From an optimization exercise on the open Yosys and OpenROAD flow, aimed at small area; shortcuts taken in it are not production practice. Some runs may be left out. An edit can pass the tests and still lose a function that they never use. No run shown here included a check of the RTL's function; only the layout flow was run.

Figure 1. Routing congestion map (run 1).
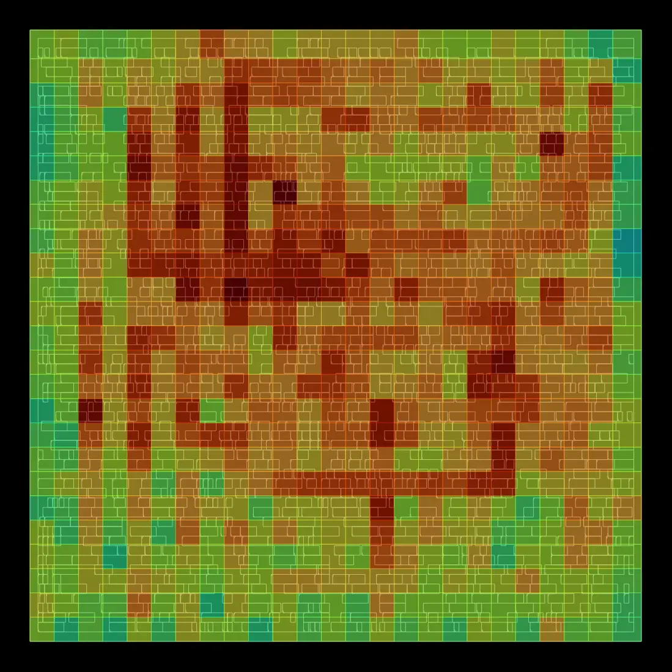
Figure 2. Clock nets (run 1).
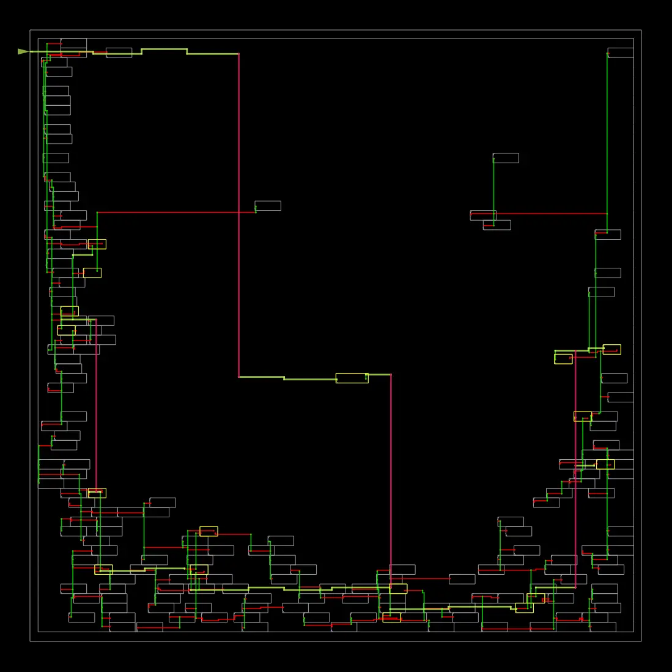
Figure 3. Routed clock nets over the placement (run 1).
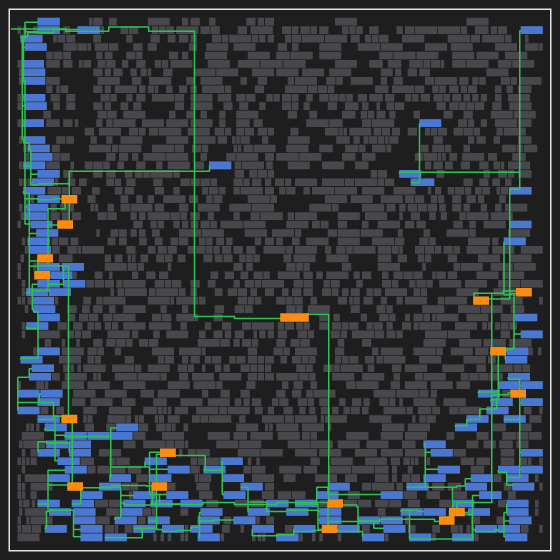
Figure 4. Signal wires by layer (run 1).
Scale bar: 50 um.
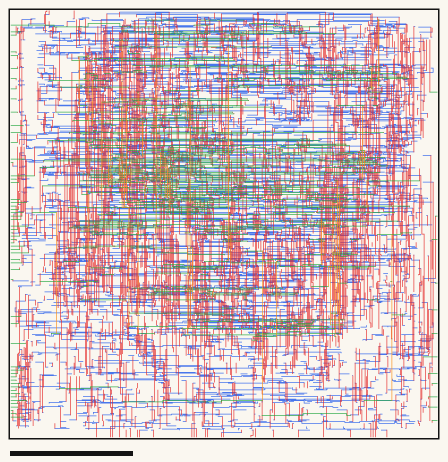
==> design.v <==
module fpm_pre (a, b, xe, ma, mb);
  input [31:0] a;
  input [31:0] b;
  output [7:0] xe;
  output [23:0] ma;
  output [23:0] mb;
  wire [7:0] ea = a[30:23];
  wire [7:0] eb = b[30:23];
  wire [7:0] c;
  wire [7:0] s;
  fpm_fa e0 (.a(ea[0]), .b(eb[0]), .c(1'b1), .s(s[0]), .co(c[1]));
  genvar i;
  generate
    for (i = 1; i < 7; i = i + 1) begin : g_e
      fpm_fa ei (.a(ea[i]), .b(eb[i]), .c(c[i]), .s(s[i]), .co(c[i + 1]));
    end
  endgenerate
  assign s[7] = ~(ea[7] ^ eb[7] ^ c[7]);
  assign xe = s;
  assign ma = {|ea, a[22:0]};
  assign mb = {|eb, b[22:0]};
endmodule
module fpm_mul (ma, mb, ph, g);
  input [23:0] ma;
  input [23:0] mb;
  output [24:0] ph;   
  output g;           
  wire one0 = mb[0] ^ 1'b0;
  wire two0 = (mb[1] & ~mb[0] & ~1'b0) | (~mb[1] & mb[0] & 1'b0);
  wire neg0 = mb[1] & ~(mb[0] & 1'b0);
  wire [24:0] pp0;
  wire [25:0] y0 = ~({1'b0, ma, 1'b0} ^ {26{neg0}});
  wire one_n0 = ~one0;
  wire two_n0 = ~two0;
  fpm_bsel bs0_0 (.y0(y0[1]), .y1(y0[0]), .one_n(one_n0), .two_n(two_n0), .pp(pp0[0]));
  fpm_bsel bs0_1 (.y0(y0[2]), .y1(y0[1]), .one_n(one_n0), .two_n(two_n0), .pp(pp0[1]));
  fpm_bsel bs0_2 (.y0(y0[3]), .y1(y0[2]), .one_n(one_n0), .two_n(two_n0), .pp(pp0[2]));
  fpm_bsel bs0_3 (.y0(y0[4]), .y1(y0[3]), .one_n(one_n0), .two_n(two_n0), .pp(pp0[3]));
  fpm_bsel bs0_4 (.y0(y0[5]), .y1(y0[4]), .one_n(one_n0), .two_n(two_n0), .pp(pp0[4]));
  fpm_bsel bs0_5 (.y0(y0[6]), .y1(y0[5]), .one_n(one_n0), .two_n(two_n0), .pp(pp0[5]));
  fpm_bsel bs0_6 (.y0(y0[7]), .y1(y0[6]), .one_n(one_n0), .two_n(two_n0), .pp(pp0[6]));
  fpm_bsel bs0_7 (.y0(y0[8]), .y1(y0[7]), .one_n(one_n0), .two_n(two_n0), .pp(pp0[7]));
  fpm_bsel bs0_8 (.y0(y0[9]), .y1(y0[8]), .one_n(one_n0), .two_n(two_n0), .pp(pp0[8]));
  fpm_bsel bs0_9 (.y0(y0[10]), .y1(y0[9]), .one_n(one_n0), .two_n(two_n0), .pp(pp0[9]));
  fpm_bsel bs0_10 (.y0(y0[11]), .y1(y0[10]), .one_n(one_n0), .two_n(two_n0), .pp(pp0[10]));
  fpm_bsel bs0_11 (.y0(y0[12]), .y1(y0[11]), .one_n(one_n0), .two_n(two_n0), .pp(pp0[11]));
  fpm_bsel bs0_12 (.y0(y0[13]), .y1(y0[12]), .one_n(one_n0), .two_n(two_n0), .pp(pp0[12]));
  fpm_bsel bs0_13 (.y0(y0[14]), .y1(y0[13]), .one_n(one_n0), .two_n(two_n0), .pp(pp0[13]));
  fpm_bsel bs0_14 (.y0(y0[15]), .y1(y0[14]), .one_n(one_n0), .two_n(two_n0), .pp(pp0[14]));
  fpm_bsel bs0_15 (.y0(y0[16]), .y1(y0[15]), .one_n(one_n0), .two_n(two_n0), .pp(pp0[15]));
  fpm_bsel bs0_16 (.y0(y0[17]), .y1(y0[16]), .one_n(one_n0), .two_n(two_n0), .pp(pp0[16]));
  fpm_bsel bs0_17 (.y0(y0[18]), .y1(y0[17]), .one_n(one_n0), .two_n(two_n0), .pp(pp0[17]));
  fpm_bsel bs0_18 (.y0(y0[19]), .y1(y0[18]), .one_n(one_n0), .two_n(two_n0), .pp(pp0[18]));
  fpm_bsel bs0_19 (.y0(y0[20]), .y1(y0[19]), .one_n(one_n0), .two_n(two_n0), .pp(pp0[19]));
  fpm_bsel bs0_20 (.y0(y0[21]), .y1(y0[20]), .one_n(one_n0), .two_n(two_n0), .pp(pp0[20]));
  fpm_bsel bs0_21 (.y0(y0[22]), .y1(y0[21]), .one_n(one_n0), .two_n(two_n0), .pp(pp0[21]));
  fpm_bsel bs0_22 (.y0(y0[23]), .y1(y0[22]), .one_n(one_n0), .two_n(two_n0), .pp(pp0[22]));
  fpm_bsel bs0_23 (.y0(y0[24]), .y1(y0[23]), .one_n(one_n0), .two_n(two_n0), .pp(pp0[23]));
  fpm_bsel bs0_24 (.y0(y0[25]), .y1(y0[24]), .one_n(one_n0), .two_n(two_n0), .pp(pp0[24]));
  wire n0 = ~neg0;
  wire one1 = mb[2] ^ mb[1];
  wire two1 = (mb[3] & ~mb[2] & ~mb[1]) | (~mb[3] & mb[2] & mb[1]);
  wire neg1 = mb[3] & ~(mb[2] & mb[1]);
  wire [24:0] pp1;
  wire [25:0] y1 = ~({1'b0, ma, 1'b0} ^ {26{neg1}});
  wire one_n1 = ~one1;
  wire two_n1 = ~two1;
  fpm_bsel bs1_0 (.y0(y1[1]), .y1(y1[0]), .one_n(one_n1), .two_n(two_n1), .pp(pp1[0]));
  fpm_bsel bs1_1 (.y0(y1[2]), .y1(y1[1]), .one_n(one_n1), .two_n(two_n1), .pp(pp1[1]));
  fpm_bsel bs1_2 (.y0(y1[3]), .y1(y1[2]), .one_n(one_n1), .two_n(two_n1), .pp(pp1[2]));
  fpm_bsel bs1_3 (.y0(y1[4]), .y1(y1[3]), .one_n(one_n1), .two_n(two_n1), .pp(pp1[3]));
  fpm_bsel bs1_4 (.y0(y1[5]), .y1(y1[4]), .one_n(one_n1), .two_n(two_n1), .pp(pp1[4]));
  fpm_bsel bs1_5 (.y0(y1[6]), .y1(y1[5]), .one_n(one_n1), .two_n(two_n1), .pp(pp1[5]));
  fpm_bsel bs1_6 (.y0(y1[7]), .y1(y1[6]), .one_n(one_n1), .two_n(two_n1), .pp(pp1[6]));
  fpm_bsel bs1_7 (.y0(y1[8]), .y1(y1[7]), .one_n(one_n1), .two_n(two_n1), .pp(pp1[7]));
  fpm_bsel bs1_8 (.y0(y1[9]), .y1(y1[8]), .one_n(one_n1), .two_n(two_n1), .pp(pp1[8]));
  fpm_bsel bs1_9 (.y0(y1[10]), .y1(y1[9]), .one_n(one_n1), .two_n(two_n1), .pp(pp1[9]));
  fpm_bsel bs1_10 (.y0(y1[11]), .y1(y1[10]), .one_n(one_n1), .two_n(two_n1), .pp(pp1[10]));
  fpm_bsel bs1_11 (.y0(y1[12]), .y1(y1[11]), .one_n(one_n1), .two_n(two_n1), .pp(pp1[11]));
  fpm_bsel bs1_12 (.y0(y1[13]), .y1(y1[12]), .one_n(one_n1), .two_n(two_n1), .pp(pp1[12]));
  fpm_bsel bs1_13 (.y0(y1[14]), .y1(y1[13]), .one_n(one_n1), .two_n(two_n1), .pp(pp1[13]));
  fpm_bsel bs1_14 (.y0(y1[15]), .y1(y1[14]), .one_n(one_n1), .two_n(two_n1), .pp(pp1[14]));
  fpm_bsel bs1_15 (.y0(y1[16]), .y1(y1[15]), .one_n(one_n1), .two_n(two_n1), .pp(pp1[15]));
  fpm_bsel bs1_16 (.y0(y1[17]), .y1(y1[16]), .one_n(one_n1), .two_n(two_n1), .pp(pp1[16]));
  fpm_bsel bs1_17 (.y0(y1[18]), .y1(y1[17]), .one_n(one_n1), .two_n(two_n1), .pp(pp1[17]));
  fpm_bsel bs1_18 (.y0(y1[19]), .y1(y1[18]), .one_n(one_n1), .two_n(two_n1), .pp(pp1[18]));
  fpm_bsel bs1_19 (.y0(y1[20]), .y1(y1[19]), .one_n(one_n1), .two_n(two_n1), .pp(pp1[19]));
  fpm_bsel bs1_20 (.y0(y1[21]), .y1(y1[20]), .one_n(one_n1), .two_n(two_n1), .pp(pp1[20]));
  fpm_bsel bs1_21 (.y0(y1[22]), .y1(y1[21]), .one_n(one_n1), .two_n(two_n1), .pp(pp1[21]));
  fpm_bsel bs1_22 (.y0(y1[23]), .y1(y1[22]), .one_n(one_n1), .two_n(two_n1), .pp(pp1[22]));
  fpm_bsel bs1_23 (.y0(y1[24]), .y1(y1[23]), .one_n(one_n1), .two_n(two_n1), .pp(pp1[23]));
  fpm_bsel bs1_24 (.y0(y1[25]), .y1(y1[24]), .one_n(one_n1), .two_n(two_n1), .pp(pp1[24]));
  wire n1 = ~neg1;
  wire one2 = mb[4] ^ mb[3];
  wire two2 = (mb[5] & ~mb[4] & ~mb[3]) | (~mb[5] & mb[4] & mb[3]);
  wire neg2 = mb[5] & ~(mb[4] & mb[3]);
  wire [24:0] pp2;
  wire [25:0] y2 = ~({1'b0, ma, 1'b0} ^ {26{neg2}});
  wire one_n2 = ~one2;
  wire two_n2 = ~two2;
  fpm_bsel bs2_0 (.y0(y2[1]), .y1(y2[0]), .one_n(one_n2), .two_n(two_n2), .pp(pp2[0]));
  fpm_bsel bs2_1 (.y0(y2[2]), .y1(y2[1]), .one_n(one_n2), .two_n(two_n2), .pp(pp2[1]));
  fpm_bsel bs2_2 (.y0(y2[3]), .y1(y2[2]), .one_n(one_n2), .two_n(two_n2), .pp(pp2[2]));
  fpm_bsel bs2_3 (.y0(y2[4]), .y1(y2[3]), .one_n(one_n2), .two_n(two_n2), .pp(pp2[3]));
  fpm_bsel bs2_4 (.y0(y2[5]), .y1(y2[4]), .one_n(one_n2), .two_n(two_n2), .pp(pp2[4]));
  fpm_bsel bs2_5 (.y0(y2[6]), .y1(y2[5]), .one_n(one_n2), .two_n(two_n2), .pp(pp2[5]));
  fpm_bsel bs2_6 (.y0(y2[7]), .y1(y2[6]), .one_n(one_n2), .two_n(two_n2), .pp(pp2[6]));
  fpm_bsel bs2_7 (.y0(y2[8]), .y1(y2[7]), .one_n(one_n2), .two_n(two_n2), .pp(pp2[7]));
  fpm_bsel bs2_8 (.y0(y2[9]), .y1(y2[8]), .one_n(one_n2), .two_n(two_n2), .pp(pp2[8]));
  fpm_bsel bs2_9 (.y0(y2[10]), .y1(y2[9]), .one_n(one_n2), .two_n(two_n2), .pp(pp2[9]));
  fpm_bsel bs2_10 (.y0(y2[11]), .y1(y2[10]), .one_n(one_n2), .two_n(two_n2), .pp(pp2[10]));
  fpm_bsel bs2_11 (.y0(y2[12]), .y1(y2[11]), .one_n(one_n2), .two_n(two_n2), .pp(pp2[11]));
  fpm_bsel bs2_12 (.y0(y2[13]), .y1(y2[12]), .one_n(one_n2), .two_n(two_n2), .pp(pp2[12]));
  fpm_bsel bs2_13 (.y0(y2[14]), .y1(y2[13]), .one_n(one_n2), .two_n(two_n2), .pp(pp2[13]));
  fpm_bsel bs2_14 (.y0(y2[15]), .y1(y2[14]), .one_n(one_n2), .two_n(two_n2), .pp(pp2[14]));
  fpm_bsel bs2_15 (.y0(y2[16]), .y1(y2[15]), .one_n(one_n2), .two_n(two_n2), .pp(pp2[15]));
  fpm_bsel bs2_16 (.y0(y2[17]), .y1(y2[16]), .one_n(one_n2), .two_n(two_n2), .pp(pp2[16]));
  fpm_bsel bs2_17 (.y0(y2[18]), .y1(y2[17]), .one_n(one_n2), .two_n(two_n2), .pp(pp2[17]));
  fpm_bsel bs2_18 (.y0(y2[19]), .y1(y2[18]), .one_n(one_n2), .two_n(two_n2), .pp(pp2[18]));
  fpm_bsel bs2_19 (.y0(y2[20]), .y1(y2[19]), .one_n(one_n2), .two_n(two_n2), .pp(pp2[19]));
  fpm_bsel bs2_20 (.y0(y2[21]), .y1(y2[20]), .one_n(one_n2), .two_n(two_n2), .pp(pp2[20]));
  fpm_bsel bs2_21 (.y0(y2[22]), .y1(y2[21]), .one_n(one_n2), .two_n(two_n2), .pp(pp2[21]));
  fpm_bsel bs2_22 (.y0(y2[23]), .y1(y2[22]), .one_n(one_n2), .two_n(two_n2), .pp(pp2[22]));
  fpm_bsel bs2_23 (.y0(y2[24]), .y1(y2[23]), .one_n(one_n2), .two_n(two_n2), .pp(pp2[23]));
  fpm_bsel bs2_24 (.y0(y2[25]), .y1(y2[24]), .one_n(one_n2), .two_n(two_n2), .pp(pp2[24]));
  wire n2 = ~neg2;
  wire one3 = mb[6] ^ mb[5];
  wire two3 = (mb[7] & ~mb[6] & ~mb[5]) | (~mb[7] & mb[6] & mb[5]);
  wire neg3 = mb[7] & ~(mb[6] & mb[5]);
  wire [24:0] pp3;
  wire [25:0] y3 = ~({1'b0, ma, 1'b0} ^ {26{neg3}});
  wire one_n3 = ~one3;
  wire two_n3 = ~two3;
  fpm_bsel bs3_0 (.y0(y3[1]), .y1(y3[0]), .one_n(one_n3), .two_n(two_n3), .pp(pp3[0]));
  fpm_bsel bs3_1 (.y0(y3[2]), .y1(y3[1]), .one_n(one_n3), .two_n(two_n3), .pp(pp3[1]));
  fpm_bsel bs3_2 (.y0(y3[3]), .y1(y3[2]), .one_n(one_n3), .two_n(two_n3), .pp(pp3[2]));
  fpm_bsel bs3_3 (.y0(y3[4]), .y1(y3[3]), .one_n(one_n3), .two_n(two_n3), .pp(pp3[3]));
  fpm_bsel bs3_4 (.y0(y3[5]), .y1(y3[4]), .one_n(one_n3), .two_n(two_n3), .pp(pp3[4]));
  fpm_bsel bs3_5 (.y0(y3[6]), .y1(y3[5]), .one_n(one_n3), .two_n(two_n3), .pp(pp3[5]));
  fpm_bsel bs3_6 (.y0(y3[7]), .y1(y3[6]), .one_n(one_n3), .two_n(two_n3), .pp(pp3[6]));
  fpm_bsel bs3_7 (.y0(y3[8]), .y1(y3[7]), .one_n(one_n3), .two_n(two_n3), .pp(pp3[7]));
  fpm_bsel bs3_8 (.y0(y3[9]), .y1(y3[8]), .one_n(one_n3), .two_n(two_n3), .pp(pp3[8]));
  fpm_bsel bs3_9 (.y0(y3[10]), .y1(y3[9]), .one_n(one_n3), .two_n(two_n3), .pp(pp3[9]));
  fpm_bsel bs3_10 (.y0(y3[11]), .y1(y3[10]), .one_n(one_n3), .two_n(two_n3), .pp(pp3[10]));
  fpm_bsel bs3_11 (.y0(y3[12]), .y1(y3[11]), .one_n(one_n3), .two_n(two_n3), .pp(pp3[11]));
  fpm_bsel bs3_12 (.y0(y3[13]), .y1(y3[12]), .one_n(one_n3), .two_n(two_n3), .pp(pp3[12]));
  fpm_bsel bs3_13 (.y0(y3[14]), .y1(y3[13]), .one_n(one_n3), .two_n(two_n3), .pp(pp3[13]));
  fpm_bsel bs3_14 (.y0(y3[15]), .y1(y3[14]), .one_n(one_n3), .two_n(two_n3), .pp(pp3[14]));
  fpm_bsel bs3_15 (.y0(y3[16]), .y1(y3[15]), .one_n(one_n3), .two_n(two_n3), .pp(pp3[15]));
  fpm_bsel bs3_16 (.y0(y3[17]), .y1(y3[16]), .one_n(one_n3), .two_n(two_n3), .pp(pp3[16]));
  fpm_bsel bs3_17 (.y0(y3[18]), .y1(y3[17]), .one_n(one_n3), .two_n(two_n3), .pp(pp3[17]));
  fpm_bsel bs3_18 (.y0(y3[19]), .y1(y3[18]), .one_n(one_n3), .two_n(two_n3), .pp(pp3[18]));
  fpm_bsel bs3_19 (.y0(y3[20]), .y1(y3[19]), .one_n(one_n3), .two_n(two_n3), .pp(pp3[19]));
  fpm_bsel bs3_20 (.y0(y3[21]), .y1(y3[20]), .one_n(one_n3), .two_n(two_n3), .pp(pp3[20]));
  fpm_bsel bs3_21 (.y0(y3[22]), .y1(y3[21]), .one_n(one_n3), .two_n(two_n3), .pp(pp3[21]));
  fpm_bsel bs3_22 (.y0(y3[23]), .y1(y3[22]), .one_n(one_n3), .two_n(two_n3), .pp(pp3[22]));
  fpm_bsel bs3_23 (.y0(y3[24]), .y1(y3[23]), .one_n(one_n3), .two_n(two_n3), .pp(pp3[23]));
  fpm_bsel bs3_24 (.y0(y3[25]), .y1(y3[24]), .one_n(one_n3), .two_n(two_n3), .pp(pp3[24]));
  wire n3 = ~neg3;
  wire one4 = mb[8] ^ mb[7];
  wire two4 = (mb[9] & ~mb[8] & ~mb[7]) | (~mb[9] & mb[8] & mb[7]);
  wire neg4 = mb[9] & ~(mb[8] & mb[7]);
  wire [24:0] pp4;
  wire [25:0] y4 = ~({1'b0, ma, 1'b0} ^ {26{neg4}});
  wire one_n4 = ~one4;
  wire two_n4 = ~two4;
  fpm_bsel bs4_0 (.y0(y4[1]), .y1(y4[0]), .one_n(one_n4), .two_n(two_n4), .pp(pp4[0]));
  fpm_bsel bs4_1 (.y0(y4[2]), .y1(y4[1]), .one_n(one_n4), .two_n(two_n4), .pp(pp4[1]));
  fpm_bsel bs4_2 (.y0(y4[3]), .y1(y4[2]), .one_n(one_n4), .two_n(two_n4), .pp(pp4[2]));
  fpm_bsel bs4_3 (.y0(y4[4]), .y1(y4[3]), .one_n(one_n4), .two_n(two_n4), .pp(pp4[3]));
  fpm_bsel bs4_4 (.y0(y4[5]), .y1(y4[4]), .one_n(one_n4), .two_n(two_n4), .pp(pp4[4]));
  fpm_bsel bs4_5 (.y0(y4[6]), .y1(y4[5]), .one_n(one_n4), .two_n(two_n4), .pp(pp4[5]));
  fpm_bsel bs4_6 (.y0(y4[7]), .y1(y4[6]), .one_n(one_n4), .two_n(two_n4), .pp(pp4[6]));
  fpm_bsel bs4_7 (.y0(y4[8]), .y1(y4[7]), .one_n(one_n4), .two_n(two_n4), .pp(pp4[7]));
  fpm_bsel bs4_8 (.y0(y4[9]), .y1(y4[8]), .one_n(one_n4), .two_n(two_n4), .pp(pp4[8]));
  fpm_bsel bs4_9 (.y0(y4[10]), .y1(y4[9]), .one_n(one_n4), .two_n(two_n4), .pp(pp4[9]));
  fpm_bsel bs4_10 (.y0(y4[11]), .y1(y4[10]), .one_n(one_n4), .two_n(two_n4), .pp(pp4[10]));
  fpm_bsel bs4_11 (.y0(y4[12]), .y1(y4[11]), .one_n(one_n4), .two_n(two_n4), .pp(pp4[11]));
  fpm_bsel bs4_12 (.y0(y4[13]), .y1(y4[12]), .one_n(one_n4), .two_n(two_n4), .pp(pp4[12]));
  fpm_bsel bs4_13 (.y0(y4[14]), .y1(y4[13]), .one_n(one_n4), .two_n(two_n4), .pp(pp4[13]));
  fpm_bsel bs4_14 (.y0(y4[15]), .y1(y4[14]), .one_n(one_n4), .two_n(two_n4), .pp(pp4[14]));
  fpm_bsel bs4_15 (.y0(y4[16]), .y1(y4[15]), .one_n(one_n4), .two_n(two_n4), .pp(pp4[15]));
  fpm_bsel bs4_16 (.y0(y4[17]), .y1(y4[16]), .one_n(one_n4), .two_n(two_n4), .pp(pp4[16]));
  fpm_bsel bs4_17 (.y0(y4[18]), .y1(y4[17]), .one_n(one_n4), .two_n(two_n4), .pp(pp4[17]));
  fpm_bsel bs4_18 (.y0(y4[19]), .y1(y4[18]), .one_n(one_n4), .two_n(two_n4), .pp(pp4[18]));
  fpm_bsel bs4_19 (.y0(y4[20]), .y1(y4[19]), .one_n(one_n4), .two_n(two_n4), .pp(pp4[19]));
  fpm_bsel bs4_20 (.y0(y4[21]), .y1(y4[20]), .one_n(one_n4), .two_n(two_n4), .pp(pp4[20]));
  fpm_bsel bs4_21 (.y0(y4[22]), .y1(y4[21]), .one_n(one_n4), .two_n(two_n4), .pp(pp4[21]));
  fpm_bsel bs4_22 (.y0(y4[23]), .y1(y4[22]), .one_n(one_n4), .two_n(two_n4), .pp(pp4[22]));
  fpm_bsel bs4_23 (.y0(y4[24]), .y1(y4[23]), .one_n(one_n4), .two_n(two_n4), .pp(pp4[23]));
  fpm_bsel bs4_24 (.y0(y4[25]), .y1(y4[24]), .one_n(one_n4), .two_n(two_n4), .pp(pp4[24]));
  wire n4 = ~neg4;
  wire one5 = mb[10] ^ mb[9];
  wire two5 = (mb[11] & ~mb[10] & ~mb[9]) | (~mb[11] & mb[10] & mb[9]);
  wire neg5 = mb[11] & ~(mb[10] & mb[9]);
  wire [24:0] pp5;
  wire [25:0] y5 = ~({1'b0, ma, 1'b0} ^ {26{neg5}});
  wire one_n5 = ~one5;
  wire two_n5 = ~two5;
  fpm_bsel bs5_0 (.y0(y5[1]), .y1(y5[0]), .one_n(one_n5), .two_n(two_n5), .pp(pp5[0]));
  fpm_bsel bs5_1 (.y0(y5[2]), .y1(y5[1]), .one_n(one_n5), .two_n(two_n5), .pp(pp5[1]));
  fpm_bsel bs5_2 (.y0(y5[3]), .y1(y5[2]), .one_n(one_n5), .two_n(two_n5), .pp(pp5[2]));
  fpm_bsel bs5_3 (.y0(y5[4]), .y1(y5[3]), .one_n(one_n5), .two_n(two_n5), .pp(pp5[3]));
  fpm_bsel bs5_4 (.y0(y5[5]), .y1(y5[4]), .one_n(one_n5), .two_n(two_n5), .pp(pp5[4]));
  fpm_bsel bs5_5 (.y0(y5[6]), .y1(y5[5]), .one_n(one_n5), .two_n(two_n5), .pp(pp5[5]));
  fpm_bsel bs5_6 (.y0(y5[7]), .y1(y5[6]), .one_n(one_n5), .two_n(two_n5), .pp(pp5[6]));
  fpm_bsel bs5_7 (.y0(y5[8]), .y1(y5[7]), .one_n(one_n5), .two_n(two_n5), .pp(pp5[7]));
  fpm_bsel bs5_8 (.y0(y5[9]), .y1(y5[8]), .one_n(one_n5), .two_n(two_n5), .pp(pp5[8]));
  fpm_bsel bs5_9 (.y0(y5[10]), .y1(y5[9]), .one_n(one_n5), .two_n(two_n5), .pp(pp5[9]));
  fpm_bsel bs5_10 (.y0(y5[11]), .y1(y5[10]), .one_n(one_n5), .two_n(two_n5), .pp(pp5[10]));
  fpm_bsel bs5_11 (.y0(y5[12]), .y1(y5[11]), .one_n(one_n5), .two_n(two_n5), .pp(pp5[11]));
  fpm_bsel bs5_12 (.y0(y5[13]), .y1(y5[12]), .one_n(one_n5), .two_n(two_n5), .pp(pp5[12]));
  fpm_bsel bs5_13 (.y0(y5[14]), .y1(y5[13]), .one_n(one_n5), .two_n(two_n5), .pp(pp5[13]));
  fpm_bsel bs5_14 (.y0(y5[15]), .y1(y5[14]), .one_n(one_n5), .two_n(two_n5), .pp(pp5[14]));
  fpm_bsel bs5_15 (.y0(y5[16]), .y1(y5[15]), .one_n(one_n5), .two_n(two_n5), .pp(pp5[15]));
  fpm_bsel bs5_16 (.y0(y5[17]), .y1(y5[16]), .one_n(one_n5), .two_n(two_n5), .pp(pp5[16]));
  fpm_bsel bs5_17 (.y0(y5[18]), .y1(y5[17]), .one_n(one_n5), .two_n(two_n5), .pp(pp5[17]));
  fpm_bsel bs5_18 (.y0(y5[19]), .y1(y5[18]), .one_n(one_n5), .two_n(two_n5), .pp(pp5[18]));
  fpm_bsel bs5_19 (.y0(y5[20]), .y1(y5[19]), .one_n(one_n5), .two_n(two_n5), .pp(pp5[19]));
  fpm_bsel bs5_20 (.y0(y5[21]), .y1(y5[20]), .one_n(one_n5), .two_n(two_n5), .pp(pp5[20]));
  fpm_bsel bs5_21 (.y0(y5[22]), .y1(y5[21]), .one_n(one_n5), .two_n(two_n5), .pp(pp5[21]));
  fpm_bsel bs5_22 (.y0(y5[23]), .y1(y5[22]), .one_n(one_n5), .two_n(two_n5), .pp(pp5[22]));
  fpm_bsel bs5_23 (.y0(y5[24]), .y1(y5[23]), .one_n(one_n5), .two_n(two_n5), .pp(pp5[23]));
  fpm_bsel bs5_24 (.y0(y5[25]), .y1(y5[24]), .one_n(one_n5), .two_n(two_n5), .pp(pp5[24]));
  wire n5 = ~neg5;
  wire one6 = mb[12] ^ mb[11];
  wire two6 = (mb[13] & ~mb[12] & ~mb[11]) | (~mb[13] & mb[12] & mb[11]);
  wire neg6 = mb[13] & ~(mb[12] & mb[11]);
  wire [24:0] pp6;
  wire [25:0] y6 = ~({1'b0, ma, 1'b0} ^ {26{neg6}});
  wire one_n6 = ~one6;
  wire two_n6 = ~two6;
  fpm_bsel bs6_0 (.y0(y6[1]), .y1(y6[0]), .one_n(one_n6), .two_n(two_n6), .pp(pp6[0]));
  fpm_bsel bs6_1 (.y0(y6[2]), .y1(y6[1]), .one_n(one_n6), .two_n(two_n6), .pp(pp6[1]));
  fpm_bsel bs6_2 (.y0(y6[3]), .y1(y6[2]), .one_n(one_n6), .two_n(two_n6), .pp(pp6[2]));
  fpm_bsel bs6_3 (.y0(y6[4]), .y1(y6[3]), .one_n(one_n6), .two_n(two_n6), .pp(pp6[3]));
  fpm_bsel bs6_4 (.y0(y6[5]), .y1(y6[4]), .one_n(one_n6), .two_n(two_n6), .pp(pp6[4]));
  fpm_bsel bs6_5 (.y0(y6[6]), .y1(y6[5]), .one_n(one_n6), .two_n(two_n6), .pp(pp6[5]));
  fpm_bsel bs6_6 (.y0(y6[7]), .y1(y6[6]), .one_n(one_n6), .two_n(two_n6), .pp(pp6[6]));
  fpm_bsel bs6_7 (.y0(y6[8]), .y1(y6[7]), .one_n(one_n6), .two_n(two_n6), .pp(pp6[7]));
  fpm_bsel bs6_8 (.y0(y6[9]), .y1(y6[8]), .one_n(one_n6), .two_n(two_n6), .pp(pp6[8]));
  fpm_bsel bs6_9 (.y0(y6[10]), .y1(y6[9]), .one_n(one_n6), .two_n(two_n6), .pp(pp6[9]));
  fpm_bsel bs6_10 (.y0(y6[11]), .y1(y6[10]), .one_n(one_n6), .two_n(two_n6), .pp(pp6[10]));
  fpm_bsel bs6_11 (.y0(y6[12]), .y1(y6[11]), .one_n(one_n6), .two_n(two_n6), .pp(pp6[11]));
  fpm_bsel bs6_12 (.y0(y6[13]), .y1(y6[12]), .one_n(one_n6), .two_n(two_n6), .pp(pp6[12]));
  fpm_bsel bs6_13 (.y0(y6[14]), .y1(y6[13]), .one_n(one_n6), .two_n(two_n6), .pp(pp6[13]));
  fpm_bsel bs6_14 (.y0(y6[15]), .y1(y6[14]), .one_n(one_n6), .two_n(two_n6), .pp(pp6[14]));
  fpm_bsel bs6_15 (.y0(y6[16]), .y1(y6[15]), .one_n(one_n6), .two_n(two_n6), .pp(pp6[15]));
  fpm_bsel bs6_16 (.y0(y6[17]), .y1(y6[16]), .one_n(one_n6), .two_n(two_n6), .pp(pp6[16]));
  fpm_bsel bs6_17 (.y0(y6[18]), .y1(y6[17]), .one_n(one_n6), .two_n(two_n6), .pp(pp6[17]));
  fpm_bsel bs6_18 (.y0(y6[19]), .y1(y6[18]), .one_n(one_n6), .two_n(two_n6), .pp(pp6[18]));
  fpm_bsel bs6_19 (.y0(y6[20]), .y1(y6[19]), .one_n(one_n6), .two_n(two_n6), .pp(pp6[19]));
  fpm_bsel bs6_20 (.y0(y6[21]), .y1(y6[20]), .one_n(one_n6), .two_n(two_n6), .pp(pp6[20]));
  fpm_bsel bs6_21 (.y0(y6[22]), .y1(y6[21]), .one_n(one_n6), .two_n(two_n6), .pp(pp6[21]));
  fpm_bsel bs6_22 (.y0(y6[23]), .y1(y6[22]), .one_n(one_n6), .two_n(two_n6), .pp(pp6[22]));
  fpm_bsel bs6_23 (.y0(y6[24]), .y1(y6[23]), .one_n(one_n6), .two_n(two_n6), .pp(pp6[23]));
  fpm_bsel bs6_24 (.y0(y6[25]), .y1(y6[24]), .one_n(one_n6), .two_n(two_n6), .pp(pp6[24]));
  wire n6 = ~neg6;
  wire one7 = mb[14] ^ mb[13];
  wire two7 = (mb[15] & ~mb[14] & ~mb[13]) | (~mb[15] & mb[14] & mb[13]);
  wire neg7 = mb[15] & ~(mb[14] & mb[13]);
  wire [24:0] pp7;
  wire [25:0] y7 = ~({1'b0, ma, 1'b0} ^ {26{neg7}});
  wire one_n7 = ~one7;
  wire two_n7 = ~two7;
  fpm_bsel bs7_0 (.y0(y7[1]), .y1(y7[0]), .one_n(one_n7), .two_n(two_n7), .pp(pp7[0]));
  fpm_bsel bs7_1 (.y0(y7[2]), .y1(y7[1]), .one_n(one_n7), .two_n(two_n7), .pp(pp7[1]));
  fpm_bsel bs7_2 (.y0(y7[3]), .y1(y7[2]), .one_n(one_n7), .two_n(two_n7), .pp(pp7[2]));
  fpm_bsel bs7_3 (.y0(y7[4]), .y1(y7[3]), .one_n(one_n7), .two_n(two_n7), .pp(pp7[3]));
  fpm_bsel bs7_4 (.y0(y7[5]), .y1(y7[4]), .one_n(one_n7), .two_n(two_n7), .pp(pp7[4]));
  fpm_bsel bs7_5 (.y0(y7[6]), .y1(y7[5]), .one_n(one_n7), .two_n(two_n7), .pp(pp7[5]));
  fpm_bsel bs7_6 (.y0(y7[7]), .y1(y7[6]), .one_n(one_n7), .two_n(two_n7), .pp(pp7[6]));
  fpm_bsel bs7_7 (.y0(y7[8]), .y1(y7[7]), .one_n(one_n7), .two_n(two_n7), .pp(pp7[7]));
  fpm_bsel bs7_8 (.y0(y7[9]), .y1(y7[8]), .one_n(one_n7), .two_n(two_n7), .pp(pp7[8]));
  fpm_bsel bs7_9 (.y0(y7[10]), .y1(y7[9]), .one_n(one_n7), .two_n(two_n7), .pp(pp7[9]));
  fpm_bsel bs7_10 (.y0(y7[11]), .y1(y7[10]), .one_n(one_n7), .two_n(two_n7), .pp(pp7[10]));
  fpm_bsel bs7_11 (.y0(y7[12]), .y1(y7[11]), .one_n(one_n7), .two_n(two_n7), .pp(pp7[11]));
  fpm_bsel bs7_12 (.y0(y7[13]), .y1(y7[12]), .one_n(one_n7), .two_n(two_n7), .pp(pp7[12]));
  fpm_bsel bs7_13 (.y0(y7[14]), .y1(y7[13]), .one_n(one_n7), .two_n(two_n7), .pp(pp7[13]));
  fpm_bsel bs7_14 (.y0(y7[15]), .y1(y7[14]), .one_n(one_n7), .two_n(two_n7), .pp(pp7[14]));
  fpm_bsel bs7_15 (.y0(y7[16]), .y1(y7[15]), .one_n(one_n7), .two_n(two_n7), .pp(pp7[15]));
  fpm_bsel bs7_16 (.y0(y7[17]), .y1(y7[16]), .one_n(one_n7), .two_n(two_n7), .pp(pp7[16]));
  fpm_bsel bs7_17 (.y0(y7[18]), .y1(y7[17]), .one_n(one_n7), .two_n(two_n7), .pp(pp7[17]));
  fpm_bsel bs7_18 (.y0(y7[19]), .y1(y7[18]), .one_n(one_n7), .two_n(two_n7), .pp(pp7[18]));
  fpm_bsel bs7_19 (.y0(y7[20]), .y1(y7[19]), .one_n(one_n7), .two_n(two_n7), .pp(pp7[19]));
  fpm_bsel bs7_20 (.y0(y7[21]), .y1(y7[20]), .one_n(one_n7), .two_n(two_n7), .pp(pp7[20]));
  fpm_bsel bs7_21 (.y0(y7[22]), .y1(y7[21]), .one_n(one_n7), .two_n(two_n7), .pp(pp7[21]));
  fpm_bsel bs7_22 (.y0(y7[23]), .y1(y7[22]), .one_n(one_n7), .two_n(two_n7), .pp(pp7[22]));
  fpm_bsel bs7_23 (.y0(y7[24]), .y1(y7[23]), .one_n(one_n7), .two_n(two_n7), .pp(pp7[23]));
  fpm_bsel bs7_24 (.y0(y7[25]), .y1(y7[24]), .one_n(one_n7), .two_n(two_n7), .pp(pp7[24]));
  wire n7 = ~neg7;
  wire one8 = mb[16] ^ mb[15];
  wire two8 = (mb[17] & ~mb[16] & ~mb[15]) | (~mb[17] & mb[16] & mb[15]);
  wire neg8 = mb[17] & ~(mb[16] & mb[15]);
  wire [24:0] pp8;
  wire [25:0] y8 = ~({1'b0, ma, 1'b0} ^ {26{neg8}});
  wire one_n8 = ~one8;
  wire two_n8 = ~two8;
  fpm_bsel bs8_0 (.y0(y8[1]), .y1(y8[0]), .one_n(one_n8), .two_n(two_n8), .pp(pp8[0]));
  fpm_bsel bs8_1 (.y0(y8[2]), .y1(y8[1]), .one_n(one_n8), .two_n(two_n8), .pp(pp8[1]));
  fpm_bsel bs8_2 (.y0(y8[3]), .y1(y8[2]), .one_n(one_n8), .two_n(two_n8), .pp(pp8[2]));
  fpm_bsel bs8_3 (.y0(y8[4]), .y1(y8[3]), .one_n(one_n8), .two_n(two_n8), .pp(pp8[3]));
  fpm_bsel bs8_4 (.y0(y8[5]), .y1(y8[4]), .one_n(one_n8), .two_n(two_n8), .pp(pp8[4]));
  fpm_bsel bs8_5 (.y0(y8[6]), .y1(y8[5]), .one_n(one_n8), .two_n(two_n8), .pp(pp8[5]));
  fpm_bsel bs8_6 (.y0(y8[7]), .y1(y8[6]), .one_n(one_n8), .two_n(two_n8), .pp(pp8[6]));
  fpm_bsel bs8_7 (.y0(y8[8]), .y1(y8[7]), .one_n(one_n8), .two_n(two_n8), .pp(pp8[7]));
  fpm_bsel bs8_8 (.y0(y8[9]), .y1(y8[8]), .one_n(one_n8), .two_n(two_n8), .pp(pp8[8]));
  fpm_bsel bs8_9 (.y0(y8[10]), .y1(y8[9]), .one_n(one_n8), .two_n(two_n8), .pp(pp8[9]));
  fpm_bsel bs8_10 (.y0(y8[11]), .y1(y8[10]), .one_n(one_n8), .two_n(two_n8), .pp(pp8[10]));
  fpm_bsel bs8_11 (.y0(y8[12]), .y1(y8[11]), .one_n(one_n8), .two_n(two_n8), .pp(pp8[11]));
  fpm_bsel bs8_12 (.y0(y8[13]), .y1(y8[12]), .one_n(one_n8), .two_n(two_n8), .pp(pp8[12]));
  fpm_bsel bs8_13 (.y0(y8[14]), .y1(y8[13]), .one_n(one_n8), .two_n(two_n8), .pp(pp8[13]));
  fpm_bsel bs8_14 (.y0(y8[15]), .y1(y8[14]), .one_n(one_n8), .two_n(two_n8), .pp(pp8[14]));
  fpm_bsel bs8_15 (.y0(y8[16]), .y1(y8[15]), .one_n(one_n8), .two_n(two_n8), .pp(pp8[15]));
  fpm_bsel bs8_16 (.y0(y8[17]), .y1(y8[16]), .one_n(one_n8), .two_n(two_n8), .pp(pp8[16]));
  fpm_bsel bs8_17 (.y0(y8[18]), .y1(y8[17]), .one_n(one_n8), .two_n(two_n8), .pp(pp8[17]));
  fpm_bsel bs8_18 (.y0(y8[19]), .y1(y8[18]), .one_n(one_n8), .two_n(two_n8), .pp(pp8[18]));
  fpm_bsel bs8_19 (.y0(y8[20]), .y1(y8[19]), .one_n(one_n8), .two_n(two_n8), .pp(pp8[19]));
  fpm_bsel bs8_20 (.y0(y8[21]), .y1(y8[20]), .one_n(one_n8), .two_n(two_n8), .pp(pp8[20]));
  fpm_bsel bs8_21 (.y0(y8[22]), .y1(y8[21]), .one_n(one_n8), .two_n(two_n8), .pp(pp8[21]));
  fpm_bsel bs8_22 (.y0(y8[23]), .y1(y8[22]), .one_n(one_n8), .two_n(two_n8), .pp(pp8[22]));
  fpm_bsel bs8_23 (.y0(y8[24]), .y1(y8[23]), .one_n(one_n8), .two_n(two_n8), .pp(pp8[23]));
  fpm_bsel bs8_24 (.y0(y8[25]), .y1(y8[24]), .one_n(one_n8), .two_n(two_n8), .pp(pp8[24]));
  wire n8 = ~neg8;
  wire one9 = mb[18] ^ mb[17];
  wire two9 = (mb[19] & ~mb[18] & ~mb[17]) | (~mb[19] & mb[18] & mb[17]);
  wire neg9 = mb[19] & ~(mb[18] & mb[17]);
  wire [24:0] pp9;
  wire [25:0] y9 = ~({1'b0, ma, 1'b0} ^ {26{neg9}});
  wire one_n9 = ~one9;
  wire two_n9 = ~two9;
  fpm_bsel bs9_0 (.y0(y9[1]), .y1(y9[0]), .one_n(one_n9), .two_n(two_n9), .pp(pp9[0]));
  fpm_bsel bs9_1 (.y0(y9[2]), .y1(y9[1]), .one_n(one_n9), .two_n(two_n9), .pp(pp9[1]));
  fpm_bsel bs9_2 (.y0(y9[3]), .y1(y9[2]), .one_n(one_n9), .two_n(two_n9), .pp(pp9[2]));
  fpm_bsel bs9_3 (.y0(y9[4]), .y1(y9[3]), .one_n(one_n9), .two_n(two_n9), .pp(pp9[3]));
  fpm_bsel bs9_4 (.y0(y9[5]), .y1(y9[4]), .one_n(one_n9), .two_n(two_n9), .pp(pp9[4]));
  fpm_bsel bs9_5 (.y0(y9[6]), .y1(y9[5]), .one_n(one_n9), .two_n(two_n9), .pp(pp9[5]));
  fpm_bsel bs9_6 (.y0(y9[7]), .y1(y9[6]), .one_n(one_n9), .two_n(two_n9), .pp(pp9[6]));
  fpm_bsel bs9_7 (.y0(y9[8]), .y1(y9[7]), .one_n(one_n9), .two_n(two_n9), .pp(pp9[7]));
  fpm_bsel bs9_8 (.y0(y9[9]), .y1(y9[8]), .one_n(one_n9), .two_n(two_n9), .pp(pp9[8]));
  fpm_bsel bs9_9 (.y0(y9[10]), .y1(y9[9]), .one_n(one_n9), .two_n(two_n9), .pp(pp9[9]));
  fpm_bsel bs9_10 (.y0(y9[11]), .y1(y9[10]), .one_n(one_n9), .two_n(two_n9), .pp(pp9[10]));
  fpm_bsel bs9_11 (.y0(y9[12]), .y1(y9[11]), .one_n(one_n9), .two_n(two_n9), .pp(pp9[11]));
  fpm_bsel bs9_12 (.y0(y9[13]), .y1(y9[12]), .one_n(one_n9), .two_n(two_n9), .pp(pp9[12]));
  fpm_bsel bs9_13 (.y0(y9[14]), .y1(y9[13]), .one_n(one_n9), .two_n(two_n9), .pp(pp9[13]));
  fpm_bsel bs9_14 (.y0(y9[15]), .y1(y9[14]), .one_n(one_n9), .two_n(two_n9), .pp(pp9[14]));
  fpm_bsel bs9_15 (.y0(y9[16]), .y1(y9[15]), .one_n(one_n9), .two_n(two_n9), .pp(pp9[15]));
  fpm_bsel bs9_16 (.y0(y9[17]), .y1(y9[16]), .one_n(one_n9), .two_n(two_n9), .pp(pp9[16]));
  fpm_bsel bs9_17 (.y0(y9[18]), .y1(y9[17]), .one_n(one_n9), .two_n(two_n9), .pp(pp9[17]));
  fpm_bsel bs9_18 (.y0(y9[19]), .y1(y9[18]), .one_n(one_n9), .two_n(two_n9), .pp(pp9[18]));
  fpm_bsel bs9_19 (.y0(y9[20]), .y1(y9[19]), .one_n(one_n9), .two_n(two_n9), .pp(pp9[19]));
  fpm_bsel bs9_20 (.y0(y9[21]), .y1(y9[20]), .one_n(one_n9), .two_n(two_n9), .pp(pp9[20]));
  fpm_bsel bs9_21 (.y0(y9[22]), .y1(y9[21]), .one_n(one_n9), .two_n(two_n9), .pp(pp9[21]));
  fpm_bsel bs9_22 (.y0(y9[23]), .y1(y9[22]), .one_n(one_n9), .two_n(two_n9), .pp(pp9[22]));
  fpm_bsel bs9_23 (.y0(y9[24]), .y1(y9[23]), .one_n(one_n9), .two_n(two_n9), .pp(pp9[23]));
  fpm_bsel bs9_24 (.y0(y9[25]), .y1(y9[24]), .one_n(one_n9), .two_n(two_n9), .pp(pp9[24]));
  wire n9 = ~neg9;
  wire one10 = mb[20] ^ mb[19];
  wire two10 = (mb[21] & ~mb[20] & ~mb[19]) | (~mb[21] & mb[20] & mb[19]);
  wire neg10 = mb[21] & ~(mb[20] & mb[19]);
  wire [24:0] pp10;
  wire [25:0] y10 = ~({1'b0, ma, 1'b0} ^ {26{neg10}});
  wire one_n10 = ~one10;
  wire two_n10 = ~two10;
  fpm_bsel bs10_0 (.y0(y10[1]), .y1(y10[0]), .one_n(one_n10), .two_n(two_n10), .pp(pp10[0]));
  fpm_bsel bs10_1 (.y0(y10[2]), .y1(y10[1]), .one_n(one_n10), .two_n(two_n10), .pp(pp10[1]));
  fpm_bsel bs10_2 (.y0(y10[3]), .y1(y10[2]), .one_n(one_n10), .two_n(two_n10), .pp(pp10[2]));
  fpm_bsel bs10_3 (.y0(y10[4]), .y1(y10[3]), .one_n(one_n10), .two_n(two_n10), .pp(pp10[3]));
  fpm_bsel bs10_4 (.y0(y10[5]), .y1(y10[4]), .one_n(one_n10), .two_n(two_n10), .pp(pp10[4]));
  fpm_bsel bs10_5 (.y0(y10[6]), .y1(y10[5]), .one_n(one_n10), .two_n(two_n10), .pp(pp10[5]));
  fpm_bsel bs10_6 (.y0(y10[7]), .y1(y10[6]), .one_n(one_n10), .two_n(two_n10), .pp(pp10[6]));
  fpm_bsel bs10_7 (.y0(y10[8]), .y1(y10[7]), .one_n(one_n10), .two_n(two_n10), .pp(pp10[7]));
  fpm_bsel bs10_8 (.y0(y10[9]), .y1(y10[8]), .one_n(one_n10), .two_n(two_n10), .pp(pp10[8]));
  fpm_bsel bs10_9 (.y0(y10[10]), .y1(y10[9]), .one_n(one_n10), .two_n(two_n10), .pp(pp10[9]));
  fpm_bsel bs10_10 (.y0(y10[11]), .y1(y10[10]), .one_n(one_n10), .two_n(two_n10), .pp(pp10[10]));
  fpm_bsel bs10_11 (.y0(y10[12]), .y1(y10[11]), .one_n(one_n10), .two_n(two_n10), .pp(pp10[11]));
  fpm_bsel bs10_12 (.y0(y10[13]), .y1(y10[12]), .one_n(one_n10), .two_n(two_n10), .pp(pp10[12]));
  fpm_bsel bs10_13 (.y0(y10[14]), .y1(y10[13]), .one_n(one_n10), .two_n(two_n10), .pp(pp10[13]));
  fpm_bsel bs10_14 (.y0(y10[15]), .y1(y10[14]), .one_n(one_n10), .two_n(two_n10), .pp(pp10[14]));
  fpm_bsel bs10_15 (.y0(y10[16]), .y1(y10[15]), .one_n(one_n10), .two_n(two_n10), .pp(pp10[15]));
  fpm_bsel bs10_16 (.y0(y10[17]), .y1(y10[16]), .one_n(one_n10), .two_n(two_n10), .pp(pp10[16]));
  fpm_bsel bs10_17 (.y0(y10[18]), .y1(y10[17]), .one_n(one_n10), .two_n(two_n10), .pp(pp10[17]));
  fpm_bsel bs10_18 (.y0(y10[19]), .y1(y10[18]), .one_n(one_n10), .two_n(two_n10), .pp(pp10[18]));
  fpm_bsel bs10_19 (.y0(y10[20]), .y1(y10[19]), .one_n(one_n10), .two_n(two_n10), .pp(pp10[19]));
  fpm_bsel bs10_20 (.y0(y10[21]), .y1(y10[20]), .one_n(one_n10), .two_n(two_n10), .pp(pp10[20]));
  fpm_bsel bs10_21 (.y0(y10[22]), .y1(y10[21]), .one_n(one_n10), .two_n(two_n10), .pp(pp10[21]));
  fpm_bsel bs10_22 (.y0(y10[23]), .y1(y10[22]), .one_n(one_n10), .two_n(two_n10), .pp(pp10[22]));
  fpm_bsel bs10_23 (.y0(y10[24]), .y1(y10[23]), .one_n(one_n10), .two_n(two_n10), .pp(pp10[23]));
  fpm_bsel bs10_24 (.y0(y10[25]), .y1(y10[24]), .one_n(one_n10), .two_n(two_n10), .pp(pp10[24]));
  wire n10 = ~neg10;
  wire one11 = mb[22] ^ mb[21];
  wire two11 = (mb[23] & ~mb[22] & ~mb[21]) | (~mb[23] & mb[22] & mb[21]);
  wire neg11 = mb[23] & ~(mb[22] & mb[21]);
  wire [24:0] pp11;
  wire [25:0] y11 = ~({1'b0, ma, 1'b0} ^ {26{neg11}});
  wire one_n11 = ~one11;
  wire two_n11 = ~two11;
  fpm_bsel bs11_0 (.y0(y11[1]), .y1(y11[0]), .one_n(one_n11), .two_n(two_n11), .pp(pp11[0]));
  fpm_bsel bs11_1 (.y0(y11[2]), .y1(y11[1]), .one_n(one_n11), .two_n(two_n11), .pp(pp11[1]));
  fpm_bsel bs11_2 (.y0(y11[3]), .y1(y11[2]), .one_n(one_n11), .two_n(two_n11), .pp(pp11[2]));
  fpm_bsel bs11_3 (.y0(y11[4]), .y1(y11[3]), .one_n(one_n11), .two_n(two_n11), .pp(pp11[3]));
  fpm_bsel bs11_4 (.y0(y11[5]), .y1(y11[4]), .one_n(one_n11), .two_n(two_n11), .pp(pp11[4]));
  fpm_bsel bs11_5 (.y0(y11[6]), .y1(y11[5]), .one_n(one_n11), .two_n(two_n11), .pp(pp11[5]));
  fpm_bsel bs11_6 (.y0(y11[7]), .y1(y11[6]), .one_n(one_n11), .two_n(two_n11), .pp(pp11[6]));
  fpm_bsel bs11_7 (.y0(y11[8]), .y1(y11[7]), .one_n(one_n11), .two_n(two_n11), .pp(pp11[7]));
  fpm_bsel bs11_8 (.y0(y11[9]), .y1(y11[8]), .one_n(one_n11), .two_n(two_n11), .pp(pp11[8]));
  fpm_bsel bs11_9 (.y0(y11[10]), .y1(y11[9]), .one_n(one_n11), .two_n(two_n11), .pp(pp11[9]));
  fpm_bsel bs11_10 (.y0(y11[11]), .y1(y11[10]), .one_n(one_n11), .two_n(two_n11), .pp(pp11[10]));
  fpm_bsel bs11_11 (.y0(y11[12]), .y1(y11[11]), .one_n(one_n11), .two_n(two_n11), .pp(pp11[11]));
  fpm_bsel bs11_12 (.y0(y11[13]), .y1(y11[12]), .one_n(one_n11), .two_n(two_n11), .pp(pp11[12]));
  fpm_bsel bs11_13 (.y0(y11[14]), .y1(y11[13]), .one_n(one_n11), .two_n(two_n11), .pp(pp11[13]));
  fpm_bsel bs11_14 (.y0(y11[15]), .y1(y11[14]), .one_n(one_n11), .two_n(two_n11), .pp(pp11[14]));
  fpm_bsel bs11_15 (.y0(y11[16]), .y1(y11[15]), .one_n(one_n11), .two_n(two_n11), .pp(pp11[15]));
  fpm_bsel bs11_16 (.y0(y11[17]), .y1(y11[16]), .one_n(one_n11), .two_n(two_n11), .pp(pp11[16]));
  fpm_bsel bs11_17 (.y0(y11[18]), .y1(y11[17]), .one_n(one_n11), .two_n(two_n11), .pp(pp11[17]));
  fpm_bsel bs11_18 (.y0(y11[19]), .y1(y11[18]), .one_n(one_n11), .two_n(two_n11), .pp(pp11[18]));
  fpm_bsel bs11_19 (.y0(y11[20]), .y1(y11[19]), .one_n(one_n11), .two_n(two_n11), .pp(pp11[19]));
  fpm_bsel bs11_20 (.y0(y11[21]), .y1(y11[20]), .one_n(one_n11), .two_n(two_n11), .pp(pp11[20]));
  fpm_bsel bs11_21 (.y0(y11[22]), .y1(y11[21]), .one_n(one_n11), .two_n(two_n11), .pp(pp11[21]));
  fpm_bsel bs11_22 (.y0(y11[23]), .y1(y11[22]), .one_n(one_n11), .two_n(two_n11), .pp(pp11[22]));
  fpm_bsel bs11_23 (.y0(y11[24]), .y1(y11[23]), .one_n(one_n11), .two_n(two_n11), .pp(pp11[23]));
  fpm_bsel bs11_24 (.y0(y11[25]), .y1(y11[24]), .one_n(one_n11), .two_n(two_n11), .pp(pp11[24]));
  wire n11 = ~neg11;
  wire n12 = ma[0] & mb[23];
  wire n13 = ma[1] & mb[23];
  wire n14 = ma[2] & mb[23];
  wire n15 = ma[3] & mb[23];
  wire n16 = ma[4] & mb[23];
  wire n17 = ma[5] & mb[23];
  wire n18 = ma[6] & mb[23];
  wire n19 = ma[7] & mb[23];
  wire n20 = ma[8] & mb[23];
  wire n21 = ma[9] & mb[23];
  wire n22 = ma[10] & mb[23];
  wire n23 = ma[11] & mb[23];
  wire n24 = ma[12] & mb[23];
  wire n25 = ma[13] & mb[23];
  wire n26 = ma[14] & mb[23];
  wire n27 = ma[15] & mb[23];
  wire n28 = ma[16] & mb[23];
  wire n29 = ma[17] & mb[23];
  wire n30 = ma[18] & mb[23];
  wire n31 = ma[19] & mb[23];
  wire n32 = ma[20] & mb[23];
  wire n33 = ma[21] & mb[23];
  wire n34 = ma[22] & mb[23];
  wire n35 = ma[23] & mb[23];
  wire n36 = ~n16;
  wire n37 = ~n18;
  wire n38 = ~n20;
  wire n39 = ~n22;
  wire n40 = ~n24;
  wire n41 = ~n26;
  wire n42 = ~n28;
  wire n43 = ~n30;
  wire n44 = ~n32;
  wire n45 = ~n34;
  wire hs1, hc1;
  fpm_ha ha1 (.a(neg0), .b(pp0[0]), .s(hs1), .co(hc1));
  wire hs2, hc2;
  fpm_ha ha2 (.a(pp0[1]), .b(hc1), .s(hs2), .co(hc2));
  wire fs1, fc1;
  fpm_fa fa1 (.a(neg1), .b(pp0[2]), .c(pp1[0]), .s(fs1), .co(fc1));
  wire hs3, hc3;
  fpm_ha ha3 (.a(fs1), .b(hc2), .s(hs3), .co(hc3));
  wire fs2, fc2;
  fpm_fa fa2 (.a(pp0[3]), .b(pp1[1]), .c(fc1), .s(fs2), .co(fc2));
  wire hs4, hc4;
  fpm_ha ha4 (.a(hc3), .b(fs2), .s(hs4), .co(hc4));
  wire fs3, fc3;
  fpm_fa fa3 (.a(neg2), .b(pp0[4]), .c(pp1[2]), .s(fs3), .co(fc3));
  wire fs4, fc4;
  fpm_fa fa4 (.a(pp2[0]), .b(fs3), .c(fc2), .s(fs4), .co(fc4));
  wire hs5, hc5;
  fpm_ha ha5 (.a(hc4), .b(fs4), .s(hs5), .co(hc5));
  wire fs5, fc5;
  fpm_fa fa5 (.a(pp0[5]), .b(pp1[3]), .c(pp2[1]), .s(fs5), .co(fc5));
  wire fs6, fc6;
  fpm_fa fa6 (.a(fc3), .b(fs5), .c(fc4), .s(fs6), .co(fc6));
  wire hs6, hc6;
  fpm_ha ha6 (.a(hc5), .b(fs6), .s(hs6), .co(hc6));
  wire fs7, fc7;
  fpm_fa fa7 (.a(neg3), .b(pp0[6]), .c(pp1[4]), .s(fs7), .co(fc7));
  wire fs8, fc8;
  fpm_fa fa8 (.a(pp2[2]), .b(pp3[0]), .c(fc5), .s(fs8), .co(fc8));
  wire fs9, fc9;
  fpm_fa fa9 (.a(fs7), .b(fs8), .c(fc6), .s(fs9), .co(fc9));
  wire hs7, hc7;
  fpm_ha ha7 (.a(hc6), .b(fs9), .s(hs7), .co(hc7));
  wire fs10, fc10;
  fpm_fa fa10 (.a(pp0[7]), .b(pp1[5]), .c(pp2[3]), .s(fs10), .co(fc10));
  wire fs11, fc11;
  fpm_fa fa11 (.a(pp3[1]), .b(fc7), .c(fs10), .s(fs11), .co(fc11));
  wire fs12, fc12;
  fpm_fa fa12 (.a(fc8), .b(fs11), .c(fc9), .s(fs12), .co(fc12));
  wire hs8, hc8;
  fpm_ha ha8 (.a(hc7), .b(fs12), .s(hs8), .co(hc8));
  wire fs13, fc13;
  fpm_fa fa13 (.a(neg4), .b(pp0[8]), .c(pp1[6]), .s(fs13), .co(fc13));
  wire fs14, fc14;
  fpm_fa fa14 (.a(pp2[4]), .b(pp3[2]), .c(pp4[0]), .s(fs14), .co(fc14));
  wire fs15, fc15;
  fpm_fa fa15 (.a(fc10), .b(fs13), .c(fs14), .s(fs15), .co(fc15));
  wire fs16, fc16;
  fpm_fa fa16 (.a(fc11), .b(fs15), .c(fc12), .s(fs16), .co(fc16));
  wire fs17, fc17;
  fpm_fa fa17 (.a(pp0[9]), .b(pp1[7]), .c(pp2[5]), .s(fs17), .co(fc17));
  wire fs18, fc18;
  fpm_fa fa18 (.a(pp3[3]), .b(pp4[1]), .c(fc13), .s(fs18), .co(fc18));
  wire fs19, fc19;
  fpm_fa fa19 (.a(fc14), .b(fs17), .c(fc15), .s(fs19), .co(fc19));
  wire hs9, hc9;
  fpm_ha ha9 (.a(fs18), .b(fs19), .s(hs9), .co(hc9));
  wire fs20, fc20;
  fpm_fa fa20 (.a(neg5), .b(pp0[10]), .c(pp1[8]), .s(fs20), .co(fc20));
  wire fs21, fc21;
  fpm_fa fa21 (.a(pp2[6]), .b(pp3[4]), .c(pp4[2]), .s(fs21), .co(fc21));
  wire fs22, fc22;
  fpm_fa fa22 (.a(pp5[0]), .b(fc17), .c(fs20), .s(fs22), .co(fc22));
  wire fs23, fc23;
  fpm_fa fa23 (.a(fs21), .b(fc18), .c(fs22), .s(fs23), .co(fc23));
  wire fs24, fc24;
  fpm_fa fa24 (.a(fc19), .b(fs23), .c(hc9), .s(fs24), .co(fc24));
  wire fs25, fc25;
  fpm_fa fa25 (.a(pp0[11]), .b(pp1[9]), .c(pp2[7]), .s(fs25), .co(fc25));
  wire fs26, fc26;
  fpm_fa fa26 (.a(pp3[5]), .b(pp4[3]), .c(pp5[1]), .s(fs26), .co(fc26));
  wire fs27, fc27;
  fpm_fa fa27 (.a(fc20), .b(fc21), .c(fs25), .s(fs27), .co(fc27));
  wire fs28, fc28;
  fpm_fa fa28 (.a(fs26), .b(fc22), .c(fs27), .s(fs28), .co(fc28));
  wire fs29, fc29;
  fpm_fa fa29 (.a(fc23), .b(fs28), .c(fc24), .s(fs29), .co(fc29));
  wire fs30, fc30;
  fpm_fa fa30 (.a(neg6), .b(pp0[12]), .c(pp1[10]), .s(fs30), .co(fc30));
  wire fs31, fc31;
  fpm_fa fa31 (.a(pp2[8]), .b(pp3[6]), .c(pp4[4]), .s(fs31), .co(fc31));
  wire fs32, fc32;
  fpm_fa fa32 (.a(pp5[2]), .b(pp6[0]), .c(fc25), .s(fs32), .co(fc32));
  wire fs33, fc33;
  fpm_fa fa33 (.a(fc26), .b(fs30), .c(fs31), .s(fs33), .co(fc33));
  wire fs34, fc34;
  fpm_fa fa34 (.a(fc27), .b(fs32), .c(fs33), .s(fs34), .co(fc34));
  wire hs10, hc10;
  fpm_ha ha10 (.a(fc28), .b(fs34), .s(hs10), .co(hc10));
  wire fs35, fc35;
  fpm_fa fa35 (.a(pp0[13]), .b(pp1[11]), .c(pp2[9]), .s(fs35), .co(fc35));
  wire fs36, fc36;
  fpm_fa fa36 (.a(pp3[7]), .b(pp4[5]), .c(pp5[3]), .s(fs36), .co(fc36));
  wire fs37, fc37;
  fpm_fa fa37 (.a(pp6[1]), .b(fc30), .c(fc31), .s(fs37), .co(fc37));
  wire fs38, fc38;
  fpm_fa fa38 (.a(fs35), .b(fs36), .c(fc32), .s(fs38), .co(fc38));
  wire fs39, fc39;
  fpm_fa fa39 (.a(fc33), .b(fs37), .c(fs38), .s(fs39), .co(fc39));
  wire fs40, fc40;
  fpm_fa fa40 (.a(fc34), .b(fs39), .c(hc10), .s(fs40), .co(fc40));
  wire fs41, fc41;
  fpm_fa fa41 (.a(neg7), .b(pp0[14]), .c(pp1[12]), .s(fs41), .co(fc41));
  wire fs42, fc42;
  fpm_fa fa42 (.a(pp2[10]), .b(pp3[8]), .c(pp4[6]), .s(fs42), .co(fc42));
  wire fs43, fc43;
  fpm_fa fa43 (.a(pp5[4]), .b(pp6[2]), .c(pp7[0]), .s(fs43), .co(fc43));
  wire fs44, fc44;
  fpm_fa fa44 (.a(fc35), .b(fc36), .c(fs41), .s(fs44), .co(fc44));
  wire fs45, fc45;
  fpm_fa fa45 (.a(fs42), .b(fs43), .c(fc37), .s(fs45), .co(fc45));
  wire fs46, fc46;
  fpm_fa fa46 (.a(fs44), .b(fc38), .c(fs45), .s(fs46), .co(fc46));
  wire fs47, fc47;
  fpm_fa fa47 (.a(fc39), .b(fs46), .c(fc40), .s(fs47), .co(fc47));
  wire fs48, fc48;
  fpm_fa fa48 (.a(pp0[15]), .b(pp1[13]), .c(pp2[11]), .s(fs48), .co(fc48));
  wire fs49, fc49;
  fpm_fa fa49 (.a(pp3[9]), .b(pp4[7]), .c(pp5[5]), .s(fs49), .co(fc49));
  wire fs50, fc50;
  fpm_fa fa50 (.a(pp6[3]), .b(pp7[1]), .c(fc41), .s(fs50), .co(fc50));
  wire fs51, fc51;
  fpm_fa fa51 (.a(fc42), .b(fc43), .c(fs48), .s(fs51), .co(fc51));
  wire fs52, fc52;
  fpm_fa fa52 (.a(fs49), .b(fc44), .c(fs50), .s(fs52), .co(fc52));
  wire fs53, fc53;
  fpm_fa fa53 (.a(fs51), .b(fc45), .c(fs52), .s(fs53), .co(fc53));
  wire hs11, hc11;
  fpm_ha ha11 (.a(fc46), .b(fs53), .s(hs11), .co(hc11));
  wire fs54, fc54;
  fpm_fa fa54 (.a(neg8), .b(pp0[16]), .c(pp1[14]), .s(fs54), .co(fc54));
  wire fs55, fc55;
  fpm_fa fa55 (.a(pp2[12]), .b(pp3[10]), .c(pp4[8]), .s(fs55), .co(fc55));
  wire fs56, fc56;
  fpm_fa fa56 (.a(pp5[6]), .b(pp6[4]), .c(pp7[2]), .s(fs56), .co(fc56));
  wire fs57, fc57;
  fpm_fa fa57 (.a(pp8[0]), .b(fc48), .c(fc49), .s(fs57), .co(fc57));
  wire fs58, fc58;
  fpm_fa fa58 (.a(fs54), .b(fs55), .c(fs56), .s(fs58), .co(fc58));
  wire fs59, fc59;
  fpm_fa fa59 (.a(fc50), .b(fc51), .c(fs57), .s(fs59), .co(fc59));
  wire fs60, fc60;
  fpm_fa fa60 (.a(fs58), .b(fc52), .c(fs59), .s(fs60), .co(fc60));
  wire fs61, fc61;
  fpm_fa fa61 (.a(fc53), .b(fs60), .c(hc11), .s(fs61), .co(fc61));
  wire fs62, fc62;
  fpm_fa fa62 (.a(pp0[17]), .b(pp1[15]), .c(pp2[13]), .s(fs62), .co(fc62));
  wire fs63, fc63;
  fpm_fa fa63 (.a(pp3[11]), .b(pp4[9]), .c(pp5[7]), .s(fs63), .co(fc63));
  wire fs64, fc64;
  fpm_fa fa64 (.a(pp6[5]), .b(pp7[3]), .c(pp8[1]), .s(fs64), .co(fc64));
  wire fs65, fc65;
  fpm_fa fa65 (.a(fc54), .b(fc55), .c(fc56), .s(fs65), .co(fc65));
  wire fs66, fc66;
  fpm_fa fa66 (.a(fs62), .b(fs63), .c(fs64), .s(fs66), .co(fc66));
  wire fs67, fc67;
  fpm_fa fa67 (.a(fc57), .b(fc58), .c(fs65), .s(fs67), .co(fc67));
  wire fs68, fc68;
  fpm_fa fa68 (.a(fs66), .b(fc59), .c(fs67), .s(fs68), .co(fc68));
  wire hs12, hc12;
  fpm_ha ha12 (.a(fc60), .b(fs68), .s(hs12), .co(hc12));
  wire fs69, fc69;
  fpm_fa fa69 (.a(neg9), .b(pp0[18]), .c(pp1[16]), .s(fs69), .co(fc69));
  wire fs70, fc70;
  fpm_fa fa70 (.a(pp2[14]), .b(pp3[12]), .c(pp4[10]), .s(fs70), .co(fc70));
  wire fs71, fc71;
  fpm_fa fa71 (.a(pp5[8]), .b(pp6[6]), .c(pp7[4]), .s(fs71), .co(fc71));
  wire fs72, fc72;
  fpm_fa fa72 (.a(pp8[2]), .b(pp9[0]), .c(fc62), .s(fs72), .co(fc72));
  wire fs73, fc73;
  fpm_fa fa73 (.a(fc63), .b(fc64), .c(fs69), .s(fs73), .co(fc73));
  wire fs74, fc74;
  fpm_fa fa74 (.a(fs70), .b(fs71), .c(fc65), .s(fs74), .co(fc74));
  wire fs75, fc75;
  fpm_fa fa75 (.a(fc66), .b(fs72), .c(fs73), .s(fs75), .co(fc75));
  wire fs76, fc76;
  fpm_fa fa76 (.a(fc67), .b(fs74), .c(fs75), .s(fs76), .co(fc76));
  wire fs77, fc77;
  fpm_fa fa77 (.a(fc68), .b(fs76), .c(hc12), .s(fs77), .co(fc77));
  wire fs78, fc78;
  fpm_fa fa78 (.a(pp0[19]), .b(pp1[17]), .c(pp2[15]), .s(fs78), .co(fc78));
  wire fs79, fc79;
  fpm_fa fa79 (.a(pp3[13]), .b(pp4[11]), .c(pp5[9]), .s(fs79), .co(fc79));
  wire fs80, fc80;
  fpm_fa fa80 (.a(pp6[7]), .b(pp7[5]), .c(pp8[3]), .s(fs80), .co(fc80));
  wire fs81, fc81;
  fpm_fa fa81 (.a(pp9[1]), .b(fc69), .c(fc70), .s(fs81), .co(fc81));
  wire fs82, fc82;
  fpm_fa fa82 (.a(fc71), .b(fs78), .c(fs79), .s(fs82), .co(fc82));
  wire fs83, fc83;
  fpm_fa fa83 (.a(fs80), .b(fc72), .c(fc73), .s(fs83), .co(fc83));
  wire fs84, fc84;
  fpm_fa fa84 (.a(fs81), .b(fs82), .c(fc74), .s(fs84), .co(fc84));
  wire fs85, fc85;
  fpm_fa fa85 (.a(fc75), .b(fs83), .c(fs84), .s(fs85), .co(fc85));
  wire hs13, hc13;
  fpm_ha ha13 (.a(fc76), .b(fs85), .s(hs13), .co(hc13));
  wire fs86, fc86;
  fpm_fa fa86 (.a(neg10), .b(pp0[20]), .c(pp10[0]), .s(fs86), .co(fc86));
  wire fs87, fc87;
  fpm_fa fa87 (.a(pp1[18]), .b(pp2[16]), .c(pp3[14]), .s(fs87), .co(fc87));
  wire fs88, fc88;
  fpm_fa fa88 (.a(pp4[12]), .b(pp5[10]), .c(pp6[8]), .s(fs88), .co(fc88));
  wire fs89, fc89;
  fpm_fa fa89 (.a(pp7[6]), .b(pp8[4]), .c(pp9[2]), .s(fs89), .co(fc89));
  wire fs90, fc90;
  fpm_fa fa90 (.a(fc78), .b(fc79), .c(fc80), .s(fs90), .co(fc90));
  wire fs91, fc91;
  fpm_fa fa91 (.a(fs86), .b(fs87), .c(fs88), .s(fs91), .co(fc91));
  wire fs92, fc92;
  fpm_fa fa92 (.a(fs89), .b(fc81), .c(fc82), .s(fs92), .co(fc92));
  wire fs93, fc93;
  fpm_fa fa93 (.a(fs90), .b(fs91), .c(fc83), .s(fs93), .co(fc93));
  wire fs94, fc94;
  fpm_fa fa94 (.a(fs92), .b(fc84), .c(fs93), .s(fs94), .co(fc94));
  wire hs14, hc14;
  fpm_ha ha14 (.a(fc85), .b(fs94), .s(hs14), .co(hc14));
  wire fs95, fc95;
  fpm_fa fa95 (.a(pp0[21]), .b(pp10[1]), .c(pp1[19]), .s(fs95), .co(fc95));
  wire fs96, fc96;
  fpm_fa fa96 (.a(pp2[17]), .b(pp3[15]), .c(pp4[13]), .s(fs96), .co(fc96));
  wire fs97, fc97;
  fpm_fa fa97 (.a(pp5[11]), .b(pp6[9]), .c(pp7[7]), .s(fs97), .co(fc97));
  wire fs98, fc98;
  fpm_fa fa98 (.a(pp8[5]), .b(pp9[3]), .c(fc86), .s(fs98), .co(fc98));
  wire fs99, fc99;
  fpm_fa fa99 (.a(fc87), .b(fc88), .c(fc89), .s(fs99), .co(fc99));
  wire fs100, fc100;
  fpm_fa fa100 (.a(fs95), .b(fs96), .c(fs97), .s(fs100), .co(fc100));
  wire fs101, fc101;
  fpm_fa fa101 (.a(fc90), .b(fc91), .c(fs98), .s(fs101), .co(fc101));
  wire fs102, fc102;
  fpm_fa fa102 (.a(fs99), .b(fs100), .c(fc92), .s(fs102), .co(fc102));
  wire fs103, fc103;
  fpm_fa fa103 (.a(fs101), .b(fc93), .c(fs102), .s(fs103), .co(fc103));
  wire hs15, hc15;
  fpm_ha ha15 (.a(fc94), .b(fs103), .s(hs15), .co(hc15));
  wire fs104, fc104;
  fpm_fa fa104 (.a(neg11), .b(pp0[22]), .c(pp10[2]), .s(fs104), .co(fc104));
  wire fs105, fc105;
  fpm_fa fa105 (.a(pp11[0]), .b(pp1[20]), .c(pp2[18]), .s(fs105), .co(fc105));
  wire fs106, fc106;
  fpm_fa fa106 (.a(pp3[16]), .b(pp4[14]), .c(pp5[12]), .s(fs106), .co(fc106));
  wire fs107, fc107;
  fpm_fa fa107 (.a(pp6[10]), .b(pp7[8]), .c(pp8[6]), .s(fs107), .co(fc107));
  wire fs108, fc108;
  fpm_fa fa108 (.a(pp9[4]), .b(fc95), .c(fc96), .s(fs108), .co(fc108));
  wire fs109, fc109;
  fpm_fa fa109 (.a(fc97), .b(fs104), .c(fs105), .s(fs109), .co(fc109));
  wire fs110, fc110;
  fpm_fa fa110 (.a(fs106), .b(fs107), .c(fc98), .s(fs110), .co(fc110));
  wire fs111, fc111;
  fpm_fa fa111 (.a(fc99), .b(fc100), .c(fs108), .s(fs111), .co(fc111));
  wire fs112, fc112;
  fpm_fa fa112 (.a(fs109), .b(fc101), .c(fs110), .s(fs112), .co(fc112));
  wire fs113, fc113;
  fpm_fa fa113 (.a(fs111), .b(fc102), .c(fs112), .s(fs113), .co(fc113));
  wire hs16, hc16;
  fpm_ha ha16 (.a(fc103), .b(fs113), .s(hs16), .co(hc16));
  wire fs114, fc114;
  fpm_fa fa114 (.a(pp0[23]), .b(pp10[3]), .c(pp11[1]), .s(fs114), .co(fc114));
  wire fs115, fc115;
  fpm_fa fa115 (.a(pp1[21]), .b(pp2[19]), .c(pp3[17]), .s(fs115), .co(fc115));
  wire fs116, fc116;
  fpm_fa fa116 (.a(pp4[15]), .b(pp5[13]), .c(pp6[11]), .s(fs116), .co(fc116));
  wire fs117, fc117;
  fpm_fa fa117 (.a(pp7[9]), .b(pp8[7]), .c(pp9[5]), .s(fs117), .co(fc117));
  wire fs118, fc118;
  fpm_fa fa118 (.a(fc104), .b(fc105), .c(fc106), .s(fs118), .co(fc118));
  wire fs119, fc119;
  fpm_fa fa119 (.a(fc107), .b(fs114), .c(fs115), .s(fs119), .co(fc119));
  wire fs120, fc120;
  fpm_fa fa120 (.a(fs116), .b(fs117), .c(fc108), .s(fs120), .co(fc120));
  wire fs121, fc121;
  fpm_fa fa121 (.a(fc109), .b(fs118), .c(fs119), .s(fs121), .co(fc121));
  wire fs122, fc122;
  fpm_fa fa122 (.a(fc110), .b(fc111), .c(fs120), .s(fs122), .co(fc122));
  wire fs123, fc123;
  fpm_fa fa123 (.a(fs121), .b(fc112), .c(fs122), .s(fs123), .co(fc123));
  wire hs17, hc17;
  fpm_ha ha17 (.a(fc113), .b(fs123), .s(hs17), .co(hc17));
  wire fs124, fc124;
  fpm_fa fa124 (.a(n12), .b(pp0[24]), .c(pp10[4]), .s(fs124), .co(fc124));
  wire fs125, fc125;
  fpm_fa fa125 (.a(pp11[2]), .b(pp1[22]), .c(pp2[20]), .s(fs125), .co(fc125));
  wire fs126, fc126;
  fpm_fa fa126 (.a(pp3[18]), .b(pp4[16]), .c(pp5[14]), .s(fs126), .co(fc126));
  wire fs127, fc127;
  fpm_fa fa127 (.a(pp6[12]), .b(pp7[10]), .c(pp8[8]), .s(fs127), .co(fc127));
  wire fs128, fc128;
  fpm_fa fa128 (.a(pp9[6]), .b(fc114), .c(fc115), .s(fs128), .co(fc128));
  wire fs129, fc129;
  fpm_fa fa129 (.a(fc116), .b(fc117), .c(fs124), .s(fs129), .co(fc129));
  wire fs130, fc130;
  fpm_fa fa130 (.a(fs125), .b(fs126), .c(fs127), .s(fs130), .co(fc130));
  wire fs131, fc131;
  fpm_fa fa131 (.a(fc118), .b(fc119), .c(fs128), .s(fs131), .co(fc131));
  wire fs132, fc132;
  fpm_fa fa132 (.a(fs129), .b(fs130), .c(fc120), .s(fs132), .co(fc132));
  wire fs133, fc133;
  fpm_fa fa133 (.a(fc121), .b(fs131), .c(fc122), .s(fs133), .co(fc133));
  wire fs134, fc134;
  fpm_fa fa134 (.a(fs132), .b(fc123), .c(fs133), .s(fs134), .co(fc134));
  wire fs135, fc135;
  fpm_fa fa135 (.a(n13), .b(neg0), .c(pp10[5]), .s(fs135), .co(fc135));
  wire fs136, fc136;
  fpm_fa fa136 (.a(pp11[3]), .b(pp1[23]), .c(pp2[21]), .s(fs136), .co(fc136));
  wire fs137, fc137;
  fpm_fa fa137 (.a(pp3[19]), .b(pp4[17]), .c(pp5[15]), .s(fs137), .co(fc137));
  wire fs138, fc138;
  fpm_fa fa138 (.a(pp6[13]), .b(pp7[11]), .c(pp8[9]), .s(fs138), .co(fc138));
  wire fs139, fc139;
  fpm_fa fa139 (.a(pp9[7]), .b(fc124), .c(fc125), .s(fs139), .co(fc139));
  wire fs140, fc140;
  fpm_fa fa140 (.a(fc126), .b(fc127), .c(fs135), .s(fs140), .co(fc140));
  wire fs141, fc141;
  fpm_fa fa141 (.a(fs136), .b(fs137), .c(fs138), .s(fs141), .co(fc141));
  wire fs142, fc142;
  fpm_fa fa142 (.a(fc128), .b(fc129), .c(fc130), .s(fs142), .co(fc142));
  wire fs143, fc143;
  fpm_fa fa143 (.a(fs139), .b(fs140), .c(fs141), .s(fs143), .co(fc143));
  wire fs144, fc144;
  fpm_fa fa144 (.a(fc131), .b(fs142), .c(fc132), .s(fs144), .co(fc144));
  wire fs145, fc145;
  fpm_fa fa145 (.a(fs143), .b(fc133), .c(fs144), .s(fs145), .co(fc145));
  wire fs146, fc146;
  fpm_fa fa146 (.a(n14), .b(neg0), .c(pp10[6]), .s(fs146), .co(fc146));
  wire fs147, fc147;
  fpm_fa fa147 (.a(pp11[4]), .b(pp1[24]), .c(pp2[22]), .s(fs147), .co(fc147));
  wire fs148, fc148;
  fpm_fa fa148 (.a(pp3[20]), .b(pp4[18]), .c(pp5[16]), .s(fs148), .co(fc148));
  wire fs149, fc149;
  fpm_fa fa149 (.a(pp6[14]), .b(pp7[12]), .c(pp8[10]), .s(fs149), .co(fc149));
  wire fs150, fc150;
  fpm_fa fa150 (.a(pp9[8]), .b(fc135), .c(fc136), .s(fs150), .co(fc150));
  wire fs151, fc151;
  fpm_fa fa151 (.a(fc137), .b(fc138), .c(fs146), .s(fs151), .co(fc151));
  wire fs152, fc152;
  fpm_fa fa152 (.a(fs147), .b(fs148), .c(fs149), .s(fs152), .co(fc152));
  wire fs153, fc153;
  fpm_fa fa153 (.a(fc139), .b(fc140), .c(fc141), .s(fs153), .co(fc153));
  wire fs154, fc154;
  fpm_fa fa154 (.a(fs150), .b(fs151), .c(fs152), .s(fs154), .co(fc154));
  wire fs155, fc155;
  fpm_fa fa155 (.a(fc142), .b(fc143), .c(fs153), .s(fs155), .co(fc155));
  wire fs156, fc156;
  fpm_fa fa156 (.a(fs154), .b(fc144), .c(fs155), .s(fs156), .co(fc156));
  wire fs157, fc157;
  fpm_fa fa157 (.a(n15), .b(n0), .c(n1), .s(fs157), .co(fc157));
  wire fs158, fc158;
  fpm_fa fa158 (.a(pp10[7]), .b(pp11[5]), .c(pp2[23]), .s(fs158), .co(fc158));
  wire fs159, fc159;
  fpm_fa fa159 (.a(pp3[21]), .b(pp4[19]), .c(pp5[17]), .s(fs159), .co(fc159));
  wire fs160, fc160;
  fpm_fa fa160 (.a(pp6[15]), .b(pp7[13]), .c(pp8[11]), .s(fs160), .co(fc160));
  wire fs161, fc161;
  fpm_fa fa161 (.a(pp9[9]), .b(fs157), .c(fc146), .s(fs161), .co(fc161));
  wire fs162, fc162;
  fpm_fa fa162 (.a(fc147), .b(fc148), .c(fc149), .s(fs162), .co(fc162));
  wire fs163, fc163;
  fpm_fa fa163 (.a(fs158), .b(fs159), .c(fs160), .s(fs163), .co(fc163));
  wire fs164, fc164;
  fpm_fa fa164 (.a(fc150), .b(fc151), .c(fc152), .s(fs164), .co(fc164));
  wire fs165, fc165;
  fpm_fa fa165 (.a(fs161), .b(fs162), .c(fs163), .s(fs165), .co(fc165));
  wire fs166, fc166;
  fpm_fa fa166 (.a(fc153), .b(fc154), .c(fs164), .s(fs166), .co(fc166));
  wire fs167, fc167;
  fpm_fa fa167 (.a(fs165), .b(fc155), .c(fs166), .s(fs167), .co(fc167));
  wire fs168, fc168;
  fpm_fa fa168 (.a(n36), .b(pp10[8]), .c(pp11[6]), .s(fs168), .co(fc168));
  wire fs169, fc169;
  fpm_fa fa169 (.a(pp2[24]), .b(pp3[22]), .c(pp4[20]), .s(fs169), .co(fc169));
  wire fs170, fc170;
  fpm_fa fa170 (.a(pp5[18]), .b(pp6[16]), .c(pp7[14]), .s(fs170), .co(fc170));
  wire fs171, fc171;
  fpm_fa fa171 (.a(pp8[12]), .b(pp9[10]), .c(fc157), .s(fs171), .co(fc171));
  wire fs172, fc172;
  fpm_fa fa172 (.a(fc158), .b(fc159), .c(fc160), .s(fs172), .co(fc172));
  wire fs173, fc173;
  fpm_fa fa173 (.a(fs168), .b(fs169), .c(fs170), .s(fs173), .co(fc173));
  wire fs174, fc174;
  fpm_fa fa174 (.a(fs171), .b(fc161), .c(fc162), .s(fs174), .co(fc174));
  wire fs175, fc175;
  fpm_fa fa175 (.a(fc163), .b(fs172), .c(fs173), .s(fs175), .co(fc175));
  wire fs176, fc176;
  fpm_fa fa176 (.a(fc164), .b(fs174), .c(fc165), .s(fs176), .co(fc176));
  wire fs177, fc177;
  fpm_fa fa177 (.a(fs175), .b(fc166), .c(fs176), .s(fs177), .co(fc177));
  wire fs178, fc178;
  fpm_fa fa178 (.a(n16), .b(n17), .c(n2), .s(fs178), .co(fc178));
  wire fs179, fc179;
  fpm_fa fa179 (.a(pp10[9]), .b(pp11[7]), .c(pp3[23]), .s(fs179), .co(fc179));
  wire fs180, fc180;
  fpm_fa fa180 (.a(pp4[21]), .b(pp5[19]), .c(pp6[17]), .s(fs180), .co(fc180));
  wire fs181, fc181;
  fpm_fa fa181 (.a(pp7[15]), .b(pp8[13]), .c(pp9[11]), .s(fs181), .co(fc181));
  wire fs182, fc182;
  fpm_fa fa182 (.a(fs178), .b(fc168), .c(fc169), .s(fs182), .co(fc182));
  wire fs183, fc183;
  fpm_fa fa183 (.a(fc170), .b(fc171), .c(fs179), .s(fs183), .co(fc183));
  wire fs184, fc184;
  fpm_fa fa184 (.a(fs180), .b(fs181), .c(fc172), .s(fs184), .co(fc184));
  wire fs185, fc185;
  fpm_fa fa185 (.a(fc173), .b(fs182), .c(fs183), .s(fs185), .co(fc185));
  wire fs186, fc186;
  fpm_fa fa186 (.a(fc174), .b(fs184), .c(fc175), .s(fs186), .co(fc186));
  wire fs187, fc187;
  fpm_fa fa187 (.a(fs185), .b(fc176), .c(fs186), .s(fs187), .co(fc187));
  wire fs188, fc188;
  fpm_fa fa188 (.a(n37), .b(pp10[10]), .c(pp11[8]), .s(fs188), .co(fc188));
  wire fs189, fc189;
  fpm_fa fa189 (.a(pp3[24]), .b(pp4[22]), .c(pp5[20]), .s(fs189), .co(fc189));
  wire fs190, fc190;
  fpm_fa fa190 (.a(pp6[18]), .b(pp7[16]), .c(pp8[14]), .s(fs190), .co(fc190));
  wire fs191, fc191;
  fpm_fa fa191 (.a(pp9[12]), .b(fc178), .c(fc179), .s(fs191), .co(fc191));
  wire fs192, fc192;
  fpm_fa fa192 (.a(fc180), .b(fc181), .c(fs188), .s(fs192), .co(fc192));
  wire fs193, fc193;
  fpm_fa fa193 (.a(fs189), .b(fs190), .c(fc182), .s(fs193), .co(fc193));
  wire fs194, fc194;
  fpm_fa fa194 (.a(fc183), .b(fs191), .c(fs192), .s(fs194), .co(fc194));
  wire fs195, fc195;
  fpm_fa fa195 (.a(fc184), .b(fs193), .c(fc185), .s(fs195), .co(fc195));
  wire fs196, fc196;
  fpm_fa fa196 (.a(fs194), .b(fc186), .c(fs195), .s(fs196), .co(fc196));
  wire fs197, fc197;
  fpm_fa fa197 (.a(n18), .b(n19), .c(n3), .s(fs197), .co(fc197));
  wire fs198, fc198;
  fpm_fa fa198 (.a(pp10[11]), .b(pp11[9]), .c(pp4[23]), .s(fs198), .co(fc198));
  wire fs199, fc199;
  fpm_fa fa199 (.a(pp5[21]), .b(pp6[19]), .c(pp7[17]), .s(fs199), .co(fc199));
  wire fs200, fc200;
  fpm_fa fa200 (.a(pp8[15]), .b(pp9[13]), .c(fs197), .s(fs200), .co(fc200));
  wire fs201, fc201;
  fpm_fa fa201 (.a(fc188), .b(fc189), .c(fc190), .s(fs201), .co(fc201));
  wire fs202, fc202;
  fpm_fa fa202 (.a(fs198), .b(fs199), .c(fc191), .s(fs202), .co(fc202));
  wire fs203, fc203;
  fpm_fa fa203 (.a(fs200), .b(fc192), .c(fs201), .s(fs203), .co(fc203));
  wire fs204, fc204;
  fpm_fa fa204 (.a(fc193), .b(fs202), .c(fc194), .s(fs204), .co(fc204));
  wire fs205, fc205;
  fpm_fa fa205 (.a(fs203), .b(fc195), .c(fs204), .s(fs205), .co(fc205));
  wire fs206, fc206;
  fpm_fa fa206 (.a(n38), .b(pp10[12]), .c(pp11[10]), .s(fs206), .co(fc206));
  wire fs207, fc207;
  fpm_fa fa207 (.a(pp4[24]), .b(pp5[22]), .c(pp6[20]), .s(fs207), .co(fc207));
  wire fs208, fc208;
  fpm_fa fa208 (.a(pp7[18]), .b(pp8[16]), .c(pp9[14]), .s(fs208), .co(fc208));
  wire fs209, fc209;
  fpm_fa fa209 (.a(fc197), .b(fc198), .c(fc199), .s(fs209), .co(fc209));
  wire fs210, fc210;
  fpm_fa fa210 (.a(fs206), .b(fs207), .c(fs208), .s(fs210), .co(fc210));
  wire fs211, fc211;
  fpm_fa fa211 (.a(fc200), .b(fc201), .c(fs209), .s(fs211), .co(fc211));
  wire fs212, fc212;
  fpm_fa fa212 (.a(fs210), .b(fc202), .c(fc203), .s(fs212), .co(fc212));
  wire fs213, fc213;
  fpm_fa fa213 (.a(fs211), .b(fc204), .c(fs212), .s(fs213), .co(fc213));
  wire fs214, fc214;
  fpm_fa fa214 (.a(n20), .b(n21), .c(n4), .s(fs214), .co(fc214));
  wire fs215, fc215;
  fpm_fa fa215 (.a(pp10[13]), .b(pp11[11]), .c(pp5[23]), .s(fs215), .co(fc215));
  wire fs216, fc216;
  fpm_fa fa216 (.a(pp6[21]), .b(pp7[19]), .c(pp8[17]), .s(fs216), .co(fc216));
  wire fs217, fc217;
  fpm_fa fa217 (.a(pp9[15]), .b(fs214), .c(fc206), .s(fs217), .co(fc217));
  wire fs218, fc218;
  fpm_fa fa218 (.a(fc207), .b(fc208), .c(fs215), .s(fs218), .co(fc218));
  wire fs219, fc219;
  fpm_fa fa219 (.a(fs216), .b(fc209), .c(fc210), .s(fs219), .co(fc219));
  wire fs220, fc220;
  fpm_fa fa220 (.a(fs217), .b(fs218), .c(fc211), .s(fs220), .co(fc220));
  wire fs221, fc221;
  fpm_fa fa221 (.a(fs219), .b(fc212), .c(fs220), .s(fs221), .co(fc221));
  wire fs222, fc222;
  fpm_fa fa222 (.a(n39), .b(pp10[14]), .c(pp11[12]), .s(fs222), .co(fc222));
  wire fs223, fc223;
  fpm_fa fa223 (.a(pp5[24]), .b(pp6[22]), .c(pp7[20]), .s(fs223), .co(fc223));
  wire fs224, fc224;
  fpm_fa fa224 (.a(pp8[18]), .b(pp9[16]), .c(fc214), .s(fs224), .co(fc224));
  wire fs225, fc225;
  fpm_fa fa225 (.a(fc215), .b(fc216), .c(fs222), .s(fs225), .co(fc225));
  wire fs226, fc226;
  fpm_fa fa226 (.a(fs223), .b(fs224), .c(fc217), .s(fs226), .co(fc226));
  wire fs227, fc227;
  fpm_fa fa227 (.a(fc218), .b(fs225), .c(fc219), .s(fs227), .co(fc227));
  wire fs228, fc228;
  fpm_fa fa228 (.a(fs226), .b(fc220), .c(fs227), .s(fs228), .co(fc228));
  wire fs229, fc229;
  fpm_fa fa229 (.a(n22), .b(n23), .c(n5), .s(fs229), .co(fc229));
  wire fs230, fc230;
  fpm_fa fa230 (.a(pp10[15]), .b(pp11[13]), .c(pp6[23]), .s(fs230), .co(fc230));
  wire fs231, fc231;
  fpm_fa fa231 (.a(pp7[21]), .b(pp8[19]), .c(pp9[17]), .s(fs231), .co(fc231));
  wire fs232, fc232;
  fpm_fa fa232 (.a(fs229), .b(fc222), .c(fc223), .s(fs232), .co(fc232));
  wire fs233, fc233;
  fpm_fa fa233 (.a(fc224), .b(fs230), .c(fs231), .s(fs233), .co(fc233));
  wire fs234, fc234;
  fpm_fa fa234 (.a(fc225), .b(fs232), .c(fs233), .s(fs234), .co(fc234));
  wire fs235, fc235;
  fpm_fa fa235 (.a(fc226), .b(fs234), .c(fc227), .s(fs235), .co(fc235));
  wire fs236, fc236;
  fpm_fa fa236 (.a(n40), .b(pp10[16]), .c(pp11[14]), .s(fs236), .co(fc236));
  wire fs237, fc237;
  fpm_fa fa237 (.a(pp6[24]), .b(pp7[22]), .c(pp8[20]), .s(fs237), .co(fc237));
  wire fs238, fc238;
  fpm_fa fa238 (.a(pp9[18]), .b(fc229), .c(fc230), .s(fs238), .co(fc238));
  wire fs239, fc239;
  fpm_fa fa239 (.a(fc231), .b(fs236), .c(fs237), .s(fs239), .co(fc239));
  wire fs240, fc240;
  fpm_fa fa240 (.a(fc232), .b(fc233), .c(fs238), .s(fs240), .co(fc240));
  wire fs241, fc241;
  fpm_fa fa241 (.a(fs239), .b(fc234), .c(fs240), .s(fs241), .co(fc241));
  wire fs242, fc242;
  fpm_fa fa242 (.a(n24), .b(n25), .c(n6), .s(fs242), .co(fc242));
  wire fs243, fc243;
  fpm_fa fa243 (.a(pp10[17]), .b(pp11[15]), .c(pp7[23]), .s(fs243), .co(fc243));
  wire fs244, fc244;
  fpm_fa fa244 (.a(pp8[21]), .b(pp9[19]), .c(fs242), .s(fs244), .co(fc244));
  wire fs245, fc245;
  fpm_fa fa245 (.a(fc236), .b(fc237), .c(fs243), .s(fs245), .co(fc245));
  wire fs246, fc246;
  fpm_fa fa246 (.a(fc238), .b(fs244), .c(fc239), .s(fs246), .co(fc246));
  wire fs247, fc247;
  fpm_fa fa247 (.a(fs245), .b(fc240), .c(fs246), .s(fs247), .co(fc247));
  wire fs248, fc248;
  fpm_fa fa248 (.a(n41), .b(pp10[18]), .c(pp11[16]), .s(fs248), .co(fc248));
  wire fs249, fc249;
  fpm_fa fa249 (.a(pp7[24]), .b(pp8[22]), .c(pp9[20]), .s(fs249), .co(fc249));
  wire fs250, fc250;
  fpm_fa fa250 (.a(fc242), .b(fc243), .c(fs248), .s(fs250), .co(fc250));
  wire fs251, fc251;
  fpm_fa fa251 (.a(fs249), .b(fc244), .c(fc245), .s(fs251), .co(fc251));
  wire fs252, fc252;
  fpm_fa fa252 (.a(fs250), .b(fc246), .c(fs251), .s(fs252), .co(fc252));
  wire fs253, fc253;
  fpm_fa fa253 (.a(n26), .b(n27), .c(n7), .s(fs253), .co(fc253));
  wire fs254, fc254;
  fpm_fa fa254 (.a(pp10[19]), .b(pp11[17]), .c(pp8[23]), .s(fs254), .co(fc254));
  wire fs255, fc255;
  fpm_fa fa255 (.a(pp9[21]), .b(fs253), .c(fc248), .s(fs255), .co(fc255));
  wire fs256, fc256;
  fpm_fa fa256 (.a(fc249), .b(fs254), .c(fc250), .s(fs256), .co(fc256));
  wire fs257, fc257;
  fpm_fa fa257 (.a(fs255), .b(fc251), .c(fs256), .s(fs257), .co(fc257));
  wire fs258, fc258;
  fpm_fa fa258 (.a(n42), .b(pp10[20]), .c(pp11[18]), .s(fs258), .co(fc258));
  wire fs259, fc259;
  fpm_fa fa259 (.a(pp8[24]), .b(pp9[22]), .c(fc253), .s(fs259), .co(fc259));
  wire fs260, fc260;
  fpm_fa fa260 (.a(fc254), .b(fs258), .c(fs259), .s(fs260), .co(fc260));
  wire fs261, fc261;
  fpm_fa fa261 (.a(fc255), .b(fs260), .c(fc256), .s(fs261), .co(fc261));
  wire fs262, fc262;
  fpm_fa fa262 (.a(n28), .b(n29), .c(n8), .s(fs262), .co(fc262));
  wire fs263, fc263;
  fpm_fa fa263 (.a(pp10[21]), .b(pp11[19]), .c(pp9[23]), .s(fs263), .co(fc263));
  wire fs264, fc264;
  fpm_fa fa264 (.a(fs262), .b(fc258), .c(fc259), .s(fs264), .co(fc264));
  wire fs265, fc265;
  fpm_fa fa265 (.a(fs263), .b(fc260), .c(fs264), .s(fs265), .co(fc265));
  wire fs266, fc266;
  fpm_fa fa266 (.a(n43), .b(pp10[22]), .c(pp11[20]), .s(fs266), .co(fc266));
  wire fs267, fc267;
  fpm_fa fa267 (.a(pp9[24]), .b(fc262), .c(fc263), .s(fs267), .co(fc267));
  wire fs268, fc268;
  fpm_fa fa268 (.a(fs266), .b(fc264), .c(fs267), .s(fs268), .co(fc268));
  wire fs269, fc269;
  fpm_fa fa269 (.a(n30), .b(n31), .c(n9), .s(fs269), .co(fc269));
  wire fs270, fc270;
  fpm_fa fa270 (.a(pp10[23]), .b(pp11[21]), .c(fs269), .s(fs270), .co(fc270));
  wire fs271, fc271;
  fpm_fa fa271 (.a(fc266), .b(fc267), .c(fs270), .s(fs271), .co(fc271));
  wire fs272, fc272;
  fpm_fa fa272 (.a(n44), .b(pp10[24]), .c(pp11[22]), .s(fs272), .co(fc272));
  wire fs273, fc273;
  fpm_fa fa273 (.a(fc269), .b(fs272), .c(fc270), .s(fs273), .co(fc273));
  wire fs274, fc274;
  fpm_fa fa274 (.a(n32), .b(n33), .c(n10), .s(fs274), .co(fc274));
  wire fs275, fc275;
  fpm_fa fa275 (.a(pp11[23]), .b(fs274), .c(fc272), .s(fs275), .co(fc275));
  wire fs276, fc276;
  fpm_fa fa276 (.a(n45), .b(pp11[24]), .c(fc274), .s(fs276), .co(fc276));
  wire fs277, fc277;
  fpm_fa fa277 (.a(n34), .b(n35), .c(n11), .s(fs277), .co(fc277));
  wire [47:0] p;
  assign p[0] = hs1;
  assign p[1] = hs2;
  assign p[2] = hs3;
  assign p[3] = hs4;
  assign p[4] = hs5;
  assign p[5] = hs6;
  assign p[6] = hs7;
  assign p[7] = hs8;
  wire [39:0] fx = {fc276, fc275, fc273, fc271, fc268, fc265, fc261, fc257, fc252, fc247, fc241, fc235, fc228, fc221, fc213, fc205, fc196, fc187, fc177, fc167, fc156, fc145, fc134, hc17, hc16, hc15, hc14, hc13, fc77, fs77, fc61, fs61, fc47, fs47, fs40, fc29, fs29, fs24, fc16, hc8};
  wire [39:0] fy = {fs277, fs276, fs275, fs273, fs271, fs268, fs265, fs261, fs257, fs252, fs247, fs241, fs235, fs228, fs221, fs213, fs205, fs196, fs187, fs177, fs167, fs156, fs145, fs134, hs17, hs16, hs15, hs14, hs13, 1'b0, hs12, 1'b0, hs11, 1'b0, 1'b0, hs10, 1'b0, 1'b0, hs9, fs16};
  wire [39:0] fg = fx & fy;
  wire [39:0] fh = fx ^ fy;
  wire bg1 = fg[1] | (fh[1] & fg[0]);
  wire bp1 = fh[1] & fh[0];
  wire bg2 = fg[3] | (fh[3] & fg[2]);
  wire bp2 = fh[3] & fh[2];
  wire bg3 = fg[5] | (fh[5] & fg[4]);
  wire bp3 = fh[5] & fh[4];
  wire bg4 = fg[7] | (fh[7] & fg[6]);
  wire bp4 = fh[7] & fh[6];
  wire bg5 = fg[9] | (fh[9] & fg[8]);
  wire bp5 = fh[9] & fh[8];
  wire bg6 = fg[11] | (fh[11] & fg[10]);
  wire bp6 = fh[11] & fh[10];
  wire bg7 = fg[13] | (fh[13] & fg[12]);
  wire bp7 = fh[13] & fh[12];
  wire bg8 = fg[15] | (fh[15] & fg[14]);
  wire bp8 = fh[15] & fh[14];
  wire bg9 = fg[17] | (fh[17] & fg[16]);
  wire bp9 = fh[17] & fh[16];
  wire bg10 = fg[19] | (fh[19] & fg[18]);
  wire bp10 = fh[19] & fh[18];
  wire bg11 = fg[21] | (fh[21] & fg[20]);
  wire bp11 = fh[21] & fh[20];
  wire bg12 = fg[23] | (fh[23] & fg[22]);
  wire bp12 = fh[23] & fh[22];
  wire bg13 = fg[25] | (fh[25] & fg[24]);
  wire bp13 = fh[25] & fh[24];
  wire bg14 = fg[27] | (fh[27] & fg[26]);
  wire bp14 = fh[27] & fh[26];
  wire bg15 = fg[29] | (fh[29] & fg[28]);
  wire bp15 = fh[29] & fh[28];
  wire bg16 = fg[31] | (fh[31] & fg[30]);
  wire bp16 = fh[31] & fh[30];
  wire bg17 = fg[33] | (fh[33] & fg[32]);
  wire bp17 = fh[33] & fh[32];
  wire bg18 = fg[35] | (fh[35] & fg[34]);
  wire bp18 = fh[35] & fh[34];
  wire bg19 = fg[37] | (fh[37] & fg[36]);
  wire bp19 = fh[37] & fh[36];
  wire bg20 = fg[39] | (fh[39] & fg[38]);
  wire bp20 = fh[39] & fh[38];
  wire bg21 = bg2 | (bp2 & bg1);
  wire bp21 = bp2 & bp1;
  wire bg22 = bg4 | (bp4 & bg3);
  wire bp22 = bp4 & bp3;
  wire bg23 = bg6 | (bp6 & bg5);
  wire bp23 = bp6 & bp5;
  wire bg24 = bg8 | (bp8 & bg7);
  wire bp24 = bp8 & bp7;
  wire bg25 = bg10 | (bp10 & bg9);
  wire bp25 = bp10 & bp9;
  wire bg26 = bg12 | (bp12 & bg11);
  wire bp26 = bp12 & bp11;
  wire bg27 = bg14 | (bp14 & bg13);
  wire bp27 = bp14 & bp13;
  wire bg28 = bg16 | (bp16 & bg15);
  wire bp28 = bp16 & bp15;
  wire bg29 = bg18 | (bp18 & bg17);
  wire bp29 = bp18 & bp17;
  wire bg30 = bg20 | (bp20 & bg19);
  wire bp30 = bp20 & bp19;
  wire bg31 = bg22 | (bp22 & bg21);
  wire bp31 = bp22 & bp21;
  wire bg32 = bg24 | (bp24 & bg23);
  wire bp32 = bp24 & bp23;
  wire bg33 = bg26 | (bp26 & bg25);
  wire bp33 = bp26 & bp25;
  wire bg34 = bg28 | (bp28 & bg27);
  wire bp34 = bp28 & bp27;
  wire bg35 = bg30 | (bp30 & bg29);
  wire bp35 = bp30 & bp29;
  wire bg36 = bg32 | (bp32 & bg31);
  wire bp36 = bp32 & bp31;
  wire bg37 = bg34 | (bp34 & bg33);
  wire bp37 = bp34 & bp33;
  wire bg38 = bg37 | (bp37 & bg36);
  wire bp38 = bp37 & bp36;
  wire bg39 = bg33 | (bp33 & bg36);
  wire bp39 = bp33 & bp36;
  wire bg40 = bg35 | (bp35 & bg38);
  wire bp40 = bp35 & bp38;
  wire bg41 = bg23 | (bp23 & bg31);
  wire bp41 = bp23 & bp31;
  wire bg42 = bg25 | (bp25 & bg36);
  wire bp42 = bp25 & bp36;
  wire bg43 = bg27 | (bp27 & bg39);
  wire bp43 = bp27 & bp39;
  wire bg44 = bg29 | (bp29 & bg38);
  wire bp44 = bp29 & bp38;
  wire bg45 = bg3 | (bp3 & bg21);
  wire bp45 = bp3 & bp21;
  wire bg46 = bg5 | (bp5 & bg31);
  wire bp46 = bp5 & bp31;
  wire bg47 = bg7 | (bp7 & bg41);
  wire bp47 = bp7 & bp41;
  wire bg48 = bg9 | (bp9 & bg36);
  wire bp48 = bp9 & bp36;
  wire bg49 = bg11 | (bp11 & bg42);
  wire bp49 = bp11 & bp42;
  wire bg50 = bg13 | (bp13 & bg39);
  wire bp50 = bp13 & bp39;
  wire bg51 = bg15 | (bp15 & bg43);
  wire bp51 = bp15 & bp43;
  wire bg52 = bg17 | (bp17 & bg38);
  wire bp52 = bp17 & bp38;
  wire bg53 = bg19 | (bp19 & bg44);
  wire bp53 = bp19 & bp44;
  wire bg54 = fg[2] | (fh[2] & bg1);
  wire bp54 = fh[2] & bp1;
  wire bg55 = fg[4] | (fh[4] & bg21);
  wire bp55 = fh[4] & bp21;
  wire bg56 = fg[6] | (fh[6] & bg45);
  wire bp56 = fh[6] & bp45;
  wire bg57 = fg[8] | (fh[8] & bg31);
  wire bp57 = fh[8] & bp31;
  wire bg58 = fg[10] | (fh[10] & bg46);
  wire bp58 = fh[10] & bp46;
  wire bg59 = fg[12] | (fh[12] & bg41);
  wire bp59 = fh[12] & bp41;
  wire bg60 = fg[14] | (fh[14] & bg47);
  wire bp60 = fh[14] & bp47;
  wire bg61 = fg[16] | (fh[16] & bg36);
  wire bp61 = fh[16] & bp36;
  wire bg62 = fg[18] | (fh[18] & bg48);
  wire bp62 = fh[18] & bp48;
  wire bg63 = fg[20] | (fh[20] & bg42);
  wire bp63 = fh[20] & bp42;
  wire bg64 = fg[22] | (fh[22] & bg49);
  wire bp64 = fh[22] & bp49;
  wire bg65 = fg[24] | (fh[24] & bg39);
  wire bp65 = fh[24] & bp39;
  wire bg66 = fg[26] | (fh[26] & bg50);
  wire bp66 = fh[26] & bp50;
  wire bg67 = fg[28] | (fh[28] & bg43);
  wire bp67 = fh[28] & bp43;
  wire bg68 = fg[30] | (fh[30] & bg51);
  wire bp68 = fh[30] & bp51;
  wire bg69 = fg[32] | (fh[32] & bg38);
  wire bp69 = fh[32] & bp38;
  wire bg70 = fg[34] | (fh[34] & bg52);
  wire bp70 = fh[34] & bp52;
  wire bg71 = fg[36] | (fh[36] & bg44);
  wire bp71 = fh[36] & bp44;
  wire bg72 = fg[38] | (fh[38] & bg53);
  wire bp72 = fh[38] & bp53;
  assign p[8] = fh[0] ^ 1'b0;
  assign p[9] = fh[1] ^ fg[0];
  assign p[10] = fh[2] ^ bg1;
  assign p[11] = fh[3] ^ bg54;
  assign p[12] = fh[4] ^ bg21;
  assign p[13] = fh[5] ^ bg55;
  assign p[14] = fh[6] ^ bg45;
  assign p[15] = fh[7] ^ bg56;
  assign p[16] = fh[8] ^ bg31;
  assign p[17] = fh[9] ^ bg57;
  assign p[18] = fh[10] ^ bg46;
  assign p[19] = fh[11] ^ bg58;
  assign p[20] = fh[12] ^ bg41;
  assign p[21] = fh[13] ^ bg59;
  assign p[22] = fh[14] ^ bg47;
  assign p[23] = fh[15] ^ bg60;
  assign p[24] = fh[16] ^ bg36;
  assign p[25] = fh[17] ^ bg61;
  assign p[26] = fh[18] ^ bg48;
  assign p[27] = fh[19] ^ bg62;
  assign p[28] = fh[20] ^ bg42;
  assign p[29] = fh[21] ^ bg63;
  assign p[30] = fh[22] ^ bg49;
  assign p[31] = fh[23] ^ bg64;
  assign p[32] = fh[24] ^ bg39;
  assign p[33] = fh[25] ^ bg65;
  assign p[34] = fh[26] ^ bg50;
  assign p[35] = fh[27] ^ bg66;
  assign p[36] = fh[28] ^ bg43;
  assign p[37] = fh[29] ^ bg67;
  assign p[38] = fh[30] ^ bg51;
  assign p[39] = fh[31] ^ bg68;
  assign p[40] = fh[32] ^ bg38;
  assign p[41] = fh[33] ^ bg69;
  assign p[42] = fh[34] ^ bg52;
  assign p[43] = fh[35] ^ bg70;
  assign p[44] = fh[36] ^ bg44;
  assign p[45] = fh[37] ^ bg71;
  assign p[46] = fh[38] ^ bg53;
  assign p[47] = fh[39] ^ bg72;
  assign ph = p[47:23];
  assign g = (p[23] & p[24]) | (|p[22:0]);
endmodule
module fpm_fa (a, b, c, s, co);
  input a, b, c;
  output s, co;
  assign s = a ^ b ^ c;
  assign co = (a & b) | (a & c) | (b & c);
endmodule
module fpm_ha (a, b, s, co);
  input a, b;
  output s, co;
  assign s = a ^ b;
  assign co = a & b;
endmodule
module fpm_bsel (y0, y1, one_n, two_n, pp);
  input y0, y1, one_n, two_n;
  output pp;
  assign pp = ~((one_n | y0) & (two_n | y1));
endmodule
module fpm_round (xe, ph, g, r);
  input [7:0] xe;
  input [24:0] ph;
  input g;
  output [30:0] r;
  wire t = ph[24];
  wire [22:0] n = t ? ph[23:1] : ph[22:0];
  wire [23:0] c;
  wire [22:0] rr;
  assign c[0] = g;
  genvar i;
  generate
    for (i = 0; i < 23; i = i + 1) begin : g_r
      fpm_ha ri (.a(n[i]), .b(c[i]), .s(rr[i]), .co(c[i + 1]));
    end
  endgenerate
  wire ovf = c[23];
  wire [7:0] e;
  wire [8:0] ec;
  fpm_fa e0 (.a(xe[0]), .b(t), .c(ovf), .s(e[0]), .co(ec[1]));
  generate
    for (i = 1; i < 7; i = i + 1) begin : g_e
      fpm_ha ei (.a(xe[i]), .b(ec[i]), .s(e[i]), .co(ec[i + 1]));
    end
  endgenerate
  assign e[7] = xe[7] ^ ec[7];
  assign r = {e, rr[22] | ovf, rr[21:0]};
endmodule
module fp_mult (clk, reset, a, b, res);
  input clk;
  input reset;
  input [31:0] a;
  input [31:0] b;
  output reg [31:0] res;
  wire [7:0] xe0;
  wire [23:0] ma0, mb0;
  fpm_pre pre (.a(a), .b(b), .xe(xe0), .ma(ma0), .mb(mb0));
  reg s1;
  reg [7:0] xe1;
  reg [23:0] ma1, mb1;
  always @(posedge clk) begin
    s1 <= a[31] ^ b[31];
    xe1 <= xe0;
    ma1 <= ma0;
    mb1 <= mb0;
  end
  wire [24:0] ph1;
  wire g1;
  fpm_mul mul (.ma(ma1), .mb(mb1), .ph(ph1), .g(g1));
  reg s2;
  reg [7:0] xe2;
  reg [24:0] ph2;
  reg g2;
  always @(posedge clk) begin
    s2 <= s1;
    xe2 <= xe1;
    ph2 <= ph1;
    g2 <= g1;
  end
  wire [30:0] r2;
  fpm_round rnd (.xe(xe2), .ph(ph2), .g(g2), .r(r2));
  reg [31:0] r3;
  always @(posedge clk) r3 <= {s2, r2};
  always @(posedge clk) res <= reset ? r3 : 32'd0;
endmodule
==> flow/run.sh <==
#!/bin/bash
# Layout flow: the standard ORFS flow (standard synthesis unchanged) with
#  - plain buf_1 cells as the port buffers global placement inserts (every
#    input and output port still gets its own buffer);
#  - clock tree built from clkbuf_8 (clkbuf_16 at the root), without the
#    dummy loads CTS otherwise adds for balancing.
set -euo pipefail
export BUFFER_PORTS_ARGS="-buffer_cell sky130_fd_sc_hd__buf_1"
export CTS_ARGS="-sink_clustering_enable -repair_clock_nets -buf_list sky130_fd_sc_hd__clkbuf_8 -root_buf sky130_fd_sc_hd__clkbuf_16 -dont_use_dummy_load"
bash standard.sh > standard_flow.log 2>&1
==> standard.sh <==
#!/bin/bash
# synth_recipe.tcl (not shown) runs the flow's synth.tcl, then flattens the netlist and writes it again
# the make line also repeats each setting of config.mk as NAME=value (left out here)
make -C /OpenROAD-flow-scripts/flow DESIGN_CONFIG=/design/flow/config.mk WORK_HOME=/design/flow/orfs CLKGATE_MAP_FILE= SYNTH_SCRIPT=/design/flow/synth_recipe.tcl "${@:-finish}"
==> config.mk <==
export PLATFORM = sky130hd
export DESIGN_NAME = fp_mult
export DESIGN_NICKNAME = fp_mult
export VERILOG_FILES = /design/flow/design.v
export SDC_FILE = /design/flow/constraint.sdc
export NUM_CORES = 4
export LEC_CHECK = 0
export CAP_MARGIN = 0
export CORE_MARGIN = 2
export CORE_UTILIZATION = 60
export CTS_BUF_LIST = sky130_fd_sc_hd__clkbuf_8
export SLEW_MARGIN = 0
export SYNTH_HIERARCHICAL = 1
export SYNTH_MINIMUM_KEEP_SIZE = 0
==> constraint.sdc <==
create_clock -name core_clock -period 8.0 [get_ports {clk}]
set_input_delay 1.6000 -clock core_clock [delete_from_list [all_inputs] [get_ports {clk}]]
set_output_delay 1.6000 -clock core_clock [all_outputs]
set_load 0.01 [all_outputs]
==> metrics.cfg, run 1 <==
[outcome]
status = timing/DRC/antenna clean

[cts]
postCtsHoldBufs = 0
cts_resized = 0
clkSlewWorstSetupHoldPaths_ns = 0.07
clockRootBuffer = clkbuf_16
htreeDepth = 4
cts_tree = built
clockBufferDepth = 2
clk_latency_ns = 0.41
cts_setup_buffers = 0

[drt]
vias_per_cell = 6.37
ant_nets = 0
num_vias = 12700
route.detailed.drc = 0
firstDrtPassIters = 5
wirelength_um = 49700
drt_iter0_markers = 1578

[synth]
yosysSeqAreaShare_pct = 18.1
synthTopCellsByArea = fa_1 (35%), dfxtp_1 (18%), xnor2_1 (15%), o22ai_1 (11%), ha_1 (6.7%)
yosys_register_bits = 156
synthFlopType = dfxtp_1
yosysTopAreaCell = fa_1
yosysWarnings = 7
synth_most_common_cell = fa_1
synth_cells = 1554
synth_edf_count = 0
netlist.area_leader.share_pct = 34.9
async_flop_share_pct = 0
synth_area_per_cell_um2 = 11.1
ys_types = 45
synth_area_mm2 = 0.0173
ys_top_cells_by_count = fa_1 (301), o22ai_1 (300), xnor2_1 (296)

[global_routing]
grt_overflow = 0
grt_max_degree = 33
antenna_found_initial = 0
grt_pass1_wl_um = 76500
first_global_vias = 13000

[setup_path]
crit_family = adder cells
crit_path_frequent_cell = fa_1
cp_max_fo = 24
worstSetupPathType = register to register
crit_chain = ha_1, nor2b_2, buf_6, xnor2_1, o22ai_1, fa_1, fa_1, fa_1, fa_1, fa_1, fa_1, ha_1, fa_1, a41o_1, a41o_2, a211oi_1, buf_4, o31a_1, o21ai_2, a21oi_2, o41a_1, o41ai_2, fa_1, xnor2_1
slowest_delay_ns = 0.48
critical-path-slowest-cell = fa_1
cp_num_buf_inv = 2
worstPathArrival_ns = 7.87
worstSetupEndpointType = register
crit_required_ns = 8.22

[sta]
fin_crit_ns = 7.65
tightest_slew_ns = 1.06
hold_ws_ns = 0.329
timing.final.crit_share_pct = 95.7
setup_viol = 0
finalHoldViolCount = 0
fmax_mhz = 131
tns_ns = 0
grt_setup_unrepaired = no
relSlewSlack_pct = 29.4

[floorplanning]
rows = 62
dieArea_mm2 = 0.0302
start_util_pct = 60.6
die_x_um = 174
die_y_um = 174
core-area_mm2 = 0.0285

[worst_hold_path]
min_path_type = register to register

[finish]
area_growth_pct = 5.63
drive_gt1_share_pct = 11.4
nNetsFinal = 2064

[run]
maxCapViolations = 0

[place]
portBuffers = 97
place_congestion = 1.07
dpl.hpwl_um = 40700

## Picture notes: Figure 1
Final Util: 64.0%
M1 GR Usage: 48.0%
total global-route track usage: 33.9%
wire per inst: 25.0 um

## Picture notes: Figure 2
Clock Sink Count: 156
Layout clock buffers: 17
Num CTS Buffers: 17
clock skew: 0.0466 ns
sequential cells: 156

## Picture notes: Figure 3
[orange] cells driving clock nets | count: 17
[green] clock wires | length: 2,010 um
[blue] flip-flops | count: 156
flops lie	spread over the die
routed clock nets	18

## Picture notes: Figure 4
color	layer	wire length
green	met3	6,490 um
red	met2	21.0 mm
blue	met1	20.7 mm
orange	met4	1,450 um

run 1: final cells by class:
type / count / area (um2)
diodes: 1 / 2.50
flip-flops and latches: 156 / 3120
repair buffers: 177 / 993
fillers: 2438 / 10300
inverters: 44 / 165
well taps: 384 / 480
clock buffers: 17 / 245
multi-input cells: 1209 / 13300
run 1: Yosys stat by module (local to each module, per instance), excerpt:
module | area, um2 | cells
fpm_mul | 4880 | 627
fpm_round | 462 | 49
fpm_pre | 399 | 55
fpm_fa | 20.0 | 1
fpm_ha | 12.5 | 1
fpm_bsel | 6.26 | 1
run 1: path summary, 6_finish.rpt:
check                             from      end  slack, ns  cells after the start
worst max register to register  mb1[1]  ph2[24]       0.35                     24
worst max-delay path            mb1[1]  ph2[24]       0.35                     24
worst min register to register  xe1[5]   xe2[5]       0.33                      0
worst min-delay path            xe1[5]   xe2[5]       0.33                      0
run 1: layer usage:
metal  GRT usage, %  share of wire, %
met1           48.0                42
met2           48.2                42
met3           13.2                13
met4           10.9               2.9
met5              0                 0
run 1: sequential cells by signal, indices dropped and copies added (netlist names), 8 cells and up:
| name | count |
|---|---|
| r3 | 32 |
| res | 32 |
| ph2 | 25 |
| ma1 | 24 |
| mb1 | 24 |
| xe1 | 8 |
| xe2 | 8 |
run 1: cell families after synthesis:
group           count (synthesis)  share of synthesized area, %
fa+ha+maj                     393                          41.5
compound gates                348                          12.7
xor+xnor                      312                          15.8
buf+inv                       189                          5.69
flops                         156                          18.1
simple gates                  132                          4.68
mux                            23                          1.50
other cells                     1                        0.0217
run 1: placed cells by master (no fill, tap or decap), types with 10 or more instances in the layout:
master	instances
mux2_2	23
nor2b_1	12
dfxtp_1	155
buf_4	77
nor2b_2	11
inv_1	44
and2_2	32
xnor2_1	296
buf_1	97
and2_1	15
fa_1	301
ha_1	92
a21oi_2	12
nand2_1	20
clkbuf_8	16
o22ai_1	300
nor3b_1	10
xor2_1	16
run 1: metrics by stage:
stage	setup WS [ns]	instances	instance area (um2)	util, %
2_1_floorplan	0.222	1554	17300	-
3_3_place_gp	0.450	1970	18000	63.1
3_5_place_dp	0.348	1970	18000	63.1
4_1_cts	0.304	1987	18300	64.0
5_1_grt	0.0126	1987	18300	64.0
6_report	0.347	1988	18300	64.0
Figure 5. Pin map (run 1).
Scale bar: 50 um. Pins as bars across the die edge, other pins in gray.
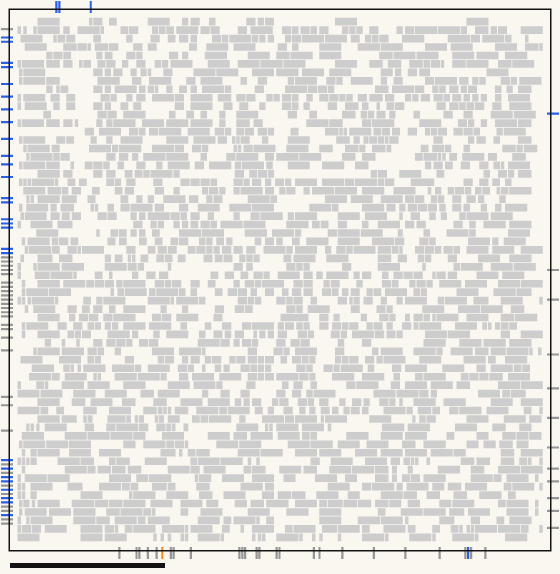

## Run 2: what changed since run 1
--- a/config.mk
+++ b/config.mk
@@ -7,7 +7,7 @@
 export LEC_CHECK = 0
 export CAP_MARGIN = 0
 export CORE_MARGIN = 2
-export CORE_UTILIZATION = 60
+export CORE_UTILIZATION = 70
 export CTS_BUF_LIST = sky130_fd_sc_hd__clkbuf_8
 export SLEW_MARGIN = 0
 export SYNTH_HIERARCHICAL = 1
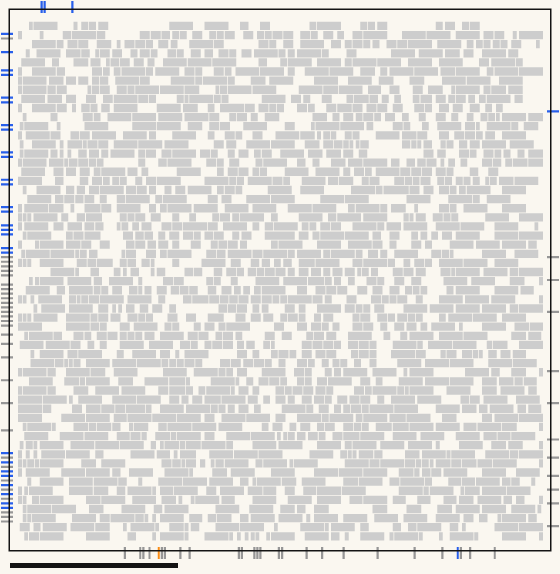
Figure 6: run 2, pin map.
Scale bar: 50 um. Pins as bars across the die edge, other pins in gray.
color	port	pins	direction	edge
blue	b	32	input	27 left, 3 top, 1 right, 1 bottom
orange	reset	1	input	bottom

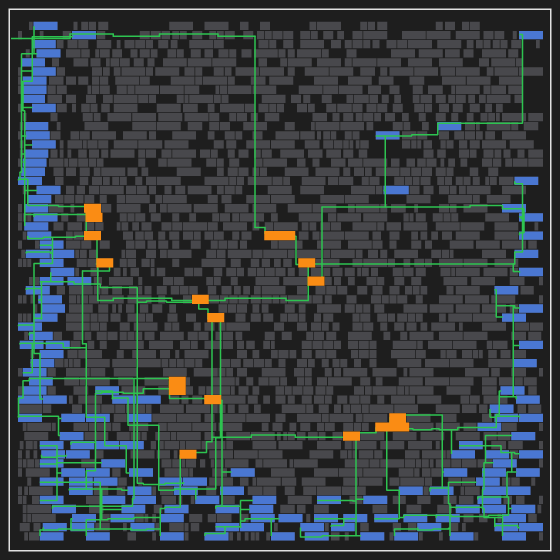
Figure 7: run 2, routed clock nets over the placement.
[orange] cells driving clock nets | count: 17
[green] clock wires | length: 2,370 um
[blue] flip-flops | count: 156
routed clock nets	18
flops lie	spread over the die

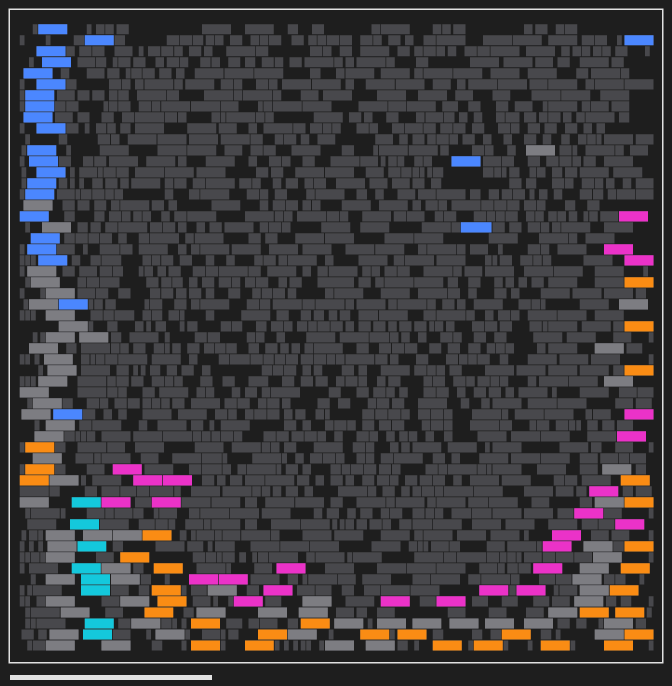
Figure 8: run 2, sequential cells colored by netlist name.
Scale bar: 50 um.
color	name in the netlist	placed flops
magenta	ph2	25
cyan	xe2	8
orange	res	32
blue	mb1	24
not colored	67

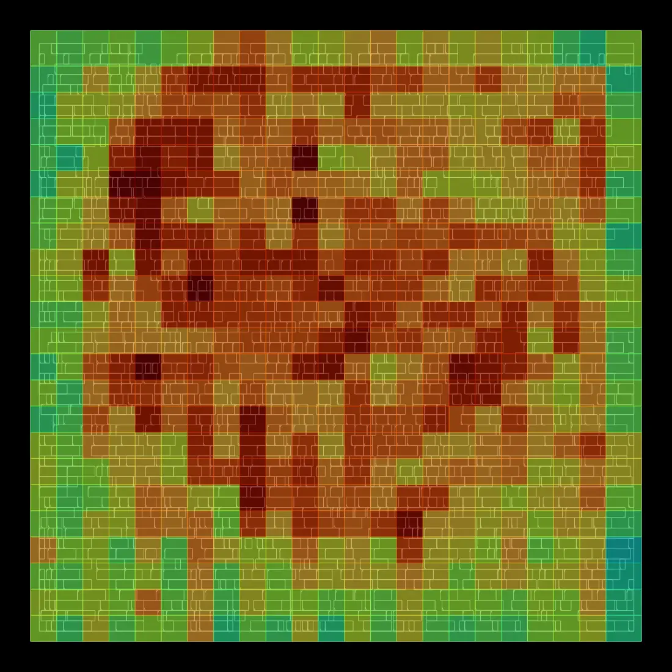
Figure 9: run 2, routing congestion map.
Final Util: 74.6%
M1 GR Usage: 52.5%
total global-route track usage: 38.1%

==> run 2 against run 1 <==
Against the previous run:
- via count is 1.9% higher
- die area decreased by 14%
- still clean
- critical path type unchanged
- critical path depth decreased by 1
==> metrics.cfg, run 2 <==
[outcome]
status = timing/DRC/antenna clean

[synth]
synth_most_common_cell = fa_1
netlist.area_leader.share_pct = 34.9
yosysSeqAreaShare_pct = 18.1
synthTopCellsByArea = fa_1 (35%), dfxtp_1 (18%), xnor2_1 (15%), o22ai_1 (11%), ha_1 (6.7%)
yosysTopAreaCell = fa_1
yosysWarnings = 7
synth_area_per_cell_um2 = 11.1
yosys_register_bits = 156
synth_area_mm2 = 0.0173

[drt]
vias_per_cell = 6.72
num_vias = 12900
ant_nets = 0
wirelength_um = 47900
firstDrtPassIters = 6
route.detailed.drc = 0

[finish]
layout_common_cells = fa_1 (301), o22ai_1 (300), xnor2_1 (296), dfxtp_1 (155), buf_1 (97)
layout.cells.non_filler = 1923
layout_commonest_cell = fa_1
top_regs = r3: 32 flops, res: 32 flops, ph2: 25 flops
nNetsFinal = 2060
antenna_cells = 0
area_growth_pct = 4.89
final_area_mm2 = 0.0181
drive_gt1_share_pct = 11.1

[sta]
fin_crit_ns = 7.50
relSlewSlack_pct = 27.3
fmax_mhz = 133
hold_ws_ns = 0.313
finalHoldViolCount = 0
timing.final.crit_share_pct = 93.8
tns_ns = 0
timing.final.ws_setup_ns = 0.497
tightest_slew_ns = 1.09
finalClockSkew_ns = 0.0388

[setup_path]
critical-path-slowest-cell = dfxtp_1
crit_path_frequent_cell = fa_1
cp_num_buf_inv = 1
worstSetupPathType = register to register
worstPathArrival_ns = 7.76
cp_max_fo = 9
crit_required_ns = 8.26
crit_chain = nor2b_2, xnor2_1, o22ai_1, fa_1, fa_1, fa_1, fa_1, fa_1, fa_1, fa_1, ha_1, fa_1, a41o_1, a41o_2, a211oi_1, buf_4, o31a_1, o21ai_2, a21oi_2, nor2_1, or2_2, fa_1, xor2_1
crit_family = adder cells

[place]
portBuffers = 97
dpl.hpwl_um = 38200
place_area_mm2 = 0.0179
dp.cells = 1906
place_congestion = 1.01

[cts]
cts_resized = 0
cts_setup_buffers = 0
clockRootBuffer = clkbuf_16
cts_tree = built
clkSlewWorstSetupHoldPaths_ns = 0.10
postCtsHoldBufs = 0
numCtsBuffers = 17
clk_latency_ns = 0.39

[floorplanning]
die_y_um = 161
die_x_um = 161
start_util_pct = 71.1

[global_routing]
grt_overflow = 0
grt_max_degree = 33
first_global_vias = 13300
grt_pass1_wl_um = 74800
antenna_found_initial = 0

[worst_hold_path]
min_path_type = register to register

[run]
maxCapViolations = 0

[run 2: worst register-to-register path, cell delays in order, from the launching register on]
cell and delay [ns]:
dfxtp_1 0.54, nor2b_2 0.53, xnor2_1 0.22, o22ai_1 0.15
fa_1 0.41, fa_1 0.39, fa_1 0.40, fa_1 0.40
fa_1 0.40, fa_1 0.39, fa_1 0.45, ha_1 0.20
fa_1 0.41, a41o_1 0.22, a41o_2 0.30, a211oi_1 0.23
buf_4 0.18, o31a_1 0.24, o21ai_2 0.10, a21oi_2 0.28
nor2_1 0.12, or2_2 0.32, fa_1 0.38, xor2_1 0.14
[run 2: layout make-up]
class                      instances  area [um2]
sequential                       156        3120
fill                            1799        6180
multi-input combinational       1209       13200
timing repair buffer             173         947
inverter                          44         165
clock buffer                      17         245
tap                              324         405
[run 2: metal layers]
| layer | vias to the layer above | GRT usage, % | share of wire (%) |
|---|---|---|---|
| met2 | 958 | 55.5 | 43 |
| met5 | - | 2.46 | 0.18 |
| met4 | 2 | 13.1 | 3.8 |
| met1 | 6343 | 52.5 | 38 |
| li1 | 5458 | - | - |
| met3 | 153 | 14.5 | 15 |
[run 2: path summary, 6_finish.rpt]
check,startpoint,endpoint,slack (ns),cells past startpoint
worst max-delay path,mb1[3],ph2[16],0.50,23
worst min-delay path,xe1[5],xe2[5],0.31,0
worst max register to register,mb1[3],ph2[16],0.50,23
worst min register to register,xe1[5],xe2[5],0.31,0
[run 2: cell families after synthesis]
family	synth area share, %
other	0.0217
muxes	1.50
and+or+nand+nor	4.68
adders and majority gates	41.5
DFF	18.1
AOI/OAI and AO/OA	12.7
buffers and inverters	5.69
xor gates and xnor gates	15.8
[run 2: stage by stage]
step,util [%]
global route,74.6
finish,74.6
detailed placement,73.6
floorplan,-
global placement,73.6
CTS,74.6
[run 2: per-module statistics from Yosys (local to each module, per instance)]
module | cell area, um2 | times used | cells | flops+latches
fpm_ha | 12.5 | 46 | 1 | 0
fpm_round | 462 | 1 | 49 | 0
fp_mult | 3390 | 1 | 192 | 156
fpm_bsel | 6.26 | 300 | 1 | 0
fpm_fa | 20.0 | 285 | 1 | 0
fpm_mul | 4880 | 1 | 627 | 0
fpm_pre | 399 | 1 | 55 | 0
Figure 10. Signal wires by layer (run 2).
Scale bar: 50 um.
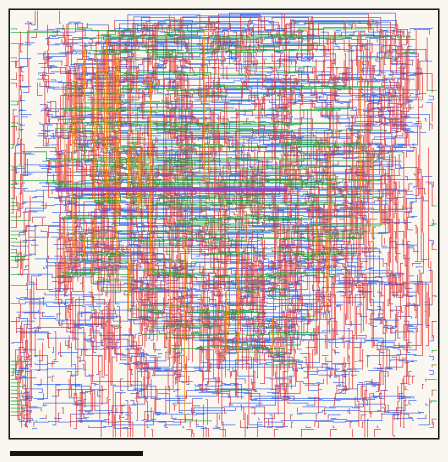

==> run 3: too many edits to list; what changed since run 2 <==
design.v: 1327 -> 1327 lines; modules unchanged: 6
  fpm_mul: edited, 1223 -> 1223 lines
--- a/config.mk
+++ b/config.mk
@@ -8,5 +8,5 @@
 export CAP_MARGIN = 0
 export CORE_MARGIN = 2
-export CORE_UTILIZATION = 70
+export CORE_UTILIZATION = 60
 export CTS_BUF_LIST = sky130_fd_sc_hd__clkbuf_8
 export SLEW_MARGIN = 0
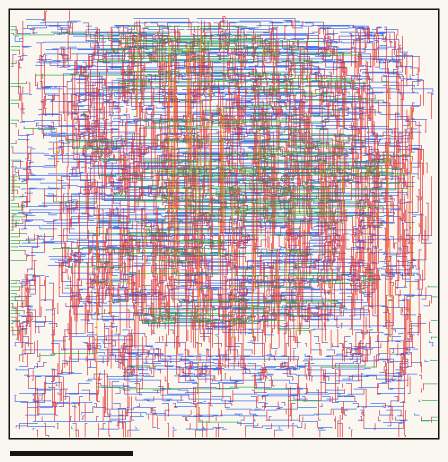
Figure 11: run 3, signal wires by layer.
Scale bar: 50 um.
color	layer	wire length
blue	met1	20.2 mm
green	met3	5,700 um
red	met2	20.8 mm
orange	met4	1,520 um

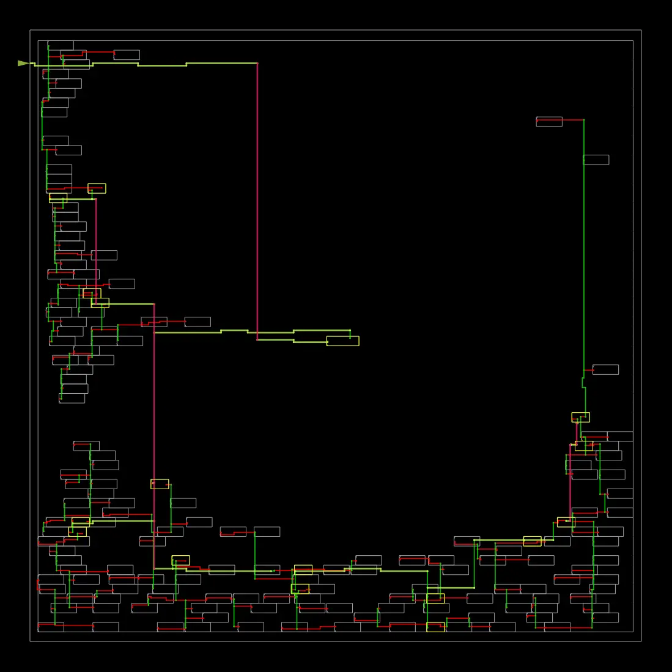
Figure 12: run 3, clock nets.
Clock Latency Late Sink: 0.40 ns

==> run 3 against run 2 <==
Against the previous run:
- still clean
- worst setup slack worse by 0.15 ns
- via count is 2.2% lower
- die area grew 17%
- routed wire length up 0.63%
- register-to-register slack worse by 0.15 ns
- maximum frequency decreased by 2.0%
- synthesized area increased by 0.77%
- first-iteration DRC count down 5.4%
==> metrics.cfg, run 3 <==
[outcome]
status = timing/DRC/antenna clean

[worst_hold_path]
hp-start = s1

[floorplanning]
start_util_pct = 60.9
core-area_mm2 = 0.0286
dieArea_mm2 = 0.0304
rows = 62

[finish]
area_growth_pct = 5.02
layout_common_cells = fa_1 (303), o22ai_1 (300), xnor2_1 (296), dfxtp_1 (155), buf_1 (97)
layout_commonest_cell = fa_1
nNetsFinal = 2074
top_regs = r3: 32 flops, res: 32 flops, ph2: 25 flops

[synth]
ys_types = 53
synthFlopType = dfxtp_1
yosys_register_bits = 156
yosysSeqAreaShare_pct = 17.9
yosysWarnings = 7

[drt]
route.detailed.drc = 0
drt_iter0_markers = 1354
wirelength_um = 48200

[sta]
timing.final.ws_setup_ns = 0.345
relSlewSlack_pct = 18.4
fmax_mhz = 131
finalClockSkew_ns = 0.0319
finalHoldViolCount = 0
hold_ws_ns = 0.307

[place]
place_area_mm2 = 0.0181
dpl.hpwl_um = 39600

[setup_path]
critical_path.endpoint = g2
setup.worst_path.start = mb1[1]
worstPathArrival_ns = 7.90
worstSetupEndpointType = register
r2r_cells = 23
regToRegEndpoint = g2

[cts]
cts_tree = built
numCtsBuffers = 17
cts_sinks = 156
clockRootBuffer = clkbuf_16

[global_routing]
grt_pass1_wl_um = 75200
grtUsageTotal_pct = 33.0
first_global_vias = 13000
grt_overflow = 0

[run]
maxCapViolations = 0

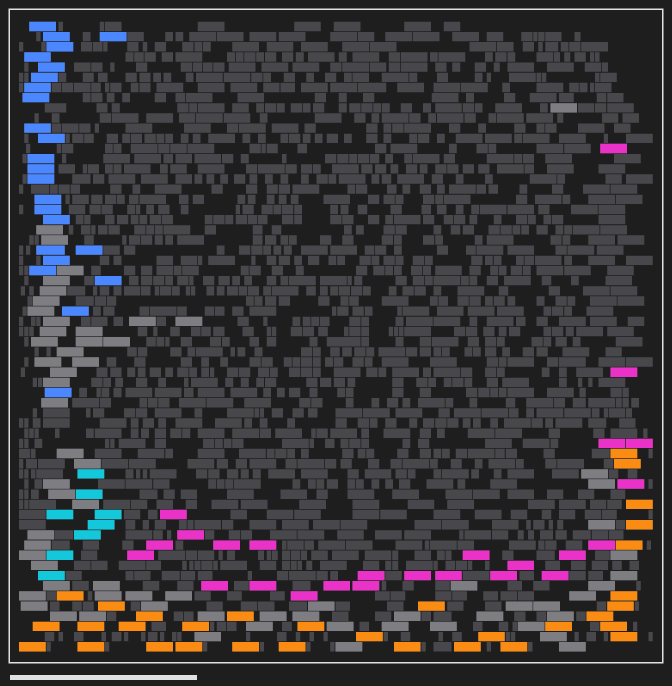
Figure 13: run 3, sequential cells colored by netlist name.
Scale bar: 50 um.
color	name in the netlist	placed flops
blue	mb1	24
cyan	xe2	8
magenta	ph2	25
orange	res	32
not colored	67

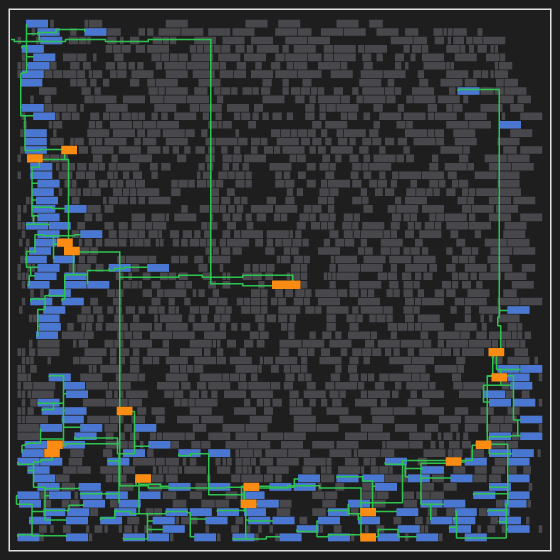
Figure 14: run 3, routed clock nets over the placement.
[green] clock wires | length: 1,810 um
[blue] flip-flops | count: 156
[orange] cells driving clock nets | count: 17
routed clock nets	18
flops lie	spread over the die

==> run 3: cell count changes in the layout (fill, tap and decap cells not counted), sizes merged, moves of 3 or more <==
cell | before | now
ha | 92 | 89
buf | 173 | 169
a21o | 8 | 3
nor2 | 8 | 11
a21oi | 19 | 24
inv | 44 | 49
==> run 3: Yosys stat by module, one instance, submodules excluded <==
| module | cells | area, um2 | flip-flops and latches |
|---|---|---|---|
| fp_mult | 192 | 3390 | 156 |
| fpm_fa | 1 | 20.0 | 0 |
| fpm_bsel | 1 | 6.26 | 0 |
| fpm_mul | 646 | 5010 | 0 |
| fpm_pre | 55 | 399 | 0 |
| fpm_round | 49 | 462 | 0 |
| fpm_ha | 1 | 12.5 | 0 |
==> run 3: logic make-up after synthesis <==
kind of cell             Yosys count  synth area share, %
adder cells (fa/ha/maj)          392                 41.2
AO/OA/AOI/OAI                    352                 12.8
XOR/XNOR                         312                 15.7
buffers and inverters            194                 5.82
flip-flops                       156                 17.9
AND/OR/NAND/NOR                  143                 5.03
multiplexers                      23                 1.49
other                              1               0.0215
==> run 3: metal layers <==
metal | GRT usage, % | vias up | wire, um
li1 | - | 5504 | -
met1 | 46.9 | 6248 | 20200
met2 | 47.8 | 781 | 20800
met3 | 10.2 | 95 | 5700
met4 | 11.7 | 0 | 1520
met5 | 0 | - | 0
==> run 3: layout make-up <==
class / instances / area share (%)
Multi-Input combinational cell: 1223 / 73.0
Timing Repair Buffer: 169 / 4.94
Sequential cell: 156 / 17.1
Clock buffer: 17 / 1.34
Inverter: 49 / 1.01
Tap cell: 384 / 2.63
==> run 3: worst min path at each step <==
stage              to  slack (ns)  cells after the start
3_3_place_gp       s2        0.31                      0
5_1_grt        xe2[5]        0.31                      0
2_1_floorplan  r3[31]        0.31                      0
4_1_cts            s2        0.31                      0
3_5_place_dp       s2        0.31                      0
6_report           s2        0.31                      0
==> run 3: stage by stage <==
| step | util [%] | instances |
|---|---|---|
| after floorplan | - | 1573 |
| after global placement | 63.1 | 1981 |
| after detailed placement | 63.1 | 1981 |
| after CTS | 63.9 | 1998 |
| after global routing | 63.9 | 1998 |
| final | 63.9 | 1998 |
==> run 3: worst max-delay path: stages, from the launching register on <==
cell and delay, ns:
dfxtp_2 0.32, buf_4 0.27, nand2_1 0.48, o22ai_1 0.18
fa_1 0.44, fa_1 0.40, fa_1 0.39, fa_1 0.39
fa_1 0.39, fa_1 0.40, fa_1 0.44, ha_1 0.21
fa_1 0.41, and3_4 0.19, a31oi_4 0.23, nor2_1 0.10
o211a_1 0.23, o2111ai_1 0.20, nand2_1 0.11, fa_1 0.48
nor2_1 0.13, nand4_1 0.23, nor4_1 0.77, nand3_1 0.14
Figure 15. Routing congestion map (run 3).
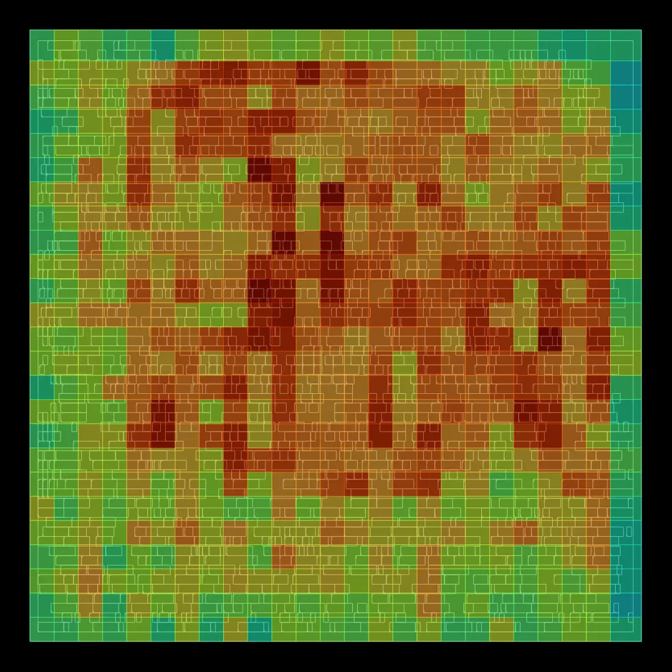

## Run 4: what changed since run 3
--- a/design.v
+++ b/design.v
@@ -445,16 +445,6 @@
   wire n33 = ma[21] & mb[23];
   wire n34 = ma[22] & mb[23];
   wire n35 = ma[23] & mb[23];
-  wire n36 = ~n16;
-  wire n37 = ~n18;
-  wire n38 = ~n20;
-  wire n39 = ~n22;
-  wire n40 = ~n24;
-  wire n41 = ~n26;
-  wire n42 = ~n28;
-  wire n43 = ~n30;
-  wire n44 = ~n32;
-  wire n45 = ~n34;
   wire hs1, hc1;
   fpm_ha ha1 (.a(neg0), .b(pp0[0]), .s(hs1), .co(hc1));
   wire hs2, hc2;
@@ -758,29 +748,31 @@
   wire fs135, fc135;
   fpm_fa fa135 (.a(fs133), .b(fc124), .c(fs134), .s(fs135), .co(fc135));
   wire fs136, fc136;
-  fpm_fa fa136 (.a(n13), .b(neg0), .c(pp10[5]), .s(fs136), .co(fc136));
+  fpm_fa fa136 (.a(1'b1), .b(n13), .c(n0), .s(fs136), .co(fc136));
   wire fs137, fc137;
-  fpm_fa fa137 (.a(pp11[3]), .b(pp1[23]), .c(pp2[21]), .s(fs137), .co(fc137));
+  fpm_fa fa137 (.a(pp10[5]), .b(pp11[3]), .c(pp1[23]), .s(fs137), .co(fc137));
   wire fs138, fc138;
-  fpm_fa fa138 (.a(pp3[19]), .b(pp4[17]), .c(pp5[15]), .s(fs138), .co(fc138));
+  fpm_fa fa138 (.a(pp2[21]), .b(pp3[19]), .c(pp4[17]), .s(fs138), .co(fc138));
   wire fs139, fc139;
-  fpm_fa fa139 (.a(pp6[13]), .b(pp7[11]), .c(pp8[9]), .s(fs139), .co(fc139));
+  fpm_fa fa139 (.a(pp5[15]), .b(pp6[13]), .c(pp7[11]), .s(fs139), .co(fc139));
   wire fs140, fc140;
-  fpm_fa fa140 (.a(pp9[7]), .b(fc125), .c(fc126), .s(fs140), .co(fc140));
+  fpm_fa fa140 (.a(pp8[9]), .b(pp9[7]), .c(fs136), .s(fs140), .co(fc140));
   wire fs141, fc141;
-  fpm_fa fa141 (.a(fc127), .b(fc128), .c(fs136), .s(fs141), .co(fc141));
+  fpm_fa fa141 (.a(fc125), .b(fc126), .c(fc127), .s(fs141), .co(fc141));
   wire fs142, fc142;
-  fpm_fa fa142 (.a(fs137), .b(fs138), .c(fs139), .s(fs142), .co(fc142));
+  fpm_fa fa142 (.a(fc128), .b(fs137), .c(fs138), .s(fs142), .co(fc142));
   wire fs143, fc143;
-  fpm_fa fa143 (.a(fc129), .b(fc130), .c(fc131), .s(fs143), .co(fc143));
+  fpm_fa fa143 (.a(fs139), .b(fs140), .c(fc129), .s(fs143), .co(fc143));
   wire fs144, fc144;
-  fpm_fa fa144 (.a(fs140), .b(fs141), .c(fs142), .s(fs144), .co(fc144));
+  fpm_fa fa144 (.a(fc130), .b(fc131), .c(fs141), .s(fs144), .co(fc144));
   wire fs145, fc145;
-  fpm_fa fa145 (.a(fc132), .b(fs143), .c(fs144), .s(fs145), .co(fc145));
+  fpm_fa fa145 (.a(fs142), .b(fc132), .c(fs143), .s(fs145), .co(fc145));
   wire fs146, fc146;
-  fpm_fa fa146 (.a(fc133), .b(fs145), .c(fc134), .s(fs146), .co(fc146));
+  fpm_fa fa146 (.a(fs144), .b(fc133), .c(fs145), .s(fs146), .co(fc146));
+  wire hs17, hc17;
+  fpm_ha ha17 (.a(fc134), .b(fs146), .s(hs17), .co(hc17));
   wire fs147, fc147;
-  fpm_fa fa147 (.a(n14), .b(neg0), .c(pp10[6]), .s(fs147), .co(fc147));
+  fpm_fa fa147 (.a(1'b1), .b(n14), .c(pp10[6]), .s(fs147), .co(fc147));
   wire fs148, fc148;
   fpm_fa fa148 (.a(pp11[4]), .b(pp1[24]), .c(pp2[22]), .s(fs148), .co(fc148));
   wire fs149, fc149;
@@ -798,251 +790,273 @@
   wire fs155, fc155;
   fpm_fa fa155 (.a(fs151), .b(fs152), .c(fs153), .s(fs155), .co(fc155));
   wire fs156, fc156;
-  fpm_fa fa156 (.a(fc143), .b(fs154), .c(fc144), .s(fs156), .co(fc156));
+  fpm_fa fa156 (.a(fc143), .b(fc144), .c(fs154), .s(fs156), .co(fc156));
   wire fs157, fc157;
   fpm_fa fa157 (.a(fs155), .b(fc145), .c(fs156), .s(fs157), .co(fc157));
+  wire hs18, hc18;
+  fpm_ha ha18 (.a(fc146), .b(fs157), .s(hs18), .co(hc18));
   wire fs158, fc158;
-  fpm_fa fa158 (.a(n15), .b(n0), .c(n1), .s(fs158), .co(fc158));
+  fpm_fa fa158 (.a(n15), .b(n1), .c(pp10[7]), .s(fs158), .co(fc158));
   wire fs159, fc159;
-  fpm_fa fa159 (.a(pp10[7]), .b(pp11[5]), .c(pp2[23]), .s(fs159), .co(fc159));
+  fpm_fa fa159 (.a(pp11[5]), .b(pp2[23]), .c(pp3[21]), .s(fs159), .co(fc159));
   wire fs160, fc160;
-  fpm_fa fa160 (.a(pp3[21]), .b(pp4[19]), .c(pp5[17]), .s(fs160), .co(fc160));
+  fpm_fa fa160 (.a(pp4[19]), .b(pp5[17]), .c(pp6[15]), .s(fs160), .co(fc160));
   wire fs161, fc161;
-  fpm_fa fa161 (.a(pp6[15]), .b(pp7[13]), .c(pp8[11]), .s(fs161), .co(fc161));
+  fpm_fa fa161 (.a(pp7[13]), .b(pp8[11]), .c(pp9[9]), .s(fs161), .co(fc161));
   wire fs162, fc162;
-  fpm_fa fa162 (.a(pp9[9]), .b(fs158), .c(fc147), .s(fs162), .co(fc162));
+  fpm_fa fa162 (.a(fc147), .b(fc148), .c(fc149), .s(fs162), .co(fc162));
   wire fs163, fc163;
-  fpm_fa fa163 (.a(fc148), .b(fc149), .c(fc150), .s(fs163), .co(fc163));
+  fpm_fa fa163 (.a(fc150), .b(fs158), .c(fs159), .s(fs163), .co(fc163));
   wire fs164, fc164;
-  fpm_fa fa164 (.a(fs159), .b(fs160), .c(fs161), .s(fs164), .co(fc164));
+  fpm_fa fa164 (.a(fs160), .b(fs161), .c(fc151), .s(fs164), .co(fc164));
   wire fs165, fc165;
-  fpm_fa fa165 (.a(fc151), .b(fc152), .c(fc153), .s(fs165), .co(fc165));
+  fpm_fa fa165 (.a(fc152), .b(fc153), .c(fs162), .s(fs165), .co(fc165));
   wire fs166, fc166;
-  fpm_fa fa166 (.a(fs162), .b(fs163), .c(fs164), .s(fs166), .co(fc166));
+  fpm_fa fa166 (.a(fs163), .b(fc154), .c(fs164), .s(fs166), .co(fc166));
   wire fs167, fc167;
-  fpm_fa fa167 (.a(fc154), .b(fs165), .c(fc155), .s(fs167), .co(fc167));
+  fpm_fa fa167 (.a(fs165), .b(fc155), .c(fc156), .s(fs167), .co(fc167));
   wire fs168, fc168;
-  fpm_fa fa168 (.a(fs166), .b(fc156), .c(fs167), .s(fs168), .co(fc168));
+  fpm_fa fa168 (.a(fs166), .b(fc157), .c(fs167), .s(fs168), .co(fc168));
   wire fs169, fc169;
-  fpm_fa fa169 (.a(n36), .b(pp10[8]), .c(pp11[6]), .s(fs169), .co(fc169));
+  fpm_fa fa169 (.a(1'b1), .b(n16), .c(pp10[8]), .s(fs169), .co(fc169));
   wire fs170, fc170;
-  fpm_fa fa170 (.a(pp2[24]), .b(pp3[22]), .c(pp4[20]), .s(fs170), .co(fc170));
+  fpm_fa fa170 (.a(pp11[6]), .b(pp2[24]), .c(pp3[22]), .s(fs170), .co(fc170));
   wire fs171, fc171;
-  fpm_fa fa171 (.a(pp5[18]), .b(pp6[16]), .c(pp7[14]), .s(fs171), .co(fc171));
+  fpm_fa fa171 (.a(pp4[20]), .b(pp5[18]), .c(pp6[16]), .s(fs171), .co(fc171));
   wire fs172, fc172;
-  fpm_fa fa172 (.a(pp8[12]), .b(pp9[10]), .c(fc158), .s(fs172), .co(fc172));
+  fpm_fa fa172 (.a(pp7[14]), .b(pp8[12]), .c(pp9[10]), .s(fs172), .co(fc172));
   wire fs173, fc173;
-  fpm_fa fa173 (.a(fc159), .b(fc160), .c(fc161), .s(fs173), .co(fc173));
+  fpm_fa fa173 (.a(fc158), .b(fc159), .c(fc160), .s(fs173), .co(fc173));
   wire fs174, fc174;
-  fpm_fa fa174 (.a(fs169), .b(fs170), .c(fs171), .s(fs174), .co(fc174));
+  fpm_fa fa174 (.a(fc161), .b(fs169), .c(fs170), .s(fs174), .co(fc174));
   wire fs175, fc175;
-  fpm_fa fa175 (.a(fs172), .b(fc162), .c(fc163), .s(fs175), .co(fc175));
+  fpm_fa fa175 (.a(fs171), .b(fs172), .c(fc162), .s(fs175), .co(fc175));
   wire fs176, fc176;
-  fpm_fa fa176 (.a(fc164), .b(fs173), .c(fs174), .s(fs176), .co(fc176));
+  fpm_fa fa176 (.a(fc163), .b(fs173), .c(fs174), .s(fs176), .co(fc176));
   wire fs177, fc177;
-  fpm_fa fa177 (.a(fc165), .b(fs175), .c(fc166), .s(fs177), .co(fc177));
+  fpm_fa fa177 (.a(fc164), .b(fc165), .c(fs175), .s(fs177), .co(fc177));
   wire fs178, fc178;
-  fpm_fa fa178 (.a(fs176), .b(fc167), .c(fs177), .s(fs178), .co(fc178));
+  fpm_fa fa178 (.a(fs176), .b(fc166), .c(fs177), .s(fs178), .co(fc178));
+  wire hs19, hc19;
+  fpm_ha ha19 (.a(fc167), .b(fs178), .s(hs19), .co(hc19));
   wire fs179, fc179;
-  fpm_fa fa179 (.a(n16), .b(n17), .c(n2), .s(fs179), .co(fc179));
+  fpm_fa fa179 (.a(n17), .b(n2), .c(pp10[9]), .s(fs179), .co(fc179));
   wire fs180, fc180;
-  fpm_fa fa180 (.a(pp10[9]), .b(pp11[7]), .c(pp3[23]), .s(fs180), .co(fc180));
+  fpm_fa fa180 (.a(pp11[7]), .b(pp3[23]), .c(pp4[21]), .s(fs180), .co(fc180));
   wire fs181, fc181;
-  fpm_fa fa181 (.a(pp4[21]), .b(pp5[19]), .c(pp6[17]), .s(fs181), .co(fc181));
+  fpm_fa fa181 (.a(pp5[19]), .b(pp6[17]), .c(pp7[15]), .s(fs181), .co(fc181));
   wire fs182, fc182;
-  fpm_fa fa182 (.a(pp7[15]), .b(pp8[13]), .c(pp9[11]), .s(fs182), .co(fc182));
+  fpm_fa fa182 (.a(pp8[13]), .b(pp9[11]), .c(fc169), .s(fs182), .co(fc182));
   wire fs183, fc183;
-  fpm_fa fa183 (.a(fs179), .b(fc169), .c(fc170), .s(fs183), .co(fc183));
+  fpm_fa fa183 (.a(fc170), .b(fc171), .c(fc172), .s(fs183), .co(fc183));
   wire fs184, fc184;
-  fpm_fa fa184 (.a(fc171), .b(fs180), .c(fs181), .s(fs184), .co(fc184));
+  fpm_fa fa184 (.a(fs179), .b(fs180), .c(fs181), .s(fs184), .co(fc184));
   wire fs185, fc185;
-  fpm_fa fa185 (.a(fs182), .b(fc172), .c(fc173), .s(fs185), .co(fc185));
+  fpm_fa fa185 (.a(fc173), .b(fc174), .c(fs182), .s(fs185), .co(fc185));
   wire fs186, fc186;
-  fpm_fa fa186 (.a(fc174), .b(fs183), .c(fs184), .s(fs186), .co(fc186));
+  fpm_fa fa186 (.a(fs183), .b(fs184), .c(fc175), .s(fs186), .co(fc186));
   wire fs187, fc187;
-  fpm_fa fa187 (.a(fc175), .b(fs185), .c(fc176), .s(fs187), .co(fc187));
+  fpm_fa fa187 (.a(fs185), .b(fc176), .c(fc177), .s(fs187), .co(fc187));
   wire fs188, fc188;
-  fpm_fa fa188 (.a(fs186), .b(fc177), .c(fs187), .s(fs188), .co(fc188));
+  fpm_fa fa188 (.a(fs186), .b(fc178), .c(fs187), .s(fs188), .co(fc188));
   wire fs189, fc189;
-  fpm_fa fa189 (.a(n37), .b(pp10[10]), .c(pp11[8]), .s(fs189), .co(fc189));
+  fpm_fa fa189 (.a(1'b1), .b(n18), .c(pp10[10]), .s(fs189), .co(fc189));
   wire fs190, fc190;
-  fpm_fa fa190 (.a(pp3[24]), .b(pp4[22]), .c(pp5[20]), .s(fs190), .co(fc190));
+  fpm_fa fa190 (.a(pp11[8]), .b(pp3[24]), .c(pp4[22]), .s(fs190), .co(fc190));
   wire fs191, fc191;
-  fpm_fa fa191 (.a(pp6[18]), .b(pp7[16]), .c(pp8[14]), .s(fs191), .co(fc191));
+  fpm_fa fa191 (.a(pp5[20]), .b(pp6[18]), .c(pp7[16]), .s(fs191), .co(fc191));
   wire fs192, fc192;
-  fpm_fa fa192 (.a(pp9[12]), .b(fc179), .c(fc180), .s(fs192), .co(fc192));
+  fpm_fa fa192 (.a(pp8[14]), .b(pp9[12]), .c(fc179), .s(fs192), .co(fc192));
   wire fs193, fc193;
-  fpm_fa fa193 (.a(fc181), .b(fc182), .c(fs189), .s(fs193), .co(fc193));
+  fpm_fa fa193 (.a(fc180), .b(fc181), .c(fs189), .s(fs193), .co(fc193));
   wire fs194, fc194;
-  fpm_fa fa194 (.a(fs190), .b(fs191), .c(fc183), .s(fs194), .co(fc194));
+  fpm_fa fa194 (.a(fs190), .b(fs191), .c(fc182), .s(fs194), .co(fc194));
   wire fs195, fc195;
-  fpm_fa fa195 (.a(fc184), .b(fs192), .c(fs193), .s(fs195), .co(fc195));
+  fpm_fa fa195 (.a(fc183), .b(fc184), .c(fs192), .s(fs195), .co(fc195));
   wire fs196, fc196;
-  fpm_fa fa196 (.a(fc185), .b(fs194), .c(fc186), .s(fs196), .co(fc196));
+  fpm_fa fa196 (.a(fs193), .b(fc185), .c(fs194), .s(fs196), .co(fc196));
   wire fs197, fc197;
-  fpm_fa fa197 (.a(fs195), .b(fc187), .c(fs196), .s(fs197), .co(fc197));
+  fpm_fa fa197 (.a(fs195), .b(fc186), .c(fs196), .s(fs197), .co(fc197));
+  wire hs20, hc20;
+  fpm_ha ha20 (.a(fc187), .b(fs197), .s(hs20), .co(hc20));
   wire fs198, fc198;
-  fpm_fa fa198 (.a(n18), .b(n19), .c(n3), .s(fs198), .co(fc198));
+  fpm_fa fa198 (.a(n19), .b(n3), .c(pp10[11]), .s(fs198), .co(fc198));
   wire fs199, fc199;
-  fpm_fa fa199 (.a(pp10[11]), .b(pp11[9]), .c(pp4[23]), .s(fs199), .co(fc199));
+  fpm_fa fa199 (.a(pp11[9]), .b(pp4[23]), .c(pp5[21]), .s(fs199), .co(fc199));
   wire fs200, fc200;
-  fpm_fa fa200 (.a(pp5[21]), .b(pp6[19]), .c(pp7[17]), .s(fs200), .co(fc200));
+  fpm_fa fa200 (.a(pp6[19]), .b(pp7[17]), .c(pp8[15]), .s(fs200), .co(fc200));
   wire fs201, fc201;
-  fpm_fa fa201 (.a(pp8[15]), .b(pp9[13]), .c(fs198), .s(fs201), .co(fc201));
+  fpm_fa fa201 (.a(pp9[13]), .b(fc189), .c(fc190), .s(fs201), .co(fc201));
   wire fs202, fc202;
-  fpm_fa fa202 (.a(fc189), .b(fc190), .c(fc191), .s(fs202), .co(fc202));
+  fpm_fa fa202 (.a(fc191), .b(fs198), .c(fs199), .s(fs202), .co(fc202));
   wire fs203, fc203;
-  fpm_fa fa203 (.a(fs199), .b(fs200), .c(fs201), .s(fs203), .co(fc203));
+  fpm_fa fa203 (.a(fs200), .b(fc192), .c(fc193), .s(fs203), .co(fc203));
   wire fs204, fc204;
-  fpm_fa fa204 (.a(fc192), .b(fc193), .c(fs202), .s(fs204), .co(fc204));
+  fpm_fa fa204 (.a(fs201), .b(fs202), .c(fc194), .s(fs204), .co(fc204));
   wire fs205, fc205;
-  fpm_fa fa205 (.a(fs203), .b(fc194), .c(fs204), .s(fs205), .co(fc205));
+  fpm_fa fa205 (.a(fc195), .b(fs203), .c(fc196), .s(fs205), .co(fc205));
   wire fs206, fc206;
-  fpm_fa fa206 (.a(fc195), .b(fc196), .c(fs205), .s(fs206), .co(fc206));
+  fpm_fa fa206 (.a(fs204), .b(fc197), .c(fs205), .s(fs206), .co(fc206));
   wire fs207, fc207;
-  fpm_fa fa207 (.a(n38), .b(pp10[12]), .c(pp11[10]), .s(fs207), .co(fc207));
+  fpm_fa fa207 (.a(1'b1), .b(n20), .c(pp10[12]), .s(fs207), .co(fc207));
   wire fs208, fc208;
-  fpm_fa fa208 (.a(pp4[24]), .b(pp5[22]), .c(pp6[20]), .s(fs208), .co(fc208));
+  fpm_fa fa208 (.a(pp11[10]), .b(pp4[24]), .c(pp5[22]), .s(fs208), .co(fc208));
   wire fs209, fc209;
-  fpm_fa fa209 (.a(pp7[18]), .b(pp8[16]), .c(pp9[14]), .s(fs209), .co(fc209));
+  fpm_fa fa209 (.a(pp6[20]), .b(pp7[18]), .c(pp8[16]), .s(fs209), .co(fc209));
   wire fs210, fc210;
-  fpm_fa fa210 (.a(fc198), .b(fc199), .c(fc200), .s(fs210), .co(fc210));
+  fpm_fa fa210 (.a(pp9[14]), .b(fc198), .c(fc199), .s(fs210), .co(fc210));
   wire fs211, fc211;
-  fpm_fa fa211 (.a(fs207), .b(fs208), .c(fs209), .s(fs211), .co(fc211));
+  fpm_fa fa211 (.a(fc200), .b(fs207), .c(fs208), .s(fs211), .co(fc211));
   wire fs212, fc212;
-  fpm_fa fa212 (.a(fc201), .b(fc202), .c(fs210), .s(fs212), .co(fc212));
+  fpm_fa fa212 (.a(fs209), .b(fc201), .c(fc202), .s(fs212), .co(fc212));
   wire fs213, fc213;
-  fpm_fa fa213 (.a(fs211), .b(fc203), .c(fc204), .s(fs213), .co(fc213));
+  fpm_fa fa213 (.a(fs210), .b(fs211), .c(fc203), .s(fs213), .co(fc213));
   wire fs214, fc214;
-  fpm_fa fa214 (.a(fs212), .b(fc205), .c(fs213), .s(fs214), .co(fc214));
+  fpm_fa fa214 (.a(fs212), .b(fc204), .c(fs213), .s(fs214), .co(fc214));
+  wire hs21, hc21;
+  fpm_ha ha21 (.a(fc205), .b(fs214), .s(hs21), .co(hc21));
   wire fs215, fc215;
-  fpm_fa fa215 (.a(n20), .b(n21), .c(n4), .s(fs215), .co(fc215));
+  fpm_fa fa215 (.a(n21), .b(n4), .c(pp10[13]), .s(fs215), .co(fc215));
   wire fs216, fc216;
-  fpm_fa fa216 (.a(pp10[13]), .b(pp11[11]), .c(pp5[23]), .s(fs216), .co(fc216));
+  fpm_fa fa216 (.a(pp11[11]), .b(pp5[23]), .c(pp6[21]), .s(fs216), .co(fc216));
   wire fs217, fc217;
-  fpm_fa fa217 (.a(pp6[21]), .b(pp7[19]), .c(pp8[17]), .s(fs217), .co(fc217));
+  fpm_fa fa217 (.a(pp7[19]), .b(pp8[17]), .c(pp9[15]), .s(fs217), .co(fc217));
   wire fs218, fc218;
-  fpm_fa fa218 (.a(pp9[15]), .b(fs215), .c(fc207), .s(fs218), .co(fc218));
+  fpm_fa fa218 (.a(fc207), .b(fc208), .c(fc209), .s(fs218), .co(fc218));
   wire fs219, fc219;
-  fpm_fa fa219 (.a(fc208), .b(fc209), .c(fs216), .s(fs219), .co(fc219));
+  fpm_fa fa219 (.a(fs215), .b(fs216), .c(fs217), .s(fs219), .co(fc219));
   wire fs220, fc220;
-  fpm_fa fa220 (.a(fs217), .b(fc210), .c(fc211), .s(fs220), .co(fc220));
+  fpm_fa fa220 (.a(fc210), .b(fc211), .c(fs218), .s(fs220), .co(fc220));
   wire fs221, fc221;
-  fpm_fa fa221 (.a(fs218), .b(fs219), .c(fc212), .s(fs221), .co(fc221));
+  fpm_fa fa221 (.a(fs219), .b(fc212), .c(fs220), .s(fs221), .co(fc221));
   wire fs222, fc222;
-  fpm_fa fa222 (.a(fs220), .b(fc213), .c(fs221), .s(fs222), .co(fc222));
+  fpm_fa fa222 (.a(fc213), .b(fs221), .c(fc214), .s(fs222), .co(fc222));
   wire fs223, fc223;
-  fpm_fa fa223 (.a(n39), .b(pp10[14]), .c(pp11[12]), .s(fs223), .co(fc223));
+  fpm_fa fa223 (.a(1'b1), .b(n22), .c(pp10[14]), .s(fs223), .co(fc223));
   wire fs224, fc224;
-  fpm_fa fa224 (.a(pp5[24]), .b(pp6[22]), .c(pp7[20]), .s(fs224), .co(fc224));
+  fpm_fa fa224 (.a(pp11[12]), .b(pp5[24]), .c(pp6[22]), .s(fs224), .co(fc224));
   wire fs225, fc225;
-  fpm_fa fa225 (.a(pp8[18]), .b(pp9[16]), .c(fc215), .s(fs225), .co(fc225));
+  fpm_fa fa225 (.a(pp7[20]), .b(pp8[18]), .c(pp9[16]), .s(fs225), .co(fc225));
   wire fs226, fc226;
-  fpm_fa fa226 (.a(fc216), .b(fc217), .c(fs223), .s(fs226), .co(fc226));
+  fpm_fa fa226 (.a(fc215), .b(fc216), .c(fc217), .s(fs226), .co(fc226));
   wire fs227, fc227;
-  fpm_fa fa227 (.a(fs224), .b(fs225), .c(fc218), .s(fs227), .co(fc227));
+  fpm_fa fa227 (.a(fs223), .b(fs224), .c(fs225), .s(fs227), .co(fc227));
   wire fs228, fc228;
-  fpm_fa fa228 (.a(fc219), .b(fs226), .c(fc220), .s(fs228), .co(fc228));
+  fpm_fa fa228 (.a(fc218), .b(fc219), .c(fs226), .s(fs228), .co(fc228));
   wire fs229, fc229;
-  fpm_fa fa229 (.a(fs227), .b(fc221), .c(fs228), .s(fs229), .co(fc229));
+  fpm_fa fa229 (.a(fs227), .b(fc220), .c(fs228), .s(fs229), .co(fc229));
+  wire hs22, hc22;
+  fpm_ha ha22 (.a(fc221), .b(fs229), .s(hs22), .co(hc22));
   wire fs230, fc230;
-  fpm_fa fa230 (.a(n22), .b(n23), .c(n5), .s(fs230), .co(fc230));
+  fpm_fa fa230 (.a(n23), .b(n5), .c(pp10[15]), .s(fs230), .co(fc230));
   wire fs231, fc231;
-  fpm_fa fa231 (.a(pp10[15]), .b(pp11[13]), .c(pp6[23]), .s(fs231), .co(fc231));
+  fpm_fa fa231 (.a(pp11[13]), .b(pp6[23]), .c(pp7[21]), .s(fs231), .co(fc231));
   wire fs232, fc232;
-  fpm_fa fa232 (.a(pp7[21]), .b(pp8[19]), .c(pp9[17]), .s(fs232), .co(fc232));
+  fpm_fa fa232 (.a(pp8[19]), .b(pp9[17]), .c(fc223), .s(fs232), .co(fc232));
   wire fs233, fc233;
-  fpm_fa fa233 (.a(fs230), .b(fc223), .c(fc224), .s(fs233), .co(fc233));
+  fpm_fa fa233 (.a(fc224), .b(fc225), .c(fs230), .s(fs233), .co(fc233));
   wire fs234, fc234;
-  fpm_fa fa234 (.a(fs231), .b(fs232), .c(fc225), .s(fs234), .co(fc234));
+  fpm_fa fa234 (.a(fs231), .b(fc226), .c(fc227), .s(fs234), .co(fc234));
   wire fs235, fc235;
-  fpm_fa fa235 (.a(fc226), .b(fs233), .c(fs234), .s(fs235), .co(fc235));
+  fpm_fa fa235 (.a(fs232), .b(fs233), .c(fc228), .s(fs235), .co(fc235));
   wire fs236, fc236;
-  fpm_fa fa236 (.a(fc227), .b(fs235), .c(fc228), .s(fs236), .co(fc236));
+  fpm_fa fa236 (.a(fs234), .b(fc229), .c(fs235), .s(fs236), .co(fc236));
   wire fs237, fc237;
-  fpm_fa fa237 (.a(n40), .b(pp10[16]), .c(pp11[14]), .s(fs237), .co(fc237));
+  fpm_fa fa237 (.a(1'b1), .b(n24), .c(pp10[16]), .s(fs237), .co(fc237));
   wire fs238, fc238;
-  fpm_fa fa238 (.a(pp6[24]), .b(pp7[22]), .c(pp8[20]), .s(fs238), .co(fc238));
+  fpm_fa fa238 (.a(pp11[14]), .b(pp6[24]), .c(pp7[22]), .s(fs238), .co(fc238));
   wire fs239, fc239;
-  fpm_fa fa239 (.a(pp9[18]), .b(fc230), .c(fc231), .s(fs239), .co(fc239));
+  fpm_fa fa239 (.a(pp8[20]), .b(pp9[18]), .c(fc230), .s(fs239), .co(fc239));
   wire fs240, fc240;
-  fpm_fa fa240 (.a(fc232), .b(fs237), .c(fs238), .s(fs240), .co(fc240));
+  fpm_fa fa240 (.a(fc231), .b(fs237), .c(fs238), .s(fs240), .co(fc240));
   wire fs241, fc241;
-  fpm_fa fa241 (.a(fc233), .b(fs239), .c(fc234), .s(fs241), .co(fc241));
+  fpm_fa fa241 (.a(fc232), .b(fc233), .c(fs239), .s(fs241), .co(fc241));
   wire fs242, fc242;
-  fpm_fa fa242 (.a(fs240), .b(fc235), .c(fs241), .s(fs242), .co(fc242));
+  fpm_fa fa242 (.a(fs240), .b(fc234), .c(fs241), .s(fs242), .co(fc242));
   wire fs243, fc243;
-  fpm_fa fa243 (.a(n24), .b(n25), .c(n6), .s(fs243), .co(fc243));
+  fpm_fa fa243 (.a(fc235), .b(fs242), .c(fc236), .s(fs243), .co(fc243));
   wire fs244, fc244;
-  fpm_fa fa244 (.a(pp10[17]), .b(pp11[15]), .c(pp7[23]), .s(fs244), .co(fc244));
+  fpm_fa fa244 (.a(n25), .b(n6), .c(pp10[17]), .s(fs244), .co(fc244));
   wire fs245, fc245;
-  fpm_fa fa245 (.a(pp8[21]), .b(pp9[19]), .c(fs243), .s(fs245), .co(fc245));
+  fpm_fa fa245 (.a(pp11[15]), .b(pp7[23]), .c(pp8[21]), .s(fs245), .co(fc245));
   wire fs246, fc246;
-  fpm_fa fa246 (.a(fc237), .b(fc238), .c(fs244), .s(fs246), .co(fc246));
+  fpm_fa fa246 (.a(pp9[19]), .b(fc237), .c(fc238), .s(fs246), .co(fc246));
   wire fs247, fc247;
-  fpm_fa fa247 (.a(fs245), .b(fc239), .c(fc240), .s(fs247), .co(fc247));
+  fpm_fa fa247 (.a(fs244), .b(fs245), .c(fc239), .s(fs247), .co(fc247));
   wire fs248, fc248;
-  fpm_fa fa248 (.a(fs246), .b(fc241), .c(fs247), .s(fs248), .co(fc248));
+  fpm_fa fa248 (.a(fc240), .b(fs246), .c(fc241), .s(fs248), .co(fc248));
   wire fs249, fc249;
-  fpm_fa fa249 (.a(n41), .b(pp10[18]), .c(pp11[16]), .s(fs249), .co(fc249));
+  fpm_fa fa249 (.a(fs247), .b(fc242), .c(fs248), .s(fs249), .co(fc249));
   wire fs250, fc250;
-  fpm_fa fa250 (.a(pp7[24]), .b(pp8[22]), .c(pp9[20]), .s(fs250), .co(fc250));
+  fpm_fa fa250 (.a(1'b1), .b(n26), .c(pp10[18]), .s(fs250), .co(fc250));
   wire fs251, fc251;
-  fpm_fa fa251 (.a(fc243), .b(fc244), .c(fs249), .s(fs251), .co(fc251));
+  fpm_fa fa251 (.a(pp11[16]), .b(pp7[24]), .c(pp8[22]), .s(fs251), .co(fc251));
   wire fs252, fc252;
-  fpm_fa fa252 (.a(fs250), .b(fc245), .c(fc246), .s(fs252), .co(fc252));
+  fpm_fa fa252 (.a(pp9[20]), .b(fc244), .c(fc245), .s(fs252), .co(fc252));
   wire fs253, fc253;
-  fpm_fa fa253 (.a(fs251), .b(fc247), .c(fs252), .s(fs253), .co(fc253));
+  fpm_fa fa253 (.a(fs250), .b(fs251), .c(fc246), .s(fs253), .co(fc253));
   wire fs254, fc254;
-  fpm_fa fa254 (.a(n26), .b(n27), .c(n7), .s(fs254), .co(fc254));
+  fpm_fa fa254 (.a(fs252), .b(fc247), .c(fs253), .s(fs254), .co(fc254));
   wire fs255, fc255;
-  fpm_fa fa255 (.a(pp10[19]), .b(pp11[17]), .c(pp8[23]), .s(fs255), .co(fc255));
+  fpm_fa fa255 (.a(fc248), .b(fs254), .c(fc249), .s(fs255), .co(fc255));
   wire fs256, fc256;
-  fpm_fa fa256 (.a(pp9[21]), .b(fs254), .c(fc249), .s(fs256), .co(fc256));
+  fpm_fa fa256 (.a(n27), .b(n7), .c(pp10[19]), .s(fs256), .co(fc256));
   wire fs257, fc257;
-  fpm_fa fa257 (.a(fc250), .b(fs255), .c(fc251), .s(fs257), .co(fc257));
+  fpm_fa fa257 (.a(pp11[17]), .b(pp8[23]), .c(pp9[21]), .s(fs257), .co(fc257));
   wire fs258, fc258;
-  fpm_fa fa258 (.a(fs256), .b(fc252), .c(fs257), .s(fs258), .co(fc258));
+  fpm_fa fa258 (.a(fc250), .b(fc251), .c(fs256), .s(fs258), .co(fc258));
   wire fs259, fc259;
-  fpm_fa fa259 (.a(n42), .b(pp10[20]), .c(pp11[18]), .s(fs259), .co(fc259));
+  fpm_fa fa259 (.a(fs257), .b(fc252), .c(fs258), .s(fs259), .co(fc259));
   wire fs260, fc260;
-  fpm_fa fa260 (.a(pp8[24]), .b(pp9[22]), .c(fc254), .s(fs260), .co(fc260));
+  fpm_fa fa260 (.a(fc253), .b(fs259), .c(fc254), .s(fs260), .co(fc260));
   wire fs261, fc261;
-  fpm_fa fa261 (.a(fc255), .b(fs259), .c(fs260), .s(fs261), .co(fc261));
+  fpm_fa fa261 (.a(1'b1), .b(n28), .c(pp10[20]), .s(fs261), .co(fc261));
   wire fs262, fc262;
-  fpm_fa fa262 (.a(fc256), .b(fs261), .c(fc257), .s(fs262), .co(fc262));
+  fpm_fa fa262 (.a(pp11[18]), .b(pp8[24]), .c(pp9[22]), .s(fs262), .co(fc262));
   wire fs263, fc263;
-  fpm_fa fa263 (.a(n28), .b(n29), .c(n8), .s(fs263), .co(fc263));
+  fpm_fa fa263 (.a(fc256), .b(fc257), .c(fs261), .s(fs263), .co(fc263));
   wire fs264, fc264;
-  fpm_fa fa264 (.a(pp10[21]), .b(pp11[19]), .c(pp9[23]), .s(fs264), .co(fc264));
+  fpm_fa fa264 (.a(fs262), .b(fc258), .c(fs263), .s(fs264), .co(fc264));
   wire fs265, fc265;
-  fpm_fa fa265 (.a(fs263), .b(fc259), .c(fs264), .s(fs265), .co(fc265));
+  fpm_fa fa265 (.a(fc259), .b(fs264), .c(fc260), .s(fs265), .co(fc265));
   wire fs266, fc266;
-  fpm_fa fa266 (.a(fc260), .b(fs265), .c(fc261), .s(fs266), .co(fc266));
+  fpm_fa fa266 (.a(n29), .b(n8), .c(pp10[21]), .s(fs266), .co(fc266));
   wire fs267, fc267;
-  fpm_fa fa267 (.a(n43), .b(pp10[22]), .c(pp11[20]), .s(fs267), .co(fc267));
+  fpm_fa fa267 (.a(pp11[19]), .b(pp9[23]), .c(fc261), .s(fs267), .co(fc267));
   wire fs268, fc268;
-  fpm_fa fa268 (.a(pp9[24]), .b(fc263), .c(fc264), .s(fs268), .co(fc268));
+  fpm_fa fa268 (.a(fc262), .b(fs266), .c(fc263), .s(fs268), .co(fc268));
   wire fs269, fc269;
-  fpm_fa fa269 (.a(fs267), .b(fc265), .c(fs268), .s(fs269), .co(fc269));
+  fpm_fa fa269 (.a(fs267), .b(fs268), .c(fc264), .s(fs269), .co(fc269));
   wire fs270, fc270;
-  fpm_fa fa270 (.a(n30), .b(n31), .c(n9), .s(fs270), .co(fc270));
+  fpm_fa fa270 (.a(1'b1), .b(n30), .c(pp10[22]), .s(fs270), .co(fc270));
   wire fs271, fc271;
-  fpm_fa fa271 (.a(pp10[23]), .b(pp11[21]), .c(fs270), .s(fs271), .co(fc271));
+  fpm_fa fa271 (.a(pp11[20]), .b(pp9[24]), .c(fc266), .s(fs271), .co(fc271));
   wire fs272, fc272;
-  fpm_fa fa272 (.a(fc267), .b(fs271), .c(fc268), .s(fs272), .co(fc272));
+  fpm_fa fa272 (.a(fs270), .b(fc267), .c(fs271), .s(fs272), .co(fc272));
   wire fs273, fc273;
-  fpm_fa fa273 (.a(n44), .b(pp10[24]), .c(pp11[22]), .s(fs273), .co(fc273));
+  fpm_fa fa273 (.a(fc268), .b(fs272), .c(fc269), .s(fs273), .co(fc273));
   wire fs274, fc274;
-  fpm_fa fa274 (.a(fc270), .b(fs273), .c(fc271), .s(fs274), .co(fc274));
+  fpm_fa fa274 (.a(n31), .b(n9), .c(pp10[23]), .s(fs274), .co(fc274));
   wire fs275, fc275;
-  fpm_fa fa275 (.a(n32), .b(n33), .c(n10), .s(fs275), .co(fc275));
+  fpm_fa fa275 (.a(pp11[21]), .b(fc270), .c(fs274), .s(fs275), .co(fc275));
   wire fs276, fc276;
-  fpm_fa fa276 (.a(pp11[23]), .b(fs275), .c(fc273), .s(fs276), .co(fc276));
+  fpm_fa fa276 (.a(fc271), .b(fs275), .c(fc272), .s(fs276), .co(fc276));
   wire fs277, fc277;
-  fpm_fa fa277 (.a(n45), .b(pp11[24]), .c(fc275), .s(fs277), .co(fc277));
+  fpm_fa fa277 (.a(1'b1), .b(n32), .c(pp10[24]), .s(fs277), .co(fc277));
   wire fs278, fc278;
-  fpm_fa fa278 (.a(n34), .b(n35), .c(n11), .s(fs278), .co(fc278));
+  fpm_fa fa278 (.a(pp11[22]), .b(fc274), .c(fs277), .s(fs278), .co(fc278));
+  wire fs279, fc279;
+  fpm_fa fa279 (.a(fc275), .b(fs278), .c(fc276), .s(fs279), .co(fc279));
+  wire fs280, fc280;
+  fpm_fa fa280 (.a(n33), .b(n10), .c(pp11[23]), .s(fs280), .co(fc280));
+  wire fs281, fc281;
+  fpm_fa fa281 (.a(fc277), .b(fs280), .c(fc278), .s(fs281), .co(fc281));
+  wire fs282, fc282;
+  fpm_fa fa282 (.a(1'b1), .b(n34), .c(pp11[24]), .s(fs282), .co(fc282));
+  wire fs283, fc283;
+  fpm_fa fa283 (.a(fc280), .b(fs282), .c(fc281), .s(fs283), .co(fc283));
+  wire fs284, fc284;
+  fpm_fa fa284 (.a(n35), .b(n11), .c(fc282), .s(fs284), .co(fc284));
   wire [47:0] p;
   assign p[0] = hs1;
   assign p[1] = hs2;
@@ -1052,8 +1066,8 @@
   assign p[5] = hs6;
   assign p[6] = hs7;
   assign p[7] = hs8;
-  wire [39:0] fx = {fc277, fc276, fc274, fc272, fc269, fc266, fc262, fc258, fc253, fc248, fc242, fc236, fc229, fc222, fc214, fc206, fc197, fc188, fc178, fc168, fc157, fc146, fc135, hc16, hc15, hc14, hc13, fc86, fs86, fc69, fs69, fc54, fs54, fs47, fc35, fs35, fs29, fs24, fc16, hc8};
-  wire [39:0] fy = {fs278, fs277, fs276, fs274, fs272, fs269, fs266, fs262, fs258, fs253, fs248, fs242, fs236, fs229, fs222, fs214, fs206, fs197, fs188, fs178, fs168, fs157, fs146, fs135, hs16, hs15, hs14, hs13, 1'b0, hs12, 1'b0, hs11, 1'b0, 1'b0, hs10, 1'b0, 1'b0, 1'b0, hs9, fs16};
+  wire [39:0] fx = {fc283, fs283, fc279, fs279, fc273, fs273, fc265, fs265, fc255, fs255, fc243, fs243, hc22, fc222, hc21, fc206, hc20, fc188, hc19, fc168, hc18, hc17, fc135, hc16, hc15, hc14, hc13, fc86, fs86, fc69, fs69, fc54, fs54, fs47, fc35, fs35, fs29, fs24, fc16, hc8};
+  wire [39:0] fy = {fs284, 1'b0, fs281, 1'b0, fs276, 1'b0, fs269, 1'b0, fs260, 1'b0, fs249, 1'b0, fs236, hs22, fs222, hs21, fs206, hs20, fs188, hs19, fs168, hs18, hs17, fs135, hs16, hs15, hs14, hs13, 1'b0, hs12, 1'b0, hs11, 1'b0, 1'b0, hs10, 1'b0, 1'b0, 1'b0, hs9, fs16};
   wire [39:0] fg = fx & fy;
   wire [39:0] fh = fx ^ fy;
   wire bg1 = fg[1] | (fh[1] & fg[0]);
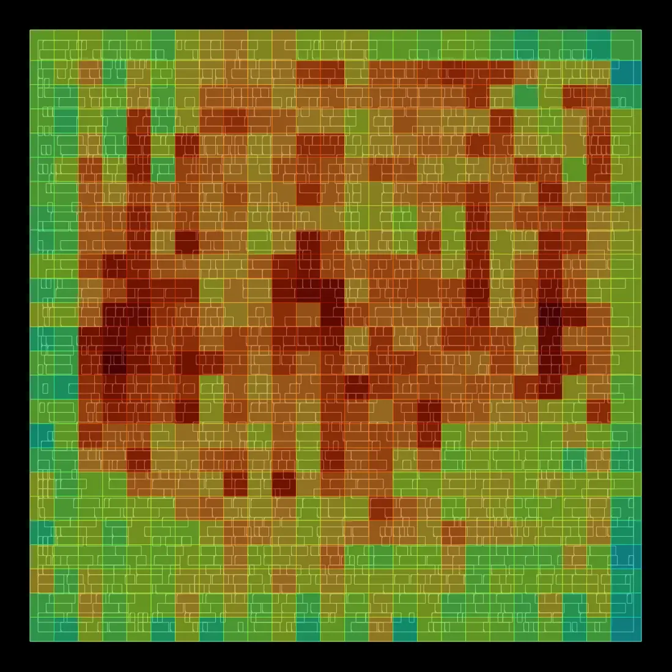
Figure 16: run 4, routing congestion map.
M1 GR Usage: 48.5%
busiest grt layer: met2

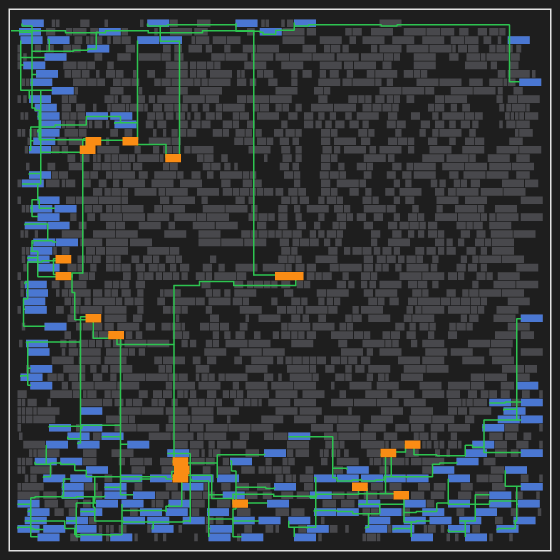
Figure 17: run 4, routed clock nets over the placement.
[green] clock wires | length: 2,210 um
[orange] cells driving clock nets | count: 17
[blue] flip-flops | count: 156
routed clock nets	18
flops lie	spread over the die

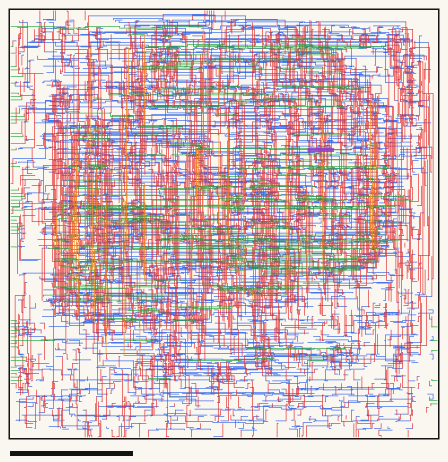
Figure 18: run 4, signal wires by layer.
Scale bar: 50 um.
color	layer	wire length
blue	met1	20.6 mm
red	met2	21.9 mm
purple	met5	9.20 um
orange	met4	2,060 um
green	met3	5,650 um

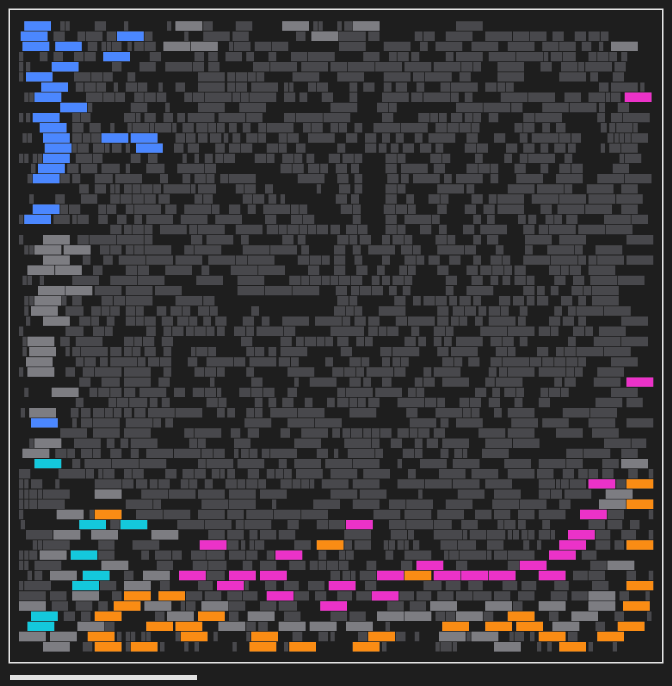
Figure 19: run 4, sequential cells colored by netlist name.
Scale bar: 50 um.
color	name in the netlist	placed flops
orange	res	32
blue	mb1	24
magenta	ph2	25
cyan	xe2	8
not colored	67

==> run 4 against run 3 <==
Against the previous run:
- critical endpoint unchanged
- clock skew up 0.013 ns
- largest cell class unchanged
- still clean on timing, DRC and antenna
- routed wire length rose by 4.1%
==> metrics.cfg, run 4 <==
[drt]
ant_nets = 0
route.detailed.drc = 0
wirelength_um = 50200
vias_per_cell = 6.42
num_vias = 12800

[sta]
finalHoldViolCount = 0
fmax_mhz = 135
setup_viol = 0
finalClockSkew_ns = 0.0452
grt_setup_unrepaired = no
timing.final.ws_setup_ns = 0.610
tightest_slew_ns = 1.05
relSlewSlack_pct = 29.8
fin_crit_ns = 7.39
hold_ws_ns = 0.299
tns_ns = 0

[global_routing]
grt_overflow = 0
grt_max_degree = 33
grtUsageTotal_pct = 34.1
first_global_vias = 13100

[cts]
htreeDepth = 4
clkSlewWorstSetupHoldPaths_ns = 0.10
postCtsHoldBufs = 0
cts_tree = built
clk_latency_ns = 0.40
numCtsBuffers = 17
clockBufferDepth = 2
cts_resized = 0
clockRootBuffer = clkbuf_16

[worst_hold_path]
hp-start = xe1[4]
min_path_type = register to register

[floorplanning]
die_x_um = 174
dieArea_mm2 = 0.0304
die_y_um = 174
start_util_pct = 60.8
rows = 62

[synth]
ys_types = 48
synthFlopType = dfxtp_1
yosysSeqAreaShare_pct = 17.9
synth_edf_count = 0
synthTopCellsByArea = fa_1 (35%), dfxtp_1 (18%), xnor2_1 (15%), o22ai_1 (11%), ha_1 (6.9%)
synth_area_mm2 = 0.0174
yosysTopAreaCell = fa_1
ys_top_cells_by_count = fa_1 (303), o22ai_1 (300), xnor2_1 (295)
synth_cells = 1545
yosysWarnings = 7
yosys_register_bits = 156

[setup_path]
worstSetupEndpointType = register
cp_num_buf_inv = 2
crit_required_ns = 8.28
worstSetupPathType = register to register
r2r-start = mb1[1]
crit_path_frequent_cell = fa_1
critical-path-slowest-cell = fa_1
cp_max_fo = 29
crit_family = adder cells
setup.worst_path.start = mb1[1]
slowest_delay_ns = 0.44

[place]
place_congestion = 1.03
dpl.hpwl_um = 39600
pre_cts_slack_ns = 0.709

[finish]
layout_commonest_cell = fa_1
nNetsFinal = 2071
area_growth_pct = 5.30
drive_gt1_share_pct = 10.8
antenna_cells = 0
top_regs = r3: 32 flops, res: 32 flops, ph2: 25 flops

[outcome]
status = timing/DRC/antenna clean

## run 4: path summary, 6_finish.rpt
| kind | to | slack (ns) | cells past startpoint |
|---|---|---|---|
| min reg2reg | xe2[4] | 0.30 | 0 |
| max reg2reg | g2 | 0.61 | 25 |
| max | g2 | 0.61 | 25 |
| min | xe2[4] | 0.30 | 0 |
## run 4: final cells by class
| cell class | count | area (um2) |
|---|---|---|
| Fill cell | 2348 | 10300 |
| Clock buffer | 17 | 245 |
| Timing Repair Buffer | 166 | 895 |
| Sequential cell | 156 | 3120 |
| Inverter | 31 | 116 |
| Tap cell | 384 | 480 |
| Multi-Input combinational cell | 1234 | 13500 |
## run 4: kinds of logic after synthesis
logic type / Yosys count / share of synthesized area (%)
multiplexers: 23 / 1.49
other: 2 / 0.0432
buffers and inverters: 166 / 5.31
flip-flops: 156 / 17.9
XOR/XNOR: 312 / 15.7
AND/OR/NAND/NOR: 140 / 5.08
adder cells (fa/ha/maj): 399 / 41.8
AO/OA/AOI/OAI: 347 / 12.6
## run 4: per-stage QoR
stage          cells  util [%]  area, um2
4_1_cts         1988      64.0      18300
5_1_grt         1988      64.0      18300
6_report        1988      64.0      18300
2_1_floorplan   1556         -      17400
3_3_place_gp    1971      63.1      18100
3_5_place_dp    1971      63.1      18100
## run 4: Yosys stat by module, one instance, submodules excluded
module,flip-flops and latches,area (um2),times used
fpm_bsel,0,6.26,300
fpm_round,0,462,1
fpm_mul,0,4790,1
fpm_ha,0,12.5,51
fpm_pre,0,399,1
fp_mult,156,3390,1
fpm_fa,0,20.0,292
## run 4: layer usage
layer / global-route usage (%) / wire [um] / vias up
met5: 0 / 9 / -
met4: 12.8 / 2060 / 2
met3: 8.27 / 5650 / 144
met2: 50.9 / 21900 / 820
met1: 48.5 / 20600 / 6322
li1: - / - / 5481
Figure 20. Clock nets (run 4).
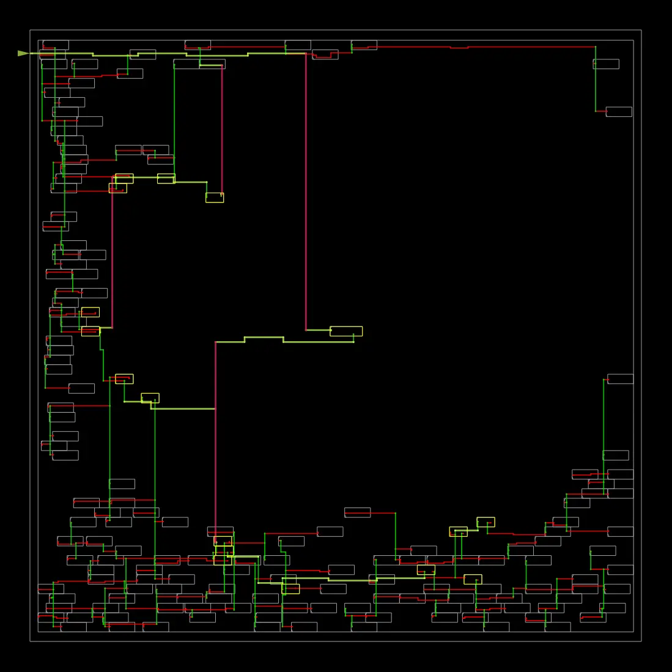

--- run 5: outline of the changes from run 4 ---
design.v: 1341 -> 1593 lines; modules unchanged: 6
  fpm_mul: edited, 1237 -> 1484 lines
  fpm_sel3: new, 5 lines
==> module fpm_sel3 as of run 5 <==
module fpm_sel3 (s1, x1, s2, x2, s3, x3, ppn);
  input s1, x1, s2, x2, s3, x3;
  output ppn;
  assign ppn = ~((s1 & x1) | (s2 & x2) | (s3 & x3));
endmodule
--- a/config.mk
+++ b/config.mk
@@ -7,6 +7,8 @@
 export LEC_CHECK = 0
 export CAP_MARGIN = 0
+export CELL_PAD_IN_SITES_DETAIL_PLACEMENT = 1
+export CELL_PAD_IN_SITES_GLOBAL_PLACEMENT = 2
 export CORE_MARGIN = 2
-export CORE_UTILIZATION = 60
+export CORE_UTILIZATION = 50
 export CTS_BUF_LIST = sky130_fd_sc_hd__clkbuf_8
 export SLEW_MARGIN = 0
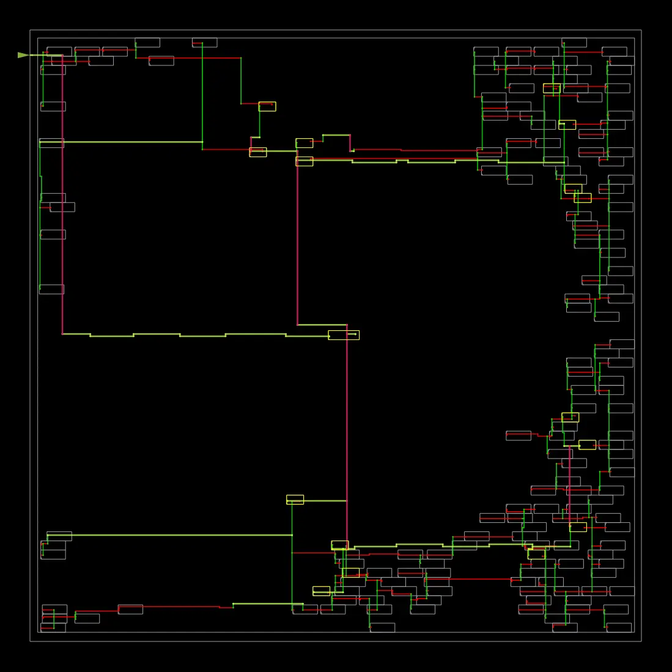
Figure 21: run 5, clock nets.
clock skew: 0.0323 ns
Clock Latency Late Sink: 0.41 ns

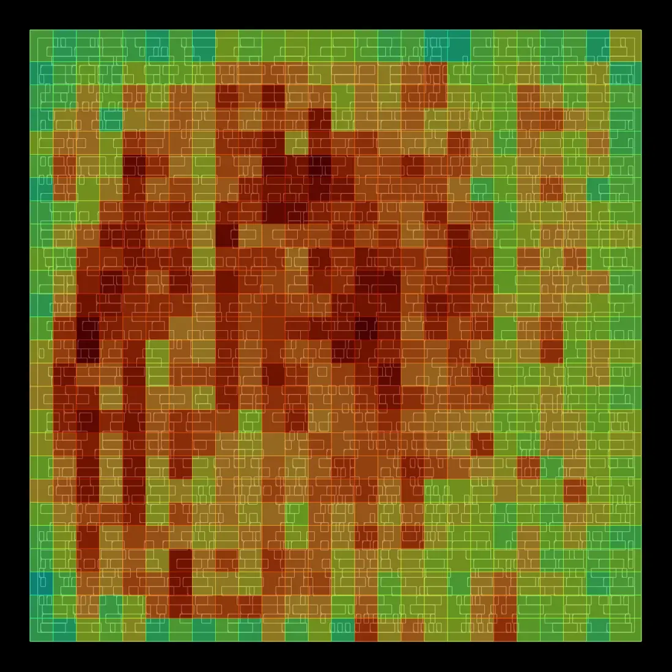
Figure 22: run 5, routing congestion map.
wire per inst: 31.8 um
Final Util: 55.8%

==> run 5 against run 4 <==
Against the previous run:
- worst hold slack better by 0.029 ns
- largest cell class unchanged
- highest routed layer is now met4
- clock skew down 0.013 ns
- critical path depth up 2
- still clean on timing, DRC and antenna
==> metrics.cfg, run 5 <==
[outcome]
status = timing/DRC/antenna clean

[floorplanning]
rows = 65
pin_count = 98
die_x_um = 182
start_util_pct = 50.4
core-area_mm2 = 0.0314
dieArea_mm2 = 0.0331
die_y_um = 182

[synth]
yosys_register_bits = 156
yosysTopAreaCell = fa_1
ys_types = 58
synth.area.mux_share_pct = 2.49
synth_area_per_cell_um2 = 12.2
synth-compound-area-share_pct = 21.4
synth_cells = 1294
yosysSeqAreaShare_pct = 19.7
synthAdderAreaFrac_pct = 41.9
yosys.area_share.simple_pct = 7.24
synthTopCellsByArea = fa_1 (35%), dfxtp_1 (20%), a222oi_1 (17%), ha_1 (7.0%), buf_4 (3.3%)
async_flop_share_pct = 0
synth-xor-area-share_pct = 2.58
synth_edf_count = 0
netlist.area_leader.share_pct = 34.9
synth_area_mm2 = 0.0158
ys_top_cells_by_count = a222oi_1 (276), fa_1 (276), dfxtp_1 (156)
synth_top_family_by_area = adder cells
yosysWarnings = 7
synthFlopType = dfxtp_1

[global_routing]
grt_overflow = 0
grt_max_degree = 38
grt_pass1_wl_um = 88800
grtUsageTotal_pct = 36.0
first_global_vias = 14600
antenna_found_initial = 0

[setup_path]
worstPathArrival_ns = 8.05
cp_max_fo = 10
worstSetupPathType = register to register
crit_path_frequent_cell = fa_1
r2r_cells = 27
crit_required_ns = 8.28
cp_num_buf_inv = 2
worstSetupEndpointType = register
slowest_delay_ns = 0.53
cp.depth = 27
critPathLaunchType = register
critical-path-slowest-cell = fa_1
crit_family = adder cells

[sta]
fmax_mhz = 129
finalHoldViolCount = 0
relSlewSlack_pct = 31.3
tightest_slew_ns = 1.03
timing.final.crit_share_pct = 97.0
hold_ws_ns = 0.328
tns_ns = 0
slew_viol_final = 0
setup_viol = 0
fin_crit_ns = 7.76

[cts]
cts_sinks = 156
cts_tree = built
clkSlewWorstSetupHoldPaths_ns = 0.10
postCtsHoldBufs = 0
clockBufferDepth = 2
htreeDepth = 4
clockRootBuffer = clkbuf_16
numCtsBuffers = 17

[drt]
drt_iter0_markers = 2927
wirelength_um = 58700
firstDrtPassIters = 20
route.detailed.drc = 0
vias_per_cell = 7.43
num_vias = 13700
ant_nets = 0

[finish]
layout_common_cells = a222oi_1 (276), fa_1 (261), dfxtp_1 (156), buf_4 (115), buf_1 (97)
register_area_mm2 = 0.00312
antenna_cells = 0
multiInputGateArea_mm2 = 0.0122
drive_gt1_share_pct = 17.6
nNetsFinal = 1877
layout_commonest_cell = a222oi_1
top_regs = r3: 32 flops, res: 32 flops, ph2: 25 flops
nFillCells = 3262
area_growth_pct = 10.6

[place]
portBuffers = 97
place_congestion = 1.00
dpl.hpwl_um = 42700

[worst_hold_path]
holdPathStages = 0
min_path_type = register to register

[run]
maxCapViolations = 0

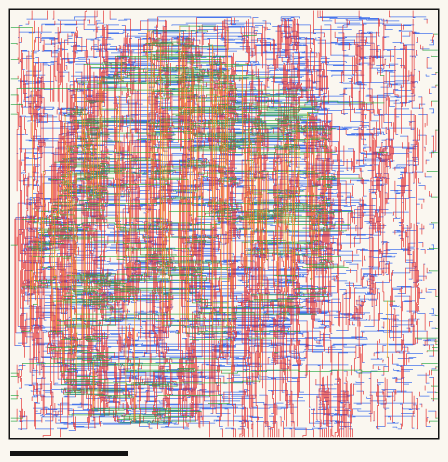
Figure 23: run 5, signal wires by layer.
Scale bar: 50 um.
color	layer	wire length
green	met3	6,960 um
blue	met1	20.4 mm
orange	met4	4,090 um
red	met2	27.2 mm

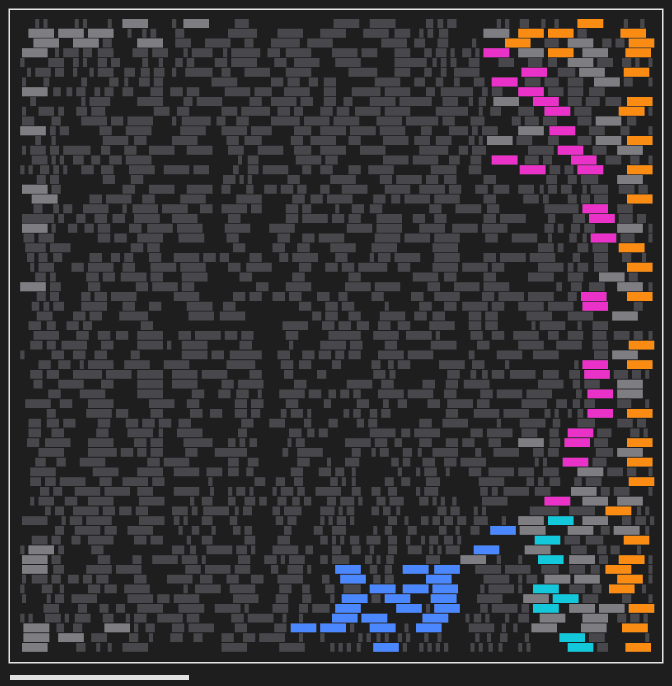
Figure 24: run 5, sequential cells colored by netlist name.
Scale bar: 50 um.
color	name in the netlist	placed flops
blue	mb1	24
cyan	xe2	8
magenta	ph2	25
orange	res	32
not colored	67

[run 5: area by class of cell]
| cell class | count | share of cell area, % |
|---|---|---|
| clock buffers | 17 | 1.40 |
| inverters | 42 | 0.900 |
| multi-input cells | 1015 | 69.7 |
| flip-flops and latches | 156 | 17.8 |
| well taps | 402 | 2.87 |
| repair buffers | 215 | 7.25 |
[run 5: path summary, 6_finish.rpt]
check,from,to,slack [ns]
worst max-delay path,ma1[3],ph2[8],0.24
worst min-delay path,s1,s2,0.33
worst max register to register,ma1[3],ph2[8],0.24
worst min register to register,s1,s2,0.33
[run 5: per-stage QoR]
stage               cells  worst slack, ns  area [um2]  util (%)
floorplan            1294            0.316       15800         -
global placement     1823            0.125       17000      54.0
detailed placement   1823           -0.132       17000      54.0
CTS                  1841          0.00732       17200      54.8
global route         1847          -0.0121       17500      55.8
finish               1847            0.239       17500      55.8
[run 5: modules after synthesis (local to each module, per instance), a selection]
module	cell area [um2]	copies in the design
fp_mult	3390	1
fpm_sel3	10.0	276
fpm_round	462	1
fpm_mul	2960	1
fpm_pre	399	1
fpm_ha	12.5	39
[run 5: cell families (layout without fill, tap and decap cells)]
logic type,Yosys count,after routing
XOR/XNOR,45,45
AO/OA/AOI/OAI,360,360
buffers and inverters,123,274
AND/OR/NAND/NOR,210,210
adder cells (fa/ha/maj),364,364
multiplexers,35,35
flip-flops,156,156
other,1,1
[run 5: metal layers]
metal | GRT usage (%) | routed length, um | vias to the layer above
li1 | - | - | 5488
met1 | 44.6 | 20400 | 6904
met2 | 58.1 | 27200 | 1096
met3 | 7.06 | 6960 | 230
met4 | 22.7 | 4090 | 0
met5 | 0 | 0 | -
[run 5: repair_timing]
item / in CTS / in global routing
endpoints found under the setup margin: 8 / 19
gates resized for setup: 2 / 48
buffers inserted: 1 / 6
gates cloned: 0 / 0
pin swaps: 2 / 29
[run 5: worst reg2reg max path: cells and delay by family (launching register included)]
kind                       cells  cell delay [ns]
and+or+nand+nor                2             0.65
xor gates and xnor gates       1             0.24
AOI/OAI and AO/OA             14             2.56
DFF                            1             0.34
buffers and inverters          2             0.44
adders and majority gates      8             3.44

==> notes/layouts.md <==
Pictures saved along the way, in no particular order.

Pin map.
Scale bar: 50 um. Pins as bars across the die edge, other pins in gray.
shot_01.png
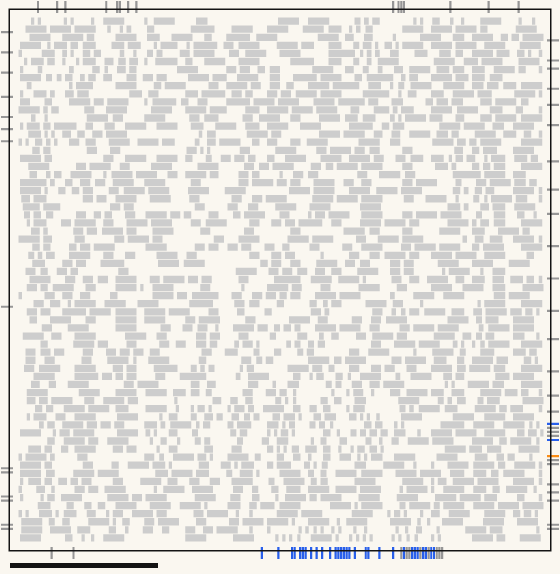
shot_02.png
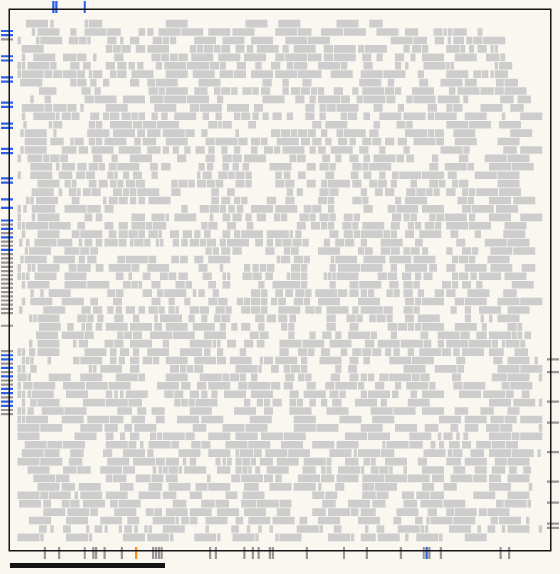
shot_03.png
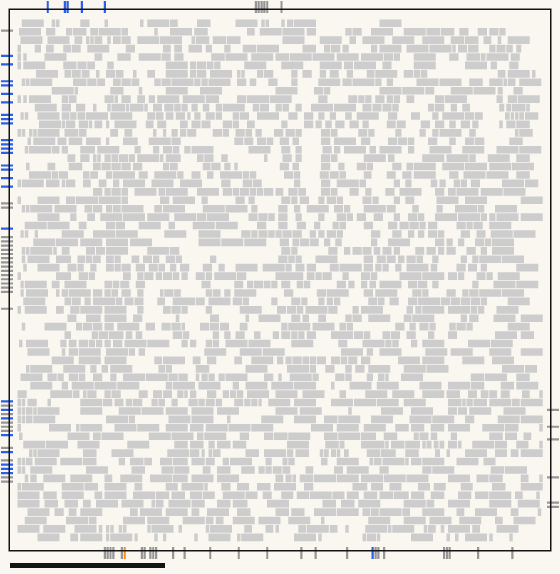
run 4: shot_03.png
run 5: shot_01.png
run 3: shot_02.png

Key to shot_03.png:
color	port	pins	direction	edge
blue	b	32	input	26 left, 5 top, 1 bottom
orange	reset	1	input	bottom
all pins by edge	53 left, 28 bottom, 11 top, 6 right

separate check: timing with driven ports:
The flow's constraints put no driver on any port. The routed layouts listed below were extracted and timed again, unchanged, in two steps.
Step 1: set_driving_cell puts a clkbuf_16 on clk and a buf_2 on each other input, an assumption about the parent block.
Step 2 adds t to the input delays and takes it off the output delays; t is the mean of the earliest and latest rising clock arrival at the registers after step 1. Input paths then give back, and output paths get back, about the clock's delay inside the block.
Slacks: no drivers / after step 1 / after step 2; pairs: no drivers / after step 1.
run	t (ns)	setup WS [ns]	worst setup path at the end	clock arrival spread, ns	slew at the worst register clock pin (ns)
run 1	0.444	0.347 / 0.347 / 0.347	register to register	0.046 / 0.046	0.10 / 0.10
run 2	0.415	0.497 / 0.497 / 0.497	register to register	0.039 / 0.040	0.10 / 0.10
run 3	0.435	0.345 / 0.345 / 0.345	register to register	0.035 / 0.035	0.09 / 0.09
run 4	0.430	0.610 / 0.610 / 0.610	register to register	0.046 / 0.046	0.10 / 0.10
run 5	0.445	0.239 / 0.239 / 0.239	register to register	0.032 / 0.033	0.10 / 0.10
After both steps every run listed still meets setup and hold.
